From an optimization exercise on the open Yosys and OpenROAD flow, aimed at small area and a short achievable clock period; shortcuts taken in it are not production practice.
Where RTL was checked, it was by simulation tests only, not by an equivalence proof against the original.
The series may have gaps, and a smaller design here may also do less where the tests do not look.
The RTL of run 5 was laid out without a check of its function.

**flow/run.sh**
```bash
#!/bin/bash
# synth_recipe.tcl (not shown) runs the flow's synth.tcl, then flattens the netlist and writes it again
# the make line also repeats each setting of config.mk as NAME=value (left out here)
make -C /OpenROAD-flow-scripts/flow DESIGN_CONFIG=/design/flow/config.mk WORK_HOME=/design/flow/orfs CLKGATE_MAP_FILE= SYNTH_SCRIPT=/design/flow/synth_recipe.tcl finish
```
**flow/config.mk**
```make
export PLATFORM = sky130hd
export DESIGN_NAME = afvip
export DESIGN_NICKNAME = afvip
export VERILOG_FILES = /design/flow/design.v
export SDC_FILE = /design/flow/constraint.sdc
export NUM_CORES = 8
export LEC_CHECK = 0
export CAP_MARGIN = 20
export CORE_MARGIN = 2
export CORE_UTILIZATION = 30
export PLACE_DENSITY = 0.4
export SLEW_MARGIN = 20
```
**flow/constraint.sdc**
```tcl
create_clock -name core_clock -period 13.0 [get_ports {clk}]
set_input_delay 2.6000 -clock core_clock [delete_from_list [all_inputs] [get_ports {clk}]]
set_output_delay 2.6000 -clock core_clock [all_outputs]
set_load 0.01 [all_outputs]
```
**flow/design.v**
```verilog
`timescale 1ns/1ps
module rw_field #(
  parameter TP        = 1              ,  
  parameter DWIDTH    = 32             ,  
  parameter RST_VALUE = {DWIDTH{1'd0}}    
)(
  input                   clk   ,  
  input                   rst_n ,  
  input                   en    ,  
  input      [DWIDTH-1:0] d     ,  
  output reg [DWIDTH-1:0] q        
);
always_ff @(posedge clk or negedge rst_n)
if (~rst_n) q <= RST_VALUE; else  
if (en)     q <= d        ;       
endmodule
`timescale 1ns/1ps
module rwa_field #(
  parameter TP        = 1              ,  
  parameter DWIDTH    = 32             ,  
  parameter RST_VALUE = {DWIDTH{1'd0}}    
)(
  input                   clk   ,  
  input                   rst_n ,  
  input                   en    ,  
  input      [DWIDTH-1:0] d     ,  
  output reg [DWIDTH-1:0] q        
);
always_ff @(posedge clk or negedge rst_n)
if (~rst_n)         q <= RST_VALUE; else  
if (en)             q <= d        ; else  
if (q != RST_VALUE) q <= RST_VALUE;       
endmodule
`timescale 1ns/1ps
module rws_field #(
  parameter TP        = 1              ,  
  parameter DWIDTH    = 32             ,  
  parameter RST_VALUE = {DWIDTH{1'd0}}    
)(
  input                   clk   ,  
  input                   rst_n ,  
  input                   a_en  ,  
  input                   b_en  ,  
  input      [DWIDTH-1:0] a_d   ,  
  input      [DWIDTH-1:0] b_d   ,  
  output reg [DWIDTH-1:0]   q      
);
always_ff @(posedge clk or negedge rst_n)
if (~rst_n) q <= RST_VALUE; else  
if (a_en)   q <= a_d      ; else  
if (b_en)   q <= b_d      ;       
endmodule
`timescale 1ns/1ps
module afvip_hw_registers #(
  parameter TP             = 1                 ,  
  parameter APB_ADDR_WIDTH = 16                ,  
  parameter BASE_ADDR      = 16'h8000             
)(
  input                       clk                            ,  
  input                       rst_n                          ,  
  output [               2:0] cfg_instr_op_code              ,  
  output [               4:0] cfg_instr_reg_rs0              ,  
  output [               4:0] cfg_instr_reg_rs1              ,  
  output [               4:0] cfg_instr_reg_dst              ,  
  output [               7:0] cfg_instr_imm                  ,  
  output [               0:0] ev_intr_clr_err                ,  
  output [               0:0] ev_intr_clr_finish             ,  
  output [               0:0] ev_ctrl_start                  ,  
  output [              31:0] work_reg00                     ,  
  input  [              31:0] ip_wdata_work_reg00            ,  
  input  [               0:0] ip_we_work_reg00              ,  
  output [              31:0] work_reg01                     ,  
  input  [              31:0] ip_wdata_work_reg01            ,  
  input  [               0:0] ip_we_work_reg01              ,  
  output [              31:0] work_reg02                     ,  
  input  [              31:0] ip_wdata_work_reg02            ,  
  input  [               0:0] ip_we_work_reg02              ,  
  output [              31:0] work_reg03                     ,  
  input  [              31:0] ip_wdata_work_reg03            ,  
  input  [               0:0] ip_we_work_reg03              ,  
  output [              31:0] work_reg04                     ,  
  input  [              31:0] ip_wdata_work_reg04            ,  
  input  [               0:0] ip_we_work_reg04              ,  
  output [              31:0] work_reg05                     ,  
  input  [              31:0] ip_wdata_work_reg05            ,  
  input  [               0:0] ip_we_work_reg05              ,  
  output [              31:0] work_reg06                     ,  
  input  [              31:0] ip_wdata_work_reg06            ,  
  input  [               0:0] ip_we_work_reg06              ,  
  output [              31:0] work_reg07                     ,  
  input  [              31:0] ip_wdata_work_reg07            ,  
  input  [               0:0] ip_we_work_reg07              ,  
  output [              31:0] work_reg08                     ,  
  input  [              31:0] ip_wdata_work_reg08            ,  
  input  [               0:0] ip_we_work_reg08              ,  
  output [              31:0] work_reg09                     ,  
  input  [              31:0] ip_wdata_work_reg09            ,  
  input  [               0:0] ip_we_work_reg09              ,  
  output [              31:0] work_reg0A                     ,  
  input  [              31:0] ip_wdata_work_reg0A            ,  
  input  [               0:0] ip_we_work_reg0A              ,  
  output [              31:0] work_reg0B                     ,  
  input  [              31:0] ip_wdata_work_reg0B            ,  
  input  [               0:0] ip_we_work_reg0B              ,  
  output [              31:0] work_reg0C                     ,  
  input  [              31:0] ip_wdata_work_reg0C            ,  
  input  [               0:0] ip_we_work_reg0C              ,  
  output [              31:0] work_reg0D                     ,  
  input  [              31:0] ip_wdata_work_reg0D            ,  
  input  [               0:0] ip_we_work_reg0D              ,  
  output [              31:0] work_reg0E                     ,  
  input  [              31:0] ip_wdata_work_reg0E            ,  
  input  [               0:0] ip_we_work_reg0E              ,  
  output [              31:0] work_reg0F                     ,  
  input  [              31:0] ip_wdata_work_reg0F            ,  
  input  [               0:0] ip_we_work_reg0F              ,  
  output [              31:0] work_reg10                     ,  
  input  [              31:0] ip_wdata_work_reg10            ,  
  input  [               0:0] ip_we_work_reg10              ,  
  output [              31:0] work_reg11                     ,  
  input  [              31:0] ip_wdata_work_reg11            ,  
  input  [               0:0] ip_we_work_reg11              ,  
  output [              31:0] work_reg12                     ,  
  input  [              31:0] ip_wdata_work_reg12            ,  
  input  [               0:0] ip_we_work_reg12              ,  
  output [              31:0] work_reg13                     ,  
  input  [              31:0] ip_wdata_work_reg13            ,  
  input  [               0:0] ip_we_work_reg13              ,  
  output [              31:0] work_reg14                     ,  
  input  [              31:0] ip_wdata_work_reg14            ,  
  input  [               0:0] ip_we_work_reg14              ,  
  output [              31:0] work_reg15                     ,  
  input  [              31:0] ip_wdata_work_reg15            ,  
  input  [               0:0] ip_we_work_reg15              ,  
  output [              31:0] work_reg16                     ,  
  input  [              31:0] ip_wdata_work_reg16            ,  
  input  [               0:0] ip_we_work_reg16              ,  
  output [              31:0] work_reg17                     ,  
  input  [              31:0] ip_wdata_work_reg17            ,  
  input  [               0:0] ip_we_work_reg17              ,  
  output [              31:0] work_reg18                     ,  
  input  [              31:0] ip_wdata_work_reg18            ,  
  input  [               0:0] ip_we_work_reg18              ,  
  output [              31:0] work_reg19                     ,  
  input  [              31:0] ip_wdata_work_reg19            ,  
  input  [               0:0] ip_we_work_reg19              ,  
  output [              31:0] work_reg1A                     ,  
  input  [              31:0] ip_wdata_work_reg1A            ,  
  input  [               0:0] ip_we_work_reg1A              ,  
  output [              31:0] work_reg1B                     ,  
  input  [              31:0] ip_wdata_work_reg1B            ,  
  input  [               0:0] ip_we_work_reg1B              ,  
  output [              31:0] work_reg1C                     ,  
  input  [              31:0] ip_wdata_work_reg1C            ,  
  input  [               0:0] ip_we_work_reg1C              ,  
  output [              31:0] work_reg1D                     ,  
  input  [              31:0] ip_wdata_work_reg1D            ,  
  input  [               0:0] ip_we_work_reg1D              ,  
  output [              31:0] work_reg1E                     ,  
  input  [              31:0] ip_wdata_work_reg1E            ,  
  input  [               0:0] ip_we_work_reg1E              ,  
  output [              31:0] work_reg1F                     ,  
  input  [              31:0] ip_wdata_work_reg1F            ,  
  input  [               0:0] ip_we_work_reg1F              ,  
  input  [               0:0] sts_intr_error_cfg             ,  
  input  [               0:0] sts_intr_finish_op             ,  
  input                       psel                           ,  
  input                       penable                        ,  
  input  [APB_ADDR_WIDTH-1:0] paddr                          ,  
  input                       pwrite                         ,  
  input                [31:0] pwdata                         ,  
  output                      pready                         ,  
  output reg           [31:0] prdata                         ,  
  output reg                  pslverr                           
);
localparam APB_ADDR_CFG_INSTR                           = BASE_ADDR + 16'h80  ;
localparam APB_ADDR_STS_INTR                            = BASE_ADDR + 16'h84  ;
localparam APB_ADDR_EV_INTR_CLR                         = BASE_ADDR + 16'h88  ;
localparam APB_ADDR_EV_CTRL                             = BASE_ADDR + 16'h8c  ;
localparam APB_ADDR_WORK_REG00                          = BASE_ADDR + 16'h0   ;
localparam APB_ADDR_WORK_REG01                          = BASE_ADDR + 16'h4   ;
localparam APB_ADDR_WORK_REG02                          = BASE_ADDR + 16'h8   ;
localparam APB_ADDR_WORK_REG03                          = BASE_ADDR + 16'hc   ;
localparam APB_ADDR_WORK_REG04                          = BASE_ADDR + 16'h10  ;
localparam APB_ADDR_WORK_REG05                          = BASE_ADDR + 16'h14  ;
localparam APB_ADDR_WORK_REG06                          = BASE_ADDR + 16'h18  ;
localparam APB_ADDR_WORK_REG07                          = BASE_ADDR + 16'h1c  ;
localparam APB_ADDR_WORK_REG08                          = BASE_ADDR + 16'h20  ;
localparam APB_ADDR_WORK_REG09                          = BASE_ADDR + 16'h24  ;
localparam APB_ADDR_WORK_REG0A                          = BASE_ADDR + 16'h28  ;
localparam APB_ADDR_WORK_REG0B                          = BASE_ADDR + 16'h2c  ;
localparam APB_ADDR_WORK_REG0C                          = BASE_ADDR + 16'h30  ;
localparam APB_ADDR_WORK_REG0D                          = BASE_ADDR + 16'h34  ;
localparam APB_ADDR_WORK_REG0E                          = BASE_ADDR + 16'h38  ;
localparam APB_ADDR_WORK_REG0F                          = BASE_ADDR + 16'h3c  ;
localparam APB_ADDR_WORK_REG10                          = BASE_ADDR + 16'h40  ;
localparam APB_ADDR_WORK_REG11                          = BASE_ADDR + 16'h44  ;
localparam APB_ADDR_WORK_REG12                          = BASE_ADDR + 16'h48  ;
localparam APB_ADDR_WORK_REG13                          = BASE_ADDR + 16'h4c  ;
localparam APB_ADDR_WORK_REG14                          = BASE_ADDR + 16'h50  ;
localparam APB_ADDR_WORK_REG15                          = BASE_ADDR + 16'h54  ;
localparam APB_ADDR_WORK_REG16                          = BASE_ADDR + 16'h58  ;
localparam APB_ADDR_WORK_REG17                          = BASE_ADDR + 16'h5c  ;
localparam APB_ADDR_WORK_REG18                          = BASE_ADDR + 16'h60  ;
localparam APB_ADDR_WORK_REG19                          = BASE_ADDR + 16'h64  ;
localparam APB_ADDR_WORK_REG1A                          = BASE_ADDR + 16'h68  ;
localparam APB_ADDR_WORK_REG1B                          = BASE_ADDR + 16'h6c  ;
localparam APB_ADDR_WORK_REG1C                          = BASE_ADDR + 16'h70  ;
localparam APB_ADDR_WORK_REG1D                          = BASE_ADDR + 16'h74  ;
localparam APB_ADDR_WORK_REG1E                          = BASE_ADDR + 16'h78  ;
localparam APB_ADDR_WORK_REG1F                          = BASE_ADDR + 16'h7c  ;
localparam RST_VAL_CFG_INSTR_OP_CODE                    = 3'h0    ;
localparam RST_VAL_CFG_INSTR_REG_RS0                    = 5'h0    ;
localparam RST_VAL_CFG_INSTR_REG_RS1                    = 5'h0    ;
localparam RST_VAL_CFG_INSTR_REG_DST                    = 5'h0    ;
localparam RST_VAL_CFG_INSTR_IMM                        = 8'h0    ;
localparam RST_VAL_EV_INTR_CLR_ERR                      = 1'h0    ;
localparam RST_VAL_EV_INTR_CLR_FINISH                   = 1'h0    ;
localparam RST_VAL_EV_CTRL_START                        = 1'h0    ;
localparam RST_VAL_WORK_REG00                           = 32'h0   ;
localparam RST_VAL_WORK_REG01                           = 32'h0   ;
localparam RST_VAL_WORK_REG02                           = 32'h0   ;
localparam RST_VAL_WORK_REG03                           = 32'h0   ;
localparam RST_VAL_WORK_REG04                           = 32'h0   ;
localparam RST_VAL_WORK_REG05                           = 32'h0   ;
localparam RST_VAL_WORK_REG06                           = 32'h0   ;
localparam RST_VAL_WORK_REG07                           = 32'h0   ;
localparam RST_VAL_WORK_REG08                           = 32'h0   ;
localparam RST_VAL_WORK_REG09                           = 32'h0   ;
localparam RST_VAL_WORK_REG0A                           = 32'h0   ;
localparam RST_VAL_WORK_REG0B                           = 32'h0   ;
localparam RST_VAL_WORK_REG0C                           = 32'h0   ;
localparam RST_VAL_WORK_REG0D                           = 32'h0   ;
localparam RST_VAL_WORK_REG0E                           = 32'h0   ;
localparam RST_VAL_WORK_REG0F                           = 32'h0   ;
localparam RST_VAL_WORK_REG10                           = 32'h0   ;
localparam RST_VAL_WORK_REG11                           = 32'h0   ;
localparam RST_VAL_WORK_REG12                           = 32'h0   ;
localparam RST_VAL_WORK_REG13                           = 32'h0   ;
localparam RST_VAL_WORK_REG14                           = 32'h0   ;
localparam RST_VAL_WORK_REG15                           = 32'h0   ;
localparam RST_VAL_WORK_REG16                           = 32'h0   ;
localparam RST_VAL_WORK_REG17                           = 32'h0   ;
localparam RST_VAL_WORK_REG18                           = 32'h0   ;
localparam RST_VAL_WORK_REG19                           = 32'h0   ;
localparam RST_VAL_WORK_REG1A                           = 32'h0   ;
localparam RST_VAL_WORK_REG1B                           = 32'h0   ;
localparam RST_VAL_WORK_REG1C                           = 32'h0   ;
localparam RST_VAL_WORK_REG1D                           = 32'h0   ;
localparam RST_VAL_WORK_REG1E                           = 32'h0   ;
localparam RST_VAL_WORK_REG1F                           = 32'h0   ;
wire         write_access                           ;  
wire [31:0]  read_data                              ;  
wire         set_error                              ;  
wire         try_write_access                       ;  
wire         try_read_access                        ;  
wire         try_misaligned_access                  ;  
wire         read_addr_decoded                      ;  
wire         write_addr_decoded                     ;  
wire         am_cfg_instr                           ;  
wire         am_sts_intr                            ;  
wire         am_ev_intr_clr                         ;  
wire         am_ev_ctrl                             ;  
wire         am_work_reg00                          ;  
wire         am_work_reg01                          ;  
wire         am_work_reg02                          ;  
wire         am_work_reg03                          ;  
wire         am_work_reg04                          ;  
wire         am_work_reg05                          ;  
wire         am_work_reg06                          ;  
wire         am_work_reg07                          ;  
wire         am_work_reg08                          ;  
wire         am_work_reg09                          ;  
wire         am_work_reg0A                          ;  
wire         am_work_reg0B                          ;  
wire         am_work_reg0C                          ;  
wire         am_work_reg0D                          ;  
wire         am_work_reg0E                          ;  
wire         am_work_reg0F                          ;  
wire         am_work_reg10                          ;  
wire         am_work_reg11                          ;  
wire         am_work_reg12                          ;  
wire         am_work_reg13                          ;  
wire         am_work_reg14                          ;  
wire         am_work_reg15                          ;  
wire         am_work_reg16                          ;  
wire         am_work_reg17                          ;  
wire         am_work_reg18                          ;  
wire         am_work_reg19                          ;  
wire         am_work_reg1A                          ;  
wire         am_work_reg1B                          ;  
wire         am_work_reg1C                          ;  
wire         am_work_reg1D                          ;  
wire         am_work_reg1E                          ;  
wire         am_work_reg1F                          ;  
wire         we_cfg_instr                           ;  
wire         we_ev_intr_clr                         ;  
wire         we_ev_ctrl                             ;  
wire         we_work_reg00                          ;  
wire         we_work_reg01                          ;  
wire         we_work_reg02                          ;  
wire         we_work_reg03                          ;  
wire         we_work_reg04                          ;  
wire         we_work_reg05                          ;  
wire         we_work_reg06                          ;  
wire         we_work_reg07                          ;  
wire         we_work_reg08                          ;  
wire         we_work_reg09                          ;  
wire         we_work_reg0A                          ;  
wire         we_work_reg0B                          ;  
wire         we_work_reg0C                          ;  
wire         we_work_reg0D                          ;  
wire         we_work_reg0E                          ;  
wire         we_work_reg0F                          ;  
wire         we_work_reg10                          ;  
wire         we_work_reg11                          ;  
wire         we_work_reg12                          ;  
wire         we_work_reg13                          ;  
wire         we_work_reg14                          ;  
wire         we_work_reg15                          ;  
wire         we_work_reg16                          ;  
wire         we_work_reg17                          ;  
wire         we_work_reg18                          ;  
wire         we_work_reg19                          ;  
wire         we_work_reg1A                          ;  
wire         we_work_reg1B                          ;  
wire         we_work_reg1C                          ;  
wire         we_work_reg1D                          ;  
wire         we_work_reg1E                          ;  
wire         we_work_reg1F                          ;  
wire  [ 2:0] wdata_cfg_instr_op_code                ;  
wire  [ 4:0] wdata_cfg_instr_reg_rs0                ;  
wire  [ 4:0] wdata_cfg_instr_reg_rs1                ;  
wire  [ 4:0] wdata_cfg_instr_reg_dst                ;  
wire  [ 7:0] wdata_cfg_instr_imm                    ;  
wire  [ 0:0] wdata_ev_intr_clr_err                  ;  
wire  [ 0:0] wdata_ev_intr_clr_finish               ;  
wire  [ 0:0] wdata_ev_ctrl_start                    ;  
wire  [31:0] wdata_work_reg00                       ;  
wire  [31:0] wdata_work_reg01                       ;  
wire  [31:0] wdata_work_reg02                       ;  
wire  [31:0] wdata_work_reg03                       ;  
wire  [31:0] wdata_work_reg04                       ;  
wire  [31:0] wdata_work_reg05                       ;  
wire  [31:0] wdata_work_reg06                       ;  
wire  [31:0] wdata_work_reg07                       ;  
wire  [31:0] wdata_work_reg08                       ;  
wire  [31:0] wdata_work_reg09                       ;  
wire  [31:0] wdata_work_reg0A                       ;  
wire  [31:0] wdata_work_reg0B                       ;  
wire  [31:0] wdata_work_reg0C                       ;  
wire  [31:0] wdata_work_reg0D                       ;  
wire  [31:0] wdata_work_reg0E                       ;  
wire  [31:0] wdata_work_reg0F                       ;  
wire  [31:0] wdata_work_reg10                       ;  
wire  [31:0] wdata_work_reg11                       ;  
wire  [31:0] wdata_work_reg12                       ;  
wire  [31:0] wdata_work_reg13                       ;  
wire  [31:0] wdata_work_reg14                       ;  
wire  [31:0] wdata_work_reg15                       ;  
wire  [31:0] wdata_work_reg16                       ;  
wire  [31:0] wdata_work_reg17                       ;  
wire  [31:0] wdata_work_reg18                       ;  
wire  [31:0] wdata_work_reg19                       ;  
wire  [31:0] wdata_work_reg1A                       ;  
wire  [31:0] wdata_work_reg1B                       ;  
wire  [31:0] wdata_work_reg1C                       ;  
wire  [31:0] wdata_work_reg1D                       ;  
wire  [31:0] wdata_work_reg1E                       ;  
wire  [31:0] wdata_work_reg1F                       ;  
assign pready                     = 1'b1 ;
assign write_access               = psel & penable & pwrite ;
assign read_addr_decoded  = (1'd0|am_cfg_instr|am_sts_intr|am_ev_intr_clr|am_ev_ctrl|am_work_reg00|am_work_reg01|am_work_reg02|am_work_reg03|am_work_reg04|am_work_reg05|am_work_reg06|am_work_reg07|am_work_reg08|am_work_reg09|am_work_reg0A|am_work_reg0B|am_work_reg0C|am_work_reg0D|am_work_reg0E|am_work_reg0F|am_work_reg10|am_work_reg11|am_work_reg12|am_work_reg13|am_work_reg14|am_work_reg15|am_work_reg16|am_work_reg17|am_work_reg18|am_work_reg19|am_work_reg1A|am_work_reg1B|am_work_reg1C|am_work_reg1D|am_work_reg1E|am_work_reg1F);
assign write_addr_decoded = (1'd0|am_cfg_instr|am_ev_intr_clr|am_ev_ctrl|am_work_reg00|am_work_reg01|am_work_reg02|am_work_reg03|am_work_reg04|am_work_reg05|am_work_reg06|am_work_reg07|am_work_reg08|am_work_reg09|am_work_reg0A|am_work_reg0B|am_work_reg0C|am_work_reg0D|am_work_reg0E|am_work_reg0F|am_work_reg10|am_work_reg11|am_work_reg12|am_work_reg13|am_work_reg14|am_work_reg15|am_work_reg16|am_work_reg17|am_work_reg18|am_work_reg19|am_work_reg1A|am_work_reg1B|am_work_reg1C|am_work_reg1D|am_work_reg1E|am_work_reg1F);
assign am_cfg_instr               = (paddr == APB_ADDR_CFG_INSTR           );  
assign am_sts_intr                = (paddr == APB_ADDR_STS_INTR            );  
assign am_ev_intr_clr             = (paddr == APB_ADDR_EV_INTR_CLR         );  
assign am_ev_ctrl                 = (paddr == APB_ADDR_EV_CTRL             );  
assign am_work_reg00              = (paddr == APB_ADDR_WORK_REG00          );  
assign am_work_reg01              = (paddr == APB_ADDR_WORK_REG01          );  
assign am_work_reg02              = (paddr == APB_ADDR_WORK_REG02          );  
assign am_work_reg03              = (paddr == APB_ADDR_WORK_REG03          );  
assign am_work_reg04              = (paddr == APB_ADDR_WORK_REG04          );  
assign am_work_reg05              = (paddr == APB_ADDR_WORK_REG05          );  
assign am_work_reg06              = (paddr == APB_ADDR_WORK_REG06          );  
assign am_work_reg07              = (paddr == APB_ADDR_WORK_REG07          );  
assign am_work_reg08              = (paddr == APB_ADDR_WORK_REG08          );  
assign am_work_reg09              = (paddr == APB_ADDR_WORK_REG09          );  
assign am_work_reg0A              = (paddr == APB_ADDR_WORK_REG0A          );  
assign am_work_reg0B              = (paddr == APB_ADDR_WORK_REG0B          );  
assign am_work_reg0C              = (paddr == APB_ADDR_WORK_REG0C          );  
assign am_work_reg0D              = (paddr == APB_ADDR_WORK_REG0D          );  
assign am_work_reg0E              = (paddr == APB_ADDR_WORK_REG0E          );  
assign am_work_reg0F              = (paddr == APB_ADDR_WORK_REG0F          );  
assign am_work_reg10              = (paddr == APB_ADDR_WORK_REG10          );  
assign am_work_reg11              = (paddr == APB_ADDR_WORK_REG11          );  
assign am_work_reg12              = (paddr == APB_ADDR_WORK_REG12          );  
assign am_work_reg13              = (paddr == APB_ADDR_WORK_REG13          );  
assign am_work_reg14              = (paddr == APB_ADDR_WORK_REG14          );  
assign am_work_reg15              = (paddr == APB_ADDR_WORK_REG15          );  
assign am_work_reg16              = (paddr == APB_ADDR_WORK_REG16          );  
assign am_work_reg17              = (paddr == APB_ADDR_WORK_REG17          );  
assign am_work_reg18              = (paddr == APB_ADDR_WORK_REG18          );  
assign am_work_reg19              = (paddr == APB_ADDR_WORK_REG19          );  
assign am_work_reg1A              = (paddr == APB_ADDR_WORK_REG1A          );  
assign am_work_reg1B              = (paddr == APB_ADDR_WORK_REG1B          );  
assign am_work_reg1C              = (paddr == APB_ADDR_WORK_REG1C          );  
assign am_work_reg1D              = (paddr == APB_ADDR_WORK_REG1D          );  
assign am_work_reg1E              = (paddr == APB_ADDR_WORK_REG1E          );  
assign am_work_reg1F              = (paddr == APB_ADDR_WORK_REG1F          );  
assign we_cfg_instr               = write_access & am_cfg_instr              ;  
assign we_ev_intr_clr             = write_access & am_ev_intr_clr            ;  
assign we_ev_ctrl                 = write_access & am_ev_ctrl                ;  
assign we_work_reg00              = write_access & am_work_reg00             ;  
assign we_work_reg01              = write_access & am_work_reg01             ;  
assign we_work_reg02              = write_access & am_work_reg02             ;  
assign we_work_reg03              = write_access & am_work_reg03             ;  
assign we_work_reg04              = write_access & am_work_reg04             ;  
assign we_work_reg05              = write_access & am_work_reg05             ;  
assign we_work_reg06              = write_access & am_work_reg06             ;  
assign we_work_reg07              = write_access & am_work_reg07             ;  
assign we_work_reg08              = write_access & am_work_reg08             ;  
assign we_work_reg09              = write_access & am_work_reg09             ;  
assign we_work_reg0A              = write_access & am_work_reg0A             ;  
assign we_work_reg0B              = write_access & am_work_reg0B             ;  
assign we_work_reg0C              = write_access & am_work_reg0C             ;  
assign we_work_reg0D              = write_access & am_work_reg0D             ;  
assign we_work_reg0E              = write_access & am_work_reg0E             ;  
assign we_work_reg0F              = write_access & am_work_reg0F             ;  
assign we_work_reg10              = write_access & am_work_reg10             ;  
assign we_work_reg11              = write_access & am_work_reg11             ;  
assign we_work_reg12              = write_access & am_work_reg12             ;  
assign we_work_reg13              = write_access & am_work_reg13             ;  
assign we_work_reg14              = write_access & am_work_reg14             ;  
assign we_work_reg15              = write_access & am_work_reg15             ;  
assign we_work_reg16              = write_access & am_work_reg16             ;  
assign we_work_reg17              = write_access & am_work_reg17             ;  
assign we_work_reg18              = write_access & am_work_reg18             ;  
assign we_work_reg19              = write_access & am_work_reg19             ;  
assign we_work_reg1A              = write_access & am_work_reg1A             ;  
assign we_work_reg1B              = write_access & am_work_reg1B             ;  
assign we_work_reg1C              = write_access & am_work_reg1C             ;  
assign we_work_reg1D              = write_access & am_work_reg1D             ;  
assign we_work_reg1E              = write_access & am_work_reg1E             ;  
assign we_work_reg1F              = write_access & am_work_reg1F             ;  
assign wdata_cfg_instr_op_code    = pwdata[ 2: 0];  
assign wdata_cfg_instr_reg_rs0    = pwdata[ 7: 3];  
assign wdata_cfg_instr_reg_rs1    = pwdata[12: 8];  
assign wdata_cfg_instr_reg_dst    = pwdata[20:16];  
assign wdata_cfg_instr_imm        = pwdata[31:24];  
assign wdata_ev_intr_clr_err      = pwdata[ 0: 0];  
assign wdata_ev_intr_clr_finish   = pwdata[ 1: 1];  
assign wdata_ev_ctrl_start        = pwdata[ 0: 0];  
assign wdata_work_reg00           = pwdata[31: 0];  
assign wdata_work_reg01           = pwdata[31: 0];  
assign wdata_work_reg02           = pwdata[31: 0];  
assign wdata_work_reg03           = pwdata[31: 0];  
assign wdata_work_reg04           = pwdata[31: 0];  
assign wdata_work_reg05           = pwdata[31: 0];  
assign wdata_work_reg06           = pwdata[31: 0];  
assign wdata_work_reg07           = pwdata[31: 0];  
assign wdata_work_reg08           = pwdata[31: 0];  
assign wdata_work_reg09           = pwdata[31: 0];  
assign wdata_work_reg0A           = pwdata[31: 0];  
assign wdata_work_reg0B           = pwdata[31: 0];  
assign wdata_work_reg0C           = pwdata[31: 0];  
assign wdata_work_reg0D           = pwdata[31: 0];  
assign wdata_work_reg0E           = pwdata[31: 0];  
assign wdata_work_reg0F           = pwdata[31: 0];  
assign wdata_work_reg10           = pwdata[31: 0];  
assign wdata_work_reg11           = pwdata[31: 0];  
assign wdata_work_reg12           = pwdata[31: 0];  
assign wdata_work_reg13           = pwdata[31: 0];  
assign wdata_work_reg14           = pwdata[31: 0];  
assign wdata_work_reg15           = pwdata[31: 0];  
assign wdata_work_reg16           = pwdata[31: 0];  
assign wdata_work_reg17           = pwdata[31: 0];  
assign wdata_work_reg18           = pwdata[31: 0];  
assign wdata_work_reg19           = pwdata[31: 0];  
assign wdata_work_reg1A           = pwdata[31: 0];  
assign wdata_work_reg1B           = pwdata[31: 0];  
assign wdata_work_reg1C           = pwdata[31: 0];  
assign wdata_work_reg1D           = pwdata[31: 0];  
assign wdata_work_reg1E           = pwdata[31: 0];  
assign wdata_work_reg1F           = pwdata[31: 0];  
assign read_data = (32'd0
                 | ({32{am_cfg_instr              }} & {cfg_instr_imm, 3'b0, cfg_instr_reg_dst, 3'b0, cfg_instr_reg_rs1, cfg_instr_reg_rs0, cfg_instr_op_code})
                 | ({32{am_sts_intr               }} & {30'b0, sts_intr_finish_op, sts_intr_error_cfg})
                 | ({32{am_ev_intr_clr            }} & {30'b0, ev_intr_clr_finish, ev_intr_clr_err})
                 | ({32{am_ev_ctrl                }} & {31'b0, ev_ctrl_start})
                 | ({32{am_work_reg00             }} & {work_reg00})
                 | ({32{am_work_reg01             }} & {work_reg01})
                 | ({32{am_work_reg02             }} & {work_reg02})
                 | ({32{am_work_reg03             }} & {work_reg03})
                 | ({32{am_work_reg04             }} & {work_reg04})
                 | ({32{am_work_reg05             }} & {work_reg05})
                 | ({32{am_work_reg06             }} & {work_reg06})
                 | ({32{am_work_reg07             }} & {work_reg07})
                 | ({32{am_work_reg08             }} & {work_reg08})
                 | ({32{am_work_reg09             }} & {work_reg09})
                 | ({32{am_work_reg0A             }} & {work_reg0A})
                 | ({32{am_work_reg0B             }} & {work_reg0B})
                 | ({32{am_work_reg0C             }} & {work_reg0C})
                 | ({32{am_work_reg0D             }} & {work_reg0D})
                 | ({32{am_work_reg0E             }} & {work_reg0E})
                 | ({32{am_work_reg0F             }} & {work_reg0F})
                 | ({32{am_work_reg10             }} & {work_reg10})
                 | ({32{am_work_reg11             }} & {work_reg11})
                 | ({32{am_work_reg12             }} & {work_reg12})
                 | ({32{am_work_reg13             }} & {work_reg13})
                 | ({32{am_work_reg14             }} & {work_reg14})
                 | ({32{am_work_reg15             }} & {work_reg15})
                 | ({32{am_work_reg16             }} & {work_reg16})
                 | ({32{am_work_reg17             }} & {work_reg17})
                 | ({32{am_work_reg18             }} & {work_reg18})
                 | ({32{am_work_reg19             }} & {work_reg19})
                 | ({32{am_work_reg1A             }} & {work_reg1A})
                 | ({32{am_work_reg1B             }} & {work_reg1B})
                 | ({32{am_work_reg1C             }} & {work_reg1C})
                 | ({32{am_work_reg1D             }} & {work_reg1D})
                 | ({32{am_work_reg1E             }} & {work_reg1E})
                 | ({32{am_work_reg1F             }} & {work_reg1F})
);
always @(posedge clk or negedge rst_n)
if(~rst_n)                        prdata <= 32'd0    ; else  
if(psel & (!penable) & (!pwrite)) prdata <= read_data;       
assign try_write_access        = psel & (~penable) &   pwrite     ;
assign try_read_access         = psel & (~penable) & (~pwrite)    ;
assign try_misaligned_access   = psel & (~penable) & (|paddr[1:0]);
assign set_error = (try_write_access & (~write_addr_decoded))|
                   (try_read_access  & (~read_addr_decoded ))|
                    try_misaligned_access                    ;
always @(posedge clk or negedge rst_n)
if(~rst_n)    pslverr <= 1'd0; else  
if(set_error) pslverr <= 1'd1; else  
if(pslverr)   pslverr <= 1'd0;       
rw_field #(
  .TP         (TP                                          ),  
  .DWIDTH     (3                                           ),  
  .RST_VALUE  (RST_VAL_CFG_INSTR_OP_CODE                   )   
)rw_field_cfg_instr_op_code                     (
  .clk        (clk                                         ),  
  .rst_n      (rst_n                                       ),  
  .en         (we_cfg_instr                                ),  
  .d          (wdata_cfg_instr_op_code                     ),  
  .q          (cfg_instr_op_code                           )   
);
rw_field #(
  .TP         (TP                                          ),  
  .DWIDTH     (5                                           ),  
  .RST_VALUE  (RST_VAL_CFG_INSTR_REG_RS0                   )   
)rw_field_cfg_instr_reg_rs0                     (
  .clk        (clk                                         ),  
  .rst_n      (rst_n                                       ),  
  .en         (we_cfg_instr                                ),  
  .d          (wdata_cfg_instr_reg_rs0                     ),  
  .q          (cfg_instr_reg_rs0                           )   
);
rw_field #(
  .TP         (TP                                          ),  
  .DWIDTH     (5                                           ),  
  .RST_VALUE  (RST_VAL_CFG_INSTR_REG_RS1                   )   
)rw_field_cfg_instr_reg_rs1                     (
  .clk        (clk                                         ),  
  .rst_n      (rst_n                                       ),  
  .en         (we_cfg_instr                                ),  
  .d          (wdata_cfg_instr_reg_rs1                     ),  
  .q          (cfg_instr_reg_rs1                           )   
);
rw_field #(
  .TP         (TP                                          ),  
  .DWIDTH     (5                                           ),  
  .RST_VALUE  (RST_VAL_CFG_INSTR_REG_DST                   )   
)rw_field_cfg_instr_reg_dst                     (
  .clk        (clk                                         ),  
  .rst_n      (rst_n                                       ),  
  .en         (we_cfg_instr                                ),  
  .d          (wdata_cfg_instr_reg_dst                     ),  
  .q          (cfg_instr_reg_dst                           )   
);
rw_field #(
  .TP         (TP                                          ),  
  .DWIDTH     (8                                           ),  
  .RST_VALUE  (RST_VAL_CFG_INSTR_IMM                       )   
)rw_field_cfg_instr_imm                         (
  .clk        (clk                                         ),  
  .rst_n      (rst_n                                       ),  
  .en         (we_cfg_instr                                ),  
  .d          (wdata_cfg_instr_imm                         ),  
  .q          (cfg_instr_imm                               )   
);
rwa_field #(
  .TP         (TP                                          ),  
  .DWIDTH     (1                                           ),  
  .RST_VALUE  (RST_VAL_EV_INTR_CLR_ERR                     )   
)rwa_field_ev_intr_clr_err                       (
  .clk        (clk                                         ),  
  .rst_n      (rst_n                                       ),  
  .en         (we_ev_intr_clr                              ),  
  .d          (wdata_ev_intr_clr_err                       ),  
  .q          (ev_intr_clr_err                             )   
);
rwa_field #(
  .TP         (TP                                          ),  
  .DWIDTH     (1                                           ),  
  .RST_VALUE  (RST_VAL_EV_INTR_CLR_FINISH                  )   
)rwa_field_ev_intr_clr_finish                    (
  .clk        (clk                                         ),  
  .rst_n      (rst_n                                       ),  
  .en         (we_ev_intr_clr                              ),  
  .d          (wdata_ev_intr_clr_finish                    ),  
  .q          (ev_intr_clr_finish                          )   
);
rwa_field #(
  .TP         (TP                                          ),  
  .DWIDTH     (1                                           ),  
  .RST_VALUE  (RST_VAL_EV_CTRL_START                       )   
)rwa_field_ev_ctrl_start                         (
  .clk        (clk                                         ),  
  .rst_n      (rst_n                                       ),  
  .en         (we_ev_ctrl                                  ),  
  .d          (wdata_ev_ctrl_start                         ),  
  .q          (ev_ctrl_start                               )   
);
rws_field #(
  .TP         (TP                                             ),  
  .DWIDTH     (32                                             ),  
  .RST_VALUE  (RST_VAL_WORK_REG00                             )   
)rws_field_work_reg00                            (
  .clk        (clk                                            ),  
  .rst_n      (rst_n                                          ),  
  .a_en       (we_work_reg00                                  ),  
  .b_en       (ip_we_work_reg00                               ),  
  .a_d        (wdata_work_reg00                               ),  
  .b_d        (ip_wdata_work_reg00                            ),  
  .q          (work_reg00                                     )   
);
rws_field #(
  .TP         (TP                                             ),  
  .DWIDTH     (32                                             ),  
  .RST_VALUE  (RST_VAL_WORK_REG01                             )   
)rws_field_work_reg01                            (
  .clk        (clk                                            ),  
  .rst_n      (rst_n                                          ),  
  .a_en       (we_work_reg01                                  ),  
  .b_en       (ip_we_work_reg01                               ),  
  .a_d        (wdata_work_reg01                               ),  
  .b_d        (ip_wdata_work_reg01                            ),  
  .q          (work_reg01                                     )   
);
rws_field #(
  .TP         (TP                                             ),  
  .DWIDTH     (32                                             ),  
  .RST_VALUE  (RST_VAL_WORK_REG02                             )   
)rws_field_work_reg02                            (
  .clk        (clk                                            ),  
  .rst_n      (rst_n                                          ),  
  .a_en       (we_work_reg02                                  ),  
  .b_en       (ip_we_work_reg02                               ),  
  .a_d        (wdata_work_reg02                               ),  
  .b_d        (ip_wdata_work_reg02                            ),  
  .q          (work_reg02                                     )   
);
rws_field #(
  .TP         (TP                                             ),  
  .DWIDTH     (32                                             ),  
  .RST_VALUE  (RST_VAL_WORK_REG03                             )   
)rws_field_work_reg03                            (
  .clk        (clk                                            ),  
  .rst_n      (rst_n                                          ),  
  .a_en       (we_work_reg03                                  ),  
  .b_en       (ip_we_work_reg03                               ),  
  .a_d        (wdata_work_reg03                               ),  
  .b_d        (ip_wdata_work_reg03                            ),  
  .q          (work_reg03                                     )   
);
rws_field #(
  .TP         (TP                                             ),  
  .DWIDTH     (32                                             ),  
  .RST_VALUE  (RST_VAL_WORK_REG04                             )   
)rws_field_work_reg04                            (
  .clk        (clk                                            ),  
  .rst_n      (rst_n                                          ),  
  .a_en       (we_work_reg04                                  ),  
  .b_en       (ip_we_work_reg04                               ),  
  .a_d        (wdata_work_reg04                               ),  
  .b_d        (ip_wdata_work_reg04                            ),  
  .q          (work_reg04                                     )   
);
rws_field #(
  .TP         (TP                                             ),  
  .DWIDTH     (32                                             ),  
  .RST_VALUE  (RST_VAL_WORK_REG05                             )   
)rws_field_work_reg05                            (
  .clk        (clk                                            ),  
  .rst_n      (rst_n                                          ),  
  .a_en       (we_work_reg05                                  ),  
  .b_en       (ip_we_work_reg05                               ),  
  .a_d        (wdata_work_reg05                               ),  
  .b_d        (ip_wdata_work_reg05                            ),  
  .q          (work_reg05                                     )   
);
rws_field #(
  .TP         (TP                                             ),  
  .DWIDTH     (32                                             ),  
  .RST_VALUE  (RST_VAL_WORK_REG06                             )   
)rws_field_work_reg06                            (
  .clk        (clk                                            ),  
  .rst_n      (rst_n                                          ),  
  .a_en       (we_work_reg06                                  ),  
  .b_en       (ip_we_work_reg06                               ),  
  .a_d        (wdata_work_reg06                               ),  
  .b_d        (ip_wdata_work_reg06                            ),  
  .q          (work_reg06                                     )   
);
rws_field #(
  .TP         (TP                                             ),  
  .DWIDTH     (32                                             ),  
  .RST_VALUE  (RST_VAL_WORK_REG07                             )   
)rws_field_work_reg07                            (
  .clk        (clk                                            ),  
  .rst_n      (rst_n                                          ),  
  .a_en       (we_work_reg07                                  ),  
  .b_en       (ip_we_work_reg07                               ),  
  .a_d        (wdata_work_reg07                               ),  
  .b_d        (ip_wdata_work_reg07                            ),  
  .q          (work_reg07                                     )   
);
rws_field #(
  .TP         (TP                                             ),  
  .DWIDTH     (32                                             ),  
  .RST_VALUE  (RST_VAL_WORK_REG08                             )   
)rws_field_work_reg08                            (
  .clk        (clk                                            ),  
  .rst_n      (rst_n                                          ),  
  .a_en       (we_work_reg08                                  ),  
  .b_en       (ip_we_work_reg08                               ),  
  .a_d        (wdata_work_reg08                               ),  
  .b_d        (ip_wdata_work_reg08                            ),  
  .q          (work_reg08                                     )   
);
rws_field #(
  .TP         (TP                                             ),  
  .DWIDTH     (32                                             ),  
  .RST_VALUE  (RST_VAL_WORK_REG09                             )   
)rws_field_work_reg09                            (
  .clk        (clk                                            ),  
  .rst_n      (rst_n                                          ),  
  .a_en       (we_work_reg09                                  ),  
  .b_en       (ip_we_work_reg09                               ),  
  .a_d        (wdata_work_reg09                               ),  
  .b_d        (ip_wdata_work_reg09                            ),  
  .q          (work_reg09                                     )   
);
rws_field #(
  .TP         (TP                                             ),  
  .DWIDTH     (32                                             ),  
  .RST_VALUE  (RST_VAL_WORK_REG0A                             )   
)rws_field_work_reg0A                            (
  .clk        (clk                                            ),  
  .rst_n      (rst_n                                          ),  
  .a_en       (we_work_reg0A                                  ),  
  .b_en       (ip_we_work_reg0A                               ),  
  .a_d        (wdata_work_reg0A                               ),  
  .b_d        (ip_wdata_work_reg0A                            ),  
  .q          (work_reg0A                                     )   
);
rws_field #(
  .TP         (TP                                             ),  
  .DWIDTH     (32                                             ),  
  .RST_VALUE  (RST_VAL_WORK_REG0B                             )   
)rws_field_work_reg0B                            (
  .clk        (clk                                            ),  
  .rst_n      (rst_n                                          ),  
  .a_en       (we_work_reg0B                                  ),  
  .b_en       (ip_we_work_reg0B                               ),  
  .a_d        (wdata_work_reg0B                               ),  
  .b_d        (ip_wdata_work_reg0B                            ),  
  .q          (work_reg0B                                     )   
);
rws_field #(
  .TP         (TP                                             ),  
  .DWIDTH     (32                                             ),  
  .RST_VALUE  (RST_VAL_WORK_REG0C                             )   
)rws_field_work_reg0C                            (
  .clk        (clk                                            ),  
  .rst_n      (rst_n                                          ),  
  .a_en       (we_work_reg0C                                  ),  
  .b_en       (ip_we_work_reg0C                               ),  
  .a_d        (wdata_work_reg0C                               ),  
  .b_d        (ip_wdata_work_reg0C                            ),  
  .q          (work_reg0C                                     )   
);
rws_field #(
  .TP         (TP                                             ),  
  .DWIDTH     (32                                             ),  
  .RST_VALUE  (RST_VAL_WORK_REG0D                             )   
)rws_field_work_reg0D                            (
  .clk        (clk                                            ),  
  .rst_n      (rst_n                                          ),  
  .a_en       (we_work_reg0D                                  ),  
  .b_en       (ip_we_work_reg0D                               ),  
  .a_d        (wdata_work_reg0D                               ),  
  .b_d        (ip_wdata_work_reg0D                            ),  
  .q          (work_reg0D                                     )   
);
rws_field #(
  .TP         (TP                                             ),  
  .DWIDTH     (32                                             ),  
  .RST_VALUE  (RST_VAL_WORK_REG0E                             )   
)rws_field_work_reg0E                            (
  .clk        (clk                                            ),  
  .rst_n      (rst_n                                          ),  
  .a_en       (we_work_reg0E                                  ),  
  .b_en       (ip_we_work_reg0E                               ),  
  .a_d        (wdata_work_reg0E                               ),  
  .b_d        (ip_wdata_work_reg0E                            ),  
  .q          (work_reg0E                                     )   
);
rws_field #(
  .TP         (TP                                             ),  
  .DWIDTH     (32                                             ),  
  .RST_VALUE  (RST_VAL_WORK_REG0F                             )   
)rws_field_work_reg0F                            (
  .clk        (clk                                            ),  
  .rst_n      (rst_n                                          ),  
  .a_en       (we_work_reg0F                                  ),  
  .b_en       (ip_we_work_reg0F                               ),  
  .a_d        (wdata_work_reg0F                               ),  
  .b_d        (ip_wdata_work_reg0F                            ),  
  .q          (work_reg0F                                     )   
);
rws_field #(
  .TP         (TP                                             ),  
  .DWIDTH     (32                                             ),  
  .RST_VALUE  (RST_VAL_WORK_REG10                             )   
)rws_field_work_reg10                            (
  .clk        (clk                                            ),  
  .rst_n      (rst_n                                          ),  
  .a_en       (we_work_reg10                                  ),  
  .b_en       (ip_we_work_reg10                               ),  
  .a_d        (wdata_work_reg10                               ),  
  .b_d        (ip_wdata_work_reg10                            ),  
  .q          (work_reg10                                     )   
);
rws_field #(
  .TP         (TP                                             ),  
  .DWIDTH     (32                                             ),  
  .RST_VALUE  (RST_VAL_WORK_REG11                             )   
)rws_field_work_reg11                            (
  .clk        (clk                                            ),  
  .rst_n      (rst_n                                          ),  
  .a_en       (we_work_reg11                                  ),  
  .b_en       (ip_we_work_reg11                               ),  
  .a_d        (wdata_work_reg11                               ),  
  .b_d        (ip_wdata_work_reg11                            ),  
  .q          (work_reg11                                     )   
);
rws_field #(
  .TP         (TP                                             ),  
  .DWIDTH     (32                                             ),  
  .RST_VALUE  (RST_VAL_WORK_REG12                             )   
)rws_field_work_reg12                            (
  .clk        (clk                                            ),  
  .rst_n      (rst_n                                          ),  
  .a_en       (we_work_reg12                                  ),  
  .b_en       (ip_we_work_reg12                               ),  
  .a_d        (wdata_work_reg12                               ),  
  .b_d        (ip_wdata_work_reg12                            ),  
  .q          (work_reg12                                     )   
);
rws_field #(
  .TP         (TP                                             ),  
  .DWIDTH     (32                                             ),  
  .RST_VALUE  (RST_VAL_WORK_REG13                             )   
)rws_field_work_reg13                            (
  .clk        (clk                                            ),  
  .rst_n      (rst_n                                          ),  
  .a_en       (we_work_reg13                                  ),  
  .b_en       (ip_we_work_reg13                               ),  
  .a_d        (wdata_work_reg13                               ),  
  .b_d        (ip_wdata_work_reg13                            ),  
  .q          (work_reg13                                     )   
);
rws_field #(
  .TP         (TP                                             ),  
  .DWIDTH     (32                                             ),  
  .RST_VALUE  (RST_VAL_WORK_REG14                             )   
)rws_field_work_reg14                            (
  .clk        (clk                                            ),  
  .rst_n      (rst_n                                          ),  
  .a_en       (we_work_reg14                                  ),  
  .b_en       (ip_we_work_reg14                               ),  
  .a_d        (wdata_work_reg14                               ),  
  .b_d        (ip_wdata_work_reg14                            ),  
  .q          (work_reg14                                     )   
);
rws_field #(
  .TP         (TP                                             ),  
  .DWIDTH     (32                                             ),  
  .RST_VALUE  (RST_VAL_WORK_REG15                             )   
)rws_field_work_reg15                            (
  .clk        (clk                                            ),  
  .rst_n      (rst_n                                          ),  
  .a_en       (we_work_reg15                                  ),  
  .b_en       (ip_we_work_reg15                               ),  
  .a_d        (wdata_work_reg15                               ),  
  .b_d        (ip_wdata_work_reg15                            ),  
  .q          (work_reg15                                     )   
);
rws_field #(
  .TP         (TP                                             ),  
  .DWIDTH     (32                                             ),  
  .RST_VALUE  (RST_VAL_WORK_REG16                             )   
)rws_field_work_reg16                            (
  .clk        (clk                                            ),  
  .rst_n      (rst_n                                          ),  
  .a_en       (we_work_reg16                                  ),  
  .b_en       (ip_we_work_reg16                               ),  
  .a_d        (wdata_work_reg16                               ),  
  .b_d        (ip_wdata_work_reg16                            ),  
  .q          (work_reg16                                     )   
);
rws_field #(
  .TP         (TP                                             ),  
  .DWIDTH     (32                                             ),  
  .RST_VALUE  (RST_VAL_WORK_REG17                             )   
)rws_field_work_reg17                            (
  .clk        (clk                                            ),  
  .rst_n      (rst_n                                          ),  
  .a_en       (we_work_reg17                                  ),  
  .b_en       (ip_we_work_reg17                               ),  
  .a_d        (wdata_work_reg17                               ),  
  .b_d        (ip_wdata_work_reg17                            ),  
  .q          (work_reg17                                     )   
);
rws_field #(
  .TP         (TP                                             ),  
  .DWIDTH     (32                                             ),  
  .RST_VALUE  (RST_VAL_WORK_REG18                             )   
)rws_field_work_reg18                            (
  .clk        (clk                                            ),  
  .rst_n      (rst_n                                          ),  
  .a_en       (we_work_reg18                                  ),  
  .b_en       (ip_we_work_reg18                               ),  
  .a_d        (wdata_work_reg18                               ),  
  .b_d        (ip_wdata_work_reg18                            ),  
  .q          (work_reg18                                     )   
);
rws_field #(
  .TP         (TP                                             ),  
  .DWIDTH     (32                                             ),  
  .RST_VALUE  (RST_VAL_WORK_REG19                             )   
)rws_field_work_reg19                            (
  .clk        (clk                                            ),  
  .rst_n      (rst_n                                          ),  
  .a_en       (we_work_reg19                                  ),  
  .b_en       (ip_we_work_reg19                               ),  
  .a_d        (wdata_work_reg19                               ),  
  .b_d        (ip_wdata_work_reg19                            ),  
  .q          (work_reg19                                     )   
);
rws_field #(
  .TP         (TP                                             ),  
  .DWIDTH     (32                                             ),  
  .RST_VALUE  (RST_VAL_WORK_REG1A                             )   
)rws_field_work_reg1A                            (
  .clk        (clk                                            ),  
  .rst_n      (rst_n                                          ),  
  .a_en       (we_work_reg1A                                  ),  
  .b_en       (ip_we_work_reg1A                               ),  
  .a_d        (wdata_work_reg1A                               ),  
  .b_d        (ip_wdata_work_reg1A                            ),  
  .q          (work_reg1A                                     )   
);
rws_field #(
  .TP         (TP                                             ),  
  .DWIDTH     (32                                             ),  
  .RST_VALUE  (RST_VAL_WORK_REG1B                             )   
)rws_field_work_reg1B                            (
  .clk        (clk                                            ),  
  .rst_n      (rst_n                                          ),  
  .a_en       (we_work_reg1B                                  ),  
  .b_en       (ip_we_work_reg1B                               ),  
  .a_d        (wdata_work_reg1B                               ),  
  .b_d        (ip_wdata_work_reg1B                            ),  
  .q          (work_reg1B                                     )   
);
rws_field #(
  .TP         (TP                                             ),  
  .DWIDTH     (32                                             ),  
  .RST_VALUE  (RST_VAL_WORK_REG1C                             )   
)rws_field_work_reg1C                            (
  .clk        (clk                                            ),  
  .rst_n      (rst_n                                          ),  
  .a_en       (we_work_reg1C                                  ),  
  .b_en       (ip_we_work_reg1C                               ),  
  .a_d        (wdata_work_reg1C                               ),  
  .b_d        (ip_wdata_work_reg1C                            ),  
  .q          (work_reg1C                                     )   
);
rws_field #(
  .TP         (TP                                             ),  
  .DWIDTH     (32                                             ),  
  .RST_VALUE  (RST_VAL_WORK_REG1D                             )   
)rws_field_work_reg1D                            (
  .clk        (clk                                            ),  
  .rst_n      (rst_n                                          ),  
  .a_en       (we_work_reg1D                                  ),  
  .b_en       (ip_we_work_reg1D                               ),  
  .a_d        (wdata_work_reg1D                               ),  
  .b_d        (ip_wdata_work_reg1D                            ),  
  .q          (work_reg1D                                     )   
);
rws_field #(
  .TP         (TP                                             ),  
  .DWIDTH     (32                                             ),  
  .RST_VALUE  (RST_VAL_WORK_REG1E                             )   
)rws_field_work_reg1E                            (
  .clk        (clk                                            ),  
  .rst_n      (rst_n                                          ),  
  .a_en       (we_work_reg1E                                  ),  
  .b_en       (ip_we_work_reg1E                               ),  
  .a_d        (wdata_work_reg1E                               ),  
  .b_d        (ip_wdata_work_reg1E                            ),  
  .q          (work_reg1E                                     )   
);
rws_field #(
  .TP         (TP                                             ),  
  .DWIDTH     (32                                             ),  
  .RST_VALUE  (RST_VAL_WORK_REG1F                             )   
)rws_field_work_reg1F                            (
  .clk        (clk                                            ),  
  .rst_n      (rst_n                                          ),  
  .a_en       (we_work_reg1F                                  ),  
  .b_en       (ip_we_work_reg1F                               ),  
  .a_d        (wdata_work_reg1F                               ),  
  .b_d        (ip_wdata_work_reg1F                            ),  
  .q          (work_reg1F                                     )   
);
endmodule
`timescale 1ns/1ps
module afvip_au#(
  parameter TP = 1    
)(
  input             clk                            ,  
  input             rst_n                          ,  
  output            afvip_intr                     ,  
  input      [31:0] work_reg00                     ,  
  input      [31:0] work_reg01                     ,  
  input      [31:0] work_reg02                     ,  
  input      [31:0] work_reg03                     ,  
  input      [31:0] work_reg04                     ,  
  input      [31:0] work_reg05                     ,  
  input      [31:0] work_reg06                     ,  
  input      [31:0] work_reg07                     ,  
  input      [31:0] work_reg08                     ,  
  input      [31:0] work_reg09                     ,  
  input      [31:0] work_reg0A                     ,  
  input      [31:0] work_reg0B                     ,  
  input      [31:0] work_reg0C                     ,  
  input      [31:0] work_reg0D                     ,  
  input      [31:0] work_reg0E                     ,  
  input      [31:0] work_reg0F                     ,  
  input      [31:0] work_reg10                     ,  
  input      [31:0] work_reg11                     ,  
  input      [31:0] work_reg12                     ,  
  input      [31:0] work_reg13                     ,  
  input      [31:0] work_reg14                     ,  
  input      [31:0] work_reg15                     ,  
  input      [31:0] work_reg16                     ,  
  input      [31:0] work_reg17                     ,  
  input      [31:0] work_reg18                     ,  
  input      [31:0] work_reg19                     ,  
  input      [31:0] work_reg1A                     ,  
  input      [31:0] work_reg1B                     ,  
  input      [31:0] work_reg1C                     ,  
  input      [31:0] work_reg1D                     ,  
  input      [31:0] work_reg1E                     ,  
  input      [31:0] work_reg1F                     ,  
  output     [ 0:0] ip_we_work_reg00               ,  
  output     [ 0:0] ip_we_work_reg01               ,  
  output     [ 0:0] ip_we_work_reg02               ,  
  output     [ 0:0] ip_we_work_reg03               ,  
  output     [ 0:0] ip_we_work_reg04               ,  
  output     [ 0:0] ip_we_work_reg05               ,  
  output     [ 0:0] ip_we_work_reg06               ,  
  output     [ 0:0] ip_we_work_reg07               ,  
  output     [ 0:0] ip_we_work_reg08               ,  
  output     [ 0:0] ip_we_work_reg09               ,  
  output     [ 0:0] ip_we_work_reg0A               ,  
  output     [ 0:0] ip_we_work_reg0B               ,  
  output     [ 0:0] ip_we_work_reg0C               ,  
  output     [ 0:0] ip_we_work_reg0D               ,  
  output     [ 0:0] ip_we_work_reg0E               ,  
  output     [ 0:0] ip_we_work_reg0F               ,  
  output     [ 0:0] ip_we_work_reg10               ,  
  output     [ 0:0] ip_we_work_reg11               ,  
  output     [ 0:0] ip_we_work_reg12               ,  
  output     [ 0:0] ip_we_work_reg13               ,  
  output     [ 0:0] ip_we_work_reg14               ,  
  output     [ 0:0] ip_we_work_reg15               ,  
  output     [ 0:0] ip_we_work_reg16               ,  
  output     [ 0:0] ip_we_work_reg17               ,  
  output     [ 0:0] ip_we_work_reg18               ,  
  output     [ 0:0] ip_we_work_reg19               ,  
  output     [ 0:0] ip_we_work_reg1A               ,  
  output     [ 0:0] ip_we_work_reg1B               ,  
  output     [ 0:0] ip_we_work_reg1C               ,  
  output     [ 0:0] ip_we_work_reg1D               ,  
  output     [ 0:0] ip_we_work_reg1E               ,  
  output     [ 0:0] ip_we_work_reg1F               ,  
  output     [31:0] ip_wdata_work_reg00            ,  
  output     [31:0] ip_wdata_work_reg01            ,  
  output     [31:0] ip_wdata_work_reg02            ,  
  output     [31:0] ip_wdata_work_reg03            ,  
  output     [31:0] ip_wdata_work_reg04            ,  
  output     [31:0] ip_wdata_work_reg05            ,  
  output     [31:0] ip_wdata_work_reg06            ,  
  output     [31:0] ip_wdata_work_reg07            ,  
  output     [31:0] ip_wdata_work_reg08            ,  
  output     [31:0] ip_wdata_work_reg09            ,  
  output     [31:0] ip_wdata_work_reg0A            ,  
  output     [31:0] ip_wdata_work_reg0B            ,  
  output     [31:0] ip_wdata_work_reg0C            ,  
  output     [31:0] ip_wdata_work_reg0D            ,  
  output     [31:0] ip_wdata_work_reg0E            ,  
  output     [31:0] ip_wdata_work_reg0F            ,  
  output     [31:0] ip_wdata_work_reg10            ,  
  output     [31:0] ip_wdata_work_reg11            ,  
  output     [31:0] ip_wdata_work_reg12            ,  
  output     [31:0] ip_wdata_work_reg13            ,  
  output     [31:0] ip_wdata_work_reg14            ,  
  output     [31:0] ip_wdata_work_reg15            ,  
  output     [31:0] ip_wdata_work_reg16            ,  
  output     [31:0] ip_wdata_work_reg17            ,  
  output     [31:0] ip_wdata_work_reg18            ,  
  output     [31:0] ip_wdata_work_reg19            ,  
  output     [31:0] ip_wdata_work_reg1A            ,  
  output     [31:0] ip_wdata_work_reg1B            ,  
  output     [31:0] ip_wdata_work_reg1C            ,  
  output     [31:0] ip_wdata_work_reg1D            ,  
  output     [31:0] ip_wdata_work_reg1E            ,  
  output     [31:0] ip_wdata_work_reg1F            ,  
  input      [ 2:0] cfg_instr_op_code              ,  
  input      [ 4:0] cfg_instr_reg_rs0              ,  
  input      [ 4:0] cfg_instr_reg_rs1              ,  
  input      [ 4:0] cfg_instr_reg_dst              ,  
  input      [ 7:0] cfg_instr_imm                  ,  
  input      [ 0:0] ev_intr_clr_err                ,  
  input      [ 0:0] ev_intr_clr_finish             ,  
  input      [ 0:0] ev_ctrl_start                  ,  
  output reg [ 0:0] sts_intr_error_cfg             ,  
  output reg [ 0:0] sts_intr_finish_op                
);
wire        valid_instruction ;  
wire        instr_0           ;  
wire        instr_1           ;  
wire        instr_2           ;  
wire        instr_3           ;  
wire        instr_4           ;  
wire [31:0] lut [31:0]        ;  
wire [31:0] rs0_val           ;  
wire [31:0] rs1_val           ;  
reg         lut_we            ;  
reg   [4:0] lut_addr          ;  
reg  [31:0] lut_wdata         ;  
assign valid_instruction = (cfg_instr_op_code < 5);  
assign instr_0           = (cfg_instr_op_code == 3'd0)      ;  
assign instr_1           = (cfg_instr_op_code == 3'd1)      ;  
assign instr_2           = (cfg_instr_op_code == 3'd2)      ;  
assign instr_3           = (cfg_instr_op_code == 3'd3)      ;  
assign instr_4           = (cfg_instr_op_code == 3'd4)      ;  
assign lut[0]   = work_reg00;  
assign lut[1]   = work_reg01;  
assign lut[2]   = work_reg02;  
assign lut[3]   = work_reg03;  
assign lut[4]   = work_reg04;  
assign lut[5]   = work_reg05;  
assign lut[6]   = work_reg06;  
assign lut[7]   = work_reg07;  
assign lut[8]   = work_reg08;  
assign lut[9]   = work_reg09;  
assign lut[10]  = work_reg0A;  
assign lut[11]  = work_reg0B;  
assign lut[12]  = work_reg0C;  
assign lut[13]  = work_reg0D;  
assign lut[14]  = work_reg0E;  
assign lut[15]  = work_reg0F;  
assign lut[16]  = work_reg10;  
assign lut[17]  = work_reg11;  
assign lut[18]  = work_reg12;  
assign lut[19]  = work_reg13;  
assign lut[20]  = work_reg14;  
assign lut[21]  = work_reg15;  
assign lut[22]  = work_reg16;  
assign lut[23]  = work_reg17;  
assign lut[24]  = work_reg18;  
assign lut[25]  = work_reg19;  
assign lut[26]  = work_reg1A;  
assign lut[27]  = work_reg1B;  
assign lut[28]  = work_reg1C;  
assign lut[29]  = work_reg1D;  
assign lut[30]  = work_reg1E;  
assign lut[31]  = work_reg1F;  
assign rs0_val = lut[cfg_instr_reg_rs0]           ;  
assign rs1_val = lut[cfg_instr_reg_rs1]           ;  
always @(posedge clk or negedge rst_n)
if(~rst_n)                                            lut_we <= 1'd0; else  
if(ev_ctrl_start & valid_instruction) lut_we <= 1'd1; else  
if(lut_we)                                            lut_we <= 1'd0;       
always @(posedge clk or negedge rst_n)
if(~rst_n)                            lut_addr <= 5'd0                        ; else  
if(ev_ctrl_start & valid_instruction) lut_addr <= cfg_instr_reg_dst;       
always @(posedge clk or negedge rst_n)
if(~rst_n)                  lut_wdata <= 32'd0                            ; else  
if(ev_ctrl_start & instr_0) lut_wdata <= rs0_val + cfg_instr_imm          ; else  
if(ev_ctrl_start & instr_1) lut_wdata <= rs0_val * cfg_instr_imm          ; else  
if(ev_ctrl_start & instr_2) lut_wdata <= rs0_val + rs1_val                ; else  
if(ev_ctrl_start & instr_3) lut_wdata <= rs0_val * rs1_val                ; else  
if(ev_ctrl_start & instr_4) lut_wdata <= rs0_val * rs1_val + cfg_instr_imm;       
assign ip_wdata_work_reg00 = lut_wdata;
assign ip_wdata_work_reg01 = lut_wdata;
assign ip_wdata_work_reg02 = lut_wdata;
assign ip_wdata_work_reg03 = lut_wdata;
assign ip_wdata_work_reg04 = lut_wdata;
assign ip_wdata_work_reg05 = lut_wdata;
assign ip_wdata_work_reg06 = lut_wdata;
assign ip_wdata_work_reg07 = lut_wdata;
assign ip_wdata_work_reg08 = lut_wdata;
assign ip_wdata_work_reg09 = lut_wdata;
assign ip_wdata_work_reg0A = lut_wdata;
assign ip_wdata_work_reg0B = lut_wdata;
assign ip_wdata_work_reg0C = lut_wdata;
assign ip_wdata_work_reg0D = lut_wdata;
assign ip_wdata_work_reg0E = lut_wdata;
assign ip_wdata_work_reg0F = lut_wdata;
assign ip_wdata_work_reg10 = lut_wdata;
assign ip_wdata_work_reg11 = lut_wdata;
assign ip_wdata_work_reg12 = lut_wdata;
assign ip_wdata_work_reg13 = lut_wdata;
assign ip_wdata_work_reg14 = lut_wdata;
assign ip_wdata_work_reg15 = lut_wdata;
assign ip_wdata_work_reg16 = lut_wdata;
assign ip_wdata_work_reg17 = lut_wdata;
assign ip_wdata_work_reg18 = lut_wdata;
assign ip_wdata_work_reg19 = lut_wdata;
assign ip_wdata_work_reg1A = lut_wdata;
assign ip_wdata_work_reg1B = lut_wdata;
assign ip_wdata_work_reg1C = lut_wdata;
assign ip_wdata_work_reg1D = lut_wdata;
assign ip_wdata_work_reg1E = lut_wdata;
assign ip_wdata_work_reg1F = lut_wdata;
assign ip_we_work_reg00 = lut_we & (lut_addr == 5'h00);
assign ip_we_work_reg01 = lut_we & (lut_addr == 5'h01);
assign ip_we_work_reg02 = lut_we & (lut_addr == 5'h02);
assign ip_we_work_reg03 = lut_we & (lut_addr == 5'h03);
assign ip_we_work_reg04 = lut_we & (lut_addr == 5'h04);
assign ip_we_work_reg05 = lut_we & (lut_addr == 5'h05);
assign ip_we_work_reg06 = lut_we & (lut_addr == 5'h06);
assign ip_we_work_reg07 = lut_we & (lut_addr == 5'h07);
assign ip_we_work_reg08 = lut_we & (lut_addr == 5'h08);
assign ip_we_work_reg09 = lut_we & (lut_addr == 5'h09);
assign ip_we_work_reg0A = lut_we & (lut_addr == 5'h0A);
assign ip_we_work_reg0B = lut_we & (lut_addr == 5'h0B);
assign ip_we_work_reg0C = lut_we & (lut_addr == 5'h0C);
assign ip_we_work_reg0D = lut_we & (lut_addr == 5'h0D);
assign ip_we_work_reg0E = lut_we & (lut_addr == 5'h0E);
assign ip_we_work_reg0F = lut_we & (lut_addr == 5'h0F);
assign ip_we_work_reg10 = lut_we & (lut_addr == 5'h10);
assign ip_we_work_reg11 = lut_we & (lut_addr == 5'h11);
assign ip_we_work_reg12 = lut_we & (lut_addr == 5'h12);
assign ip_we_work_reg13 = lut_we & (lut_addr == 5'h13);
assign ip_we_work_reg14 = lut_we & (lut_addr == 5'h14);
assign ip_we_work_reg15 = lut_we & (lut_addr == 5'h15);
assign ip_we_work_reg16 = lut_we & (lut_addr == 5'h16);
assign ip_we_work_reg17 = lut_we & (lut_addr == 5'h17);
assign ip_we_work_reg18 = lut_we & (lut_addr == 5'h18);
assign ip_we_work_reg19 = lut_we & (lut_addr == 5'h19);
assign ip_we_work_reg1A = lut_we & (lut_addr == 5'h1A);
assign ip_we_work_reg1B = lut_we & (lut_addr == 5'h1B);
assign ip_we_work_reg1C = lut_we & (lut_addr == 5'h1C);
assign ip_we_work_reg1D = lut_we & (lut_addr == 5'h1D);
assign ip_we_work_reg1E = lut_we & (lut_addr == 5'h1E);
assign ip_we_work_reg1F = lut_we & (lut_addr == 5'h1F);
always @(posedge clk or negedge rst_n)
if(~rst_n)                               sts_intr_error_cfg <= 1'd0     ; else  
if(ev_ctrl_start & (~valid_instruction)) sts_intr_error_cfg <= 1'd1     ; else  
if(ev_intr_clr_err)                      sts_intr_error_cfg <= 1'd0     ;       
always @(posedge clk or negedge rst_n)
if(~rst_n)                               sts_intr_finish_op <= 1'd0     ; else  
if(ev_ctrl_start &   valid_instruction ) sts_intr_finish_op <= 1'd1     ; else  
if(ev_intr_clr_finish)                   sts_intr_finish_op <= 1'd0     ;       
assign afvip_intr = sts_intr_error_cfg | sts_intr_finish_op;
endmodule
`timescale 1ns/1ps
module afvip #(
    parameter TP = 0   
)(
    input            clk        ,  
    input            rst_n      ,  
    output           afvip_intr ,  
    input            psel       ,  
    input            penable    ,  
    input     [15:0] paddr      ,  
    input            pwrite     ,  
    input     [31:0] pwdata     ,  
    output           pready     ,  
    output    [31:0] prdata     ,  
    output           pslverr       
);
wire [31:0] work_reg00                     ;  
wire [31:0] ip_wdata_work_reg00            ;  
wire [ 0:0] ip_we_work_reg00              ;  
wire [31:0] work_reg01                     ;  
wire [31:0] ip_wdata_work_reg01            ;  
wire [ 0:0] ip_we_work_reg01              ;  
wire [31:0] work_reg02                     ;  
wire [31:0] ip_wdata_work_reg02            ;  
wire [ 0:0] ip_we_work_reg02              ;  
wire [31:0] work_reg03                     ;  
wire [31:0] ip_wdata_work_reg03            ;  
wire [ 0:0] ip_we_work_reg03              ;  
wire [31:0] work_reg04                     ;  
wire [31:0] ip_wdata_work_reg04            ;  
wire [ 0:0] ip_we_work_reg04              ;  
wire [31:0] work_reg05                     ;  
wire [31:0] ip_wdata_work_reg05            ;  
wire [ 0:0] ip_we_work_reg05              ;  
wire [31:0] work_reg06                     ;  
wire [31:0] ip_wdata_work_reg06            ;  
wire [ 0:0] ip_we_work_reg06              ;  
wire [31:0] work_reg07                     ;  
wire [31:0] ip_wdata_work_reg07            ;  
wire [ 0:0] ip_we_work_reg07              ;  
wire [31:0] work_reg08                     ;  
wire [31:0] ip_wdata_work_reg08            ;  
wire [ 0:0] ip_we_work_reg08              ;  
wire [31:0] work_reg09                     ;  
wire [31:0] ip_wdata_work_reg09            ;  
wire [ 0:0] ip_we_work_reg09              ;  
wire [31:0] work_reg0A                     ;  
wire [31:0] ip_wdata_work_reg0A            ;  
wire [ 0:0] ip_we_work_reg0A              ;  
wire [31:0] work_reg0B                     ;  
wire [31:0] ip_wdata_work_reg0B            ;  
wire [ 0:0] ip_we_work_reg0B              ;  
wire [31:0] work_reg0C                     ;  
wire [31:0] ip_wdata_work_reg0C            ;  
wire [ 0:0] ip_we_work_reg0C              ;  
wire [31:0] work_reg0D                     ;  
wire [31:0] ip_wdata_work_reg0D            ;  
wire [ 0:0] ip_we_work_reg0D              ;  
wire [31:0] work_reg0E                     ;  
wire [31:0] ip_wdata_work_reg0E            ;  
wire [ 0:0] ip_we_work_reg0E              ;  
wire [31:0] work_reg0F                     ;  
wire [31:0] ip_wdata_work_reg0F            ;  
wire [ 0:0] ip_we_work_reg0F              ;  
wire [31:0] work_reg10                     ;  
wire [31:0] ip_wdata_work_reg10            ;  
wire [ 0:0] ip_we_work_reg10              ;  
wire [31:0] work_reg11                     ;  
wire [31:0] ip_wdata_work_reg11            ;  
wire [ 0:0] ip_we_work_reg11              ;  
wire [31:0] work_reg12                     ;  
wire [31:0] ip_wdata_work_reg12            ;  
wire [ 0:0] ip_we_work_reg12              ;  
wire [31:0] work_reg13                     ;  
wire [31:0] ip_wdata_work_reg13            ;  
wire [ 0:0] ip_we_work_reg13              ;  
wire [31:0] work_reg14                     ;  
wire [31:0] ip_wdata_work_reg14            ;  
wire [ 0:0] ip_we_work_reg14              ;  
wire [31:0] work_reg15                     ;  
wire [31:0] ip_wdata_work_reg15            ;  
wire [ 0:0] ip_we_work_reg15              ;  
wire [31:0] work_reg16                     ;  
wire [31:0] ip_wdata_work_reg16            ;  
wire [ 0:0] ip_we_work_reg16              ;  
wire [31:0] work_reg17                     ;  
wire [31:0] ip_wdata_work_reg17            ;  
wire [ 0:0] ip_we_work_reg17              ;  
wire [31:0] work_reg18                     ;  
wire [31:0] ip_wdata_work_reg18            ;  
wire [ 0:0] ip_we_work_reg18              ;  
wire [31:0] work_reg19                     ;  
wire [31:0] ip_wdata_work_reg19            ;  
wire [ 0:0] ip_we_work_reg19              ;  
wire [31:0] work_reg1A                     ;  
wire [31:0] ip_wdata_work_reg1A            ;  
wire [ 0:0] ip_we_work_reg1A              ;  
wire [31:0] work_reg1B                     ;  
wire [31:0] ip_wdata_work_reg1B            ;  
wire [ 0:0] ip_we_work_reg1B              ;  
wire [31:0] work_reg1C                     ;  
wire [31:0] ip_wdata_work_reg1C            ;  
wire [ 0:0] ip_we_work_reg1C              ;  
wire [31:0] work_reg1D                     ;  
wire [31:0] ip_wdata_work_reg1D            ;  
wire [ 0:0] ip_we_work_reg1D              ;  
wire [31:0] work_reg1E                     ;  
wire [31:0] ip_wdata_work_reg1E            ;  
wire [ 0:0] ip_we_work_reg1E              ;  
wire [31:0] work_reg1F                     ;  
wire [31:0] ip_wdata_work_reg1F            ;  
wire [ 0:0] ip_we_work_reg1F              ;  
wire [ 2:0] cfg_instr_op_code              ;  
wire [ 4:0] cfg_instr_reg_rs0              ;  
wire [ 4:0] cfg_instr_reg_rs1              ;  
wire [ 4:0] cfg_instr_reg_dst              ;  
wire [ 7:0] cfg_instr_imm                  ;  
wire [ 0:0] ev_intr_clr_err                ;  
wire [ 0:0] ev_intr_clr_finish             ;  
wire [ 0:0] ev_ctrl_start                  ;  
wire [ 0:0] sts_intr_error_cfg             ;  
wire [ 0:0] sts_intr_finish_op             ;  
wire        lut_we                         ;  
wire  [4:0] lut_addr                       ;  
wire [31:0] lut_wdata                      ;  
afvip_hw_registers #(
  .TP                             (TP                   ),  
  .APB_ADDR_WIDTH                 (16                   ),  
  .BASE_ADDR                      (16'h0000             )   
)afvip_hw_registers_i(
  .clk                            (clk                  ),  
  .rst_n                          (rst_n                ),  
  .work_reg00                     (work_reg00           ),  
  .work_reg01                     (work_reg01           ),  
  .work_reg02                     (work_reg02           ),  
  .work_reg03                     (work_reg03           ),  
  .work_reg04                     (work_reg04           ),  
  .work_reg05                     (work_reg05           ),  
  .work_reg06                     (work_reg06           ),  
  .work_reg07                     (work_reg07           ),  
  .work_reg08                     (work_reg08           ),  
  .work_reg09                     (work_reg09           ),  
  .work_reg0A                     (work_reg0A           ),  
  .work_reg0B                     (work_reg0B           ),  
  .work_reg0C                     (work_reg0C           ),  
  .work_reg0D                     (work_reg0D           ),  
  .work_reg0E                     (work_reg0E           ),  
  .work_reg0F                     (work_reg0F           ),  
  .work_reg10                     (work_reg10           ),  
  .work_reg11                     (work_reg11           ),  
  .work_reg12                     (work_reg12           ),  
  .work_reg13                     (work_reg13           ),  
  .work_reg14                     (work_reg14           ),  
  .work_reg15                     (work_reg15           ),  
  .work_reg16                     (work_reg16           ),  
  .work_reg17                     (work_reg17           ),  
  .work_reg18                     (work_reg18           ),  
  .work_reg19                     (work_reg19           ),  
  .work_reg1A                     (work_reg1A           ),  
  .work_reg1B                     (work_reg1B           ),  
  .work_reg1C                     (work_reg1C           ),  
  .work_reg1D                     (work_reg1D           ),  
  .work_reg1E                     (work_reg1E           ),  
  .work_reg1F                     (work_reg1F           ),  
  .ip_we_work_reg00               (ip_we_work_reg00     ),  
  .ip_we_work_reg01               (ip_we_work_reg01     ),  
  .ip_we_work_reg02               (ip_we_work_reg02     ),  
  .ip_we_work_reg03               (ip_we_work_reg03     ),  
  .ip_we_work_reg04               (ip_we_work_reg04     ),  
  .ip_we_work_reg05               (ip_we_work_reg05     ),  
  .ip_we_work_reg06               (ip_we_work_reg06     ),  
  .ip_we_work_reg07               (ip_we_work_reg07     ),  
  .ip_we_work_reg08               (ip_we_work_reg08     ),  
  .ip_we_work_reg09               (ip_we_work_reg09     ),  
  .ip_we_work_reg0A               (ip_we_work_reg0A     ),  
  .ip_we_work_reg0B               (ip_we_work_reg0B     ),  
  .ip_we_work_reg0C               (ip_we_work_reg0C     ),  
  .ip_we_work_reg0D               (ip_we_work_reg0D     ),  
  .ip_we_work_reg0E               (ip_we_work_reg0E     ),  
  .ip_we_work_reg0F               (ip_we_work_reg0F     ),  
  .ip_we_work_reg10               (ip_we_work_reg10     ),  
  .ip_we_work_reg11               (ip_we_work_reg11     ),  
  .ip_we_work_reg12               (ip_we_work_reg12     ),  
  .ip_we_work_reg13               (ip_we_work_reg13     ),  
  .ip_we_work_reg14               (ip_we_work_reg14     ),  
  .ip_we_work_reg15               (ip_we_work_reg15     ),  
  .ip_we_work_reg16               (ip_we_work_reg16     ),  
  .ip_we_work_reg17               (ip_we_work_reg17     ),  
  .ip_we_work_reg18               (ip_we_work_reg18     ),  
  .ip_we_work_reg19               (ip_we_work_reg19     ),  
  .ip_we_work_reg1A               (ip_we_work_reg1A     ),  
  .ip_we_work_reg1B               (ip_we_work_reg1B     ),  
  .ip_we_work_reg1C               (ip_we_work_reg1C     ),  
  .ip_we_work_reg1D               (ip_we_work_reg1D     ),  
  .ip_we_work_reg1E               (ip_we_work_reg1E     ),  
  .ip_we_work_reg1F               (ip_we_work_reg1F     ),  
  .ip_wdata_work_reg00            (ip_wdata_work_reg00  ),  
  .ip_wdata_work_reg01            (ip_wdata_work_reg01  ),  
  .ip_wdata_work_reg02            (ip_wdata_work_reg02  ),  
  .ip_wdata_work_reg03            (ip_wdata_work_reg03  ),  
  .ip_wdata_work_reg04            (ip_wdata_work_reg04  ),  
  .ip_wdata_work_reg05            (ip_wdata_work_reg05  ),  
  .ip_wdata_work_reg06            (ip_wdata_work_reg06  ),  
  .ip_wdata_work_reg07            (ip_wdata_work_reg07  ),  
  .ip_wdata_work_reg08            (ip_wdata_work_reg08  ),  
  .ip_wdata_work_reg09            (ip_wdata_work_reg09  ),  
  .ip_wdata_work_reg0A            (ip_wdata_work_reg0A  ),  
  .ip_wdata_work_reg0B            (ip_wdata_work_reg0B  ),  
  .ip_wdata_work_reg0C            (ip_wdata_work_reg0C  ),  
  .ip_wdata_work_reg0D            (ip_wdata_work_reg0D  ),  
  .ip_wdata_work_reg0E            (ip_wdata_work_reg0E  ),  
  .ip_wdata_work_reg0F            (ip_wdata_work_reg0F  ),  
  .ip_wdata_work_reg10            (ip_wdata_work_reg10  ),  
  .ip_wdata_work_reg11            (ip_wdata_work_reg11  ),  
  .ip_wdata_work_reg12            (ip_wdata_work_reg12  ),  
  .ip_wdata_work_reg13            (ip_wdata_work_reg13  ),  
  .ip_wdata_work_reg14            (ip_wdata_work_reg14  ),  
  .ip_wdata_work_reg15            (ip_wdata_work_reg15  ),  
  .ip_wdata_work_reg16            (ip_wdata_work_reg16  ),  
  .ip_wdata_work_reg17            (ip_wdata_work_reg17  ),  
  .ip_wdata_work_reg18            (ip_wdata_work_reg18  ),  
  .ip_wdata_work_reg19            (ip_wdata_work_reg19  ),  
  .ip_wdata_work_reg1A            (ip_wdata_work_reg1A  ),  
  .ip_wdata_work_reg1B            (ip_wdata_work_reg1B  ),  
  .ip_wdata_work_reg1C            (ip_wdata_work_reg1C  ),  
  .ip_wdata_work_reg1D            (ip_wdata_work_reg1D  ),  
  .ip_wdata_work_reg1E            (ip_wdata_work_reg1E  ),  
  .ip_wdata_work_reg1F            (ip_wdata_work_reg1F  ),  
  .cfg_instr_op_code              (cfg_instr_op_code    ),  
  .cfg_instr_reg_rs0              (cfg_instr_reg_rs0    ),  
  .cfg_instr_reg_rs1              (cfg_instr_reg_rs1    ),  
  .cfg_instr_reg_dst              (cfg_instr_reg_dst    ),  
  .cfg_instr_imm                  (cfg_instr_imm        ),  
  .ev_intr_clr_err                (ev_intr_clr_err      ),  
  .ev_intr_clr_finish             (ev_intr_clr_finish   ),  
  .ev_ctrl_start                  (ev_ctrl_start        ),  
  .sts_intr_error_cfg             (sts_intr_error_cfg   ),  
  .sts_intr_finish_op             (sts_intr_finish_op   ),  
  .psel                           (psel                 ),  
  .penable                        (penable              ),  
  .paddr                          (paddr                ),  
  .pwrite                         (pwrite               ),  
  .pwdata                         (pwdata               ),  
  .pready                         (pready               ),  
  .prdata                         (prdata               ),  
  .pslverr                        (pslverr              )   
);
afvip_au #(
  .TP                             (TP                    )   
)afvip_au_i(
  .clk                            (clk                   ),  
  .rst_n                          (rst_n                 ),  
  .afvip_intr                     (afvip_intr            ),  
  .work_reg00                     (work_reg00            ),  
  .work_reg01                     (work_reg01            ),  
  .work_reg02                     (work_reg02            ),  
  .work_reg03                     (work_reg03            ),  
  .work_reg04                     (work_reg04            ),  
  .work_reg05                     (work_reg05            ),  
  .work_reg06                     (work_reg06            ),  
  .work_reg07                     (work_reg07            ),  
  .work_reg08                     (work_reg08            ),  
  .work_reg09                     (work_reg09            ),  
  .work_reg0A                     (work_reg0A            ),  
  .work_reg0B                     (work_reg0B            ),  
  .work_reg0C                     (work_reg0C            ),  
  .work_reg0D                     (work_reg0D            ),  
  .work_reg0E                     (work_reg0E            ),  
  .work_reg0F                     (work_reg0F            ),  
  .work_reg10                     (work_reg10            ),  
  .work_reg11                     (work_reg11            ),  
  .work_reg12                     (work_reg12            ),  
  .work_reg13                     (work_reg13            ),  
  .work_reg14                     (work_reg14            ),  
  .work_reg15                     (work_reg15            ),  
  .work_reg16                     (work_reg16            ),  
  .work_reg17                     (work_reg17            ),  
  .work_reg18                     (work_reg18            ),  
  .work_reg19                     (work_reg19            ),  
  .work_reg1A                     (work_reg1A            ),  
  .work_reg1B                     (work_reg1B            ),  
  .work_reg1C                     (work_reg1C            ),  
  .work_reg1D                     (work_reg1D            ),  
  .work_reg1E                     (work_reg1E            ),  
  .work_reg1F                     (work_reg1F            ),  
  .ip_we_work_reg00               (ip_we_work_reg00      ),  
  .ip_we_work_reg01               (ip_we_work_reg01      ),  
  .ip_we_work_reg02               (ip_we_work_reg02      ),  
  .ip_we_work_reg03               (ip_we_work_reg03      ),  
  .ip_we_work_reg04               (ip_we_work_reg04      ),  
  .ip_we_work_reg05               (ip_we_work_reg05      ),  
  .ip_we_work_reg06               (ip_we_work_reg06      ),  
  .ip_we_work_reg07               (ip_we_work_reg07      ),  
  .ip_we_work_reg08               (ip_we_work_reg08      ),  
  .ip_we_work_reg09               (ip_we_work_reg09      ),  
  .ip_we_work_reg0A               (ip_we_work_reg0A      ),  
  .ip_we_work_reg0B               (ip_we_work_reg0B      ),  
  .ip_we_work_reg0C               (ip_we_work_reg0C      ),  
  .ip_we_work_reg0D               (ip_we_work_reg0D      ),  
  .ip_we_work_reg0E               (ip_we_work_reg0E      ),  
  .ip_we_work_reg0F               (ip_we_work_reg0F      ),  
  .ip_we_work_reg10               (ip_we_work_reg10      ),  
  .ip_we_work_reg11               (ip_we_work_reg11      ),  
  .ip_we_work_reg12               (ip_we_work_reg12      ),  
  .ip_we_work_reg13               (ip_we_work_reg13      ),  
  .ip_we_work_reg14               (ip_we_work_reg14      ),  
  .ip_we_work_reg15               (ip_we_work_reg15      ),  
  .ip_we_work_reg16               (ip_we_work_reg16      ),  
  .ip_we_work_reg17               (ip_we_work_reg17      ),  
  .ip_we_work_reg18               (ip_we_work_reg18      ),  
  .ip_we_work_reg19               (ip_we_work_reg19      ),  
  .ip_we_work_reg1A               (ip_we_work_reg1A      ),  
  .ip_we_work_reg1B               (ip_we_work_reg1B      ),  
  .ip_we_work_reg1C               (ip_we_work_reg1C      ),  
  .ip_we_work_reg1D               (ip_we_work_reg1D      ),  
  .ip_we_work_reg1E               (ip_we_work_reg1E      ),  
  .ip_we_work_reg1F               (ip_we_work_reg1F      ),  
  .ip_wdata_work_reg00            (ip_wdata_work_reg00   ),  
  .ip_wdata_work_reg01            (ip_wdata_work_reg01   ),  
  .ip_wdata_work_reg02            (ip_wdata_work_reg02   ),  
  .ip_wdata_work_reg03            (ip_wdata_work_reg03   ),  
  .ip_wdata_work_reg04            (ip_wdata_work_reg04   ),  
  .ip_wdata_work_reg05            (ip_wdata_work_reg05   ),  
  .ip_wdata_work_reg06            (ip_wdata_work_reg06   ),  
  .ip_wdata_work_reg07            (ip_wdata_work_reg07   ),  
  .ip_wdata_work_reg08            (ip_wdata_work_reg08   ),  
  .ip_wdata_work_reg09            (ip_wdata_work_reg09   ),  
  .ip_wdata_work_reg0A            (ip_wdata_work_reg0A   ),  
  .ip_wdata_work_reg0B            (ip_wdata_work_reg0B   ),  
  .ip_wdata_work_reg0C            (ip_wdata_work_reg0C   ),  
  .ip_wdata_work_reg0D            (ip_wdata_work_reg0D   ),  
  .ip_wdata_work_reg0E            (ip_wdata_work_reg0E   ),  
  .ip_wdata_work_reg0F            (ip_wdata_work_reg0F   ),  
  .ip_wdata_work_reg10            (ip_wdata_work_reg10   ),  
  .ip_wdata_work_reg11            (ip_wdata_work_reg11   ),  
  .ip_wdata_work_reg12            (ip_wdata_work_reg12   ),  
  .ip_wdata_work_reg13            (ip_wdata_work_reg13   ),  
  .ip_wdata_work_reg14            (ip_wdata_work_reg14   ),  
  .ip_wdata_work_reg15            (ip_wdata_work_reg15   ),  
  .ip_wdata_work_reg16            (ip_wdata_work_reg16   ),  
  .ip_wdata_work_reg17            (ip_wdata_work_reg17   ),  
  .ip_wdata_work_reg18            (ip_wdata_work_reg18   ),  
  .ip_wdata_work_reg19            (ip_wdata_work_reg19   ),  
  .ip_wdata_work_reg1A            (ip_wdata_work_reg1A   ),  
  .ip_wdata_work_reg1B            (ip_wdata_work_reg1B   ),  
  .ip_wdata_work_reg1C            (ip_wdata_work_reg1C   ),  
  .ip_wdata_work_reg1D            (ip_wdata_work_reg1D   ),  
  .ip_wdata_work_reg1E            (ip_wdata_work_reg1E   ),  
  .ip_wdata_work_reg1F            (ip_wdata_work_reg1F   ),  
  .cfg_instr_op_code              (cfg_instr_op_code     ),  
  .cfg_instr_reg_rs0              (cfg_instr_reg_rs0     ),  
  .cfg_instr_reg_rs1              (cfg_instr_reg_rs1     ),  
  .cfg_instr_reg_dst              (cfg_instr_reg_dst     ),  
  .cfg_instr_imm                  (cfg_instr_imm         ),  
  .ev_intr_clr_err                (ev_intr_clr_err       ),  
  .ev_intr_clr_finish             (ev_intr_clr_finish    ),  
  .ev_ctrl_start                  (ev_ctrl_start         ),  
  .sts_intr_error_cfg             (sts_intr_error_cfg    ),  
  .sts_intr_finish_op             (sts_intr_finish_op    )   
);
endmodule 
```
==> impl_metrics.toml, run 1 <==
[outcome]
status = "complete, no violations"

[floorplan]
initial_utilization_pct = 30.1
die_area_um2 = 329000
core-area_um2 = 323000
die_h_um = 574
num_rows = 209

[drt]
ant_nets = 0

[global_route]
grt_use_met1_pct = 55.6
grt_pass1_wl_um = 965000
grt_pass1_vias = 98000
met3_usage_pct = 18.0
grt_max_degree = 149

[synth]
synth.avg_cell_area_um2 = 8.55
synth.most_common_cell = "nor2_1"
synth_compound_area_share_pct = 18.4
synth_common_cells = "1211 x nor2_1, 1126 x dfrtp_1, 1071 x mux2i_1, 943 x nand2_1, 907 x a21oi_1"
yosysTopAreaCellShare_pct = 28.9
synth_top_family_by_area = "compound AO/OA/AOI/OAI gates"
synth_warnings = 7
synthMuxAreaShare_pct = 11.5

[layout]
utilization_pct = 34.4
drive_above_1_share_pct = 10.3

[clock_tree]
cts_tree = "yes"
clockBufferDepth = 4
cts_buffers = 156
insertion_delay_ns = 0.95

[worst_setup_path]
rrSetupSlack_ns = 1.0
reg2reg_depth = 35
cp-start-kind = "flop"
cp-end-kind = "flop"
crit_fanout = 22
cp_slowest_cell = "nor2_4"
max_stage_delay_ns = 0.99

[place]
place_hpwl_um = 476000

[sta]
setup_viol = 0
fin_worst_skew_ns = 0.0668
rsz0062_at_grt = "no"
max_freq_mhz = 83.3

[run]
maxCapViolCount = 0
run 1: cell type report:
class                      count  share of cell area (%)
clock buffer                 218                    4.01
tap                         4325                    4.87
clock inverter                48                   0.437
multi-input combinational   8465                    57.7
timing repair buffer         665                    5.04
sequential                  1126                    25.4
inverter                     679                    2.30
antenna                      128                   0.288
run 1: layout by cell type, fill, tap and decap left out, types with 82 or more instances in the layout:
master / instances
a22o_1: 115
a221oi_1: 142
a22oi_1: 658
fa_1: 567
a222oi_1: 82
nand3_1: 430
and3_1: 285
clkbuf_16: 161
buf_4: 548
a21oi_1: 904
o21ai_0: 382
inv_1: 664
nand4_1: 246
nand2_1: 906
nor2_1: 1114
clkdlybuf4s50_1: 82
xnor2_1: 149
ha_1: 210
diode_2: 128
and2_1: 191
mux2i_1: 1071
nor2_4: 106
dfrtp_1: 1110
run 1: per-layer routing:
layer  part of all wire, %  routed length, um  up-vias
li1                      -                  -    39900
met1                    39             286000    53900
met2                    38             284000    10500
met3                    14             101000     3324
met4                   9.0              66600       18
met5                 0.018                131        -
run 1: worst max-delay path: cells and delay by family (launching register included):
kind / cells / cell delay (ns)
xor gates and xnor gates: 1 / 0.26
adders and majority gates: 9 / 3.58
and+or+nand+nor: 9 / 3.58
DFF: 1 / 0.63
AOI/OAI and AO/OA: 9 / 2.68
buffers and inverters: 7 / 0.98
run 1: metrics by stage:
| stage | hold slack, ns | worst slack, ns | cell area [um^2] | std cells |
|---|---|---|---|---|
| 2_1_floorplan | 0.424 | 3.25 | 97400 | 11400 |
| 3_3_place_gp | 0.441 | 1.24 | 106000 | 15300 |
| 3_5_place_dp | 0.459 | 1.28 | 106000 | 15300 |
| 4_1_cts | 0.476 | 1.23 | 111000 | 15500 |
| 5_1_grt | 0.503 | 0.681 | 111000 | 15500 |
| 6_report | 0.471 | 0.997 | 111000 | 15700 |
==> run_1/closeup.png <==
Bar = 10 um. Region (274, 274) to (299, 299) um. Cells in grey, sequential cells in the stronger grey; small squares are vias.
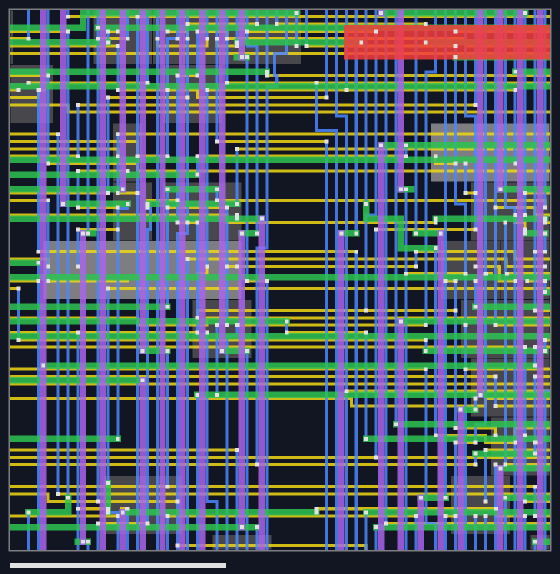
| layer | colour |
|---|---|
| M4 | purple |
| M5 | red |
| M1 | yellow |
| M2 | blue |
| M3 | green |
sequential cells in the window: 2
cells with their middle in the window: 18
netlist names of flops here include: afvip_hw_registers_i.prdata (1), afvip_hw_registers_i.rws_field_work_reg17.q (1)
most frequent: a22oi_1 (5), mux2i_1 (3)

==> run_1/port_trees.png <==
Bar = 200 um.
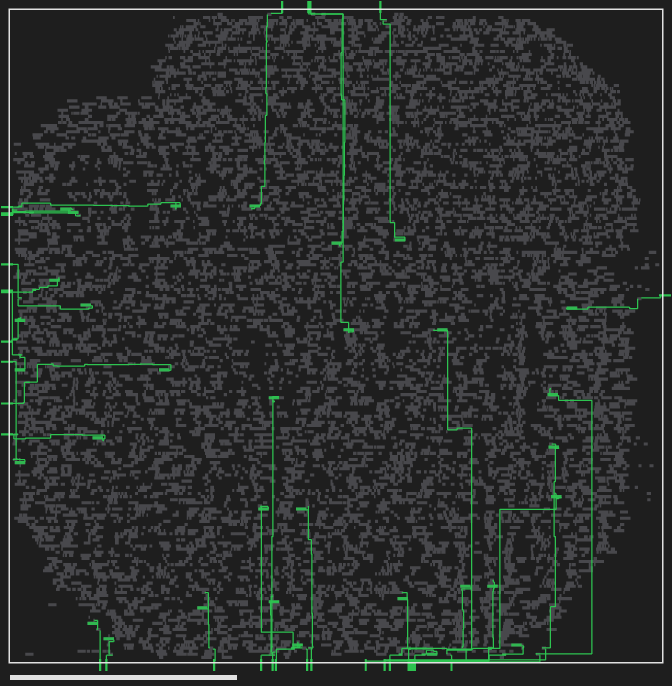
| port | colour | bits | direction | edge | end cells | buffers | wire |
|---|---|---|---|---|---|---|---|
| prdata | green | 32 | output | 17 bottom, 10 left, 4 top, 1 right | 32 | 32 | 4920 um |
I/O pin count: 88
IO buf count: 86

==> run_1/m2.png <==
Cells faint in the background.
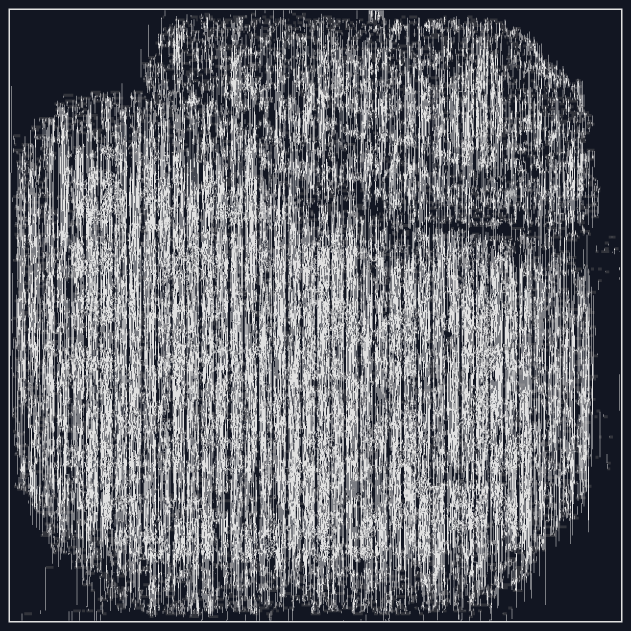
share of all routed wire: 38%
nets with wire on the layer: 9099
vias: 108000
grt met2 use: 58.0%
final wirelength: 738000 um

==> run_1/routed.png <==
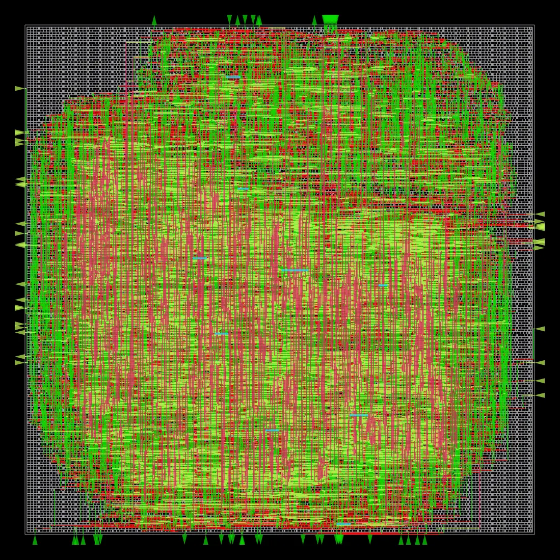
DR WL/cell: 47.1 um
met1 wire length: 286000 um
GRT Total Usage: 43.4%

## Run 2: files that changed since run 1, shown whole
removed: flow/run.sh
==> flow/design.v <==
`timescale 1ns/1ps
module rw_field #(
  parameter TP        = 1              ,  
  parameter DWIDTH    = 32             ,  
  parameter RST_VALUE = {DWIDTH{1'd0}}    
)(
  input                   clk   ,  
  input                   rst_n ,  
  input                   en    ,  
  input      [DWIDTH-1:0] d     ,  
  output reg [DWIDTH-1:0] q        
);
always_ff @(posedge clk or negedge rst_n)
if (~rst_n) q <= RST_VALUE; else  
if (en)     q <= d        ;       
endmodule
`timescale 1ns/1ps
module rwa_field #(
  parameter TP        = 1              ,  
  parameter DWIDTH    = 32             ,  
  parameter RST_VALUE = {DWIDTH{1'd0}}    
)(
  input                   clk   ,  
  input                   rst_n ,  
  input                   en    ,  
  input      [DWIDTH-1:0] d     ,  
  output reg [DWIDTH-1:0] q        
);
always_ff @(posedge clk or negedge rst_n)
if (~rst_n)         q <= RST_VALUE; else  
if (en)             q <= d        ; else  
if (q != RST_VALUE) q <= RST_VALUE;       
endmodule
`timescale 1ns/1ps
module rws_field #(
  parameter TP        = 1              ,  
  parameter DWIDTH    = 32             ,  
  parameter RST_VALUE = {DWIDTH{1'd0}}    
)(
  input                   clk   ,  
  input                   rst_n ,  
  input                   a_en  ,  
  input                   b_en  ,  
  input      [DWIDTH-1:0] a_d   ,  
  input      [DWIDTH-1:0] b_d   ,  
  output reg [DWIDTH-1:0]   q      
);
always_ff @(posedge clk or negedge rst_n)
if (~rst_n) q <= RST_VALUE; else  
if (a_en)   q <= a_d      ; else  
if (b_en)   q <= b_d      ;       
endmodule
module afvip_au (
  input  [31:0] a,
  input  [31:0] y,
  input  [7:0]  c,
  output [95:0] r
);
  wire [32:0] yx = {y, 1'b0};
  wire [15:0] one, two, neg;
  genvar g;
  for (g = 0; g < 16; g = g + 1) begin : g_booth
    assign one[g] = yx[2*g+1] ^ yx[2*g];
    assign two[g] = (yx[2*g+2] & ~yx[2*g+1] & ~yx[2*g]) | (~yx[2*g+2] & yx[2*g+1] & yx[2*g]);
    assign neg[g] = yx[2*g+2];
  end
  wire t0 = ((one[0] & a[0]) ^ neg[0]);
  wire t1 = (((one[0] & a[1]) | (two[0] & a[0])) ^ neg[0]);
  wire t2 = (((one[0] & a[2]) | (two[0] & a[1])) ^ neg[0]);
  wire t3 = (((one[0] & a[3]) | (two[0] & a[2])) ^ neg[0]);
  wire t4 = (((one[0] & a[4]) | (two[0] & a[3])) ^ neg[0]);
  wire t5 = (((one[0] & a[5]) | (two[0] & a[4])) ^ neg[0]);
  wire t6 = (((one[0] & a[6]) | (two[0] & a[5])) ^ neg[0]);
  wire t7 = (((one[0] & a[7]) | (two[0] & a[6])) ^ neg[0]);
  wire t8 = (((one[0] & a[8]) | (two[0] & a[7])) ^ neg[0]);
  wire t9 = (((one[0] & a[9]) | (two[0] & a[8])) ^ neg[0]);
  wire t10 = (((one[0] & a[10]) | (two[0] & a[9])) ^ neg[0]);
  wire t11 = (((one[0] & a[11]) | (two[0] & a[10])) ^ neg[0]);
  wire t12 = (((one[0] & a[12]) | (two[0] & a[11])) ^ neg[0]);
  wire t13 = (((one[0] & a[13]) | (two[0] & a[12])) ^ neg[0]);
  wire t14 = (((one[0] & a[14]) | (two[0] & a[13])) ^ neg[0]);
  wire t15 = (((one[0] & a[15]) | (two[0] & a[14])) ^ neg[0]);
  wire t16 = (((one[0] & a[16]) | (two[0] & a[15])) ^ neg[0]);
  wire t17 = (((one[0] & a[17]) | (two[0] & a[16])) ^ neg[0]);
  wire t18 = (((one[0] & a[18]) | (two[0] & a[17])) ^ neg[0]);
  wire t19 = (((one[0] & a[19]) | (two[0] & a[18])) ^ neg[0]);
  wire t20 = (((one[0] & a[20]) | (two[0] & a[19])) ^ neg[0]);
  wire t21 = (((one[0] & a[21]) | (two[0] & a[20])) ^ neg[0]);
  wire t22 = (((one[0] & a[22]) | (two[0] & a[21])) ^ neg[0]);
  wire t23 = (((one[0] & a[23]) | (two[0] & a[22])) ^ neg[0]);
  wire t24 = (((one[0] & a[24]) | (two[0] & a[23])) ^ neg[0]);
  wire t25 = (((one[0] & a[25]) | (two[0] & a[24])) ^ neg[0]);
  wire t26 = (((one[0] & a[26]) | (two[0] & a[25])) ^ neg[0]);
  wire t27 = (((one[0] & a[27]) | (two[0] & a[26])) ^ neg[0]);
  wire t28 = (((one[0] & a[28]) | (two[0] & a[27])) ^ neg[0]);
  wire t29 = (((one[0] & a[29]) | (two[0] & a[28])) ^ neg[0]);
  wire t30 = (((one[0] & a[30]) | (two[0] & a[29])) ^ neg[0]);
  wire t31 = (((one[0] & a[31]) | (two[0] & a[30])) ^ neg[0]);
  wire t32 = ((one[1] & a[0]) ^ neg[1]);
  wire t33 = (((one[1] & a[1]) | (two[1] & a[0])) ^ neg[1]);
  wire t34 = (((one[1] & a[2]) | (two[1] & a[1])) ^ neg[1]);
  wire t35 = (((one[1] & a[3]) | (two[1] & a[2])) ^ neg[1]);
  wire t36 = (((one[1] & a[4]) | (two[1] & a[3])) ^ neg[1]);
  wire t37 = (((one[1] & a[5]) | (two[1] & a[4])) ^ neg[1]);
  wire t38 = (((one[1] & a[6]) | (two[1] & a[5])) ^ neg[1]);
  wire t39 = (((one[1] & a[7]) | (two[1] & a[6])) ^ neg[1]);
  wire t40 = (((one[1] & a[8]) | (two[1] & a[7])) ^ neg[1]);
  wire t41 = (((one[1] & a[9]) | (two[1] & a[8])) ^ neg[1]);
  wire t42 = (((one[1] & a[10]) | (two[1] & a[9])) ^ neg[1]);
  wire t43 = (((one[1] & a[11]) | (two[1] & a[10])) ^ neg[1]);
  wire t44 = (((one[1] & a[12]) | (two[1] & a[11])) ^ neg[1]);
  wire t45 = (((one[1] & a[13]) | (two[1] & a[12])) ^ neg[1]);
  wire t46 = (((one[1] & a[14]) | (two[1] & a[13])) ^ neg[1]);
  wire t47 = (((one[1] & a[15]) | (two[1] & a[14])) ^ neg[1]);
  wire t48 = (((one[1] & a[16]) | (two[1] & a[15])) ^ neg[1]);
  wire t49 = (((one[1] & a[17]) | (two[1] & a[16])) ^ neg[1]);
  wire t50 = (((one[1] & a[18]) | (two[1] & a[17])) ^ neg[1]);
  wire t51 = (((one[1] & a[19]) | (two[1] & a[18])) ^ neg[1]);
  wire t52 = (((one[1] & a[20]) | (two[1] & a[19])) ^ neg[1]);
  wire t53 = (((one[1] & a[21]) | (two[1] & a[20])) ^ neg[1]);
  wire t54 = (((one[1] & a[22]) | (two[1] & a[21])) ^ neg[1]);
  wire t55 = (((one[1] & a[23]) | (two[1] & a[22])) ^ neg[1]);
  wire t56 = (((one[1] & a[24]) | (two[1] & a[23])) ^ neg[1]);
  wire t57 = (((one[1] & a[25]) | (two[1] & a[24])) ^ neg[1]);
  wire t58 = (((one[1] & a[26]) | (two[1] & a[25])) ^ neg[1]);
  wire t59 = (((one[1] & a[27]) | (two[1] & a[26])) ^ neg[1]);
  wire t60 = (((one[1] & a[28]) | (two[1] & a[27])) ^ neg[1]);
  wire t61 = (((one[1] & a[29]) | (two[1] & a[28])) ^ neg[1]);
  wire t62 = ((one[2] & a[0]) ^ neg[2]);
  wire t63 = (((one[2] & a[1]) | (two[2] & a[0])) ^ neg[2]);
  wire t64 = (((one[2] & a[2]) | (two[2] & a[1])) ^ neg[2]);
  wire t65 = (((one[2] & a[3]) | (two[2] & a[2])) ^ neg[2]);
  wire t66 = (((one[2] & a[4]) | (two[2] & a[3])) ^ neg[2]);
  wire t67 = (((one[2] & a[5]) | (two[2] & a[4])) ^ neg[2]);
  wire t68 = (((one[2] & a[6]) | (two[2] & a[5])) ^ neg[2]);
  wire t69 = (((one[2] & a[7]) | (two[2] & a[6])) ^ neg[2]);
  wire t70 = (((one[2] & a[8]) | (two[2] & a[7])) ^ neg[2]);
  wire t71 = (((one[2] & a[9]) | (two[2] & a[8])) ^ neg[2]);
  wire t72 = (((one[2] & a[10]) | (two[2] & a[9])) ^ neg[2]);
  wire t73 = (((one[2] & a[11]) | (two[2] & a[10])) ^ neg[2]);
  wire t74 = (((one[2] & a[12]) | (two[2] & a[11])) ^ neg[2]);
  wire t75 = (((one[2] & a[13]) | (two[2] & a[12])) ^ neg[2]);
  wire t76 = (((one[2] & a[14]) | (two[2] & a[13])) ^ neg[2]);
  wire t77 = (((one[2] & a[15]) | (two[2] & a[14])) ^ neg[2]);
  wire t78 = (((one[2] & a[16]) | (two[2] & a[15])) ^ neg[2]);
  wire t79 = (((one[2] & a[17]) | (two[2] & a[16])) ^ neg[2]);
  wire t80 = (((one[2] & a[18]) | (two[2] & a[17])) ^ neg[2]);
  wire t81 = (((one[2] & a[19]) | (two[2] & a[18])) ^ neg[2]);
  wire t82 = (((one[2] & a[20]) | (two[2] & a[19])) ^ neg[2]);
  wire t83 = (((one[2] & a[21]) | (two[2] & a[20])) ^ neg[2]);
  wire t84 = (((one[2] & a[22]) | (two[2] & a[21])) ^ neg[2]);
  wire t85 = (((one[2] & a[23]) | (two[2] & a[22])) ^ neg[2]);
  wire t86 = (((one[2] & a[24]) | (two[2] & a[23])) ^ neg[2]);
  wire t87 = (((one[2] & a[25]) | (two[2] & a[24])) ^ neg[2]);
  wire t88 = (((one[2] & a[26]) | (two[2] & a[25])) ^ neg[2]);
  wire t89 = (((one[2] & a[27]) | (two[2] & a[26])) ^ neg[2]);
  wire t90 = ((one[3] & a[0]) ^ neg[3]);
  wire t91 = (((one[3] & a[1]) | (two[3] & a[0])) ^ neg[3]);
  wire t92 = (((one[3] & a[2]) | (two[3] & a[1])) ^ neg[3]);
  wire t93 = (((one[3] & a[3]) | (two[3] & a[2])) ^ neg[3]);
  wire t94 = (((one[3] & a[4]) | (two[3] & a[3])) ^ neg[3]);
  wire t95 = (((one[3] & a[5]) | (two[3] & a[4])) ^ neg[3]);
  wire t96 = (((one[3] & a[6]) | (two[3] & a[5])) ^ neg[3]);
  wire t97 = (((one[3] & a[7]) | (two[3] & a[6])) ^ neg[3]);
  wire t98 = (((one[3] & a[8]) | (two[3] & a[7])) ^ neg[3]);
  wire t99 = (((one[3] & a[9]) | (two[3] & a[8])) ^ neg[3]);
  wire t100 = (((one[3] & a[10]) | (two[3] & a[9])) ^ neg[3]);
  wire t101 = (((one[3] & a[11]) | (two[3] & a[10])) ^ neg[3]);
  wire t102 = (((one[3] & a[12]) | (two[3] & a[11])) ^ neg[3]);
  wire t103 = (((one[3] & a[13]) | (two[3] & a[12])) ^ neg[3]);
  wire t104 = (((one[3] & a[14]) | (two[3] & a[13])) ^ neg[3]);
  wire t105 = (((one[3] & a[15]) | (two[3] & a[14])) ^ neg[3]);
  wire t106 = (((one[3] & a[16]) | (two[3] & a[15])) ^ neg[3]);
  wire t107 = (((one[3] & a[17]) | (two[3] & a[16])) ^ neg[3]);
  wire t108 = (((one[3] & a[18]) | (two[3] & a[17])) ^ neg[3]);
  wire t109 = (((one[3] & a[19]) | (two[3] & a[18])) ^ neg[3]);
  wire t110 = (((one[3] & a[20]) | (two[3] & a[19])) ^ neg[3]);
  wire t111 = (((one[3] & a[21]) | (two[3] & a[20])) ^ neg[3]);
  wire t112 = (((one[3] & a[22]) | (two[3] & a[21])) ^ neg[3]);
  wire t113 = (((one[3] & a[23]) | (two[3] & a[22])) ^ neg[3]);
  wire t114 = (((one[3] & a[24]) | (two[3] & a[23])) ^ neg[3]);
  wire t115 = (((one[3] & a[25]) | (two[3] & a[24])) ^ neg[3]);
  wire t116 = ((one[4] & a[0]) ^ neg[4]);
  wire t117 = (((one[4] & a[1]) | (two[4] & a[0])) ^ neg[4]);
  wire t118 = (((one[4] & a[2]) | (two[4] & a[1])) ^ neg[4]);
  wire t119 = (((one[4] & a[3]) | (two[4] & a[2])) ^ neg[4]);
  wire t120 = (((one[4] & a[4]) | (two[4] & a[3])) ^ neg[4]);
  wire t121 = (((one[4] & a[5]) | (two[4] & a[4])) ^ neg[4]);
  wire t122 = (((one[4] & a[6]) | (two[4] & a[5])) ^ neg[4]);
  wire t123 = (((one[4] & a[7]) | (two[4] & a[6])) ^ neg[4]);
  wire t124 = (((one[4] & a[8]) | (two[4] & a[7])) ^ neg[4]);
  wire t125 = (((one[4] & a[9]) | (two[4] & a[8])) ^ neg[4]);
  wire t126 = (((one[4] & a[10]) | (two[4] & a[9])) ^ neg[4]);
  wire t127 = (((one[4] & a[11]) | (two[4] & a[10])) ^ neg[4]);
  wire t128 = (((one[4] & a[12]) | (two[4] & a[11])) ^ neg[4]);
  wire t129 = (((one[4] & a[13]) | (two[4] & a[12])) ^ neg[4]);
  wire t130 = (((one[4] & a[14]) | (two[4] & a[13])) ^ neg[4]);
  wire t131 = (((one[4] & a[15]) | (two[4] & a[14])) ^ neg[4]);
  wire t132 = (((one[4] & a[16]) | (two[4] & a[15])) ^ neg[4]);
  wire t133 = (((one[4] & a[17]) | (two[4] & a[16])) ^ neg[4]);
  wire t134 = (((one[4] & a[18]) | (two[4] & a[17])) ^ neg[4]);
  wire t135 = (((one[4] & a[19]) | (two[4] & a[18])) ^ neg[4]);
  wire t136 = (((one[4] & a[20]) | (two[4] & a[19])) ^ neg[4]);
  wire t137 = (((one[4] & a[21]) | (two[4] & a[20])) ^ neg[4]);
  wire t138 = (((one[4] & a[22]) | (two[4] & a[21])) ^ neg[4]);
  wire t139 = (((one[4] & a[23]) | (two[4] & a[22])) ^ neg[4]);
  wire t140 = ((one[5] & a[0]) ^ neg[5]);
  wire t141 = (((one[5] & a[1]) | (two[5] & a[0])) ^ neg[5]);
  wire t142 = (((one[5] & a[2]) | (two[5] & a[1])) ^ neg[5]);
  wire t143 = (((one[5] & a[3]) | (two[5] & a[2])) ^ neg[5]);
  wire t144 = (((one[5] & a[4]) | (two[5] & a[3])) ^ neg[5]);
  wire t145 = (((one[5] & a[5]) | (two[5] & a[4])) ^ neg[5]);
  wire t146 = (((one[5] & a[6]) | (two[5] & a[5])) ^ neg[5]);
  wire t147 = (((one[5] & a[7]) | (two[5] & a[6])) ^ neg[5]);
  wire t148 = (((one[5] & a[8]) | (two[5] & a[7])) ^ neg[5]);
  wire t149 = (((one[5] & a[9]) | (two[5] & a[8])) ^ neg[5]);
  wire t150 = (((one[5] & a[10]) | (two[5] & a[9])) ^ neg[5]);
  wire t151 = (((one[5] & a[11]) | (two[5] & a[10])) ^ neg[5]);
  wire t152 = (((one[5] & a[12]) | (two[5] & a[11])) ^ neg[5]);
  wire t153 = (((one[5] & a[13]) | (two[5] & a[12])) ^ neg[5]);
  wire t154 = (((one[5] & a[14]) | (two[5] & a[13])) ^ neg[5]);
  wire t155 = (((one[5] & a[15]) | (two[5] & a[14])) ^ neg[5]);
  wire t156 = (((one[5] & a[16]) | (two[5] & a[15])) ^ neg[5]);
  wire t157 = (((one[5] & a[17]) | (two[5] & a[16])) ^ neg[5]);
  wire t158 = (((one[5] & a[18]) | (two[5] & a[17])) ^ neg[5]);
  wire t159 = (((one[5] & a[19]) | (two[5] & a[18])) ^ neg[5]);
  wire t160 = (((one[5] & a[20]) | (two[5] & a[19])) ^ neg[5]);
  wire t161 = (((one[5] & a[21]) | (two[5] & a[20])) ^ neg[5]);
  wire t162 = ((one[6] & a[0]) ^ neg[6]);
  wire t163 = (((one[6] & a[1]) | (two[6] & a[0])) ^ neg[6]);
  wire t164 = (((one[6] & a[2]) | (two[6] & a[1])) ^ neg[6]);
  wire t165 = (((one[6] & a[3]) | (two[6] & a[2])) ^ neg[6]);
  wire t166 = (((one[6] & a[4]) | (two[6] & a[3])) ^ neg[6]);
  wire t167 = (((one[6] & a[5]) | (two[6] & a[4])) ^ neg[6]);
  wire t168 = (((one[6] & a[6]) | (two[6] & a[5])) ^ neg[6]);
  wire t169 = (((one[6] & a[7]) | (two[6] & a[6])) ^ neg[6]);
  wire t170 = (((one[6] & a[8]) | (two[6] & a[7])) ^ neg[6]);
  wire t171 = (((one[6] & a[9]) | (two[6] & a[8])) ^ neg[6]);
  wire t172 = (((one[6] & a[10]) | (two[6] & a[9])) ^ neg[6]);
  wire t173 = (((one[6] & a[11]) | (two[6] & a[10])) ^ neg[6]);
  wire t174 = (((one[6] & a[12]) | (two[6] & a[11])) ^ neg[6]);
  wire t175 = (((one[6] & a[13]) | (two[6] & a[12])) ^ neg[6]);
  wire t176 = (((one[6] & a[14]) | (two[6] & a[13])) ^ neg[6]);
  wire t177 = (((one[6] & a[15]) | (two[6] & a[14])) ^ neg[6]);
  wire t178 = (((one[6] & a[16]) | (two[6] & a[15])) ^ neg[6]);
  wire t179 = (((one[6] & a[17]) | (two[6] & a[16])) ^ neg[6]);
  wire t180 = (((one[6] & a[18]) | (two[6] & a[17])) ^ neg[6]);
  wire t181 = (((one[6] & a[19]) | (two[6] & a[18])) ^ neg[6]);
  wire t182 = ((one[7] & a[0]) ^ neg[7]);
  wire t183 = (((one[7] & a[1]) | (two[7] & a[0])) ^ neg[7]);
  wire t184 = (((one[7] & a[2]) | (two[7] & a[1])) ^ neg[7]);
  wire t185 = (((one[7] & a[3]) | (two[7] & a[2])) ^ neg[7]);
  wire t186 = (((one[7] & a[4]) | (two[7] & a[3])) ^ neg[7]);
  wire t187 = (((one[7] & a[5]) | (two[7] & a[4])) ^ neg[7]);
  wire t188 = (((one[7] & a[6]) | (two[7] & a[5])) ^ neg[7]);
  wire t189 = (((one[7] & a[7]) | (two[7] & a[6])) ^ neg[7]);
  wire t190 = (((one[7] & a[8]) | (two[7] & a[7])) ^ neg[7]);
  wire t191 = (((one[7] & a[9]) | (two[7] & a[8])) ^ neg[7]);
  wire t192 = (((one[7] & a[10]) | (two[7] & a[9])) ^ neg[7]);
  wire t193 = (((one[7] & a[11]) | (two[7] & a[10])) ^ neg[7]);
  wire t194 = (((one[7] & a[12]) | (two[7] & a[11])) ^ neg[7]);
  wire t195 = (((one[7] & a[13]) | (two[7] & a[12])) ^ neg[7]);
  wire t196 = (((one[7] & a[14]) | (two[7] & a[13])) ^ neg[7]);
  wire t197 = (((one[7] & a[15]) | (two[7] & a[14])) ^ neg[7]);
  wire t198 = (((one[7] & a[16]) | (two[7] & a[15])) ^ neg[7]);
  wire t199 = (((one[7] & a[17]) | (two[7] & a[16])) ^ neg[7]);
  wire t200 = ((one[8] & a[0]) ^ neg[8]);
  wire t201 = (((one[8] & a[1]) | (two[8] & a[0])) ^ neg[8]);
  wire t202 = (((one[8] & a[2]) | (two[8] & a[1])) ^ neg[8]);
  wire t203 = (((one[8] & a[3]) | (two[8] & a[2])) ^ neg[8]);
  wire t204 = (((one[8] & a[4]) | (two[8] & a[3])) ^ neg[8]);
  wire t205 = (((one[8] & a[5]) | (two[8] & a[4])) ^ neg[8]);
  wire t206 = (((one[8] & a[6]) | (two[8] & a[5])) ^ neg[8]);
  wire t207 = (((one[8] & a[7]) | (two[8] & a[6])) ^ neg[8]);
  wire t208 = (((one[8] & a[8]) | (two[8] & a[7])) ^ neg[8]);
  wire t209 = (((one[8] & a[9]) | (two[8] & a[8])) ^ neg[8]);
  wire t210 = (((one[8] & a[10]) | (two[8] & a[9])) ^ neg[8]);
  wire t211 = (((one[8] & a[11]) | (two[8] & a[10])) ^ neg[8]);
  wire t212 = (((one[8] & a[12]) | (two[8] & a[11])) ^ neg[8]);
  wire t213 = (((one[8] & a[13]) | (two[8] & a[12])) ^ neg[8]);
  wire t214 = (((one[8] & a[14]) | (two[8] & a[13])) ^ neg[8]);
  wire t215 = (((one[8] & a[15]) | (two[8] & a[14])) ^ neg[8]);
  wire t216 = ((one[9] & a[0]) ^ neg[9]);
  wire t217 = (((one[9] & a[1]) | (two[9] & a[0])) ^ neg[9]);
  wire t218 = (((one[9] & a[2]) | (two[9] & a[1])) ^ neg[9]);
  wire t219 = (((one[9] & a[3]) | (two[9] & a[2])) ^ neg[9]);
  wire t220 = (((one[9] & a[4]) | (two[9] & a[3])) ^ neg[9]);
  wire t221 = (((one[9] & a[5]) | (two[9] & a[4])) ^ neg[9]);
  wire t222 = (((one[9] & a[6]) | (two[9] & a[5])) ^ neg[9]);
  wire t223 = (((one[9] & a[7]) | (two[9] & a[6])) ^ neg[9]);
  wire t224 = (((one[9] & a[8]) | (two[9] & a[7])) ^ neg[9]);
  wire t225 = (((one[9] & a[9]) | (two[9] & a[8])) ^ neg[9]);
  wire t226 = (((one[9] & a[10]) | (two[9] & a[9])) ^ neg[9]);
  wire t227 = (((one[9] & a[11]) | (two[9] & a[10])) ^ neg[9]);
  wire t228 = (((one[9] & a[12]) | (two[9] & a[11])) ^ neg[9]);
  wire t229 = (((one[9] & a[13]) | (two[9] & a[12])) ^ neg[9]);
  wire t230 = ((one[10] & a[0]) ^ neg[10]);
  wire t231 = (((one[10] & a[1]) | (two[10] & a[0])) ^ neg[10]);
  wire t232 = (((one[10] & a[2]) | (two[10] & a[1])) ^ neg[10]);
  wire t233 = (((one[10] & a[3]) | (two[10] & a[2])) ^ neg[10]);
  wire t234 = (((one[10] & a[4]) | (two[10] & a[3])) ^ neg[10]);
  wire t235 = (((one[10] & a[5]) | (two[10] & a[4])) ^ neg[10]);
  wire t236 = (((one[10] & a[6]) | (two[10] & a[5])) ^ neg[10]);
  wire t237 = (((one[10] & a[7]) | (two[10] & a[6])) ^ neg[10]);
  wire t238 = (((one[10] & a[8]) | (two[10] & a[7])) ^ neg[10]);
  wire t239 = (((one[10] & a[9]) | (two[10] & a[8])) ^ neg[10]);
  wire t240 = (((one[10] & a[10]) | (two[10] & a[9])) ^ neg[10]);
  wire t241 = (((one[10] & a[11]) | (two[10] & a[10])) ^ neg[10]);
  wire t242 = ((one[11] & a[0]) ^ neg[11]);
  wire t243 = (((one[11] & a[1]) | (two[11] & a[0])) ^ neg[11]);
  wire t244 = (((one[11] & a[2]) | (two[11] & a[1])) ^ neg[11]);
  wire t245 = (((one[11] & a[3]) | (two[11] & a[2])) ^ neg[11]);
  wire t246 = (((one[11] & a[4]) | (two[11] & a[3])) ^ neg[11]);
  wire t247 = (((one[11] & a[5]) | (two[11] & a[4])) ^ neg[11]);
  wire t248 = (((one[11] & a[6]) | (two[11] & a[5])) ^ neg[11]);
  wire t249 = (((one[11] & a[7]) | (two[11] & a[6])) ^ neg[11]);
  wire t250 = (((one[11] & a[8]) | (two[11] & a[7])) ^ neg[11]);
  wire t251 = (((one[11] & a[9]) | (two[11] & a[8])) ^ neg[11]);
  wire t252 = ((one[12] & a[0]) ^ neg[12]);
  wire t253 = (((one[12] & a[1]) | (two[12] & a[0])) ^ neg[12]);
  wire t254 = (((one[12] & a[2]) | (two[12] & a[1])) ^ neg[12]);
  wire t255 = (((one[12] & a[3]) | (two[12] & a[2])) ^ neg[12]);
  wire t256 = (((one[12] & a[4]) | (two[12] & a[3])) ^ neg[12]);
  wire t257 = (((one[12] & a[5]) | (two[12] & a[4])) ^ neg[12]);
  wire t258 = (((one[12] & a[6]) | (two[12] & a[5])) ^ neg[12]);
  wire t259 = (((one[12] & a[7]) | (two[12] & a[6])) ^ neg[12]);
  wire t260 = ((one[13] & a[0]) ^ neg[13]);
  wire t261 = (((one[13] & a[1]) | (two[13] & a[0])) ^ neg[13]);
  wire t262 = (((one[13] & a[2]) | (two[13] & a[1])) ^ neg[13]);
  wire t263 = (((one[13] & a[3]) | (two[13] & a[2])) ^ neg[13]);
  wire t264 = (((one[13] & a[4]) | (two[13] & a[3])) ^ neg[13]);
  wire t265 = (((one[13] & a[5]) | (two[13] & a[4])) ^ neg[13]);
  wire t266 = ((one[14] & a[0]) ^ neg[14]);
  wire t267 = (((one[14] & a[1]) | (two[14] & a[0])) ^ neg[14]);
  wire t268 = (((one[14] & a[2]) | (two[14] & a[1])) ^ neg[14]);
  wire t269 = (((one[14] & a[3]) | (two[14] & a[2])) ^ neg[14]);
  wire t270 = ((one[15] & a[0]) ^ neg[15]);
  wire t271 = (((one[15] & a[1]) | (two[15] & a[0])) ^ neg[15]);
  wire t272 = t24 ^ t54 ^ t82;
  wire t273 = (t24 & t54) | (t24 & t82) | (t54 & t82);
  wire t274 = t25 ^ t55 ^ t83;
  wire t275 = (t25 & t55) | (t25 & t83) | (t55 & t83);
  wire t276 = t26 ^ t56 ^ t84;
  wire t277 = (t26 & t56) | (t26 & t84) | (t56 & t84);
  wire t278 = t110 ^ t134 ^ t156;
  wire t279 = (t110 & t134) | (t110 & t156) | (t134 & t156);
  wire t280 = t27 ^ t57 ^ t85;
  wire t281 = (t27 & t57) | (t27 & t85) | (t57 & t85);
  wire t282 = t111 ^ t135 ^ t157;
  wire t283 = (t111 & t135) | (t111 & t157) | (t135 & t157);
  wire t284 = t28 ^ t58 ^ t86;
  wire t285 = (t28 & t58) | (t28 & t86) | (t58 & t86);
  wire t286 = t112 ^ t136 ^ t158;
  wire t287 = (t112 & t136) | (t112 & t158) | (t136 & t158);
  wire t288 = t178 ^ t196 ^ t212;
  wire t289 = (t178 & t196) | (t178 & t212) | (t196 & t212);
  wire t290 = t29 ^ t59 ^ t87;
  wire t291 = (t29 & t59) | (t29 & t87) | (t59 & t87);
  wire t292 = t113 ^ t137 ^ t159;
  wire t293 = (t113 & t137) | (t113 & t159) | (t137 & t159);
  wire t294 = t179 ^ t197 ^ t213;
  wire t295 = (t179 & t197) | (t179 & t213) | (t197 & t213);
  wire t296 = t30 ^ t60 ^ t88;
  wire t297 = (t30 & t60) | (t30 & t88) | (t60 & t88);
  wire t298 = t114 ^ t138 ^ t160;
  wire t299 = (t114 & t138) | (t114 & t160) | (t138 & t160);
  wire t300 = t180 ^ t198 ^ t214;
  wire t301 = (t180 & t198) | (t180 & t214) | (t198 & t214);
  wire t302 = t228 ^ t240 ^ t250;
  wire t303 = (t228 & t240) | (t228 & t250) | (t240 & t250);
  wire t304 = t31 ^ t61 ^ t89;
  wire t305 = t115 ^ t139 ^ t161;
  wire t306 = t181 ^ t199 ^ t215;
  wire t307 = t229 ^ t241 ^ t251;
  wire t308 = t16 ^ t46 ^ t74;
  wire t309 = (t16 & t46) | (t16 & t74) | (t46 & t74);
  wire t310 = t17 ^ t47 ^ t75;
  wire t311 = (t17 & t47) | (t17 & t75) | (t47 & t75);
  wire t312 = t18 ^ t48 ^ t76;
  wire t313 = (t18 & t48) | (t18 & t76) | (t48 & t76);
  wire t314 = t102 ^ t126 ^ t148;
  wire t315 = (t102 & t126) | (t102 & t148) | (t126 & t148);
  wire t316 = t19 ^ t49 ^ t77;
  wire t317 = (t19 & t49) | (t19 & t77) | (t49 & t77);
  wire t318 = t103 ^ t127 ^ t149;
  wire t319 = (t103 & t127) | (t103 & t149) | (t127 & t149);
  wire t320 = t20 ^ t50 ^ t78;
  wire t321 = (t20 & t50) | (t20 & t78) | (t50 & t78);
  wire t322 = t104 ^ t128 ^ t150;
  wire t323 = (t104 & t128) | (t104 & t150) | (t128 & t150);
  wire t324 = t170 ^ t188 ^ t204;
  wire t325 = (t170 & t188) | (t170 & t204) | (t188 & t204);
  wire t326 = t21 ^ t51 ^ t79;
  wire t327 = (t21 & t51) | (t21 & t79) | (t51 & t79);
  wire t328 = t105 ^ t129 ^ t151;
  wire t329 = (t105 & t129) | (t105 & t151) | (t129 & t151);
  wire t330 = t171 ^ t189 ^ t205;
  wire t331 = (t171 & t189) | (t171 & t205) | (t189 & t205);
  wire t332 = t22 ^ t52 ^ t80;
  wire t333 = (t22 & t52) | (t22 & t80) | (t52 & t80);
  wire t334 = t106 ^ t130 ^ t152;
  wire t335 = (t106 & t130) | (t106 & t152) | (t130 & t152);
  wire t336 = t172 ^ t190 ^ t206;
  wire t337 = (t172 & t190) | (t172 & t206) | (t190 & t206);
  wire t338 = t220 ^ t232 ^ t242;
  wire t339 = (t220 & t232) | (t220 & t242) | (t232 & t242);
  wire t340 = t23 ^ t53 ^ t81;
  wire t341 = (t23 & t53) | (t23 & t81) | (t53 & t81);
  wire t342 = t107 ^ t131 ^ t153;
  wire t343 = (t107 & t131) | (t107 & t153) | (t131 & t153);
  wire t344 = t173 ^ t191 ^ t207;
  wire t345 = (t173 & t191) | (t173 & t207) | (t191 & t207);
  wire t346 = t221 ^ t233 ^ t243;
  wire t347 = (t221 & t233) | (t221 & t243) | (t233 & t243);
  wire t348 = t272 ^ t108 ^ t132;
  wire t349 = (t272 & t108) | (t272 & t132) | (t108 & t132);
  wire t350 = t154 ^ t174 ^ t192;
  wire t351 = (t154 & t174) | (t154 & t192) | (t174 & t192);
  wire t352 = t208 ^ t222 ^ t234;
  wire t353 = (t208 & t222) | (t208 & t234) | (t222 & t234);
  wire t354 = t244 ^ t252 ^ neg[12];
  wire t355 = (t244 & t252) | (t244 & neg[12]) | (t252 & neg[12]);
  wire t356 = t273 ^ t274 ^ t109;
  wire t357 = (t273 & t274) | (t273 & t109) | (t274 & t109);
  wire t358 = t133 ^ t155 ^ t175;
  wire t359 = (t133 & t155) | (t133 & t175) | (t155 & t175);
  wire t360 = t193 ^ t209 ^ t223;
  wire t361 = (t193 & t209) | (t193 & t223) | (t209 & t223);
  wire t362 = t235 ^ t245 ^ t253;
  wire t363 = (t235 & t245) | (t235 & t253) | (t245 & t253);
  wire t364 = t275 ^ t276 ^ t278;
  wire t365 = (t275 & t276) | (t275 & t278) | (t276 & t278);
  wire t366 = t176 ^ t194 ^ t210;
  wire t367 = (t176 & t194) | (t176 & t210) | (t194 & t210);
  wire t368 = t224 ^ t236 ^ t246;
  wire t369 = (t224 & t236) | (t224 & t246) | (t236 & t246);
  wire t370 = t254 ^ t260 ^ neg[13];
  wire t371 = (t254 & t260) | (t254 & neg[13]) | (t260 & neg[13]);
  wire t372 = t277 ^ t279 ^ t280;
  wire t373 = (t277 & t279) | (t277 & t280) | (t279 & t280);
  wire t374 = t282 ^ t177 ^ t195;
  wire t375 = (t282 & t177) | (t282 & t195) | (t177 & t195);
  wire t376 = t211 ^ t225 ^ t237;
  wire t377 = (t211 & t225) | (t211 & t237) | (t225 & t237);
  wire t378 = t247 ^ t255 ^ t261;
  wire t379 = (t247 & t255) | (t247 & t261) | (t255 & t261);
  wire t380 = t281 ^ t283 ^ t284;
  wire t381 = (t281 & t283) | (t281 & t284) | (t283 & t284);
  wire t382 = t286 ^ t288 ^ t226;
  wire t383 = (t286 & t288) | (t286 & t226) | (t288 & t226);
  wire t384 = t238 ^ t248 ^ t256;
  wire t385 = (t238 & t248) | (t238 & t256) | (t248 & t256);
  wire t386 = t262 ^ t266 ^ neg[14];
  wire t387 = (t262 & t266) | (t262 & neg[14]) | (t266 & neg[14]);
  wire t388 = t285 ^ t287 ^ t289;
  wire t389 = (t285 & t287) | (t285 & t289) | (t287 & t289);
  wire t390 = t290 ^ t292 ^ t294;
  wire t391 = (t290 & t292) | (t290 & t294) | (t292 & t294);
  wire t392 = t227 ^ t239 ^ t249;
  wire t393 = (t227 & t239) | (t227 & t249) | (t239 & t249);
  wire t394 = t257 ^ t263 ^ t267;
  wire t395 = (t257 & t263) | (t257 & t267) | (t263 & t267);
  wire t396 = t291 ^ t293 ^ t295;
  wire t397 = (t291 & t293) | (t291 & t295) | (t293 & t295);
  wire t398 = t296 ^ t298 ^ t300;
  wire t399 = (t296 & t298) | (t296 & t300) | (t298 & t300);
  wire t400 = t302 ^ t258 ^ t264;
  wire t401 = (t302 & t258) | (t302 & t264) | (t258 & t264);
  wire t402 = t268 ^ t270 ^ neg[15];
  wire t403 = (t268 & t270) | (t268 & neg[15]) | (t270 & neg[15]);
  wire t404 = t297 ^ t299 ^ t301;
  wire t405 = t303 ^ t304 ^ t305;
  wire t406 = t306 ^ t307 ^ t259;
  wire t407 = t265 ^ t269 ^ t271;
  wire t408 = t10 ^ t40 ^ t68;
  wire t409 = (t10 & t40) | (t10 & t68) | (t40 & t68);
  wire t410 = t11 ^ t41 ^ t69;
  wire t411 = (t11 & t41) | (t11 & t69) | (t41 & t69);
  wire t412 = t12 ^ t42 ^ t70;
  wire t413 = (t12 & t42) | (t12 & t70) | (t42 & t70);
  wire t414 = t96 ^ t120 ^ t142;
  wire t415 = (t96 & t120) | (t96 & t142) | (t120 & t142);
  wire t416 = t13 ^ t43 ^ t71;
  wire t417 = (t13 & t43) | (t13 & t71) | (t43 & t71);
  wire t418 = t97 ^ t121 ^ t143;
  wire t419 = (t97 & t121) | (t97 & t143) | (t121 & t143);
  wire t420 = t14 ^ t44 ^ t72;
  wire t421 = (t14 & t44) | (t14 & t72) | (t44 & t72);
  wire t422 = t98 ^ t122 ^ t144;
  wire t423 = (t98 & t122) | (t98 & t144) | (t122 & t144);
  wire t424 = t164 ^ t182 ^ neg[7];
  wire t425 = (t164 & t182) | (t164 & neg[7]) | (t182 & neg[7]);
  wire t426 = t15 ^ t45 ^ t73;
  wire t427 = (t15 & t45) | (t15 & t73) | (t45 & t73);
  wire t428 = t99 ^ t123 ^ t145;
  wire t429 = (t99 & t123) | (t99 & t145) | (t123 & t145);
  wire t430 = t165 ^ t183;
  wire t431 = t165 & t183;
  wire t432 = t308 ^ t100 ^ t124;
  wire t433 = (t308 & t100) | (t308 & t124) | (t100 & t124);
  wire t434 = t146 ^ t166 ^ t184;
  wire t435 = (t146 & t166) | (t146 & t184) | (t166 & t184);
  wire t436 = t200 ^ neg[8];
  wire t437 = t200 & neg[8];
  wire t438 = t309 ^ t310 ^ t101;
  wire t439 = (t309 & t310) | (t309 & t101) | (t310 & t101);
  wire t440 = t125 ^ t147 ^ t167;
  wire t441 = (t125 & t147) | (t125 & t167) | (t147 & t167);
  wire t442 = t185 ^ t201;
  wire t443 = t185 & t201;
  wire t444 = t311 ^ t312 ^ t314;
  wire t445 = (t311 & t312) | (t311 & t314) | (t312 & t314);
  wire t446 = t168 ^ t186 ^ t202;
  wire t447 = (t168 & t186) | (t168 & t202) | (t186 & t202);
  wire t448 = t216 ^ neg[9];
  wire t449 = t216 & neg[9];
  wire t450 = t313 ^ t315 ^ t316;
  wire t451 = (t313 & t315) | (t313 & t316) | (t315 & t316);
  wire t452 = t318 ^ t169 ^ t187;
  wire t453 = (t318 & t169) | (t318 & t187) | (t169 & t187);
  wire t454 = t203 ^ t217;
  wire t455 = t203 & t217;
  wire t456 = t317 ^ t319 ^ t320;
  wire t457 = (t317 & t319) | (t317 & t320) | (t319 & t320);
  wire t458 = t322 ^ t324 ^ t218;
  wire t459 = (t322 & t324) | (t322 & t218) | (t324 & t218);
  wire t460 = t230 ^ neg[10];
  wire t461 = t230 & neg[10];
  wire t462 = t321 ^ t323 ^ t325;
  wire t463 = (t321 & t323) | (t321 & t325) | (t323 & t325);
  wire t464 = t326 ^ t328 ^ t330;
  wire t465 = (t326 & t328) | (t326 & t330) | (t328 & t330);
  wire t466 = t219 ^ t231;
  wire t467 = t219 & t231;
  wire t468 = t327 ^ t329 ^ t331;
  wire t469 = (t327 & t329) | (t327 & t331) | (t329 & t331);
  wire t470 = t332 ^ t334 ^ t336;
  wire t471 = (t332 & t334) | (t332 & t336) | (t334 & t336);
  wire t472 = t338 ^ neg[11];
  wire t473 = t338 & neg[11];
  wire t474 = t333 ^ t335 ^ t337;
  wire t475 = (t333 & t335) | (t333 & t337) | (t335 & t337);
  wire t476 = t339 ^ t340 ^ t342;
  wire t477 = (t339 & t340) | (t339 & t342) | (t340 & t342);
  wire t478 = t344 ^ t346;
  wire t479 = t344 & t346;
  wire t480 = t341 ^ t343 ^ t345;
  wire t481 = (t341 & t343) | (t341 & t345) | (t343 & t345);
  wire t482 = t347 ^ t348 ^ t350;
  wire t483 = (t347 & t348) | (t347 & t350) | (t348 & t350);
  wire t484 = t352 ^ t354;
  wire t485 = t352 & t354;
  wire t486 = t349 ^ t351 ^ t353;
  wire t487 = (t349 & t351) | (t349 & t353) | (t351 & t353);
  wire t488 = t355 ^ t356 ^ t358;
  wire t489 = (t355 & t356) | (t355 & t358) | (t356 & t358);
  wire t490 = t360 ^ t362;
  wire t491 = t360 & t362;
  wire t492 = t357 ^ t359 ^ t361;
  wire t493 = (t357 & t359) | (t357 & t361) | (t359 & t361);
  wire t494 = t363 ^ t364 ^ t366;
  wire t495 = (t363 & t364) | (t363 & t366) | (t364 & t366);
  wire t496 = t368 ^ t370;
  wire t497 = t368 & t370;
  wire t498 = t365 ^ t367 ^ t369;
  wire t499 = (t365 & t367) | (t365 & t369) | (t367 & t369);
  wire t500 = t371 ^ t372 ^ t374;
  wire t501 = (t371 & t372) | (t371 & t374) | (t372 & t374);
  wire t502 = t376 ^ t378;
  wire t503 = t376 & t378;
  wire t504 = t373 ^ t375 ^ t377;
  wire t505 = (t373 & t375) | (t373 & t377) | (t375 & t377);
  wire t506 = t379 ^ t380 ^ t382;
  wire t507 = (t379 & t380) | (t379 & t382) | (t380 & t382);
  wire t508 = t384 ^ t386;
  wire t509 = t384 & t386;
  wire t510 = t381 ^ t383 ^ t385;
  wire t511 = (t381 & t383) | (t381 & t385) | (t383 & t385);
  wire t512 = t387 ^ t388 ^ t390;
  wire t513 = (t387 & t388) | (t387 & t390) | (t388 & t390);
  wire t514 = t392 ^ t394;
  wire t515 = t392 & t394;
  wire t516 = t389 ^ t391 ^ t393;
  wire t517 = (t389 & t391) | (t389 & t393) | (t391 & t393);
  wire t518 = t395 ^ t396 ^ t398;
  wire t519 = (t395 & t396) | (t395 & t398) | (t396 & t398);
  wire t520 = t400 ^ t402;
  wire t521 = t400 & t402;
  wire t522 = t397 ^ t399 ^ t401;
  wire t523 = t403 ^ t404 ^ t405;
  wire t524 = t406 ^ t407;
  wire t525 = t4 ^ t34 ^ t62;
  wire t526 = (t4 & t34) | (t4 & t62) | (t34 & t62);
  wire t527 = t5 ^ t35 ^ t63;
  wire t528 = (t5 & t35) | (t5 & t63) | (t35 & t63);
  wire t529 = t6 ^ t36 ^ t64;
  wire t530 = (t6 & t36) | (t6 & t64) | (t36 & t64);
  wire t531 = t90 ^ neg[3] ^ c[6];
  wire t532 = (t90 & neg[3]) | (t90 & c[6]) | (neg[3] & c[6]);
  wire t533 = t7 ^ t37 ^ t65;
  wire t534 = (t7 & t37) | (t7 & t65) | (t37 & t65);
  wire t535 = t91 ^ c[7];
  wire t536 = t91 & c[7];
  wire t537 = t8 ^ t38 ^ t66;
  wire t538 = (t8 & t38) | (t8 & t66) | (t38 & t66);
  wire t539 = t92 ^ t116 ^ neg[4];
  wire t540 = (t92 & t116) | (t92 & neg[4]) | (t116 & neg[4]);
  wire t541 = t9 ^ t39 ^ t67;
  wire t542 = (t9 & t39) | (t9 & t67) | (t39 & t67);
  wire t543 = t93 ^ t117;
  wire t544 = t93 & t117;
  wire t545 = t408 ^ t94 ^ t118;
  wire t546 = (t408 & t94) | (t408 & t118) | (t94 & t118);
  wire t547 = t140 ^ neg[5];
  wire t548 = t140 & neg[5];
  wire t549 = t409 ^ t410 ^ t95;
  wire t550 = (t409 & t410) | (t409 & t95) | (t410 & t95);
  wire t551 = t119 ^ t141;
  wire t552 = t119 & t141;
  wire t553 = t411 ^ t412 ^ t414;
  wire t554 = (t411 & t412) | (t411 & t414) | (t412 & t414);
  wire t555 = t162 ^ neg[6];
  wire t556 = t162 & neg[6];
  wire t557 = t413 ^ t415 ^ t416;
  wire t558 = (t413 & t415) | (t413 & t416) | (t415 & t416);
  wire t559 = t418 ^ t163;
  wire t560 = t418 & t163;
  wire t561 = t417 ^ t419 ^ t420;
  wire t562 = (t417 & t419) | (t417 & t420) | (t419 & t420);
  wire t563 = t422 ^ t424;
  wire t564 = t422 & t424;
  wire t565 = t421 ^ t423 ^ t425;
  wire t566 = (t421 & t423) | (t421 & t425) | (t423 & t425);
  wire t567 = t426 ^ t428 ^ t430;
  wire t568 = (t426 & t428) | (t426 & t430) | (t428 & t430);
  wire t569 = t427 ^ t429 ^ t431;
  wire t570 = (t427 & t429) | (t427 & t431) | (t429 & t431);
  wire t571 = t432 ^ t434 ^ t436;
  wire t572 = (t432 & t434) | (t432 & t436) | (t434 & t436);
  wire t573 = t433 ^ t435 ^ t437;
  wire t574 = (t433 & t435) | (t433 & t437) | (t435 & t437);
  wire t575 = t438 ^ t440 ^ t442;
  wire t576 = (t438 & t440) | (t438 & t442) | (t440 & t442);
  wire t577 = t439 ^ t441 ^ t443;
  wire t578 = (t439 & t441) | (t439 & t443) | (t441 & t443);
  wire t579 = t444 ^ t446 ^ t448;
  wire t580 = (t444 & t446) | (t444 & t448) | (t446 & t448);
  wire t581 = t445 ^ t447 ^ t449;
  wire t582 = (t445 & t447) | (t445 & t449) | (t447 & t449);
  wire t583 = t450 ^ t452 ^ t454;
  wire t584 = (t450 & t452) | (t450 & t454) | (t452 & t454);
  wire t585 = t451 ^ t453 ^ t455;
  wire t586 = (t451 & t453) | (t451 & t455) | (t453 & t455);
  wire t587 = t456 ^ t458 ^ t460;
  wire t588 = (t456 & t458) | (t456 & t460) | (t458 & t460);
  wire t589 = t457 ^ t459 ^ t461;
  wire t590 = (t457 & t459) | (t457 & t461) | (t459 & t461);
  wire t591 = t462 ^ t464 ^ t466;
  wire t592 = (t462 & t464) | (t462 & t466) | (t464 & t466);
  wire t593 = t463 ^ t465 ^ t467;
  wire t594 = (t463 & t465) | (t463 & t467) | (t465 & t467);
  wire t595 = t468 ^ t470 ^ t472;
  wire t596 = (t468 & t470) | (t468 & t472) | (t470 & t472);
  wire t597 = t469 ^ t471 ^ t473;
  wire t598 = (t469 & t471) | (t469 & t473) | (t471 & t473);
  wire t599 = t474 ^ t476 ^ t478;
  wire t600 = (t474 & t476) | (t474 & t478) | (t476 & t478);
  wire t601 = t475 ^ t477 ^ t479;
  wire t602 = (t475 & t477) | (t475 & t479) | (t477 & t479);
  wire t603 = t480 ^ t482 ^ t484;
  wire t604 = (t480 & t482) | (t480 & t484) | (t482 & t484);
  wire t605 = t481 ^ t483 ^ t485;
  wire t606 = (t481 & t483) | (t481 & t485) | (t483 & t485);
  wire t607 = t486 ^ t488 ^ t490;
  wire t608 = (t486 & t488) | (t486 & t490) | (t488 & t490);
  wire t609 = t487 ^ t489 ^ t491;
  wire t610 = (t487 & t489) | (t487 & t491) | (t489 & t491);
  wire t611 = t492 ^ t494 ^ t496;
  wire t612 = (t492 & t494) | (t492 & t496) | (t494 & t496);
  wire t613 = t493 ^ t495 ^ t497;
  wire t614 = (t493 & t495) | (t493 & t497) | (t495 & t497);
  wire t615 = t498 ^ t500 ^ t502;
  wire t616 = (t498 & t500) | (t498 & t502) | (t500 & t502);
  wire t617 = t499 ^ t501 ^ t503;
  wire t618 = (t499 & t501) | (t499 & t503) | (t501 & t503);
  wire t619 = t504 ^ t506 ^ t508;
  wire t620 = (t504 & t506) | (t504 & t508) | (t506 & t508);
  wire t621 = t505 ^ t507 ^ t509;
  wire t622 = (t505 & t507) | (t505 & t509) | (t507 & t509);
  wire t623 = t510 ^ t512 ^ t514;
  wire t624 = (t510 & t512) | (t510 & t514) | (t512 & t514);
  wire t625 = t511 ^ t513 ^ t515;
  wire t626 = (t511 & t513) | (t511 & t515) | (t513 & t515);
  wire t627 = t516 ^ t518 ^ t520;
  wire t628 = (t516 & t518) | (t516 & t520) | (t518 & t520);
  wire t629 = t517 ^ t519 ^ t521;
  wire t630 = t522 ^ t523 ^ t524;
  wire t631 = t2 ^ t32 ^ neg[1];
  wire t632 = (t2 & t32) | (t2 & neg[1]) | (t32 & neg[1]);
  wire t633 = t3 ^ t33 ^ c[3];
  wire t634 = (t3 & t33) | (t3 & c[3]) | (t33 & c[3]);
  wire t635 = t525 ^ neg[2] ^ c[4];
  wire t636 = (t525 & neg[2]) | (t525 & c[4]) | (neg[2] & c[4]);
  wire t637 = t526 ^ t527 ^ c[5];
  wire t638 = (t526 & t527) | (t526 & c[5]) | (t527 & c[5]);
  wire t639 = t528 ^ t529 ^ t531;
  wire t640 = (t528 & t529) | (t528 & t531) | (t529 & t531);
  wire t641 = t530 ^ t532 ^ t533;
  wire t642 = (t530 & t532) | (t530 & t533) | (t532 & t533);
  wire t643 = t534 ^ t536 ^ t537;
  wire t644 = (t534 & t536) | (t534 & t537) | (t536 & t537);
  wire t645 = t538 ^ t540 ^ t541;
  wire t646 = (t538 & t540) | (t538 & t541) | (t540 & t541);
  wire t647 = t542 ^ t544 ^ t545;
  wire t648 = (t542 & t544) | (t542 & t545) | (t544 & t545);
  wire t649 = t546 ^ t548 ^ t549;
  wire t650 = (t546 & t548) | (t546 & t549) | (t548 & t549);
  wire t651 = t550 ^ t552 ^ t553;
  wire t652 = (t550 & t552) | (t550 & t553) | (t552 & t553);
  wire t653 = t554 ^ t556 ^ t557;
  wire t654 = (t554 & t556) | (t554 & t557) | (t556 & t557);
  wire t655 = t558 ^ t560 ^ t561;
  wire t656 = (t558 & t560) | (t558 & t561) | (t560 & t561);
  wire t657 = t562 ^ t564 ^ t565;
  wire t658 = (t562 & t564) | (t562 & t565) | (t564 & t565);
  wire t659 = t566 ^ t568 ^ t569;
  wire t660 = (t566 & t568) | (t566 & t569) | (t568 & t569);
  wire t661 = t570 ^ t572 ^ t573;
  wire t662 = (t570 & t572) | (t570 & t573) | (t572 & t573);
  wire t663 = t574 ^ t576 ^ t577;
  wire t664 = (t574 & t576) | (t574 & t577) | (t576 & t577);
  wire t665 = t578 ^ t580 ^ t581;
  wire t666 = (t578 & t580) | (t578 & t581) | (t580 & t581);
  wire t667 = t582 ^ t584 ^ t585;
  wire t668 = (t582 & t584) | (t582 & t585) | (t584 & t585);
  wire t669 = t586 ^ t588 ^ t589;
  wire t670 = (t586 & t588) | (t586 & t589) | (t588 & t589);
  wire t671 = t590 ^ t592 ^ t593;
  wire t672 = (t590 & t592) | (t590 & t593) | (t592 & t593);
  wire t673 = t594 ^ t596 ^ t597;
  wire t674 = (t594 & t596) | (t594 & t597) | (t596 & t597);
  wire t675 = t598 ^ t600 ^ t601;
  wire t676 = (t598 & t600) | (t598 & t601) | (t600 & t601);
  wire t677 = t602 ^ t604 ^ t605;
  wire t678 = (t602 & t604) | (t602 & t605) | (t604 & t605);
  wire t679 = t606 ^ t608 ^ t609;
  wire t680 = (t606 & t608) | (t606 & t609) | (t608 & t609);
  wire t681 = t610 ^ t612 ^ t613;
  wire t682 = (t610 & t612) | (t610 & t613) | (t612 & t613);
  wire t683 = t614 ^ t616 ^ t617;
  wire t684 = (t614 & t616) | (t614 & t617) | (t616 & t617);
  wire t685 = t618 ^ t620 ^ t621;
  wire t686 = (t618 & t620) | (t618 & t621) | (t620 & t621);
  wire t687 = t622 ^ t624 ^ t625;
  wire t688 = (t622 & t624) | (t622 & t625) | (t624 & t625);
  wire t689 = t626 ^ t628 ^ t629;
  assign r[0] = t0;
  assign r[32] = neg[0];
  assign r[64] = c[0];
  assign r[1] = t1;
  assign r[33] = c[1];
  assign r[65] = 1'b0;
  assign r[2] = t631;
  assign r[34] = c[2];
  assign r[66] = 1'b0;
  assign r[3] = t632;
  assign r[35] = t633;
  assign r[67] = 1'b0;
  assign r[4] = t634;
  assign r[36] = t635;
  assign r[68] = 1'b0;
  assign r[5] = t636;
  assign r[37] = t637;
  assign r[69] = 1'b0;
  assign r[6] = t638;
  assign r[38] = t639;
  assign r[70] = 1'b0;
  assign r[7] = t640;
  assign r[39] = t641;
  assign r[71] = t535;
  assign r[8] = t642;
  assign r[40] = t643;
  assign r[72] = t539;
  assign r[9] = t644;
  assign r[41] = t645;
  assign r[73] = t543;
  assign r[10] = t646;
  assign r[42] = t647;
  assign r[74] = t547;
  assign r[11] = t648;
  assign r[43] = t649;
  assign r[75] = t551;
  assign r[12] = t650;
  assign r[44] = t651;
  assign r[76] = t555;
  assign r[13] = t652;
  assign r[45] = t653;
  assign r[77] = t559;
  assign r[14] = t654;
  assign r[46] = t655;
  assign r[78] = t563;
  assign r[15] = t656;
  assign r[47] = t657;
  assign r[79] = t567;
  assign r[16] = t658;
  assign r[48] = t659;
  assign r[80] = t571;
  assign r[17] = t660;
  assign r[49] = t661;
  assign r[81] = t575;
  assign r[18] = t662;
  assign r[50] = t663;
  assign r[82] = t579;
  assign r[19] = t664;
  assign r[51] = t665;
  assign r[83] = t583;
  assign r[20] = t666;
  assign r[52] = t667;
  assign r[84] = t587;
  assign r[21] = t668;
  assign r[53] = t669;
  assign r[85] = t591;
  assign r[22] = t670;
  assign r[54] = t671;
  assign r[86] = t595;
  assign r[23] = t672;
  assign r[55] = t673;
  assign r[87] = t599;
  assign r[24] = t674;
  assign r[56] = t675;
  assign r[88] = t603;
  assign r[25] = t676;
  assign r[57] = t677;
  assign r[89] = t607;
  assign r[26] = t678;
  assign r[58] = t679;
  assign r[90] = t611;
  assign r[27] = t680;
  assign r[59] = t681;
  assign r[91] = t615;
  assign r[28] = t682;
  assign r[60] = t683;
  assign r[92] = t619;
  assign r[29] = t684;
  assign r[61] = t685;
  assign r[93] = t623;
  assign r[30] = t686;
  assign r[62] = t687;
  assign r[94] = t627;
  assign r[31] = t688;
  assign r[63] = t689;
  assign r[95] = t630;
endmodule
`timescale 1ns/1ps
module afvip #(
    parameter TP = 0
)(
    input            clk        ,
    input            rst_n      ,
    output           afvip_intr ,
    input            psel       ,
    input            penable    ,
    input     [15:0] paddr      ,
    input            pwrite     ,
    input     [31:0] pwdata     ,
    output           pready     ,
    output    [31:0] prdata     ,
    output           pslverr
);
integer i;
wire        a_low    = ~|paddr[15:8];
wire        a_work   = a_low & ~paddr[7] & ~|paddr[1:0];
wire        a_cfg    = a_low & (paddr[7:0] == 8'h80);
wire        a_sts    = a_low & (paddr[7:0] == 8'h84);
wire        a_clr    = a_low & (paddr[7:0] == 8'h88);
wire        a_ctl    = a_low & (paddr[7:0] == 8'h8C);
wire [4:0]  a_idx    = paddr[6:2];
wire        wr_acc   = psel & penable & pwrite;
wire        rd_setup = psel & ~penable & ~pwrite;
wire        we_work  = wr_acc & a_work;
wire        we_cfg   = wr_acc & a_cfg;
wire        we_clr   = wr_acc & a_clr;
wire        we_ctl   = wr_acc & a_ctl;
reg  [2:0]  op;
reg  [4:0]  rs0, rs1, dst;
reg  [7:0]  imm;
reg         mul, y_imm, c_b, c_imm, op_ok;
wire [2:0]  wop = pwdata[2:0];
always @(posedge clk or negedge rst_n)
if (~rst_n) begin
  op <= 3'd0; rs0 <= 5'd0; rs1 <= 5'd0; dst <= 5'd0; imm <= 8'd0;
  mul <= 1'b0; y_imm <= 1'b0; c_b <= 1'b0; c_imm <= 1'b0; op_ok <= 1'b1;
end else if (we_cfg) begin
  op <= wop; rs0 <= pwdata[7:3]; rs1 <= pwdata[12:8]; dst <= pwdata[20:16]; imm <= pwdata[31:24];
  mul   <= (wop == 3'd1) | (wop == 3'd3) | (wop == 3'd4);
  y_imm <= (wop == 3'd1);
  c_b   <= (wop == 3'd2);
  c_imm <= (wop == 3'd4);
  op_ok <= (wop < 3'd5);
end
reg         clr_err, clr_fin, start;
always @(posedge clk or negedge rst_n)
if (~rst_n) begin
  clr_err <= 1'b0; clr_fin <= 1'b0; start <= 1'b0;
end else begin
  clr_err <= we_clr & pwdata[0];
  clr_fin <= we_clr & pwdata[1];
  start   <= we_ctl & pwdata[0];
end
reg         err, fin;
always @(posedge clk or negedge rst_n)
if (~rst_n)                err <= 1'b0; else
if (start & ~op_ok)        err <= 1'b1; else
if (clr_err)               err <= 1'b0;
always @(posedge clk or negedge rst_n)
if (~rst_n)                fin <= 1'b0; else
if (start &  op_ok)        fin <= 1'b1; else
if (clr_fin)               fin <= 1'b0;
assign afvip_intr = err | fin;
reg         pend1;    
reg         pend2;    
wire [31:0] res;
wire        au_now = (pend1 | pend2) & ~we_work;
always @(posedge clk or negedge rst_n)
if (~rst_n) begin
  pend1 <= 1'b0; pend2 <= 1'b0;
end else begin
  pend1 <= start & op_ok;
  pend2 <= pend1 & we_work & (a_idx != dst);
end
wire [31:0] wbus  = we_work ? pwdata : res;
wire [31:0] a_hot = 32'd1 << a_idx;
wire [31:0] d_hot = 32'd1 << dst;
reg  [1023:0] wreg;
reg  [31:0]   vld;
wire [31:0]   wsel = ({32{we_work}} & a_hot) | ({32{au_now}} & d_hot);
always @(posedge clk)
  for (i = 0; i < 32; i = i + 1)
    if (wsel[i]) wreg[i*32 +: 32] <= wbus;
always @(posedge clk or negedge rst_n)
if (~rst_n) vld <= 32'd0;
else        vld <= vld | wsel;
reg         a_ok, b_ok;
wire [31:0] f_hot = vld & (32'd1 << (a_ok ? rs1 : rs0));
wire [31:0] r_hot = vld & a_hot & {32{a_work}} & ~({32{pend2}} & d_hot);
wire [31:0] rhot  = rd_setup ? r_hot : f_hot;
reg  [31:0] rval;
always @* begin
  rval = 32'd0;
  for (i = 0; i < 32; i = i + 1)
    rval = rval | (wreg[i*32 +: 32] & {32{rhot[i]}});
end
reg  [31:0] opa, opb;
wire        fill    = ~rd_setup;
wire        snp_a   = (we_work & (a_idx == rs0)) | (au_now & (dst == rs0));
wire        snp_b   = (we_work & (a_idx == rs1)) | (au_now & (dst == rs1));
wire        fill_a  = fill & ~a_ok;
wire        fill_b  = fill & a_ok & ~b_ok;
wire        ld_imm  = we_cfg & (wop == 3'd1);
wire        b_snp   = ~we_cfg & ~y_imm & snp_b;
wire        b_fill  = ~we_cfg & ~y_imm & ~snp_b & fill_b;
always @(posedge clk) begin
  if (snp_a)                opa <= wbus; else
  if (fill_a)               opa <= rval;
  if (ld_imm | b_snp | b_fill)
    opb <= ({32{ld_imm}} & {24'd0, pwdata[31:24]}) | ({32{b_snp}} & wbus) | ({32{b_fill}} & rval);
end
always @(posedge clk or negedge rst_n)
if (~rst_n) begin
  a_ok <= 1'b0; b_ok <= 1'b0;
end else if (we_cfg) begin
  a_ok <= 1'b0; b_ok <= ld_imm;
end else begin
  a_ok <= a_ok | fill | snp_a;
  b_ok <= b_ok | (fill & a_ok) | snp_b;
end
wire [95:0] cs;
reg  [95:0] st;
afvip_au afvip_au_i (.a(opa), .y(opb), .c(imm & {8{c_imm}}), .r(cs));
always @(posedge clk)
  st <= mul ? cs : {32'd0, (c_b ? opb : {24'd0, imm}), opa};
wire [31:0] r0 = st[31:0], r1 = st[63:32], r2 = st[95:64];
wire [31:0] cs_s = r0 ^ r1 ^ r2;
wire [31:0] cs_c = (r0 & r1) | (r0 & r2) | (r1 & r2);
assign res = cs_s + {cs_c[30:0], 1'b0};
wire        fwd      = a_work & pend2 & (a_idx == dst);
wire [31:0] rdata    = rval
                     | ({32{fwd   }} & res)
                     | ({32{a_cfg }} & {imm, 3'd0, dst, 3'd0, rs1, rs0, op})
                     | ({32{a_sts }} & {30'd0, fin, err})
                     | ({32{a_clr }} & {30'd0, clr_fin, clr_err})
                     | ({32{a_ctl }} & {31'd0, start});
wire        dec_ok   = a_work | a_cfg | a_clr | a_ctl | (a_sts & ~pwrite);
reg  [31:0] prdata_r;
reg         pslverr_r;
always @(posedge clk) begin
  prdata_r  <= rdata;
  pslverr_r <= ~dec_ok;
end
assign prdata  = prdata_r;
assign pslverr = pslverr_r;
assign pready  = 1'b1;
endmodule
==> flow/flow/run.sh <==
#!/bin/bash
set -euo pipefail
export SETUP_SLACK_MARGIN=8.5
bash standard.sh finish > standard.log 2>&1
==> flow/standard.sh <==
#!/bin/bash
# synth_recipe.tcl (not shown) runs the flow's synth.tcl, then flattens the netlist and writes it again
# the make line also repeats each setting of config.mk as NAME=value (left out here)
make -C /OpenROAD-flow-scripts/flow DESIGN_CONFIG=/design/flow/config.mk WORK_HOME=/design/flow/orfs CLKGATE_MAP_FILE= SYNTH_SCRIPT=/design/flow/synth_recipe.tcl "${@:-finish}"
==> flow/config.mk <==
export PLATFORM = sky130hd
export DESIGN_NAME = afvip
export DESIGN_NICKNAME = afvip
export VERILOG_FILES = /design/flow/design.v
export SDC_FILE = /design/flow/constraint.sdc
export NUM_CORES = 8
export LEC_CHECK = 0
export ABC_AREA = 1
export CAP_MARGIN = 20
export CORE_MARGIN = 2
export CORE_UTILIZATION = 60
export PLACE_DENSITY = 0.7
export SLEW_MARGIN = 20
==> run_2/m2.png <==
Cells faint in the background.
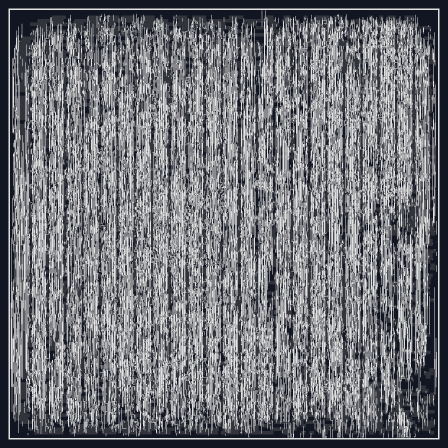
nets with wire on the layer: 5545
main direction: vertical
longest straight run: 116 um
wire length on this layer: 123 mm
share of all routed wire: 40%
vias: 58800
grt met2 use: 74.0%
final wirelength: 309000 um

==> run_2/routed.png <==
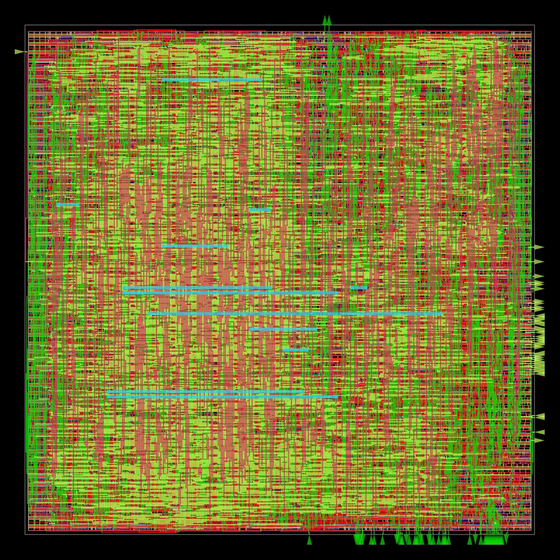
met2 wire length: 123000 um
DR WL/cell: 37.4 um
met1 wire length: 92200 um
Met3 Routed Length: 58300 um

==> impl_metrics.toml, run 2 <==
[worst_setup_path]
crit_family = "adder cells"
cp-start-kind = "flop"
cp_slowest_cell = "edfxtp_1"
cp-end-kind = "flop"
worst-path-buf-inv = 3
max_stage_delay_ns = 0.71
crit_fanout = 8

[synth]
synth.avg_cell_area_um2 = 10.1
synthMuxAreaShare_pct = 0
synth_top_family_by_area = "simple AND/OR/NAND/NOR gates"
synth_compound_area_share_pct = 4.73
synth.most_common_cell = "nand2_1"

[sta]
setup_viol = 0
rsz0062_at_grt = "yes"
fin_worst_skew_ns = 0.0647

[global_route]
grt_max_degree = 102
grt_pass1_vias = 53300
grt_pass1_wl_um = 404000

[floorplan]
io_pins = 88
initial_utilization_pct = 60.6
die_h_um = 333
core-area_um2 = 107000
num_rows = 120
die_area_um2 = 111000

[layout]
drive_above_1_share_pct = 16.5
final_common_cell = "nand2_1"
final_area_um2 = 78800

[clock_tree]
clockBufferDepth = 3
cts_buffers = 134
insertion_delay_ns = 0.81
cts_tree = "yes"

[run]
maxCapViolCount = 0

[place]
numPlacedInstances = 7727
place_hpwl_um = 159000
portBuffers = 86

[outcome]
status = "complete, no violations"

[drt]
top_layer_used = "met5"
ant_nets = 0
==> run_2/m4.png <==
Bar = 100 um. Cells faint in the background.
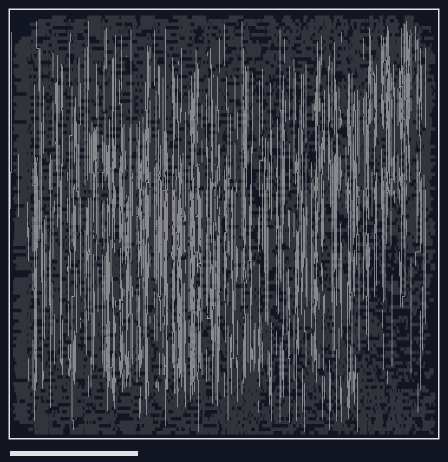
nets with wire on the layer: 501
wire length on this layer: 34.1 mm
share of all routed wire: 11%
longest straight run: 181 um
main direction: vertical

==> run_2/port_trees.png <==
Bar = 100 um.
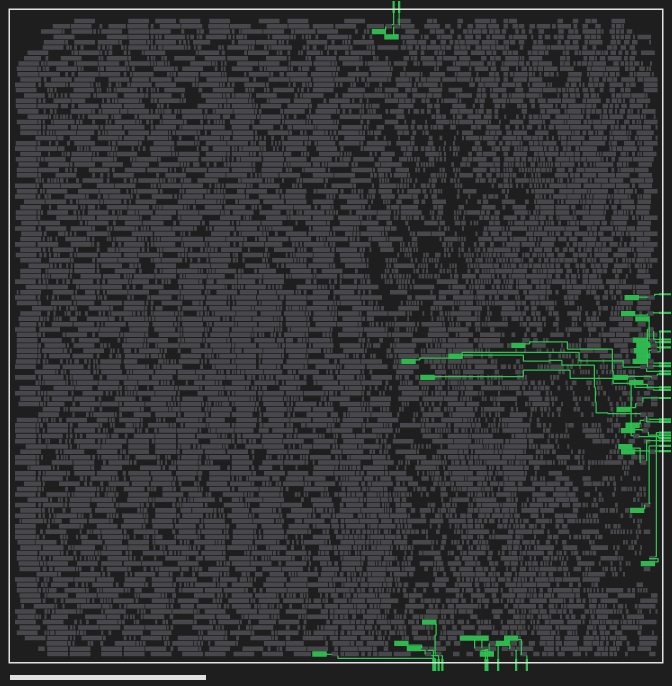
| port | colour | bits | direction | edge | end cells | buffers | wire |
|---|---|---|---|---|---|---|---|
| prdata | green | 32 | output | 21 right, 9 bottom, 2 top | 32 | 32 | 1000 um |

==> run 2: cell count changes in the layout (fill, tap and decap cells not counted), sizes merged, moves of 230 or more <==
| cell | change |
|---|---|
| fa | -370 |
| inv | -307 |
| xor2 | +230 |
| nand2 | +573 |
| a22oi | -653 |
| and3 | -288 |
| nand3 | +702 |
| o22ai | +247 |
| edfxtp | +1088 |
| dfrtp | -1055 |
| nor2 | -714 |
| a21oi | -851 |
| mux2i | -1071 |
==> run 2: what timing repair did <==
action	in CTS	in global routing
endpoints found under the setup margin	2281	546
pin swaps	83	126
buffers inserted	121	70
gates cloned	44	31
resized for setup	560	218
==> run 2: through the flow <==
stage	hold slack [ns]	worst slack [ns]
2_1_floorplan	0.434	8.02
3_3_place_gp	0.447	5.20
3_5_place_dp	0.458	5.57
4_1_cts	0.463	8.48
5_1_grt	0.472	8.34
6_report	0.462	8.39
==> run 2: worst paths after layout <==
path | endpoint | slack (ns) | depth (start not counted) | startpoint
setup / recovery | st[59]$_DFF_P_ | 8.39 | 12 | opa[17]$_DFFE_PP_
hold / removal | err$_DFFE_PN0P_ | 0.46 | 1 | clr_err$_DFF_PN0_
setup reg to reg | st[59]$_DFF_P_ | 8.39 | 12 | opa[17]$_DFFE_PP_
hold reg to reg | err$_DFFE_PN0P_ | 0.46 | 1 | clr_err$_DFF_PN0_
max in group asynchronous | mul$_DFFE_PN0P_ | 10.10 | 2 | rst_n
min in group asynchronous | vld[25]$_DFF_PN0_ | 1.73 | 1 | rst_n
==> run 2: layout make-up <==
cell class | count | share of cell area, %
repair inverters | 5 | 0.0508
flip-flops and latches | 1283 | 46.9
inverters | 386 | 2.09
clock buffers | 167 | 4.60
diodes | 26 | 0.0826
repair buffers | 504 | 8.32
clock inverters | 75 | 0.993
well taps | 1403 | 2.23
multi-input cells | 4412 | 34.7
==> run 2: cell families after synthesis <==
family,count (synthesis)
adders and majority gates,256
xor gates and xnor gates,299
AOI/OAI and AO/OA,529
other,1
and+or+nand+nor,3319
buffers and inverters,772
DFF,1283
--- run 3 (diff from run 2) ---
--- a/flow/design.v
+++ b/flow/design.v
@@ -54,7 +54,7 @@
   input  [31:0] a,
   input  [31:0] y,
   input  [7:0]  c,
-  output [95:0] r
+  output [127:0] r
 );
   wire [32:0] yx = {y, 1'b0};
   wire [15:0] one, two, neg;
@@ -695,161 +695,134 @@
   wire t628 = (t516 & t518) | (t516 & t520) | (t518 & t520);
   wire t629 = t517 ^ t519 ^ t521;
   wire t630 = t522 ^ t523 ^ t524;
-  wire t631 = t2 ^ t32 ^ neg[1];
-  wire t632 = (t2 & t32) | (t2 & neg[1]) | (t32 & neg[1]);
-  wire t633 = t3 ^ t33 ^ c[3];
-  wire t634 = (t3 & t33) | (t3 & c[3]) | (t33 & c[3]);
-  wire t635 = t525 ^ neg[2] ^ c[4];
-  wire t636 = (t525 & neg[2]) | (t525 & c[4]) | (neg[2] & c[4]);
-  wire t637 = t526 ^ t527 ^ c[5];
-  wire t638 = (t526 & t527) | (t526 & c[5]) | (t527 & c[5]);
-  wire t639 = t528 ^ t529 ^ t531;
-  wire t640 = (t528 & t529) | (t528 & t531) | (t529 & t531);
-  wire t641 = t530 ^ t532 ^ t533;
-  wire t642 = (t530 & t532) | (t530 & t533) | (t532 & t533);
-  wire t643 = t534 ^ t536 ^ t537;
-  wire t644 = (t534 & t536) | (t534 & t537) | (t536 & t537);
-  wire t645 = t538 ^ t540 ^ t541;
-  wire t646 = (t538 & t540) | (t538 & t541) | (t540 & t541);
-  wire t647 = t542 ^ t544 ^ t545;
-  wire t648 = (t542 & t544) | (t542 & t545) | (t544 & t545);
-  wire t649 = t546 ^ t548 ^ t549;
-  wire t650 = (t546 & t548) | (t546 & t549) | (t548 & t549);
-  wire t651 = t550 ^ t552 ^ t553;
-  wire t652 = (t550 & t552) | (t550 & t553) | (t552 & t553);
-  wire t653 = t554 ^ t556 ^ t557;
-  wire t654 = (t554 & t556) | (t554 & t557) | (t556 & t557);
-  wire t655 = t558 ^ t560 ^ t561;
-  wire t656 = (t558 & t560) | (t558 & t561) | (t560 & t561);
-  wire t657 = t562 ^ t564 ^ t565;
-  wire t658 = (t562 & t564) | (t562 & t565) | (t564 & t565);
-  wire t659 = t566 ^ t568 ^ t569;
-  wire t660 = (t566 & t568) | (t566 & t569) | (t568 & t569);
-  wire t661 = t570 ^ t572 ^ t573;
-  wire t662 = (t570 & t572) | (t570 & t573) | (t572 & t573);
-  wire t663 = t574 ^ t576 ^ t577;
-  wire t664 = (t574 & t576) | (t574 & t577) | (t576 & t577);
-  wire t665 = t578 ^ t580 ^ t581;
-  wire t666 = (t578 & t580) | (t578 & t581) | (t580 & t581);
-  wire t667 = t582 ^ t584 ^ t585;
-  wire t668 = (t582 & t584) | (t582 & t585) | (t584 & t585);
-  wire t669 = t586 ^ t588 ^ t589;
-  wire t670 = (t586 & t588) | (t586 & t589) | (t588 & t589);
-  wire t671 = t590 ^ t592 ^ t593;
-  wire t672 = (t590 & t592) | (t590 & t593) | (t592 & t593);
-  wire t673 = t594 ^ t596 ^ t597;
-  wire t674 = (t594 & t596) | (t594 & t597) | (t596 & t597);
-  wire t675 = t598 ^ t600 ^ t601;
-  wire t676 = (t598 & t600) | (t598 & t601) | (t600 & t601);
-  wire t677 = t602 ^ t604 ^ t605;
-  wire t678 = (t602 & t604) | (t602 & t605) | (t604 & t605);
-  wire t679 = t606 ^ t608 ^ t609;
-  wire t680 = (t606 & t608) | (t606 & t609) | (t608 & t609);
-  wire t681 = t610 ^ t612 ^ t613;
-  wire t682 = (t610 & t612) | (t610 & t613) | (t612 & t613);
-  wire t683 = t614 ^ t616 ^ t617;
-  wire t684 = (t614 & t616) | (t614 & t617) | (t616 & t617);
-  wire t685 = t618 ^ t620 ^ t621;
-  wire t686 = (t618 & t620) | (t618 & t621) | (t620 & t621);
-  wire t687 = t622 ^ t624 ^ t625;
-  wire t688 = (t622 & t624) | (t622 & t625) | (t624 & t625);
-  wire t689 = t626 ^ t628 ^ t629;
   assign r[0] = t0;
   assign r[32] = neg[0];
   assign r[64] = c[0];
+  assign r[96] = 1'b0;
   assign r[1] = t1;
   assign r[33] = c[1];
   assign r[65] = 1'b0;
-  assign r[2] = t631;
-  assign r[34] = c[2];
-  assign r[66] = 1'b0;
-  assign r[3] = t632;
-  assign r[35] = t633;
-  assign r[67] = 1'b0;
-  assign r[4] = t634;
-  assign r[36] = t635;
-  assign r[68] = 1'b0;
-  assign r[5] = t636;
-  assign r[37] = t637;
-  assign r[69] = 1'b0;
-  assign r[6] = t638;
-  assign r[38] = t639;
-  assign r[70] = 1'b0;
-  assign r[7] = t640;
-  assign r[39] = t641;
-  assign r[71] = t535;
-  assign r[8] = t642;
-  assign r[40] = t643;
-  assign r[72] = t539;
-  assign r[9] = t644;
-  assign r[41] = t645;
-  assign r[73] = t543;
-  assign r[10] = t646;
-  assign r[42] = t647;
-  assign r[74] = t547;
-  assign r[11] = t648;
-  assign r[43] = t649;
-  assign r[75] = t551;
-  assign r[12] = t650;
-  assign r[44] = t651;
-  assign r[76] = t555;
-  assign r[13] = t652;
-  assign r[45] = t653;
-  assign r[77] = t559;
-  assign r[14] = t654;
-  assign r[46] = t655;
-  assign r[78] = t563;
-  assign r[15] = t656;
-  assign r[47] = t657;
-  assign r[79] = t567;
-  assign r[16] = t658;
-  assign r[48] = t659;
-  assign r[80] = t571;
-  assign r[17] = t660;
-  assign r[49] = t661;
-  assign r[81] = t575;
-  assign r[18] = t662;
-  assign r[50] = t663;
-  assign r[82] = t579;
-  assign r[19] = t664;
-  assign r[51] = t665;
-  assign r[83] = t583;
-  assign r[20] = t666;
-  assign r[52] = t667;
-  assign r[84] = t587;
-  assign r[21] = t668;
-  assign r[53] = t669;
-  assign r[85] = t591;
-  assign r[22] = t670;
-  assign r[54] = t671;
-  assign r[86] = t595;
-  assign r[23] = t672;
-  assign r[55] = t673;
-  assign r[87] = t599;
-  assign r[24] = t674;
-  assign r[56] = t675;
-  assign r[88] = t603;
-  assign r[25] = t676;
-  assign r[57] = t677;
-  assign r[89] = t607;
-  assign r[26] = t678;
-  assign r[58] = t679;
-  assign r[90] = t611;
-  assign r[27] = t680;
-  assign r[59] = t681;
-  assign r[91] = t615;
-  assign r[28] = t682;
-  assign r[60] = t683;
-  assign r[92] = t619;
-  assign r[29] = t684;
-  assign r[61] = t685;
-  assign r[93] = t623;
-  assign r[30] = t686;
-  assign r[62] = t687;
-  assign r[94] = t627;
-  assign r[31] = t688;
-  assign r[63] = t689;
-  assign r[95] = t630;
+  assign r[97] = 1'b0;
+  assign r[2] = t2;
+  assign r[34] = t32;
+  assign r[66] = neg[1];
+  assign r[98] = c[2];
+  assign r[3] = t3;
+  assign r[35] = t33;
+  assign r[67] = c[3];
+  assign r[99] = 1'b0;
+  assign r[4] = t525;
+  assign r[36] = neg[2];
+  assign r[68] = c[4];
+  assign r[100] = 1'b0;
+  assign r[5] = t526;
+  assign r[37] = t527;
+  assign r[69] = c[5];
+  assign r[101] = 1'b0;
+  assign r[6] = t528;
+  assign r[38] = t529;
+  assign r[70] = t531;
+  assign r[102] = 1'b0;
+  assign r[7] = t530;
+  assign r[39] = t532;
+  assign r[71] = t533;
+  assign r[103] = t535;
+  assign r[8] = t534;
+  assign r[40] = t536;
+  assign r[72] = t537;
+  assign r[104] = t539;
+  assign r[9] = t538;
+  assign r[41] = t540;
+  assign r[73] = t541;
+  assign r[105] = t543;
+  assign r[10] = t542;
+  assign r[42] = t544;
+  assign r[74] = t545;
+  assign r[106] = t547;
+  assign r[11] = t546;
+  assign r[43] = t548;
+  assign r[75] = t549;
+  assign r[107] = t551;
+  assign r[12] = t550;
+  assign r[44] = t552;
+  assign r[76] = t553;
+  assign r[108] = t555;
+  assign r[13] = t554;
+  assign r[45] = t556;
+  assign r[77] = t557;
+  assign r[109] = t559;
+  assign r[14] = t558;
+  assign r[46] = t560;
+  assign r[78] = t561;
+  assign r[110] = t563;
+  assign r[15] = t562;
+  assign r[47] = t564;
+  assign r[79] = t565;
+  assign r[111] = t567;
+  assign r[16] = t566;
+  assign r[48] = t568;
+  assign r[80] = t569;
+  assign r[112] = t571;
+  assign r[17] = t570;
+  assign r[49] = t572;
+  assign r[81] = t573;
+  assign r[113] = t575;
+  assign r[18] = t574;
+  assign r[50] = t576;
+  assign r[82] = t577;
+  assign r[114] = t579;
+  assign r[19] = t578;
+  assign r[51] = t580;
+  assign r[83] = t581;
+  assign r[115] = t583;
+  assign r[20] = t582;
+  assign r[52] = t584;
+  assign r[84] = t585;
+  assign r[116] = t587;
+  assign r[21] = t586;
+  assign r[53] = t588;
+  assign r[85] = t589;
+  assign r[117] = t591;
+  assign r[22] = t590;
+  assign r[54] = t592;
+  assign r[86] = t593;
+  assign r[118] = t595;
+  assign r[23] = t594;
+  assign r[55] = t596;
+  assign r[87] = t597;
+  assign r[119] = t599;
+  assign r[24] = t598;
+  assign r[56] = t600;
+  assign r[88] = t601;
+  assign r[120] = t603;
+  assign r[25] = t602;
+  assign r[57] = t604;
+  assign r[89] = t605;
+  assign r[121] = t607;
+  assign r[26] = t606;
+  assign r[58] = t608;
+  assign r[90] = t609;
+  assign r[122] = t611;
+  assign r[27] = t610;
+  assign r[59] = t612;
+  assign r[91] = t613;
+  assign r[123] = t615;
+  assign r[28] = t614;
+  assign r[60] = t616;
+  assign r[92] = t617;
+  assign r[124] = t619;
+  assign r[29] = t618;
+  assign r[61] = t620;
+  assign r[93] = t621;
+  assign r[125] = t623;
+  assign r[30] = t622;
+  assign r[62] = t624;
+  assign r[94] = t625;
+  assign r[126] = t627;
+  assign r[31] = t626;
+  assign r[63] = t628;
+  assign r[95] = t629;
+  assign r[127] = t630;
 endmodule
 `timescale 1ns/1ps
 module afvip #(
@@ -917,23 +890,28 @@
 if (start &  op_ok)        fin <= 1'b1; else
 if (clr_fin)               fin <= 1'b0;
 assign afvip_intr = err | fin;
-reg         pend1;    
-reg         pend2;    
+reg         pend;     
 wire [31:0] res;
-wire        au_now = (pend1 | pend2) & ~we_work;
+reg         wb_v;
+reg  [4:0]  wb_idx;
+reg  [31:0] wb_dat;
 always @(posedge clk or negedge rst_n)
 if (~rst_n) begin
-  pend1 <= 1'b0; pend2 <= 1'b0;
+  pend <= 1'b0; wb_v <= 1'b0;
 end else begin
-  pend1 <= start & op_ok;
-  pend2 <= pend1 & we_work & (a_idx != dst);
+  pend <= start & op_ok;
+  wb_v <= we_work;
 end
-wire [31:0] wbus  = we_work ? pwdata : res;
-wire [31:0] a_hot = 32'd1 << a_idx;
+always @(posedge clk) begin
+  wb_idx <= a_idx;
+  wb_dat <= pwdata;
+end
+wire [31:0] wbus  = wb_v ? wb_dat : res;
 wire [31:0] d_hot = 32'd1 << dst;
+wire [31:0] w_hot = 32'd1 << wb_idx;
 reg  [1023:0] wreg;
 reg  [31:0]   vld;
-wire [31:0]   wsel = ({32{we_work}} & a_hot) | ({32{au_now}} & d_hot);
+wire [31:0]   wsel = ({32{wb_v}} & w_hot) | ({32{pend}} & d_hot);
 always @(posedge clk)
   for (i = 0; i < 32; i = i + 1)
     if (wsel[i]) wreg[i*32 +: 32] <= wbus;
@@ -941,51 +919,51 @@
 if (~rst_n) vld <= 32'd0;
 else        vld <= vld | wsel;
 reg         a_ok, b_ok;
-wire [31:0] f_hot = vld & (32'd1 << (a_ok ? rs1 : rs0));
-wire [31:0] r_hot = vld & a_hot & {32{a_work}} & ~({32{pend2}} & d_hot);
+wire [4:0]  f_idx = a_ok ? rs1 : rs0;
+wire [31:0] r_vld = vld & ~({32{wb_v}} & w_hot);           
+wire [31:0] f_hot = r_vld & (32'd1 << f_idx);
+wire [31:0] r_hot = r_vld & (32'd1 << a_idx) & {32{a_work}};
 wire [31:0] rhot  = rd_setup ? r_hot : f_hot;
+wire        r_fwd = wb_v & (rd_setup ? (a_work & (a_idx == wb_idx)) : (f_idx == wb_idx));
 reg  [31:0] rval;
 always @* begin
-  rval = 32'd0;
+  rval = {32{r_fwd}} & wb_dat;
   for (i = 0; i < 32; i = i + 1)
     rval = rval | (wreg[i*32 +: 32] & {32{rhot[i]}});
 end
 reg  [31:0] opa, opb;
 wire        fill    = ~rd_setup;
-wire        snp_a   = (we_work & (a_idx == rs0)) | (au_now & (dst == rs0));
-wire        snp_b   = (we_work & (a_idx == rs1)) | (au_now & (dst == rs1));
+wire        au_a    = pend & (dst == rs0);
+wire        au_b    = pend & (dst == rs1);
 wire        fill_a  = fill & ~a_ok;
 wire        fill_b  = fill & a_ok & ~b_ok;
-wire        ld_imm  = we_cfg & (wop == 3'd1);
-wire        b_snp   = ~we_cfg & ~y_imm & snp_b;
-wire        b_fill  = ~we_cfg & ~y_imm & ~snp_b & fill_b;
 always @(posedge clk) begin
-  if (snp_a)                opa <= wbus; else
+  if (au_a)                 opa <= res; else
   if (fill_a)               opa <= rval;
-  if (ld_imm | b_snp | b_fill)
-    opb <= ({32{ld_imm}} & {24'd0, pwdata[31:24]}) | ({32{b_snp}} & wbus) | ({32{b_fill}} & rval);
+  if (au_b & ~y_imm)        opb <= res; else
+  if (fill_b)               opb <= y_imm ? {24'd0, imm} : rval;
 end
 always @(posedge clk or negedge rst_n)
 if (~rst_n) begin
   a_ok <= 1'b0; b_ok <= 1'b0;
 end else if (we_cfg) begin
-  a_ok <= 1'b0; b_ok <= ld_imm;
+  a_ok <= 1'b0; b_ok <= 1'b0;
 end else begin
-  a_ok <= a_ok | fill | snp_a;
-  b_ok <= b_ok | (fill & a_ok) | snp_b;
+  a_ok <= (a_ok | fill | au_a) & ~(we_work & (a_idx == rs0));
+  b_ok <= (b_ok | (fill & a_ok) | au_b) & ~(we_work & (a_idx == rs1) & ~y_imm);
 end
-wire [95:0] cs;
-reg  [95:0] st;
+wire [127:0] cs;
+reg  [127:0] st;
 afvip_au afvip_au_i (.a(opa), .y(opb), .c(imm & {8{c_imm}}), .r(cs));
 always @(posedge clk)
-  st <= mul ? cs : {32'd0, (c_b ? opb : {24'd0, imm}), opa};
-wire [31:0] r0 = st[31:0], r1 = st[63:32], r2 = st[95:64];
-wire [31:0] cs_s = r0 ^ r1 ^ r2;
-wire [31:0] cs_c = (r0 & r1) | (r0 & r2) | (r1 & r2);
-assign res = cs_s + {cs_c[30:0], 1'b0};
-wire        fwd      = a_work & pend2 & (a_idx == dst);
+  st <= mul ? cs : {64'd0, (c_b ? opb : {24'd0, imm}), opa};
+wire [31:0] r0 = st[31:0], r1 = st[63:32], r2 = st[95:64], r3 = st[127:96];
+wire [31:0] s1 = r0 ^ r1 ^ r2;
+wire [31:0] c1 = {(r0[30:0] & r1[30:0]) | (r0[30:0] & r2[30:0]) | (r1[30:0] & r2[30:0]), 1'b0};
+wire [31:0] s2 = s1 ^ c1 ^ r3;
+wire [31:0] c2 = {(s1[30:0] & c1[30:0]) | (s1[30:0] & r3[30:0]) | (c1[30:0] & r3[30:0]), 1'b0};
+assign res = s2 + c2;
 wire [31:0] rdata    = rval
-                     | ({32{fwd   }} & res)
                      | ({32{a_cfg }} & {imm, 3'd0, dst, 3'd0, rs1, rs0, op})
                      | ({32{a_sts }} & {30'd0, fin, err})
                      | ({32{a_clr }} & {30'd0, clr_fin, clr_err})
--- a/flow/config.mk
+++ b/flow/config.mk
@@ -8,6 +8,6 @@
 export ABC_AREA = 1
 export CAP_MARGIN = 20
 export CORE_MARGIN = 2
-export CORE_UTILIZATION = 60
-export PLACE_DENSITY = 0.7
+export CORE_UTILIZATION = 55
+export PLACE_DENSITY = 0.65
 export SLEW_MARGIN = 20
==> run_3/port_trees.png <==
Bar = 100 um.
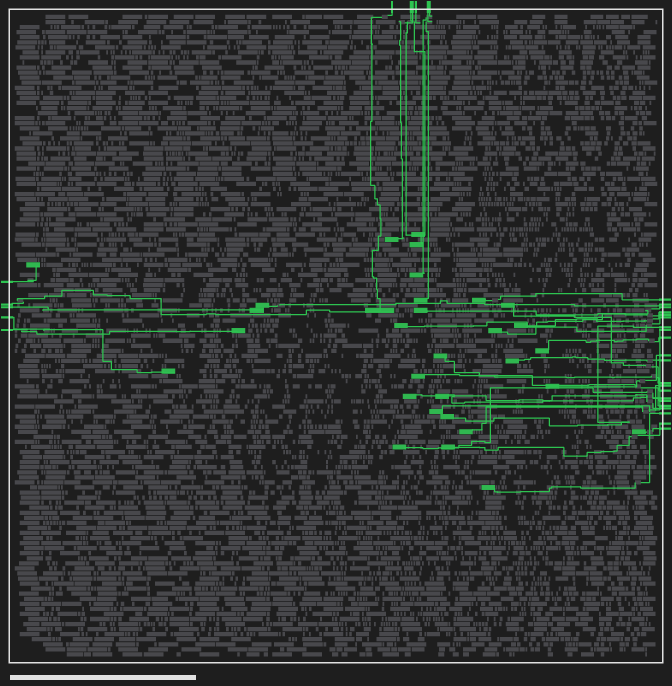
| port | colour | bits | direction | edge | end cells | buffers | wire |
|---|---|---|---|---|---|---|---|
| prdata | green | 32 | output | 21 right, 6 top, 5 left | 32 | 32 | 4130 um |

==> run_3/m4.png <==
Bar = 100 um. Cells faint in the background.
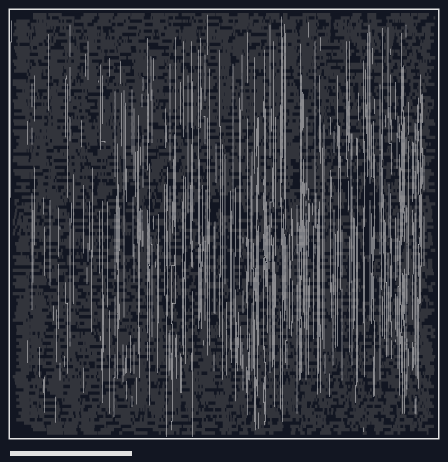
longest straight run: 226 um
main direction: vertical
wire length on this layer: 26.2 mm
nets with wire on the layer: 345
share of all routed wire: 9.3%
final wirelength: 283000 um
vias: 54100

==> impl_metrics.toml, run 3 <==
[worst_setup_path]
crit_type = "flop to flop"
path_cells = "fa_1 > fa_1 > ha_1 > a21oi_1 > o21ai_0 > a21oi_2 > nand3_1 > nand2_1 > nand3_1 > nand2_1 > buf_6"
required_ns = 13.52
reg2reg_depth = 11
crit_start = "st[21]$_DFF_P_"
cp-start-kind = "flop"
crit_fanout = 32
cp-end-kind = "flop"
r2r_end = "wreg[214]$_DFFE_PP_"
cp_slowest_cell = "fa_1"
rrSetupSlack_ns = 8.44
r2r-start = "st[21]$_DFF_P_"
cp.depth = 11
worst-path-buf-inv = 1
cp.arrival_ns = 5.08
crit_path_end = "wreg[214]$_DFFE_PP_"
max_stage_delay_ns = 0.57
crit_family = "adder cells"

[drt]
avgViaCountPerCell = 6.35
m1WireLength_um = 94800
post_drt_wl_per_cell_um = 33.2
ant_nets = 0
drtIter0Drc = 8188

[global_route]
grt_max_degree = 72
grt_use_met1_pct = 54.6
grt_antenna_before_repair = 11
grtUsageTotal_pct = 45.5
grt_pass1_wl_um = 386000
grt_pass1_vias = 50900
grt-busiest-layer = "met2"
grt-ovfl-total = 0
use_met2_pct = 68.2
met3_usage_pct = 14.4

[sta]
min_period_over_period_pct = 35.1
hold_viol_final = 0
min_period_ns = 4.56
rsz0062_at_grt = "yes"
whs_ns = 0.465
drv_slew = 0
fin_setup_tns_ns = 0
setup_viol = 0
tightest_slew_ns = 1.17
max_freq_mhz = 219
fin_worst_skew_ns = 0.0400

[layout]
largest_reg_flops = 1024
reg_top3 = "wreg: 1024 flops, st: 121 flops"
area_growth_pct = 18.0
nets = 7099
largest-register = "wreg"
final_common_cell = "nand2_1"
final_cell_mix = "1453 x nand2_1, 1088 x edfxtp_1, 892 x nand3_1"
drive_above_1_share_pct = 14.4

[place]
place_hpwl_um = 180000
gp_congestion = 1.05
portBuffers = 86

[floorplan]
die_h_um = 351
num_rows = 127
die_area_um2 = 123000
io_pins = 88
fp.dieW_um = 351
initial_utilization_pct = 55.3
core-area_um2 = 119000

[synth]
synth_cells = 6540
yosys-top-cells-area = "edfxtp_1 49%, nand2_1 8.8%, nand3_1 7.0%, fa_1 6.0%, dfxtp_1 5.8%"
yosysTopAreaCellShare_pct = 49.5
synthMuxAreaShare_pct = 0
yosysSeqAreaShare_pct = 58.0
synth_cell_types = 55
synth_compound_area_share_pct = 4.85
synth.most_common_cell = "nand2_1"
synth_top_family_by_area = "simple AND/OR/NAND/NOR gates"
syn_nets = 6850
async_flop_share_pct = 5.33
synth_common_cells = "1545 x nand2_1, 1088 x edfxtp_1, 921 x nand3_1, 589 x nor2_1, 519 x inv_1"
synth.avg_cell_area_um2 = 10.1
synth_xor_area_share_pct = 3.75
synth_adder_area_share_pct = 7.13
synth_edf_count = 1088
synth_warnings = 1
syn_area_um2 = 66100
ys_ff_latch = 1351

[outcome]
status = "complete, no violations"

[clock_tree]
clockBufferDepth = 3
clock_sinks = 1351
insertion_delay_ns = 0.82
clk_pin_slew_ns = 0.06
cts_hold_buf = 0
cts_tree = "yes"
cts_root_buf = "clkbuf_16"
cts_buffers = 144
htree_levels = 4

[min_path]
min_path_type = "flop to flop"

[run]
maxCapViolCount = 0
==> run_3/routed.png <==
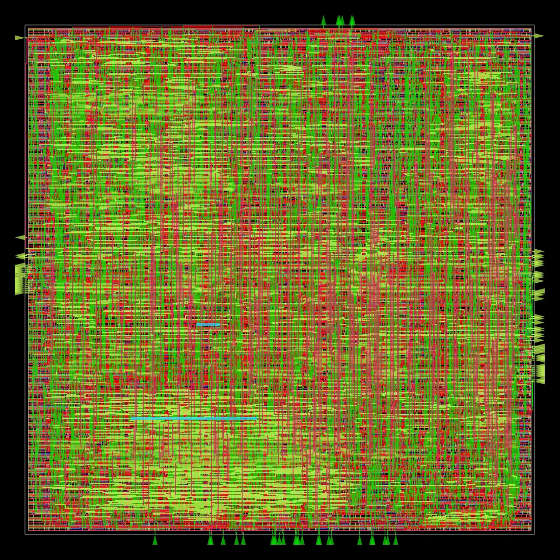
Met3 Routed Length: 37700 um
highest routed layer: met5
met2 wire length: 124000 um

==> run_3/closeup.png <==
Bar = 10 um. Region (163, 163) to (188, 188) um. Cells in grey, sequential cells in the stronger grey; small squares are vias.
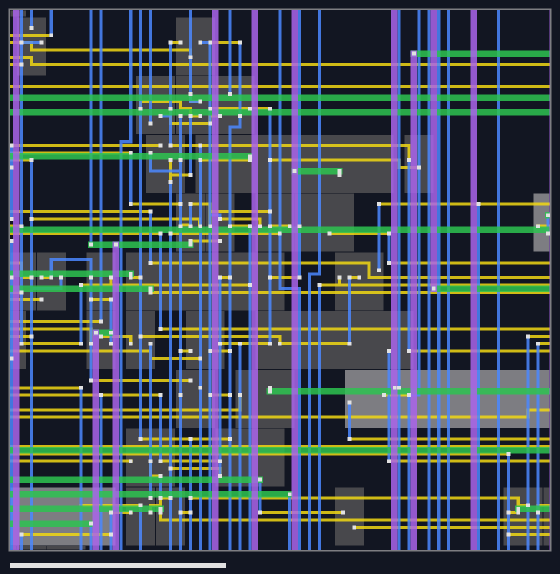
| layer | colour |
|---|---|
| M4 | purple |
| M1 | yellow |
| M2 | blue |
| M3 | green |
most frequent: nand3_1 (8), nor2_1 (7), nand2_1 (4)
netlist names of flops here include: vld (1), wreg (1)
cells with their middle in the window: 32
sequential cells in the window: 2

run 3: changes by cell type in the layout (fill, tap and decap cells not counted), sizes merged, moves of 12 or more:
cell,delta
buf,-72
clkbuf,+19
dfxtp,+68
diode,-23
inv,+179
nand2,+44
nand3,-208
nor2,+85
nor3,-12
o21ai,-22
xor2,-12
run 3: logic make-up (layout without fill, tap and decap cells):
logic type / count (synthesis) / count (layout)
adders and majority gates: 257 / 257
DFF: 1351 / 1351
AOI/OAI and AO/OA: 534 / 537
xor gates and xnor gates: 283 / 283
and+or+nand+nor: 3232 / 3234
buffers and inverters: 882 / 1248
other: 1 / 4
run 3: metrics by stage:
| step | util [%] | setup WS (ns) | cell area (um^2) | cells |
|---|---|---|---|---|
| floorplan | - | 8.16 | 66100 | 6540 |
| global placement | 57.9 | 5.67 | 69200 | 8090 |
| detailed placement | 57.9 | 5.62 | 69200 | 8090 |
| CTS | 64.0 | 8.41 | 76500 | 8457 |
| global route | 65.2 | 8.46 | 78000 | 8524 |
| finish | 65.2 | 8.44 | 78000 | 8526 |
run 3: area by class of cell:
| cell class | instances | area [um^2] |
|---|---|---|
| repair buffers | 411 | 4430 |
| diodes | 3 | 7.51 |
| fillers | 9510 | 41500 |
| clock buffers | 194 | 3980 |
| well taps | 1612 | 2020 |
| clock inverters | 74 | 644 |
| repair inverters | 4 | 28.8 |
| flip-flops and latches | 1351 | 38300 |
| multi-input cells | 4312 | 26300 |
| inverters | 565 | 2240 |
run 3: worst min-delay path by stage:
| stage | start | to | slack [ns] | cells past startpoint |
|---|---|---|---|---|
| floorplan | vld[7]$_DFF_PN0_ | vld[7]$_DFF_PN0_ | 0.43 | 1 |
| global placement | vld[7]$_DFF_PN0_ | vld[7]$_DFF_PN0_ | 0.45 | 1 |
| detailed placement | vld[7]$_DFF_PN0_ | vld[7]$_DFF_PN0_ | 0.45 | 1 |
| CTS | vld[7]$_DFF_PN0_ | vld[7]$_DFF_PN0_ | 0.46 | 1 |
| global route | vld[26]$_DFF_PN0_ | vld[26]$_DFF_PN0_ | 0.48 | 1 |
| finish | vld[7]$_DFF_PN0_ | vld[7]$_DFF_PN0_ | 0.47 | 1 |
run 3: timing repair:
item	4_1_cts	5_1_grt
pin swaps	54	68
endpoints found under the setup margin	375	486
hold endpoints to repair	0	0
cloned	21	10
buffers inserted	78	56
gates resized for setup	462	211
--- run 4: outline of the changes from run 3 ---
flow/design.v: 981 -> 1043 lines; modules unchanged: 4
  afvip_au: edited, 774 -> 836 lines
==> flow/flow/run.sh (replaced) <==
#!/bin/bash
# Standard layout (standard.sh: standard synthesis, floorplan, placement, CTS, routing), with
#  - clock tree sink clusters of up to 25 flip-flops and no dummy loads (a smaller clock tree).
set -euo pipefail
export SETUP_SLACK_MARGIN=8.5
export CTS_ARGS="-sink_clustering_enable -repair_clock_nets -dont_use_dummy_load -sink_clustering_size 25 -sink_clustering_max_diameter 80"
bash standard.sh finish > standard.log 2>&1
==> run_4/m2.png <==
Cells faint in the background.
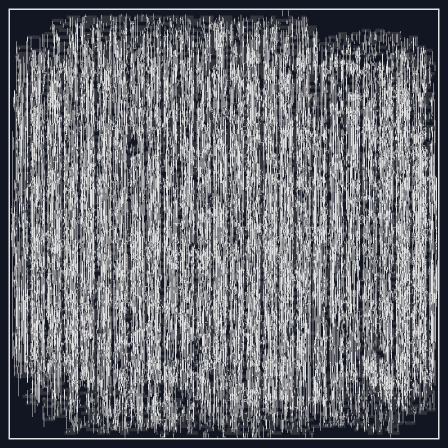
wire length on this layer: 124 mm
nets with wire on the layer: 5540
grt met2 use: 69.7%
vias: 54300
final wirelength: 284000 um

==> run_4/routed.png <==
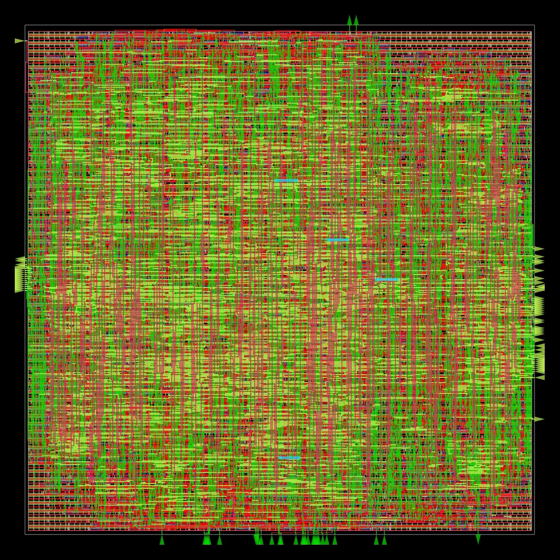
DR WL/cell: 34.2 um
GRT Total Usage: 45.6%
met2 wire length: 124000 um

==> impl_metrics.toml, run 4 <==
[min_path]
min_path_type = "flop to flop"

[clock_tree]
clockBufferDepth = 3
clock_sinks = 1313
insertion_delay_ns = 0.76
cts_root_buf = "clkbuf_16"
clk_pin_slew_ns = 0.08
cts_tree = "yes"
htree_levels = 3
cts_buffers = 71

[global_route]
grt_pass1_wl_um = 388000
grt_max_degree = 75
grt_antenna_before_repair = 12
grt-ovfl-total = 0
grt_pass1_vias = 50800

[drt]
ant_nets = 0
avgViaCountPerCell = 6.56
first_pass_iters = 7
drtIter0Drc = 9018
drc = 0

[layout]
drive_above_1_share_pct = 14.7
nets = 7017
instances_no_fill = 8283
largest_reg_flops = 1024
final_cell_mix = "1338 x nand2_1, 1088 x edfxtp_1, 900 x nand3_1"
largest-register = "wreg"
area_growth_pct = 15.0
final_common_cell = "nand2_1"
reg_top3 = "wreg: 1024 flops, st: 83 flops"

[synth]
ys.flop_type = "edfxtp_1"
synth_cells = 6462
yosys-top-cells-area = "edfxtp_1 50%, nand2_1 8.2%, nand3_1 7.2%, fa_1 6.1%, dfxtp_1 4.7%"
syn_area_um2 = 65800
synth_warnings = 1
synth_cell_types = 57
syn_nets = 6800
synth_top_area_cell = "edfxtp_1"
synth_common_cells = "1436 x nand2_1, 1088 x edfxtp_1, 952 x nand3_1, 571 x nor2_1, 485 x inv_1"
yosysSeqAreaShare_pct = 57.0
async_flop_share_pct = 5.48
synth.most_common_cell = "nand2_1"
yosysTopAreaCellShare_pct = 49.7
synth_edf_count = 1088
ys_ff_latch = 1313
synth.avg_cell_area_um2 = 10.2

[floorplan]
io_pins = 88
initial_utilization_pct = 55.6
fp.dieW_um = 350
die_area_um2 = 122000
core-area_um2 = 118000
die_h_um = 350
num_rows = 126

[sta]
tightest_slew_ns = 1.19
drv_slew = 0
setup_viol = 0
relSlewSlack_pct = 20.9
rsz0062_at_grt = "yes"
fin_setup_tns_ns = 0
hold_viol_final = 0
min_period_ns = 4.60
whs_ns = 0.462
fin_worst_skew_ns = 0.141
max_freq_mhz = 217
min_period_over_period_pct = 35.4

[worst_setup_path]
cp-start-kind = "input pin"
crit_type = "input pin to flop"
required_ns = 13.54
cp-end-kind = "flop"
crit_fanout = 7
cp.arrival_ns = 5.14

[place]
place_hpwl_um = 177000
gp_congestion = 1.01
numPlacedInstances = 7993
portBuffers = 86

[run]
maxCapViolCount = 0

[outcome]
status = "complete, no violations"
==> run_4/closeup.png <==
Bar = 10 um. Region (162, 162) to (187, 187) um. Cells in grey, sequential cells in the stronger grey; small squares are vias.
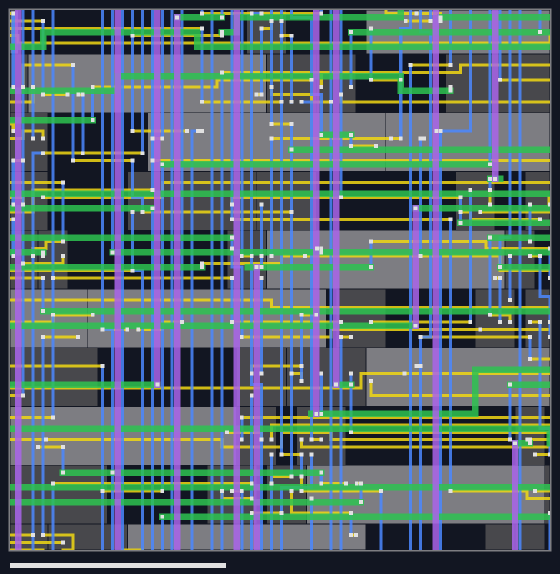
| layer | colour |
|---|---|
| M3 | green |
| M1 | yellow |
| M4 | purple |
| M2 | blue |
sequential cells in the window: 9
most frequent: edfxtp_1 (9), nand3_1 (8), nor2_2 (4)
netlist names of flops here include: wreg (9)
cells with their middle in the window: 33

==> run_4/port_trees.png <==
Bar = 100 um.
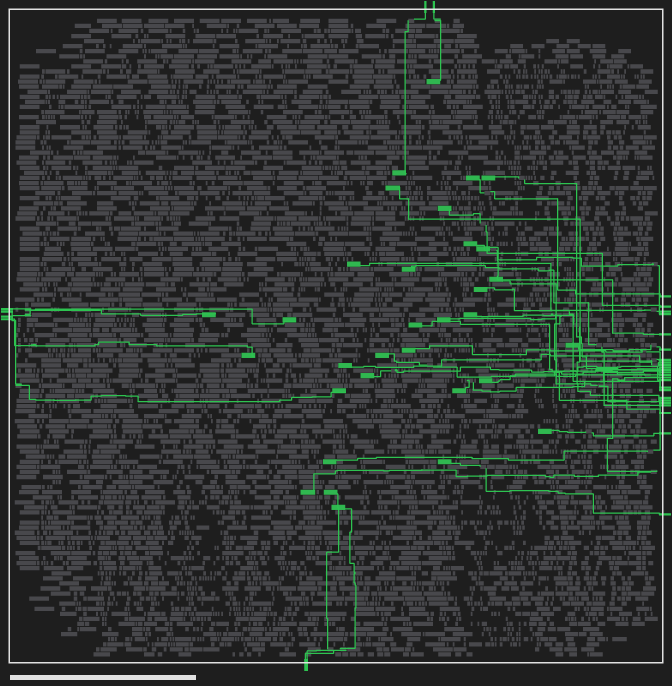
| port | colour | bits | direction | edge | end cells | buffers | wire |
|---|---|---|---|---|---|---|---|
| prdata | green | 32 | output | 24 right, 4 left, 2 bottom, 2 top | 32 | 32 | 4890 um |

run 4: critical path: stages:
cell     delay (ns)
buf_8          0.10
nor2_4         0.21
nand3_4        0.12
buf_6          0.14
nor2_4         0.24
buf_6          0.15
buf_6          0.10
nand4_1        0.21
nand2_8        0.23
buf_16         0.21
buf_12         0.19
buf_6          0.12
nand3_2        0.06
nand2_1        0.07
nor2_1         0.04
nand2_1        0.07
nor2_2         0.05
nand3_2        0.08
nand2_1        0.06
nand2_1        0.09
run 4: path summary, 6_finish.rpt:
check | startpoint | slack, ns | endpoint | depth (start not counted)
min in group asynchronous | rst_n | 1.76 | vld[27]$_DFF_PN0_ | 1
max reg2reg | st[19]$_DFF_P_ | 8.52 | wreg[508]$_DFFE_PP_ | 11
min | vld[17]$_DFF_PN0_ | 0.46 | vld[17]$_DFF_PN0_ | 1
max | paddr[1] | 8.40 | opa[29]$_DFFE_PP_ | 20
min reg2reg | vld[17]$_DFF_PN0_ | 0.46 | vld[17]$_DFF_PN0_ | 1
max in group asynchronous | rst_n | 9.91 | mul$_DFFE_PN0P_ | 2
run 4: final cells by class:
type / instances / area [um^2]
multi-input combinational: 4314 / 27000
sequential: 1313 / 37500
timing repair inverter: 4 / 41.3
inverter: 522 / 2140
tap: 1600 / 2000
antenna: 6 / 15.0
fill: 9476 / 42700
clock buffer: 71 / 1780
timing repair buffer: 453 / 5220
run 4: through the flow:
step                setup slack [ns]  util (%)  instance area (um^2)
finish                          8.40      63.9                 75700
global route                    8.40      63.9                 75700
CTS                             8.47      62.6                 74100
detailed placement              5.75      58.1                 68700
global placement                5.68      58.1                 68700
floorplan                       8.58         -                 65800
run 4: timing repair:
item,CTS,global route
gates resized for setup,499,251
hold buffers,0,0
hold endpoints to repair,0,0
setup endpoints to repair,349,165
gates cloned,30,10
pin swaps,66,124
setup buffers,122,50
run 4: cell families after synthesis:
group	count (synthesis)	synth area share, %
compound gates	542	4.94
xor+xnor	294	3.91
fa+ha+maj	285	7.70
buf+inv	842	5.43
flops	1313	57.0
other cells	1	0.00570
simple gates	3185	21.0
run 4: routing by layer:
layer	track usage [%]	wire, um
met5	0	53
met4	35.1	27800
met3	12.8	39000
met2	69.7	124000
met1	54.9	92300
--- run 5 (diff from run 4) ---
--- a/flow/design.v
+++ b/flow/design.v
@@ -50,6 +50,19 @@
 if (a_en)   q <= a_d      ; else  
 if (b_en)   q <= b_d      ;       
 endmodule
+`timescale 1ns/1ps
+module afvip_rmux (
+  input      [1023:0] d   ,
+  input      [31:0]   sel ,
+  output reg [31:0]   q
+);
+integer i;
+always @* begin
+  q = 32'd0;
+  for (i = 0; i < 32; i = i + 1)
+    q = q | (d[i*32 +: 32] & {32{sel[i]}});
+end
+endmodule
 module afvip_au (
   input  [31:0] a,
   input  [31:0] y,
@@ -911,7 +924,6 @@
 wire        a_ctl    = a_low & (paddr[7:0] == 8'h8C);
 wire [4:0]  a_idx    = paddr[6:2];
 wire        wr_acc   = psel & penable & pwrite;
-wire        rd_setup = psel & ~penable & ~pwrite;
 wire        we_work  = wr_acc & a_work;
 wire        we_cfg   = wr_acc & a_cfg;
 wire        we_clr   = wr_acc & a_clr;
@@ -985,16 +997,13 @@
 wire [31:0] r_vld = vld & ~({32{wb_v}} & w_hot);           
 wire [31:0] f_hot = r_vld & (32'd1 << f_idx);
 wire [31:0] r_hot = r_vld & (32'd1 << a_idx) & {32{a_work}};
-wire [31:0] rhot  = rd_setup ? r_hot : f_hot;
-wire        r_fwd = wb_v & (rd_setup ? (a_work & (a_idx == wb_idx)) : (f_idx == wb_idx));
-reg  [31:0] rval;
-always @* begin
-  rval = {32{r_fwd}} & wb_dat;
-  for (i = 0; i < 32; i = i + 1)
-    rval = rval | (wreg[i*32 +: 32] & {32{rhot[i]}});
-end
+wire [31:0] rhot  = pwrite ? f_hot : r_hot;
+wire        r_fwd = wb_v & (pwrite ? (f_idx == wb_idx) : (a_work & (a_idx == wb_idx)));
+wire [31:0] rmux;
+afvip_rmux afvip_rmux_i (.d(wreg), .sel(rhot), .q(rmux));
+wire [31:0] rval  = rmux | ({32{r_fwd}} & wb_dat);
 reg  [31:0] opa, opb;
-wire        fill    = ~rd_setup;
+wire        fill    = pwrite;
 wire        au_a    = pend & (dst == rs0);
 wire        au_b    = pend & (dst == rs1);
 wire        fill_a  = fill & ~a_ok;
==> flow/flow/run.sh (replaced) <==
#!/bin/bash
# Layout flow: the standard layout (standard.sh) with these changes:
#  - synthesis uses flow/synth.tcl: the standard synthesis script, except that the work register read
#    mux (module afvip_rmux, which holds no registers) is mapped on its own onto a few AND-OR cells;
#    registers, their names and cells are those of the standard synthesis;
#  - repair_timing aims for a setup slack margin of SETUP_SLACK_MARGIN ns against the design's clock;
#  - clock tree sink clusters of up to 25 flip-flops and no dummy loads;
#  - ports are buffered with buf_4 cells.
# Each tool's output goes to a log here (synth.log, standard.log) and to ORFS's logs under orfs/logs.
set -euo pipefail
export SETUP_SLACK_MARGIN=8.5
export CTS_ARGS="-sink_clustering_enable -repair_clock_nets -dont_use_dummy_load -sink_clustering_size 25 -sink_clustering_max_diameter 80"
export BUFFER_PORTS_ARGS="-buffer_cell sky130_fd_sc_hd__buf_4"
make_line=$(grep '^make ' standard.sh)
synth_line=$(printf '%s\n' "$make_line" | sed -e "s|SYNTH_SCRIPT=[^ ]*|SYNTH_SCRIPT=$PWD/flow/synth.tcl|" -e 's|"${@:-finish}"|synth|')
bash -c "$synth_line" > synth.log 2>&1
bash standard.sh finish > standard.log 2>&1
==> flow/flow/synth.tcl (new file) <==
# Synthesis for flow/run.sh: the standard synthesis (synth_recipe.tcl, ORFS synth.tcl), except
# that the work register read mux (module afvip_rmux, no registers) is kept as its own module until
# the end and ABC maps it with an area-only mapping onto a few AND-OR cells; the top module is
# mapped exactly as in the standard flow. The design is flattened and renamed as synth_recipe.tcl does.
proc synth {args} { yosys synth -nofsm -noshare {*}$args }
set ::env(SYNTH_KEEP_MODULES) afvip_rmux
proc abc {args} {
  yosys abc {*}$args afvip
  set lib [lindex $args [expr {[lsearch -exact $args -liberty] + 1}]]
  set fh [open $lib r]; set text [read $fh]; close $fh
  set keep {sky130_fd_sc_hd__a22oi_1 sky130_fd_sc_hd__nand4_1 sky130_fd_sc_hd__nand2_1
            sky130_fd_sc_hd__nor2_1 sky130_fd_sc_hd__inv_1}
  set rargs {}
  set skip 0
  foreach a $args {
    if {$skip} { set skip 0; continue }
    if {$a eq "-script" || $a eq "-constr"} { set skip 1; continue }
    lappend rargs $a
  }
  foreach {- c} [regexp -all -inline {cell\s*\(\s*"?([A-Za-z0-9_]+)"?\s*\)} $text] {
    if {[lsearch -exact $keep $c] < 0} { lappend rargs -dont_use $c }
  }
  set scr $::env(OBJECTS_DIR)/abc_rmux.script
  set fh [open $scr w]; puts $fh "strash\ndch\nmap -a"; close $fh
  yosys abc -script $scr {*}$rargs afvip_rmux
}
source $::env(SCRIPTS_DIR)/synth.tcl
# left out here: clear keep_hierarchy, flatten, clean up, hide names made inside functions, write 1_2_yosys.v
==> run_5/closeup.png <==
Bar = 10 um. Region (156, 156) to (181, 181) um. Cells in grey, sequential cells in the stronger grey; small squares are vias.
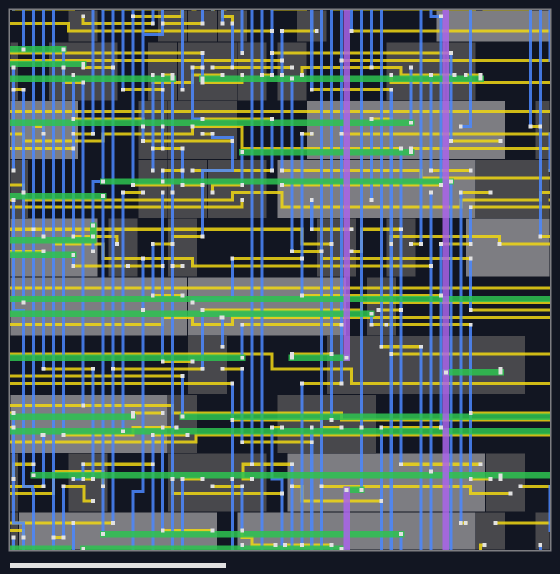
| layer | colour |
|---|---|
| M1 | yellow |
| M4 | purple |
| M2 | blue |
| M3 | green |
netlist names of flops here include: rs1 (3), dst (2), prdata_r (2)
most frequent: inv_1 (6), nor2_1 (6)
sequential cells in the window: 9
cells with their middle in the window: 41

==> run_5/routed.png <==
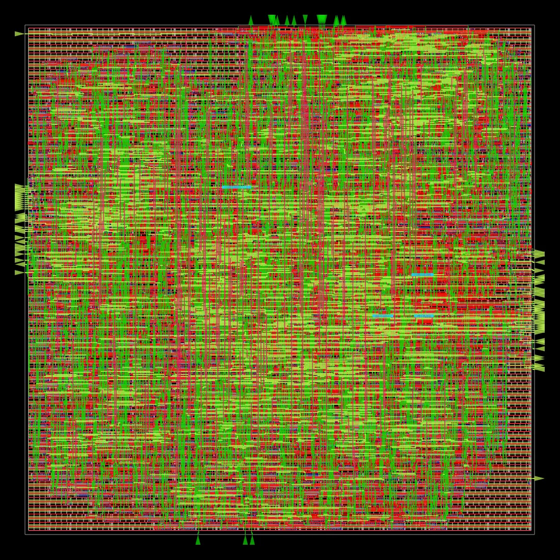
DR WL/cell: 32.1 um
final wirelength: 213000 um
GRT Total Usage: 36.3%
met1 wire length: 79300 um

==> impl_metrics.toml, run 5 <==
[sta]
whs_ns = 0.472
fin_worst_skew_ns = 0.132
fin_setup_tns_ns = 0
drv_slew = 0
min_period_over_period_pct = 37.2
hold_viol_final = 0
relSlewSlack_pct = 19.8
max_freq_mhz = 207

[layout]
largest_reg_flops = 1024
regArea_um2 = 37500
area_growth_pct = 13.2
nFillCells = 8541
reg_top3 = "wreg: 1024 flops, st: 83 flops"
largest-register = "wreg"
multiInputGateArea_um2 = 22300
final_common_cell = "edfxtp_1"
final_cell_mix = "1088 x edfxtp_1, 597 x nand2_1, 510 x a22oi_1"
utilization_pct = 62.5
nets = 5477

[global_route]
grt_pass1_wl_um = 293000
met3_usage_pct = 8.70
grt-ovfl-total = 0
grt-busiest-layer = "met2"
grt_pass1_vias = 41600
grt_antenna_before_repair = 17
grt_use_met1_pct = 51.1

[floorplan]
die_area_um2 = 113000
fp.dieW_um = 337
num_rows = 122
io_pins = 88
initial_utilization_pct = 55.2

[worst_setup_path]
cp-start-kind = "input pin"
cp_slowest_cell = "nand4_1"
required_ns = 13.48
max_stage_delay_ns = 0.28
crit_fanout = 12
crit_type = "input pin to flop"
cp.arrival_ns = 5.32

[synth]
async_flop_share_pct = 5.48
syn_area_um2 = 60900
synth_cells = 4937
yosys-top-cells-area = "edfxtp_1 54%, fa_1 6.4%, a22oi_1 6.4%, dfxtp_1 5.0%, xor2_1 4.0%"
yosysSeqAreaShare_pct = 61.7
synth.avg_cell_area_um2 = 12.3
synth_common_cells = "1088 x edfxtp_1, 621 x nand2_1, 516 x a22oi_1, 423 x inv_1, 279 x xor2_1"
synth.most_common_cell = "edfxtp_1"
ys.flop_type = "edfxtp_1"
synth_edf_count = 1088
synth_top_area_cell = "edfxtp_1"
syn_nets = 5275

[run]
maxCapViolCount = 0

[clock_tree]
clock_sinks = 1313
clockBufferDepth = 3
clk_pin_slew_ns = 0.09
cts_buffers = 66
insertion_delay_ns = 0.70
cts_root_buf = "clkbuf_16"
cts_tree = "yes"

[place]
placed_cell_area_um2 = 64500
portBuffers = 86
gp_congestion = 1.01

[min_path]
min_path_type = "flop to flop"

[drt]
avgViaCountPerCell = 6.66
first_pass_iters = 8
dr_wl_met3_um = 28200

[outcome]
status = "complete, no violations"
==> run_5/m4.png <==
Bar = 100 um. Cells faint in the background.
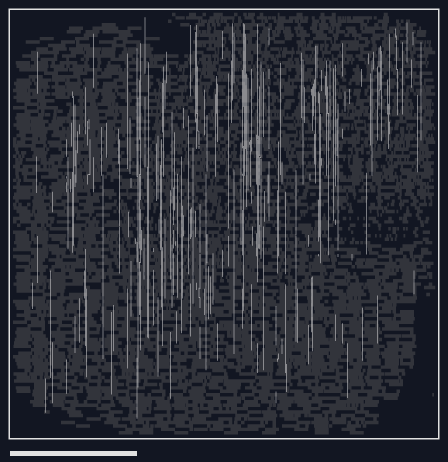
main direction: vertical
longest straight run: 217 um
share of all routed wire: 5.5%
wire length on this layer: 11600 um
nets with wire on the layer: 194
vias: 44200

==> run_5/m2.png <==
Cells faint in the background.
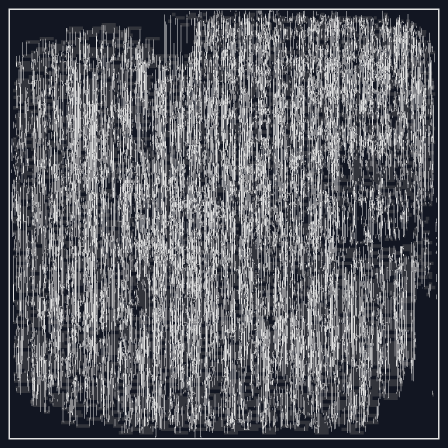
wire length on this layer: 93.7 mm
main direction: vertical
share of all routed wire: 44%
longest straight run: 150 um
grt met2 use: 54.0%

[run 5: Yosys stat by module (local to each module, per instance)]
module / area, um^2 / times used / cells / flip-flops and latches
afvip: 55900 / 1 / 4201 / 1313
afvip_rmux: 5000 / 1 / 736 / 0
[run 5: worst paths after layout]
check | start | end | slack [ns] | cells past startpoint
hold / removal | clr_err$_DFF_PN0_ | err$_DFFE_PN0P_ | 0.47 | 1
min in group asynchronous | rst_n | vld[18]$_DFF_PN0_ | 1.90 | 1
setup / recovery | paddr[9] | opa[11]$_DFFE_PP_ | 8.16 | 20
setup reg to reg | opb[15]$_DFFE_PP_ | st[50]$_DFF_P_ | 8.56 | 13
hold reg to reg | clr_err$_DFF_PN0_ | err$_DFFE_PN0P_ | 0.47 | 1
max in group asynchronous | rst_n | mul$_DFFE_PN0P_ | 10.08 | 2
[run 5: kinds of logic after synthesis]
family | count (synthesis) | share of synthesized area (%)
other cells | 1 | 0.00616
simple gates | 1166 | 8.37
compound gates | 1208 | 13.1
flops | 1313 | 61.7
fa+ha+maj | 285 | 8.26
mux | 1 | 0.0164
buf+inv | 659 | 4.16
xor+xnor | 304 | 4.37
[run 5: metrics by stage]
step | setup slack, ns | instances
finish | 8.16 | 6633
global placement | 6.64 | 6455
global route | 8.11 | 6629
CTS | 8.33 | 6576
floorplan | 8.13 | 4937
detailed placement | 6.63 | 6455
[run 5: layout make-up]
cell class                      count  area share (%)
Sequential cell                  1313            54.5
Tap cell                         1488            2.70
Timing Repair inverter              2          0.0218
Timing Repair Buffer              307            5.25
Clock buffer                       66            2.40
Multi-Input combinational cell   2968            32.4
Antenna cell                        8          0.0291
Inverter                          481            2.73
[run 5: what timing repair did]
item / CTS / global route
setup endpoints to repair: 226 / 206
pin swaps: 44 / 34
setup buffers: 37 / 28
resized for setup: 244 / 67
cloned: 18 / 20
--- run 6 (diff from run 5) ---
--- a/flow/design.v
+++ b/flow/design.v
@@ -996,9 +996,9 @@
 wire [4:0]  f_idx = a_ok ? rs1 : rs0;
 wire [31:0] r_vld = vld & ~({32{wb_v}} & w_hot);           
 wire [31:0] f_hot = r_vld & (32'd1 << f_idx);
-wire [31:0] r_hot = r_vld & (32'd1 << a_idx) & {32{a_work}};
+wire [31:0] r_hot = r_vld & (32'd1 << a_idx);
 wire [31:0] rhot  = pwrite ? f_hot : r_hot;
-wire        r_fwd = wb_v & (pwrite ? (f_idx == wb_idx) : (a_work & (a_idx == wb_idx)));
+wire        r_fwd = wb_v & (pwrite ? (f_idx == wb_idx) : (a_idx == wb_idx));
 wire [31:0] rmux;
 afvip_rmux afvip_rmux_i (.d(wreg), .sel(rhot), .q(rmux));
 wire [31:0] rval  = rmux | ({32{r_fwd}} & wb_dat);
@@ -1034,7 +1034,7 @@
 wire [31:0] s2 = s1 ^ c1 ^ r3;
 wire [31:0] c2 = {(s1[30:0] & c1[30:0]) | (s1[30:0] & r3[30:0]) | (c1[30:0] & r3[30:0]), 1'b0};
 assign res = s2 + c2;
-wire [31:0] rdata    = rval
+wire [31:0] rdata    = ({32{a_work}} & rval)
                      | ({32{a_cfg }} & {imm, 3'd0, dst, 3'd0, rs1, rs0, op})
                      | ({32{a_sts }} & {30'd0, fin, err})
                      | ({32{a_clr }} & {30'd0, clr_fin, clr_err})
==> run_6/closeup.png <==
Bar = 10 um. Region (155, 155) to (180, 180) um. Cells in grey, sequential cells in the stronger grey; small squares are vias.
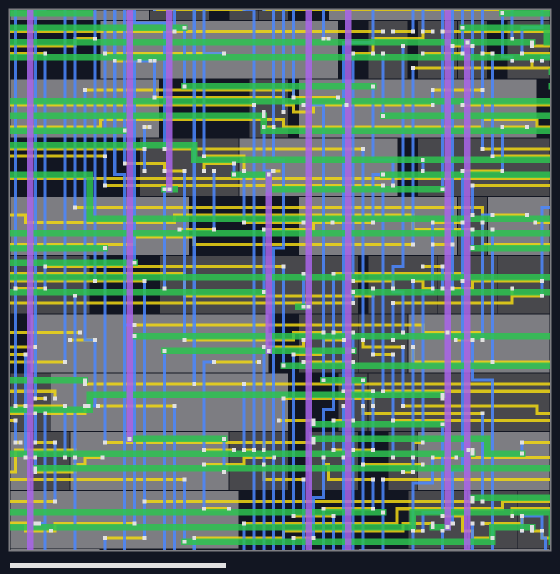
| layer | colour |
|---|---|
| M1 | yellow |
| M2 | blue |
| M4 | purple |
| M3 | green |
netlist names of flops here include: wreg (9), prdata_r (2)
sequential cells in the window: 12
most frequent: edfxtp_1 (9), a22oi_1 (5)
cells with their middle in the window: 37

==> run_6/port_trees.png <==
Bar = 100 um.
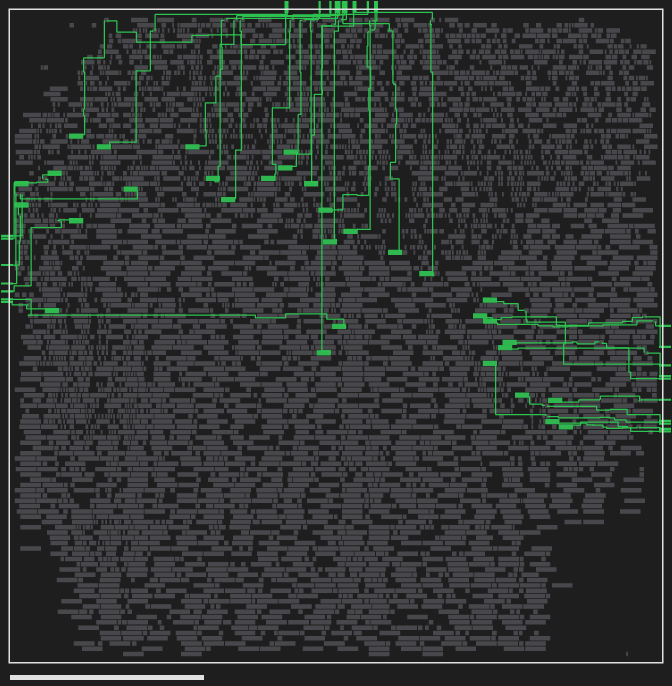
| port | colour | bits | direction | edge | end cells | buffers | wire |
|---|---|---|---|---|---|---|---|
| prdata | green | 32 | output | 15 top, 10 right, 7 left | 32 | 32 | 3570 um |

==> impl_metrics.toml, run 6 <==
[drt]
ant_nets = 1
drtIter0Drc = 7113
first_pass_iters = 8
drc = 0
avgViaCountPerCell = 6.63

[sta]
min_period_ns = 4.76
drv_slew = 0
hold_viol_final = 0
fin_worst_skew_ns = 0.0803
relSlewSlack_pct = 25.1
rsz0062_at_grt = "yes"
min_period_over_period_pct = 36.6

[layout]
signal_buffers = 351
area_growth_pct = 14.4
regArea_um2 = 37500
multi_input_area_share_pct = 32.3
largest-register = "wreg"
final_cell_mix = "1088 x edfxtp_1, 605 x nand2_1, 455 x a22oi_1"
largest_class = "sequential cells"
final.signal_inverter_count = 502
nFlopsAndLatches = 1313
nets = 5520
num-multi-input-gates = 2946

[synth]
synth_xor_area_share_pct = 4.43
synth.most_common_cell = "edfxtp_1"
synth_warnings = 2
yosysSeqAreaShare_pct = 62.1
synth_adder_area_share_pct = 8.32
syn_area_um2 = 60500
ys.flop_type = "edfxtp_1"
ys_ff_latch = 1313
yosys-top-cells-area = "edfxtp_1 54%, fa_1 6.5%, a22oi_1 6.4%, dfxtp_1 5.1%, nand2_1 4.2%"
synth_compound_area_share_pct = 12.1
synth_cell_types = 56
syn_nets = 5251
yosysTopAreaCellShare_pct = 54.0

[global_route]
grtUsageTotal_pct = 36.4
grt_antenna_before_repair = 8

[worst_setup_path]
path_cells = "buf_12 > inv_8 > nor2_4 > inv_4 > buf_4 > o221ai_4 > inv_6 > nand2_4 > nor4_4 > buf_6 > buf_12 > a22oi_2 > nand4_1 > nor2_1 > nand2_2 > inv_2 > nand2_2 > nand2_1 > o21ai_1"
cp-start-kind = "input pin"
r2r-start = "opb[1]$_DFFE_PP_"
crit_start = "pwrite"
crit_type = "input pin to flop"
crit_fanout = 9
crit_family = "simple AND/OR/NAND/NOR gates"
cp-end-kind = "flop"

[outcome]
status = "complete, but fails checks"
so.violations = "antenna violations"

[run]
maxCapViolCount = 0

[floorplan]
core-area_um2 = 109000
fp.dieW_um = 336
num_rows = 121
die_h_um = 336

[place]
place_hpwl_um = 128000
gp_congestion = 0.945

[clock_tree]
clock_sinks = 1313
insertion_delay_ns = 0.68
cts_tree = "yes"
clockBufferDepth = 3
htree_levels = 3
cts_buffers = 68

[min_path]
min_from = "clr_err$_DFF_PN0_"
==> run_6/routed.png <==
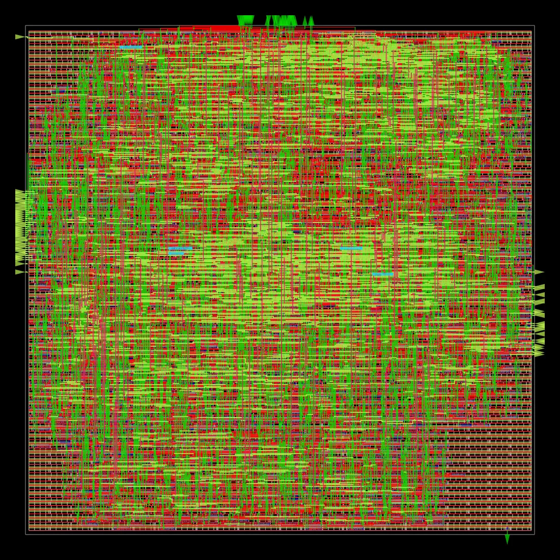
met1 wire length: 81000 um
met2 wire length: 88200 um
DR WL/cell: 31.4 um
vias: 43800
Met3 Routed Length: 29400 um

==> run_6/m4.png <==
Bar = 100 um. Cells faint in the background.
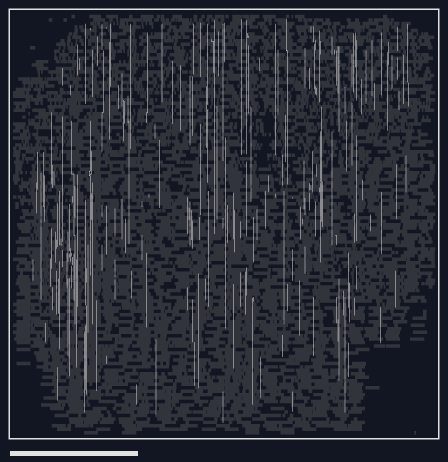
share of all routed wire: 4.2%
longest straight run: 167 um
final wirelength: 207000 um

## run 6: cells by family after synthesis
group / Yosys count
AND/OR/NAND/NOR: 1243
adder cells (fa/ha/maj): 285
XOR/XNOR: 306
other: 1
flip-flops: 1313
multiplexers: 1
buffers and inverters: 669
AO/OA/AOI/OAI: 1095
## run 6: through the flow
step                      utilization [%]  setup WS, ns  area, um^2
final                                63.5          8.24       69200
after global placement               58.6          6.74       63800
after global routing                 63.4          8.19       69200
after detailed placement             58.6          6.68       63900
after floorplan                         -          7.71       60800
after CTS                            62.5          8.32       68200
## run 6: layer usage
layer  GRT usage, %  up-vias
met5              0        -
met4           12.6       10
met2           52.4     3158
met1           53.0    21800
met3           10.3      508
li1               -    18300
## run 6: path summary, 6_finish.rpt
path / slack (ns) / cells after the start / to
max: 8.24 / 19 / opa[1]$_DFFE_PP_
min: 0.46 / 1 / err$_DFFE_PN0P_
max reg2reg: 8.59 / 17 / st[45]$_DFF_P_
min reg2reg: 0.46 / 1 / err$_DFFE_PN0P_
max in group asynchronous: 10.00 / 2 / mul$_DFFE_PN0P_
min in group asynchronous: 1.76 / 1 / imm[5]$_DFFE_PN0P_
## run 6: timing repair
action | in CTS | in global routing
buffers inserted | 107 | 30
pin swaps | 117 | 60
gates resized for setup | 296 | 106
setup endpoints to repair | 223 | 236
gates cloned | 22 | 8
hold buffers | 0 | 0
## run 6: Yosys stat by module (local to each module, per instance)
module	cells	flops+latches	copies in the design	area, um^2
afvip_rmux	736	0	1	5000
afvip	4177	1313	1	55500
## run 6: worst register-to-register path, cell delays in order (launching register included)
cell,delay (ns)
edfxtp_1,0.36
buf_6,0.33
clkinvlp_4,0.21
nand2_1,0.12
nand2_1,0.06
nand2_1,0.07
buf_4,0.39
o22ai_1,0.20
xor2_1,0.18
inv_1,0.07
ha_1,0.28
xor2_1,0.19
fa_1,0.49
fa_1,0.50
inv_1,0.05
fa_1,0.46
nand2_1,0.12
o21ai_0,0.13
--- run 7 (diff from run 6) ---
--- a/flow/design.v
+++ b/flow/design.v
@@ -51,6 +51,16 @@
 if (b_en)   q <= b_d      ;       
 endmodule
 `timescale 1ns/1ps
+module afvip_rsel (
+  input  [4:0]  idx   ,
+  input         fill  ,
+  input  [31:0] f_hot ,
+  input  [31:0] vld   ,
+  output [31:0] hot
+);
+assign hot = fill ? f_hot : (vld & (32'd1 << idx));
+endmodule
+`timescale 1ns/1ps
 module afvip_rmux (
   input      [1023:0] d   ,
   input      [31:0]   sel ,
@@ -996,8 +1006,8 @@
 wire [4:0]  f_idx = a_ok ? rs1 : rs0;
 wire [31:0] r_vld = vld & ~({32{wb_v}} & w_hot);           
 wire [31:0] f_hot = r_vld & (32'd1 << f_idx);
-wire [31:0] r_hot = r_vld & (32'd1 << a_idx);
-wire [31:0] rhot  = pwrite ? f_hot : r_hot;
+wire [31:0] rhot;
+afvip_rsel afvip_rsel_i (.idx(a_idx), .fill(pwrite), .f_hot(f_hot), .vld(r_vld), .hot(rhot));
 wire        r_fwd = wb_v & (pwrite ? (f_idx == wb_idx) : (a_idx == wb_idx));
 wire [31:0] rmux;
 afvip_rmux afvip_rmux_i (.d(wreg), .sel(rhot), .q(rmux));
--- a/flow/flow/run.sh
+++ b/flow/flow/run.sh
@@ -1,8 +1,9 @@
 #!/bin/bash
 # Layout flow: the standard layout (standard.sh) with these changes:
 #  - synthesis uses flow/synth.tcl: the standard synthesis script, except that the work register read
-#    mux (module afvip_rmux, which holds no registers) is mapped on its own onto a few AND-OR cells;
-#    registers, their names and cells are those of the standard synthesis;
+#    mux and its select lines (modules afvip_rmux and afvip_rsel, which hold no registers) are mapped
+#    on their own (see flow/synth.tcl); registers, their names and cells are those of the standard
+#    synthesis;
 #  - repair_timing aims for a setup slack margin of SETUP_SLACK_MARGIN ns against the design's clock;
 #  - clock tree sink clusters of up to 25 flip-flops and no dummy loads;
 #  - ports are buffered with buf_4 cells.
--- a/flow/flow/synth.tcl
+++ b/flow/flow/synth.tcl
@@ -1,11 +1,13 @@
 # Synthesis for flow/run.sh: the standard synthesis (synth_recipe.tcl, ORFS synth.tcl), except
-# that the work register read mux (module afvip_rmux, no registers) is kept as its own module until
-# the end and ABC maps it with an area-only mapping onto a few AND-OR cells; the top module is
-# mapped exactly as in the standard flow. The design is flattened and renamed as synth_recipe.tcl does.
+# that the work register read mux (module afvip_rmux) and its select lines (module afvip_rsel) are
+# kept as modules of their own until the end: ABC maps afvip_rsel as it maps the top module, and
+# afvip_rmux with an area-only mapping onto a few AND-OR cells. Neither module holds registers.
+# The design is flattened and renamed as synth_recipe.tcl does.
 proc synth {args} { yosys synth -nofsm -noshare {*}$args }
-set ::env(SYNTH_KEEP_MODULES) afvip_rmux
+set ::env(SYNTH_KEEP_MODULES) {afvip_rmux afvip_rsel}
 proc abc {args} {
   yosys abc {*}$args afvip
+  yosys abc {*}$args afvip_rsel
   set lib [lindex $args [expr {[lsearch -exact $args -liberty] + 1}]]
   set fh [open $lib r]; set text [read $fh]; close $fh
   set keep {sky130_fd_sc_hd__a22oi_1 sky130_fd_sc_hd__nand4_1 sky130_fd_sc_hd__nand2_1
==> run_7/routed.png <==
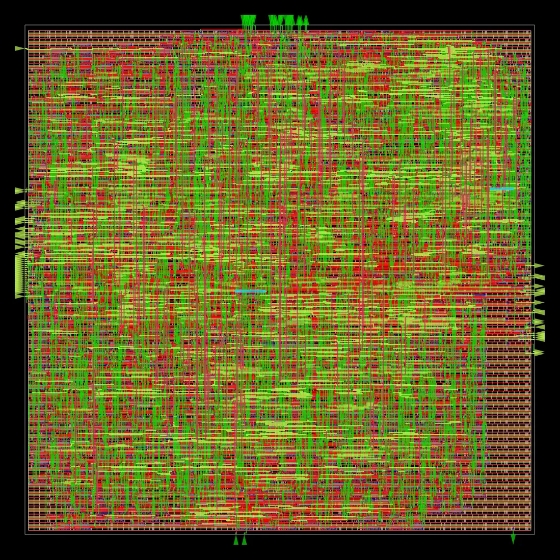
vias: 43800
Met3 Routed Length: 24600 um
GRT Total Usage: 35.1%

==> run_7/port_trees.png <==
Bar = 100 um.
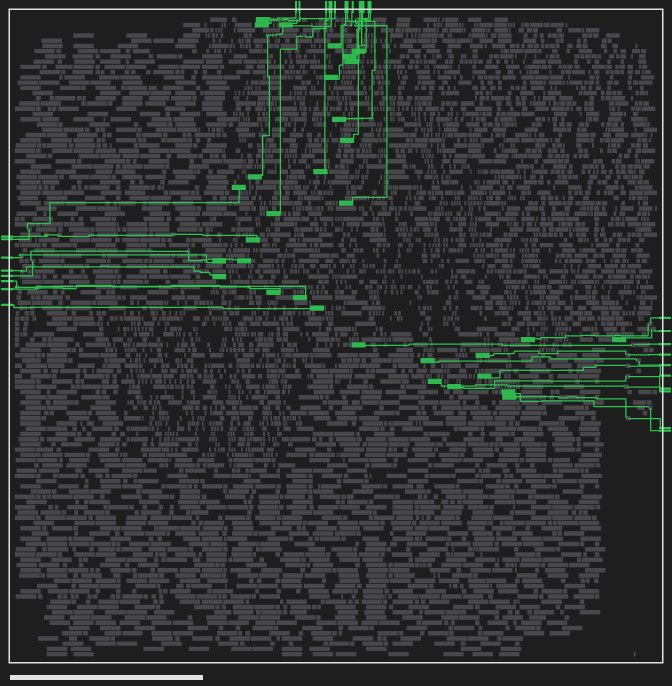
| port | colour | bits | direction | edge | end cells | buffers | wire |
|---|---|---|---|---|---|---|---|
| prdata | green | 32 | output | 14 top, 10 right, 8 left | 32 | 32 | 2990 um |

==> impl_metrics.toml, run 7 <==
[outcome]
status = "complete, no violations"

[global_route]
grt-ovfl-total = 0
grt_pass1_wl_um = 292000
grt_antenna_before_repair = 9
grt_pass1_vias = 42300

[layout]
bufAreaShareNonClock_pct = 2.88
final_common_cell = "edfxtp_1"
drive_above_1_share_pct = 10.3
reg_top3 = "wreg: 1024 flops, st: 83 flops"
final_area_um2 = 67400
nFillCells = 8766
final.signal_inverter_count = 513
area_growth_pct = 9.74
nFlopsAndLatches = 1313
largest_reg_flops = 1024
multi_input_area_share_pct = 33.2
utilization_pct = 60.9
multiInputGateArea_um2 = 22400
clock_tree_area_fraction_pct = 2.52
final_cell_mix = "1088 x edfxtp_1, 750 x nand2_1, 507 x a22oi_1"
largest-register = "wreg"
nets = 5585
largest_class = "sequential cells"

[synth]
ys_ff_latch = 1313
yosys-top-cells-area = "edfxtp_1 53%, fa_1 6.4%, a22oi_1 6.3%, dfxtp_1 5.0%, nand2_1 4.7%"
synth_adder_area_share_pct = 8.19
yosysSeqAreaShare_pct = 61.1
synth.most_common_cell = "edfxtp_1"
synth_common_cells = "1088 x edfxtp_1, 773 x nand2_1, 513 x a22oi_1, 481 x inv_1, 278 x xor2_1"
ys.flop_type = "edfxtp_1"
synth.avg_cell_area_um2 = 12.0
yosys.area_share.simple_pct = 9.98
synth_cells = 5116
synthMuxAreaShare_pct = 0.0163
yosysTopAreaCellShare_pct = 53.2

[sta]
tightest_slew_ns = 1.14
fin_setup_tns_ns = 0
rsz0062_at_grt = "yes"
relSlewSlack_pct = 23.4
setup_viol = 0
min_period_ns = 4.52
worst_slack_ns = 8.48
drv_slew = 0

[run]
maxCapViolCount = 0

[floorplan]
die_area_um2 = 114000
fp.dieW_um = 338
initial_utilization_pct = 55.5
io_pins = 88
core-area_um2 = 111000
num_rows = 122
taps = 1488

[worst_setup_path]
cp.arrival_ns = 4.98
required_ns = 13.47
cp-end-kind = "flop"
cp-start-kind = "flop"
crit_type = "flop to flop"

[drt]
post_drt_wl_per_cell_um = 30.2
first_pass_iters = 6
drtIter0Drc = 6366
ant_nets = 0
m1WireLength_um = 79100
drc = 0
avgViaCountPerCell = 6.51

[clock_tree]
cts_tree = "yes"
clock_sinks = 1313
clockBufferDepth = 3
cts_root_buf = "clkbuf_16"
insertion_delay_ns = 0.68
cts_hold_buf = 0
htree_levels = 3
cts_buffers = 68

[place]
place_hpwl_um = 129000
numPlacedInstances = 6633
portBuffers = 86

[min_path]
min_path_type = "flop to flop"
==> run_7/m2.png <==
Cells faint in the background.
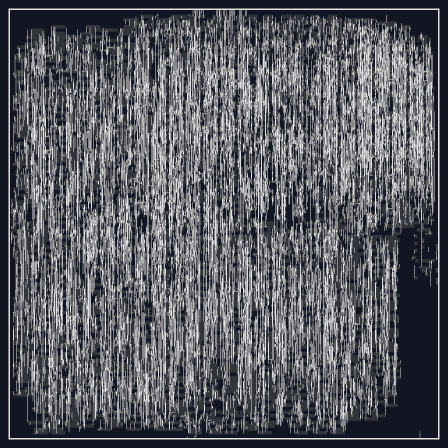
nets with wire on the layer: 4549
share of all routed wire: 44%
longest straight run: 130 um
main direction: vertical
grt met2 use: 52.8%
final wirelength: 203000 um

==> run_7/m4.png <==
Bar = 100 um. Cells faint in the background.
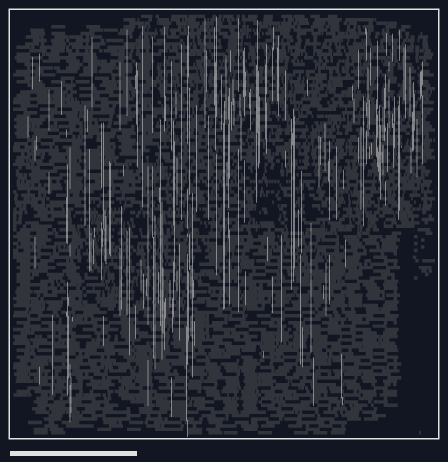
wire length on this layer: 10100 um
longest straight run: 164 um
share of all routed wire: 5.0%

## run 7: cell count changes after synthesis, sizes merged, moves of 5 or more
cell,delta
o22ai,+19
o21ai,-5
o21a,+6
nor2,+18
nand4,+12
nand2,+98
nor3,+8
nor4,+21
buf,+10
or2,+9
inv,+9
## run 7: path summary, 6_finish.rpt
kind,from,cells past startpoint,slack [ns],end
worst max-delay path,opb[15]$_DFFE_PP_,13,8.48,st[60]$_DFF_P_
worst min-delay path,vld[27]$_DFF_PN0_,1,0.47,vld[27]$_DFF_PN0_
worst max register to register,opb[15]$_DFFE_PP_,13,8.48,st[60]$_DFF_P_
worst min register to register,vld[27]$_DFF_PN0_,1,0.47,vld[27]$_DFF_PN0_
max in group asynchronous,rst_n,1,10.39,vld[6]$_DFF_PN0_
min in group asynchronous,rst_n,1,1.95,c_imm$_DFFE_PN0P_
## run 7: per-layer routing
layer	GRT usage [%]	vias to the layer above
met1	49.4	21800
met3	7.58	487
met5	0	-
met2	52.8	2833
met4	15.2	4
li1	-	18700
## run 7: per-module statistics from Yosys (local to each module, per instance)
| module | cells | cell area (um^2) | copies in the design | flip-flops and latches |
|---|---|---|---|---|
| afvip_rmux | 736 | 5000 | 1 | 0 |
| afvip | 4216 | 55700 | 1 | 1313 |
| afvip_rsel | 164 | 696 | 1 | 0 |
## run 7: timing repair
action / 4_1_cts / 5_1_grt
resized for setup: 79 / 84
endpoints found under the setup margin: 193 / 170
pin swaps: 11 / 10
cloned: 3 / 3
setup buffers: 17 / 8
## run 7: critical path, cell delays in order, from the launching register on
cell and delay, ns:
edfxtp_1 0.56, buf_4 0.29, nand2_1 0.11, and2_1 0.26
clkinvlp_4 0.37, o22ai_1 0.26, xor2_1 0.20, fa_1 0.50
fa_1 0.52, inv_1 0.05, fa_1 0.54, fa_1 0.46
nand2_1 0.07, o21ai_0 0.11
## run 7: cell families (layout without fill, tap and decap cells)
kind of cell	after synthesis	count (layout)
simple gates	1415	1420
flops	1313	1313
compound gates	1108	1108
buf+inv	689	813
xor+xnor	304	304
fa+ha+maj	285	285
other cells	1	4
mux	1	1
==> run 8: too many edits to list; what changed since run 7 <==
flow/design.v: 1062 -> 858 lines; modules unchanged: 6
  afvip_au: edited, 836 -> 632 lines
--- a/flow/flow/run.sh
+++ b/flow/flow/run.sh
@@ -10,5 +10,5 @@
 # Each tool's output goes to a log here (synth.log, standard.log) and to ORFS's logs under orfs/logs.
 set -euo pipefail
-export SETUP_SLACK_MARGIN=8.5
+export SETUP_SLACK_MARGIN=8.7
 export CTS_ARGS="-sink_clustering_enable -repair_clock_nets -dont_use_dummy_load -sink_clustering_size 25 -sink_clustering_max_diameter 80"
 export BUFFER_PORTS_ARGS="-buffer_cell sky130_fd_sc_hd__buf_4"
==> run_8/routed.png <==
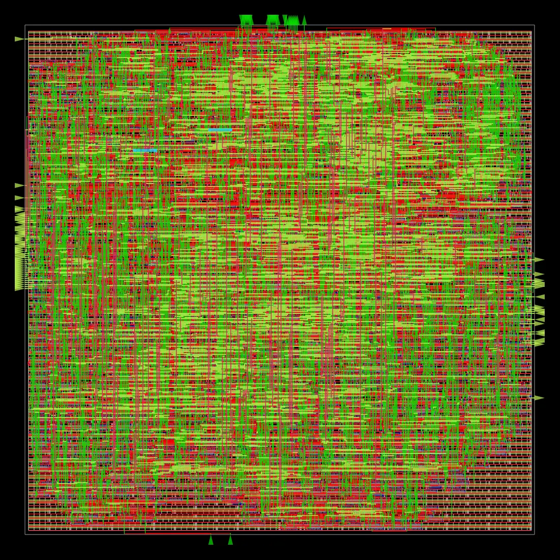
met2 wire length: 94600 um
final wirelength: 221000 um
Met3 Routed Length: 33100 um

==> run_8/closeup.png <==
Bar = 10 um. Region (156, 156) to (181, 181) um. Cells in grey, sequential cells in the stronger grey; small squares are vias.
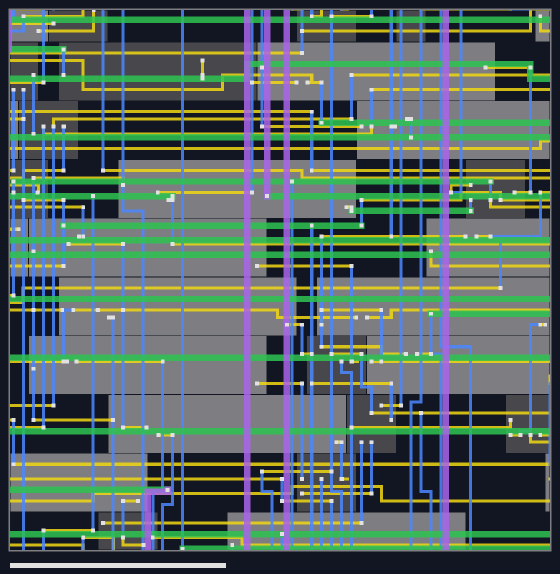
| layer | colour |
|---|---|
| M4 | purple |
| M2 | blue |
| M1 | yellow |
| M3 | green |
netlist names of flops here include: wreg (12)
most frequent: edfxtp_1 (12), a22oi_1 (9), nand4_1 (2)
sequential cells in the window: 12
cells with their middle in the window: 25

==> impl_metrics.toml, run 8 <==
[synth]
synth.most_common_cell = "edfxtp_1"
synth_top_area_cell = "edfxtp_1"
async_flop_share_pct = 5.48
synth_common_cells = "1088 x edfxtp_1, 627 x nand2_1, 516 x a22oi_1, 358 x inv_1, 292 x o22ai_1"
ys.flop_type = "edfxtp_1"
synth_cell_types = 52
synth_cells = 4890
ys_ff_latch = 1313
syn_nets = 5228

[floorplan]
initial_utilization_pct = 55.5
io_pins = 88
num_rows = 121
die_h_um = 336

[worst_setup_path]
path_common_cell = "nor2_1"
r2r-start = "opb[13]$_DFFE_PP_"
cp-end-kind = "flop"
cp_slowest_cell = "a21oi_2"
max_stage_delay_ns = 0.27
cp-start-kind = "input pin"
cp.arrival_ns = 4.74
path_cells = "buf_16 > nor2_4 > buf_4 > inv_6 > nor2_1 > nand2_4 > nand2_8 > buf_12 > a22oi_1 > nand4_1 > nor2_1 > nand2_1 > a21oi_2 > mux2i_1"
crit_fanout = 10

[layout]
reg_top3 = "wreg: 1024 flops, st: 83 flops"
final_cell_mix = "1088 x edfxtp_1, 543 x nand2_1, 490 x a22oi_1"
multiInputGateArea_um2 = 22700
largest-register = "wreg"
nFillCells = 8521
regArea_um2 = 37500
largest_reg_flops = 1024

[global_route]
grt_pass1_vias = 41900
grt_pass1_wl_um = 306000
met3_usage_pct = 11.6
grt_use_met1_pct = 55.8
use_met2_pct = 55.6
grt-busiest-layer = "met1"
grt-ovfl-total = 0

[min_path]
min_path_type = "flop to flop"
min_from = "clr_err$_DFF_PN0_"

[drt]
avgViaCountPerCell = 6.82
m1WireLength_um = 84100
post_drt_wl_per_cell_um = 33.9
drtIter0Drc = 7640

[place]
gp_congestion = 0.984
pre_cts_ws_ns = 7.36
place_hpwl_um = 129000

[sta]
rsz0062_at_grt = "yes"
tightest_slew_ns = 1.14
drv_slew = 0
fin_setup_tns_ns = 0
relSlewSlack_pct = 24.0
fin_worst_skew_ns = 0.0896

[clock_tree]
cts_tree = "yes"
clock_sinks = 1313
clk_pin_slew_ns = 0.10

[outcome]
status = "complete, no violations"

[run]
maxCapViolCount = 0
==> run_8/m4.png <==
Bar = 100 um. Cells faint in the background.
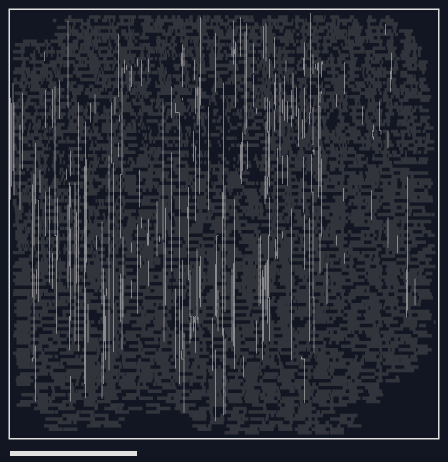
share of all routed wire: 4.3%
wire length on this layer: 9620 um
vias: 44600

==> run_8/port_trees.png <==
Bar = 100 um.
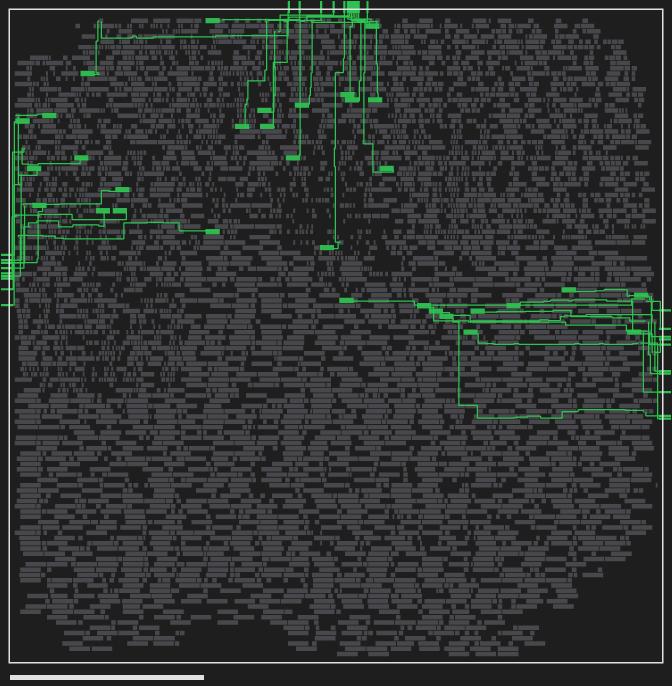
| port | colour | bits | direction | edge | end cells | buffers | wire |
|---|---|---|---|---|---|---|---|
| prdata | green | 32 | output | 13 top, 10 right, 9 left | 32 | 32 | 3090 um |

run 8: final cells by class:
class                           instances  share of cell area [%]
Timing Repair Buffer                  261                    3.61
Inverter                              385                    2.31
Sequential cell                      1313                    55.3
Timing Repair inverter                  3                  0.0350
Clock buffer                           69                    2.55
Tap cell                             1476                    2.72
Antenna cell                            7                  0.0258
Multi-Input combinational cell       3024                    33.4
run 8: per-module statistics from Yosys, one instance, submodules excluded:
module	times used	cells	flip-flops and latches
afvip_rsel	1	164	0
afvip	1	3990	1313
afvip_rmux	1	736	0
run 8: timing repair:
action	CTS	global route
endpoints found under the hold margin	0	0
buffers inserted	17	43
gates resized for setup	182	151
pin swaps	13	40
endpoints found under the setup margin	457	414
cloned	14	10
run 8: critical path, delay by kind of cell:
family	cells	cell delay, ns
AO/OA/AOI/OAI	2	0.43
buffers and inverters	4	0.55
AND/OR/NAND/NOR	7	0.99
multiplexers	1	0.13
run 8: logic make-up after synthesis:
kind of cell	after synthesis	synth area share [%]
flip-flops	1313	61.9
AND/OR/NAND/NOR	1263	9.12
AO/OA/AOI/OAI	1156	12.5
buffers and inverters	571	3.69
XOR/XNOR	291	4.20
adder cells (fa/ha/maj)	285	8.36
multiplexers	10	0.165
other	1	0.00619
run 8: path summary, 6_finish.rpt:
check	to	slack [ns]	depth (start not counted)
max reg2reg	st[54]$_DFF_P_	8.73	11
min reg2reg	err$_DFFE_PN0P_	0.46	1
max	opa[5]$_DFFE_PP_	8.65	14
min in group asynchronous	imm[7]$_DFFE_PN0P_	1.93	1
max in group asynchronous	vld[28]$_DFF_PN0_	10.40	1
min	err$_DFFE_PN0P_	0.46	1
run 8: through the flow:
step,cells,utilization (%),hold slack (ns)
6_report,6538,62.1,0.462
5_1_grt,6532,62.1,0.467
4_1_cts,6478,61.1,0.465
3_5_place_dp,6378,58.5,0.452
3_3_place_gp,6377,58.5,0.450
2_1_floorplan,4890,-,0.434
--- run 9 (diff from run 8) ---
--- a/flow/config.mk
+++ b/flow/config.mk
@@ -8,6 +8,6 @@
 export ABC_AREA = 1
 export CAP_MARGIN = 20
 export CORE_MARGIN = 2
-export CORE_UTILIZATION = 55
-export PLACE_DENSITY = 0.65
+export CORE_UTILIZATION = 62
+export PLACE_DENSITY = 0.72
 export SLEW_MARGIN = 20
==> run_9/port_trees.png <==
Bar = 100 um.
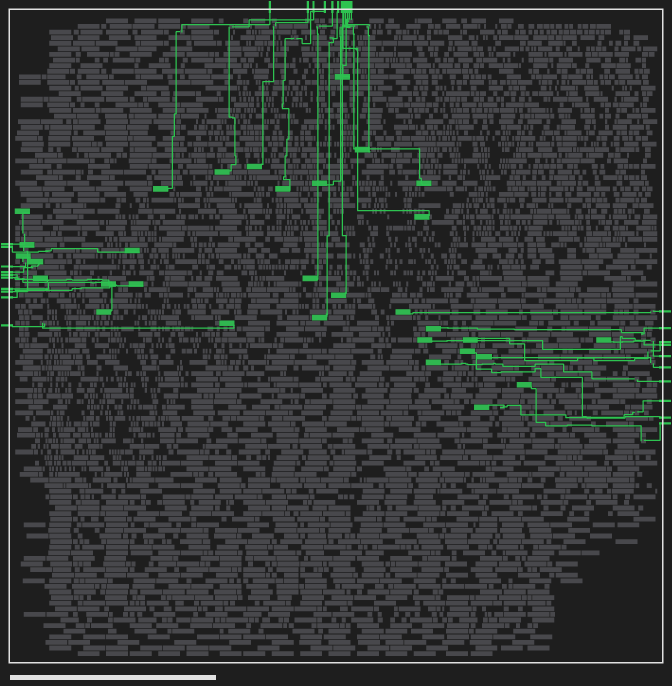
| port | colour | bits | direction | edge | end cells | buffers | wire |
|---|---|---|---|---|---|---|---|
| prdata | green | 32 | output | 12 top, 10 left, 10 right | 32 | 32 | 2930 um |

==> run_9/m4.png <==
Bar = 100 um. Cells faint in the background.
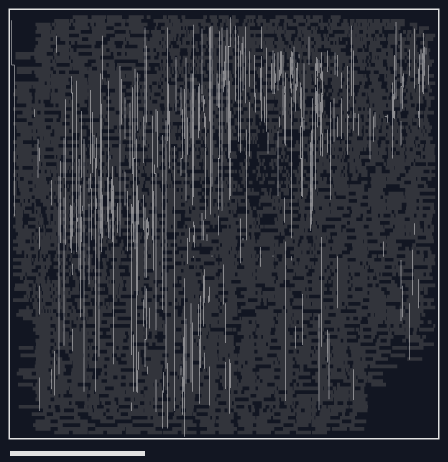
nets with wire on the layer: 228
main direction: vertical
wire length on this layer: 11900 um
share of all routed wire: 5.8%
longest straight run: 196 um
vias: 44600
final wirelength: 205000 um

==> impl_metrics.toml, run 9 <==
[outcome]
status = "complete, no violations"

[clock_tree]
insertion_delay_ns = 0.67
cts_root_buf = "clkbuf_16"
clk_pin_slew_ns = 0.10

[sta]
relSlewSlack_pct = 23.2
fin_worst_skew_ns = 0.0736
min_period_over_period_pct = 33.1
worst_slack_ns = 8.69
tightest_slew_ns = 1.15
hold_viol_final = 0

[drt]
post_drt_wl_per_cell_um = 32.4
top_layer_used = "met5"
wl_met2_um = 86500
drtIter0Drc = 8111
dr_wl_met3_um = 31900
ant_nets = 0

[run]
maxCapViolCount = 0

[floorplan]
initial_utilization_pct = 62.6
fp.dieW_um = 317
die_area_um2 = 100000
io_pins = 88
core-area_um2 = 96900

[worst_setup_path]
cp-end-kind = "flop"
path_cells = "buf_16 > nand2_1 > nand2_8 > a22oi_1 > nand4_1 > nor2_2 > nand2_1 > a21oi_1 > o21ai_0"
worst-path-buf-inv = 1
cp_slowest_cell = "nand2_1"
cp-start-kind = "input pin"
crit_fanout = 20
crit_type = "input pin to flop"
crit_family = "simple AND/OR/NAND/NOR gates"

[synth]
async_flop_share_pct = 5.48
yosys.area_share.simple_pct = 9.12
synth_compound_area_share_pct = 12.5
synth.avg_cell_area_um2 = 12.4
syn_nets = 5228
ys.flop_type = "edfxtp_1"
yosys-top-cells-area = "edfxtp_1 54%, fa_1 6.6%, a22oi_1 6.4%, dfxtp_1 5.1%, nand2_1 3.9%"
synth.most_common_cell = "edfxtp_1"
synth_warnings = 2
synth_cell_types = 52
synth_cells = 4890
synth_common_cells = "1088 x edfxtp_1, 627 x nand2_1, 516 x a22oi_1, 358 x inv_1, 292 x o22ai_1"
yosysTopAreaCellShare_pct = 53.9
synth_top_area_cell = "edfxtp_1"
syn_area_um2 = 60600

[layout]
drive_above_1_share_pct = 12.5
utilization_pct = 69.7
nets = 5400
nFillCells = 6759
final_cell_mix = "1088 x edfxtp_1, 566 x nand2_1, 500 x a22oi_1"
area_growth_pct = 11.3

[global_route]
grt_use_met1_pct = 57.3
grt_pass1_vias = 41100
grt_antenna_before_repair = 3
grt_max_degree = 73
grt-busiest-layer = "met1"
grt_pass1_wl_um = 284000
grt-ovfl-total = 0

[min_path]
min_path_type = "flop to flop"

[place]
pre_cts_ws_ns = 7.47
portBuffers = 86
place_hpwl_um = 124000
gp_congestion = 1.01
==> run_9/routed.png <==
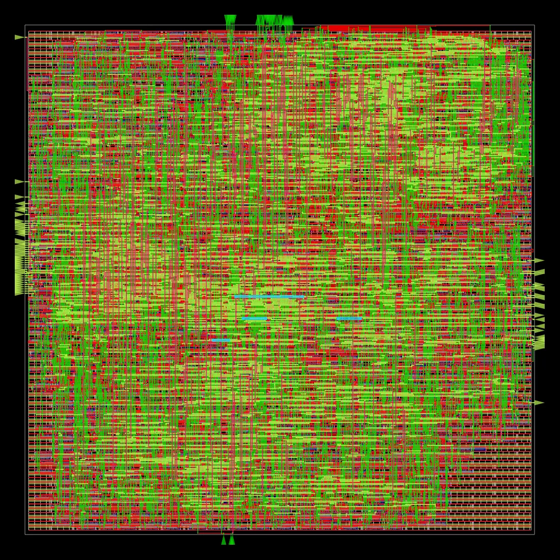
met1 wire length: 75000 um
GRT Total Usage: 39.7%

==> run_9/closeup.png <==
Bar = 10 um. Region (146, 146) to (171, 171) um. Cells in grey, sequential cells in the stronger grey; small squares are vias.
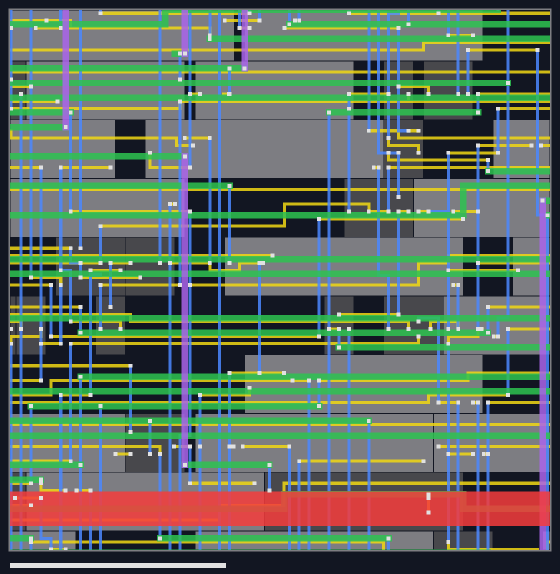
| layer | colour |
|---|---|
| M5 | red |
| M2 | blue |
| M3 | green |
| M1 | yellow |
| M4 | purple |
most frequent: edfxtp_1 (9), nand2_1 (5), dfxtp_1 (3)
cells with their middle in the window: 25
netlist names of flops here include: wreg (7), wb_dat (2)
sequential cells in the window: 12

## run 9: cell counts after synthesis
Identical to the previous run, type by type.
## run 9: final cells by class
type                       instances  area (um^2)  area share (%)
clock buffer                      67         1680            2.49
multi-input combinational       3020        22400            33.2
sequential                      1313        37500            55.6
inverter                         385         1590            2.36
timing repair buffer             270         2590            3.84
tap                             1276         1600            2.37
antenna                            2         5.00         0.00742
timing repair inverter             5         37.5          0.0556
## run 9: Yosys stat by module (local to each module, per instance)
| module | copies in the design | flops+latches | cells inside |
|---|---|---|---|
| afvip_rsel | 1 | 0 | 164 |
| afvip_rmux | 1 | 0 | 736 |
| afvip | 1 | 1313 | 3990 |
## run 9: logic make-up (layout without fill, tap and decap cells)
family                     count (synthesis)  in the layout
AOI/OAI and AO/OA                       1156           1156
xor gates and xnor gates                 291            291
adders and majority gates                285            285
buffers and inverters                    571            727
DFF                                     1313           1313
muxes                                     10             10
other                                      1              3
and+or+nand+nor                         1263           1277
## run 9: through the flow
| stage | instance area, um^2 | instances |
|---|---|---|
| floorplan | 60900 | 4890 |
| global placement | 63600 | 6174 |
| detailed placement | 63600 | 6176 |
| CTS | 66300 | 6287 |
| global route | 67500 | 6336 |
| finish | 67500 | 6338 |
## run 9: path summary, 6_finish.rpt
check                             startpoint                  to  slack, ns  depth (start not counted)
min in group asynchronous              rst_n  imm[2]$_DFFE_PN0P_       1.93                          1
min reg2reg                vld[31]$_DFF_PN0_   vld[31]$_DFF_PN0_       0.47                          1
min                        vld[31]$_DFF_PN0_   vld[31]$_DFF_PN0_       0.47                          1
max                                   pwrite   opb[20]$_DFFE_PP_       8.69                          9
max reg2reg                opa[11]$_DFFE_PP_   st[91]$_SDFF_PN0_       8.75                         10
max in group asynchronous              rst_n      wb_v$_DFF_PN0_      10.41                          1
## run 9: what timing repair did
item,CTS,global route
pin swaps,20,38
gates resized for setup,142,163
setup endpoints to repair,358,369
gates cloned,14,13
buffers inserted,30,36
endpoints found under the hold margin,0,0
--- run 10 (diff from run 9) ---
--- a/flow/flow/run.sh
+++ b/flow/flow/run.sh
@@ -9,7 +9,7 @@
 #  - ports are buffered with buf_4 cells.
 # Each tool's output goes to a log here (synth.log, standard.log) and to ORFS's logs under orfs/logs.
 set -euo pipefail
-export SETUP_SLACK_MARGIN=8.7
+export SETUP_SLACK_MARGIN=8.8
 export CTS_ARGS="-sink_clustering_enable -repair_clock_nets -dont_use_dummy_load -sink_clustering_size 25 -sink_clustering_max_diameter 80"
 export BUFFER_PORTS_ARGS="-buffer_cell sky130_fd_sc_hd__buf_4"
 make_line=$(grep '^make ' standard.sh)
==> run_10/port_trees.png <==
Bar = 100 um.
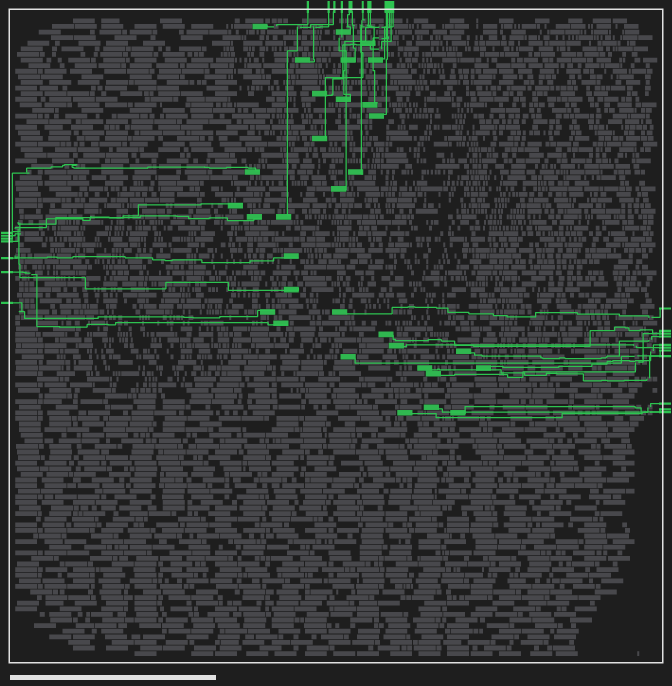
| port | colour | bits | direction | edge | end cells | buffers | wire |
|---|---|---|---|---|---|---|---|
| prdata | green | 32 | output | 14 top, 11 right, 7 left | 32 | 32 | 3240 um |

==> run_10/m4.png <==
Bar = 100 um. Cells faint in the background.
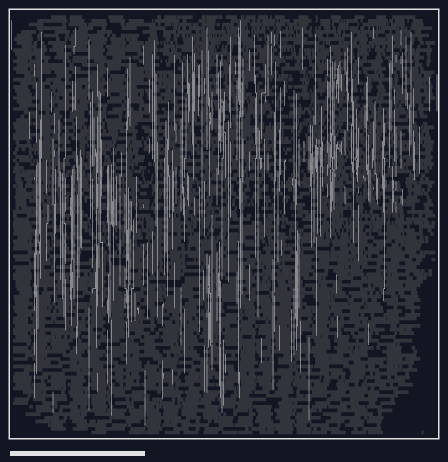
share of all routed wire: 6.9%
main direction: vertical
wire length on this layer: 14800 um
longest straight run: 156 um
nets with wire on the layer: 265
vias: 45400
final wirelength: 214000 um

==> impl_metrics.toml, run 10 <==
[outcome]
status = "complete, no violations"

[drt]
drtIter0Drc = 7524
post_drt_wl_per_cell_um = 33.5
top_layer_used = "met5"
first_pass_iters = 8
ant_nets = 0
m1WireLength_um = 75400
wl_met2_um = 92200
drc = 0
avgViaCountPerCell = 7.10

[worst_setup_path]
cp_slowest_cell = "nand3b_1"
required_ns = 13.54
cp-end-kind = "flop"
rrSetupSlack_ns = 8.82
max_stage_delay_ns = 0.88
crit_family = "simple AND/OR/NAND/NOR gates"
path_cells = "buf_16 > nand3_1 > nand3b_1 > o41ai_1"
worst-path-buf-inv = 1
crit_fanout = 15
cp-start-kind = "input pin"

[floorplan]
die_h_um = 317
fp.dieW_um = 317
initial_utilization_pct = 62.6
core-area_um2 = 96900
die_area_um2 = 100000

[sta]
hold_viol_final = 0
min_period_ns = 4.24
relSlewSlack_pct = 13.7
fin_setup_tns_ns = 0
min_period_over_period_pct = 32.6
worst_slack_ns = 8.76
rsz0062_at_grt = "yes"
fin_worst_skew_ns = 0.0836
max_freq_mhz = 236
drv_slew = 0

[synth]
synth.most_common_cell = "edfxtp_1"
synth_cells = 4890
synth_edf_count = 1088
synth_compound_area_share_pct = 12.5
synth_common_cells = "1088 x edfxtp_1, 627 x nand2_1, 516 x a22oi_1, 358 x inv_1, 292 x o22ai_1"
yosys.area_share.simple_pct = 9.12
synthMuxAreaShare_pct = 0.165
yosys-top-cells-area = "edfxtp_1 54%, fa_1 6.6%, a22oi_1 6.4%, dfxtp_1 5.1%, nand2_1 3.9%"
syn_area_um2 = 60600
synth.avg_cell_area_um2 = 12.4
synth_adder_area_share_pct = 8.36

[clock_tree]
clk_pin_slew_ns = 0.09
cts_buffers = 67
clockBufferDepth = 3
insertion_delay_ns = 0.70
cts_hold_buf = 0
cts_tree = "yes"

[layout]
final_common_cell = "edfxtp_1"
area_growth_pct = 13.3
instances_no_fill = 6401
largest_reg_flops = 1024
nets = 5463
reg_top3 = "wreg: 1024 flops, st: 83 flops"
largest-register = "wreg"

[global_route]
grt_use_met1_pct = 57.4
grt-busiest-layer = "met2"
grt_pass1_vias = 42800
grt_max_degree = 65
grt_antenna_before_repair = 6

[place]
place_hpwl_um = 124000
gp_congestion = 1.02
pre_cts_ws_ns = 7.15

[min_path]
min_path_type = "flop to flop"
==> run_10/m2.png <==
Cells faint in the background.
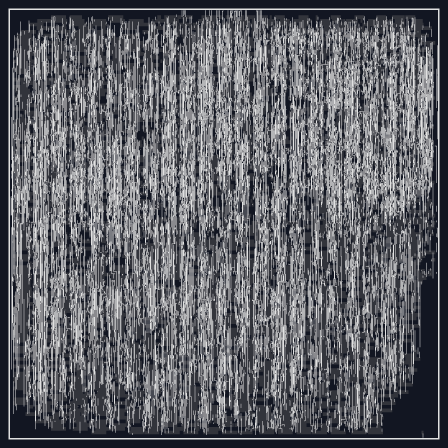
main direction: vertical
nets with wire on the layer: 4635
longest straight run: 129 um
share of all routed wire: 43%
grt met2 use: 60.7%

==> run_10/routed.png <==
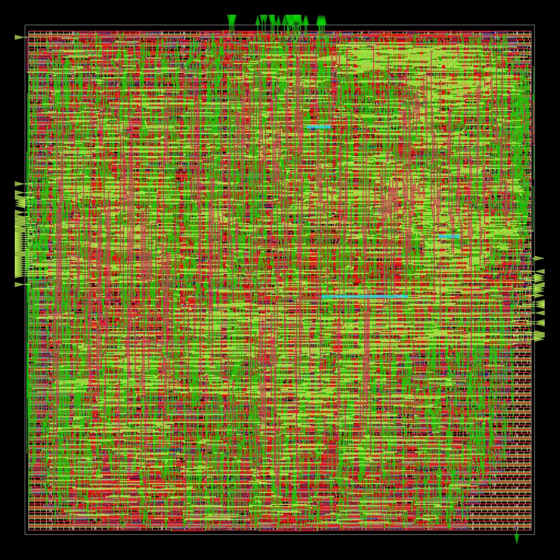
GRT Total Usage: 41.2%
Met3 Routed Length: 32000 um

-- run 10: cell counts after synthesis --
Identical to the previous run, type by type.
-- run 10: per-stage QoR --
stage,hold WS (ns),utilization [%]
after global placement,0.450,65.8
after detailed placement,0.453,65.9
after CTS,0.471,69.1
after global routing,0.483,70.9
after floorplan,0.434,-
final,0.469,70.9
-- run 10: area by class of cell --
class | count | area (um^2)
fillers | 6630 | 28200
diodes | 2 | 5.00
repair inverters | 6 | 46.3
repair buffers | 320 | 3130
inverters | 385 | 1610
flip-flops and latches | 1313 | 37500
well taps | 1276 | 1600
clock buffers | 67 | 1680
multi-input cells | 3032 | 23100
-- run 10: timing repair --
action	4_1_cts	5_1_grt
setup buffers	47	60
endpoints found under the setup margin	358	305
gates cloned	19	22
pin swaps	39	58
resized for setup	222	183
-- run 10: modules after synthesis (local to each module, per instance) --
module      cells  cell area (um^2)  flip-flops and latches  times used
afvip_rsel    164               696                       0           1
afvip        3990             54900                    1313           1
afvip_rmux    736              5000                       0           1
-- run 10: worst reg2reg max path: stages (launching register included) --
cell	delay, ns
edfxtp_1	0.51
bufinv_16	0.33
nand2_1	0.17
nand2_2	0.18
nand2_4	0.13
o22ai_1	0.16
xor2_1	0.21
fa_1	0.50
fa_1	0.55
inv_1	0.06
fa_2	0.53
fa_1	0.57
nand2_1	0.06
inv_1	0.11
-- run 10: path summary, 6_finish.rpt --
| path | startpoint | to | depth (start not counted) |
|---|---|---|---|
| hold / removal | clr_fin$_DFF_PN0_ | fin$_DFFE_PN0P_ | 1 |
| setup reg to reg | opb[17]$_DFFE_PP_ | st[91]$_SDFF_PN0_ | 13 |
| hold reg to reg | clr_fin$_DFF_PN0_ | fin$_DFFE_PN0P_ | 1 |
| min in group asynchronous | rst_n | imm[3]$_DFFE_PN0P_ | 1 |
| setup / recovery | pwrite | c_b$_DFFE_PN0P_ | 4 |
| max in group asynchronous | rst_n | vld[20]$_DFF_PN0_ | 2 |

==> notes/layouts.md <==
Pictures saved along the way, in no particular order.

The metal 2 layer.
Cells faint in the background.
Plate I
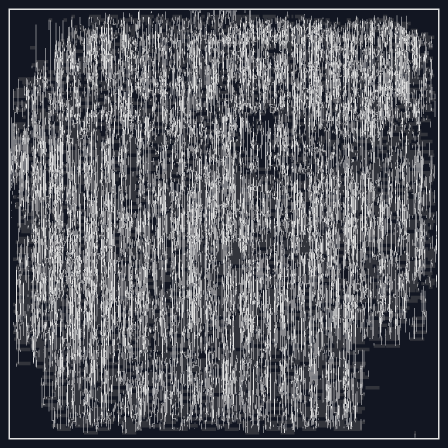
Plate II
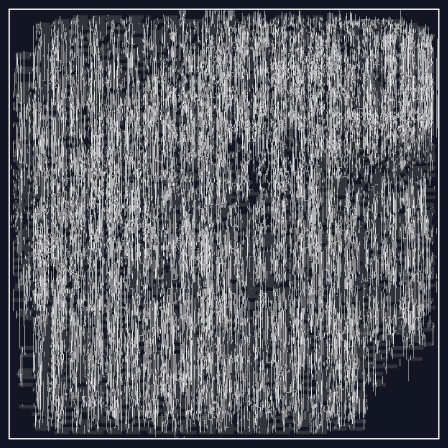
Plate III
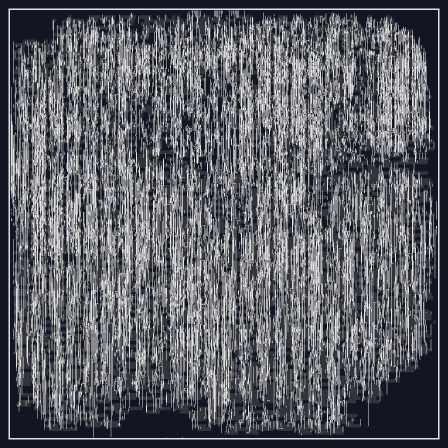
Plate IV
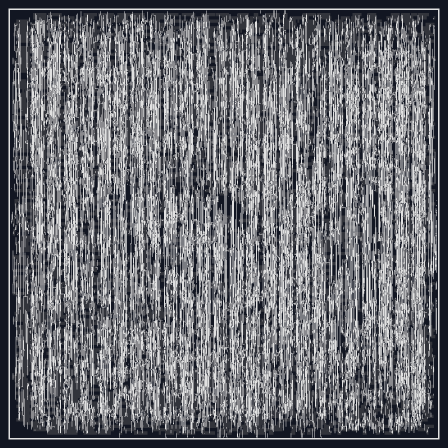
| from | picture |
|---|---|
| run 6 | Plate I |
| run 9 | Plate II |
| run 3 | Plate IV |
| run 8 | Plate III |


==> gallery <==
A small window of the routed layout.
picture 1
Bar = 10 um. Region (146, 146) to (171, 171) um. Cells in grey, sequential cells in the stronger grey; small squares are vias.
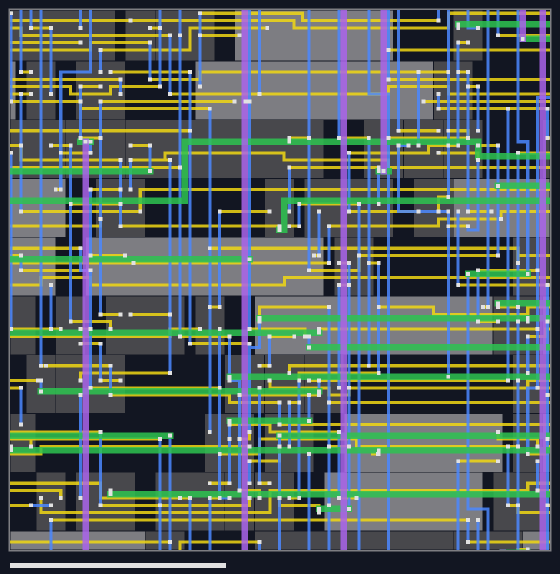
picture 2
Bar = 10 um. Region (157, 157) to (182, 182) um. Cells in grey, sequential cells in the stronger grey; small squares are vias.
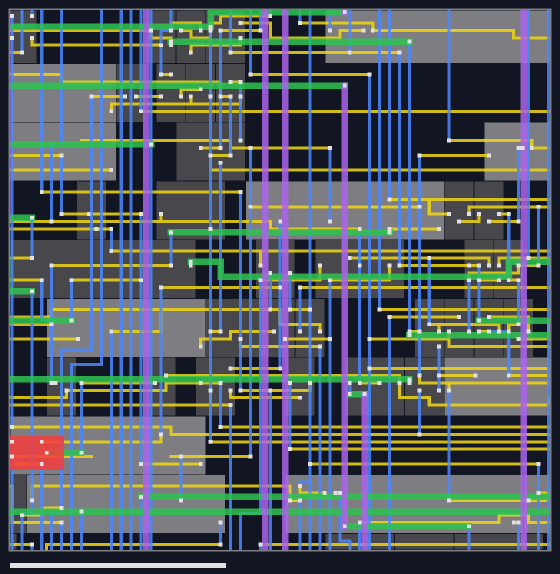
picture 3
Bar = 10 um. Region (154, 154) to (179, 179) um. Cells in grey, sequential cells in the stronger grey; small squares are vias.
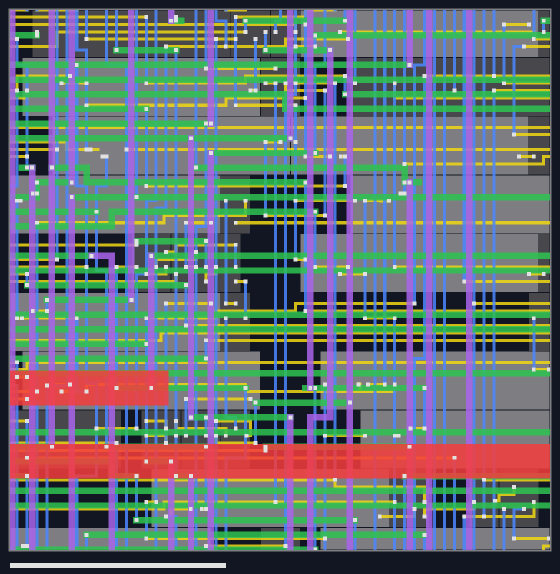
run 7: picture 2
run 10: picture 1
run 2: picture 3

Key to picture 1:
| layer | colour |
|---|---|
| M2 | blue |
| M4 | purple |
| M1 | yellow |
| M3 | green |
most frequent: nand2_1 (8), nand3_1 (6)
netlist names of flops here include: opa (2), prdata_r (2)
cells with their middle in the window: 43
sequential cells in the window: 6

## static timing again, ports no longer ideal
How much do the figures lean on ideal ports? The routed layouts below were timed once more, with nothing changed but the port constraints. Step 1, drivers: a clkbuf_16 drives clk and a buf_2 each remaining input, both assumed. Step 2, shift: input delay + t, output delay - t, t = (earliest + latest rising clock arrival at the registers) / 2. This alone moves slack from input paths to output paths. Slacks: no drivers / after step 1 / after step 2; pairs: no drivers / after step 1.
run | t (ns) | slack for setup (ns) | clock arrival spread, ns | worst slew at a driven data input, ns
run 1 | 1.018 | 0.997 / 0.997 / 0.997 | 0.079 / 0.079 | 0.19
run 2 | 0.859 | 8.395 / 8.395 / 7.603 | 0.065 / 0.065 | 0.05
run 3 | 0.877 | 8.437 / 8.410 / 7.542 | 0.043 / 0.043 | 0.13
run 4 | 0.771 | 8.397 / 8.304 / 7.533 | 0.141 / 0.141 | 0.29
run 5 | 0.715 | 8.164 / 8.076 / 7.361 | 0.132 / 0.131 | 0.16
run 6 | 0.718 | 8.241 / 8.258 / 7.540 | 0.081 / 0.080 | 0.14
run 7 | 0.723 | 8.482 / 8.448 / 7.725 | 0.092 / 0.092 | 0.15
run 8 | 0.730 | 8.654 / 8.537 / 7.807 | 0.089 / 0.090 | 0.20
run 9 | 0.718 | 8.692 / 8.586 / 7.868 | 0.076 / 0.077 | 0.26
run 10 | 0.733 | 8.763 / 8.627 / 7.894 | 0.083 / 0.084 | 0.22
The setup slack of run 3, which loses most, moves by -0.027 ns with the drivers and by -0.895 ns with both steps.
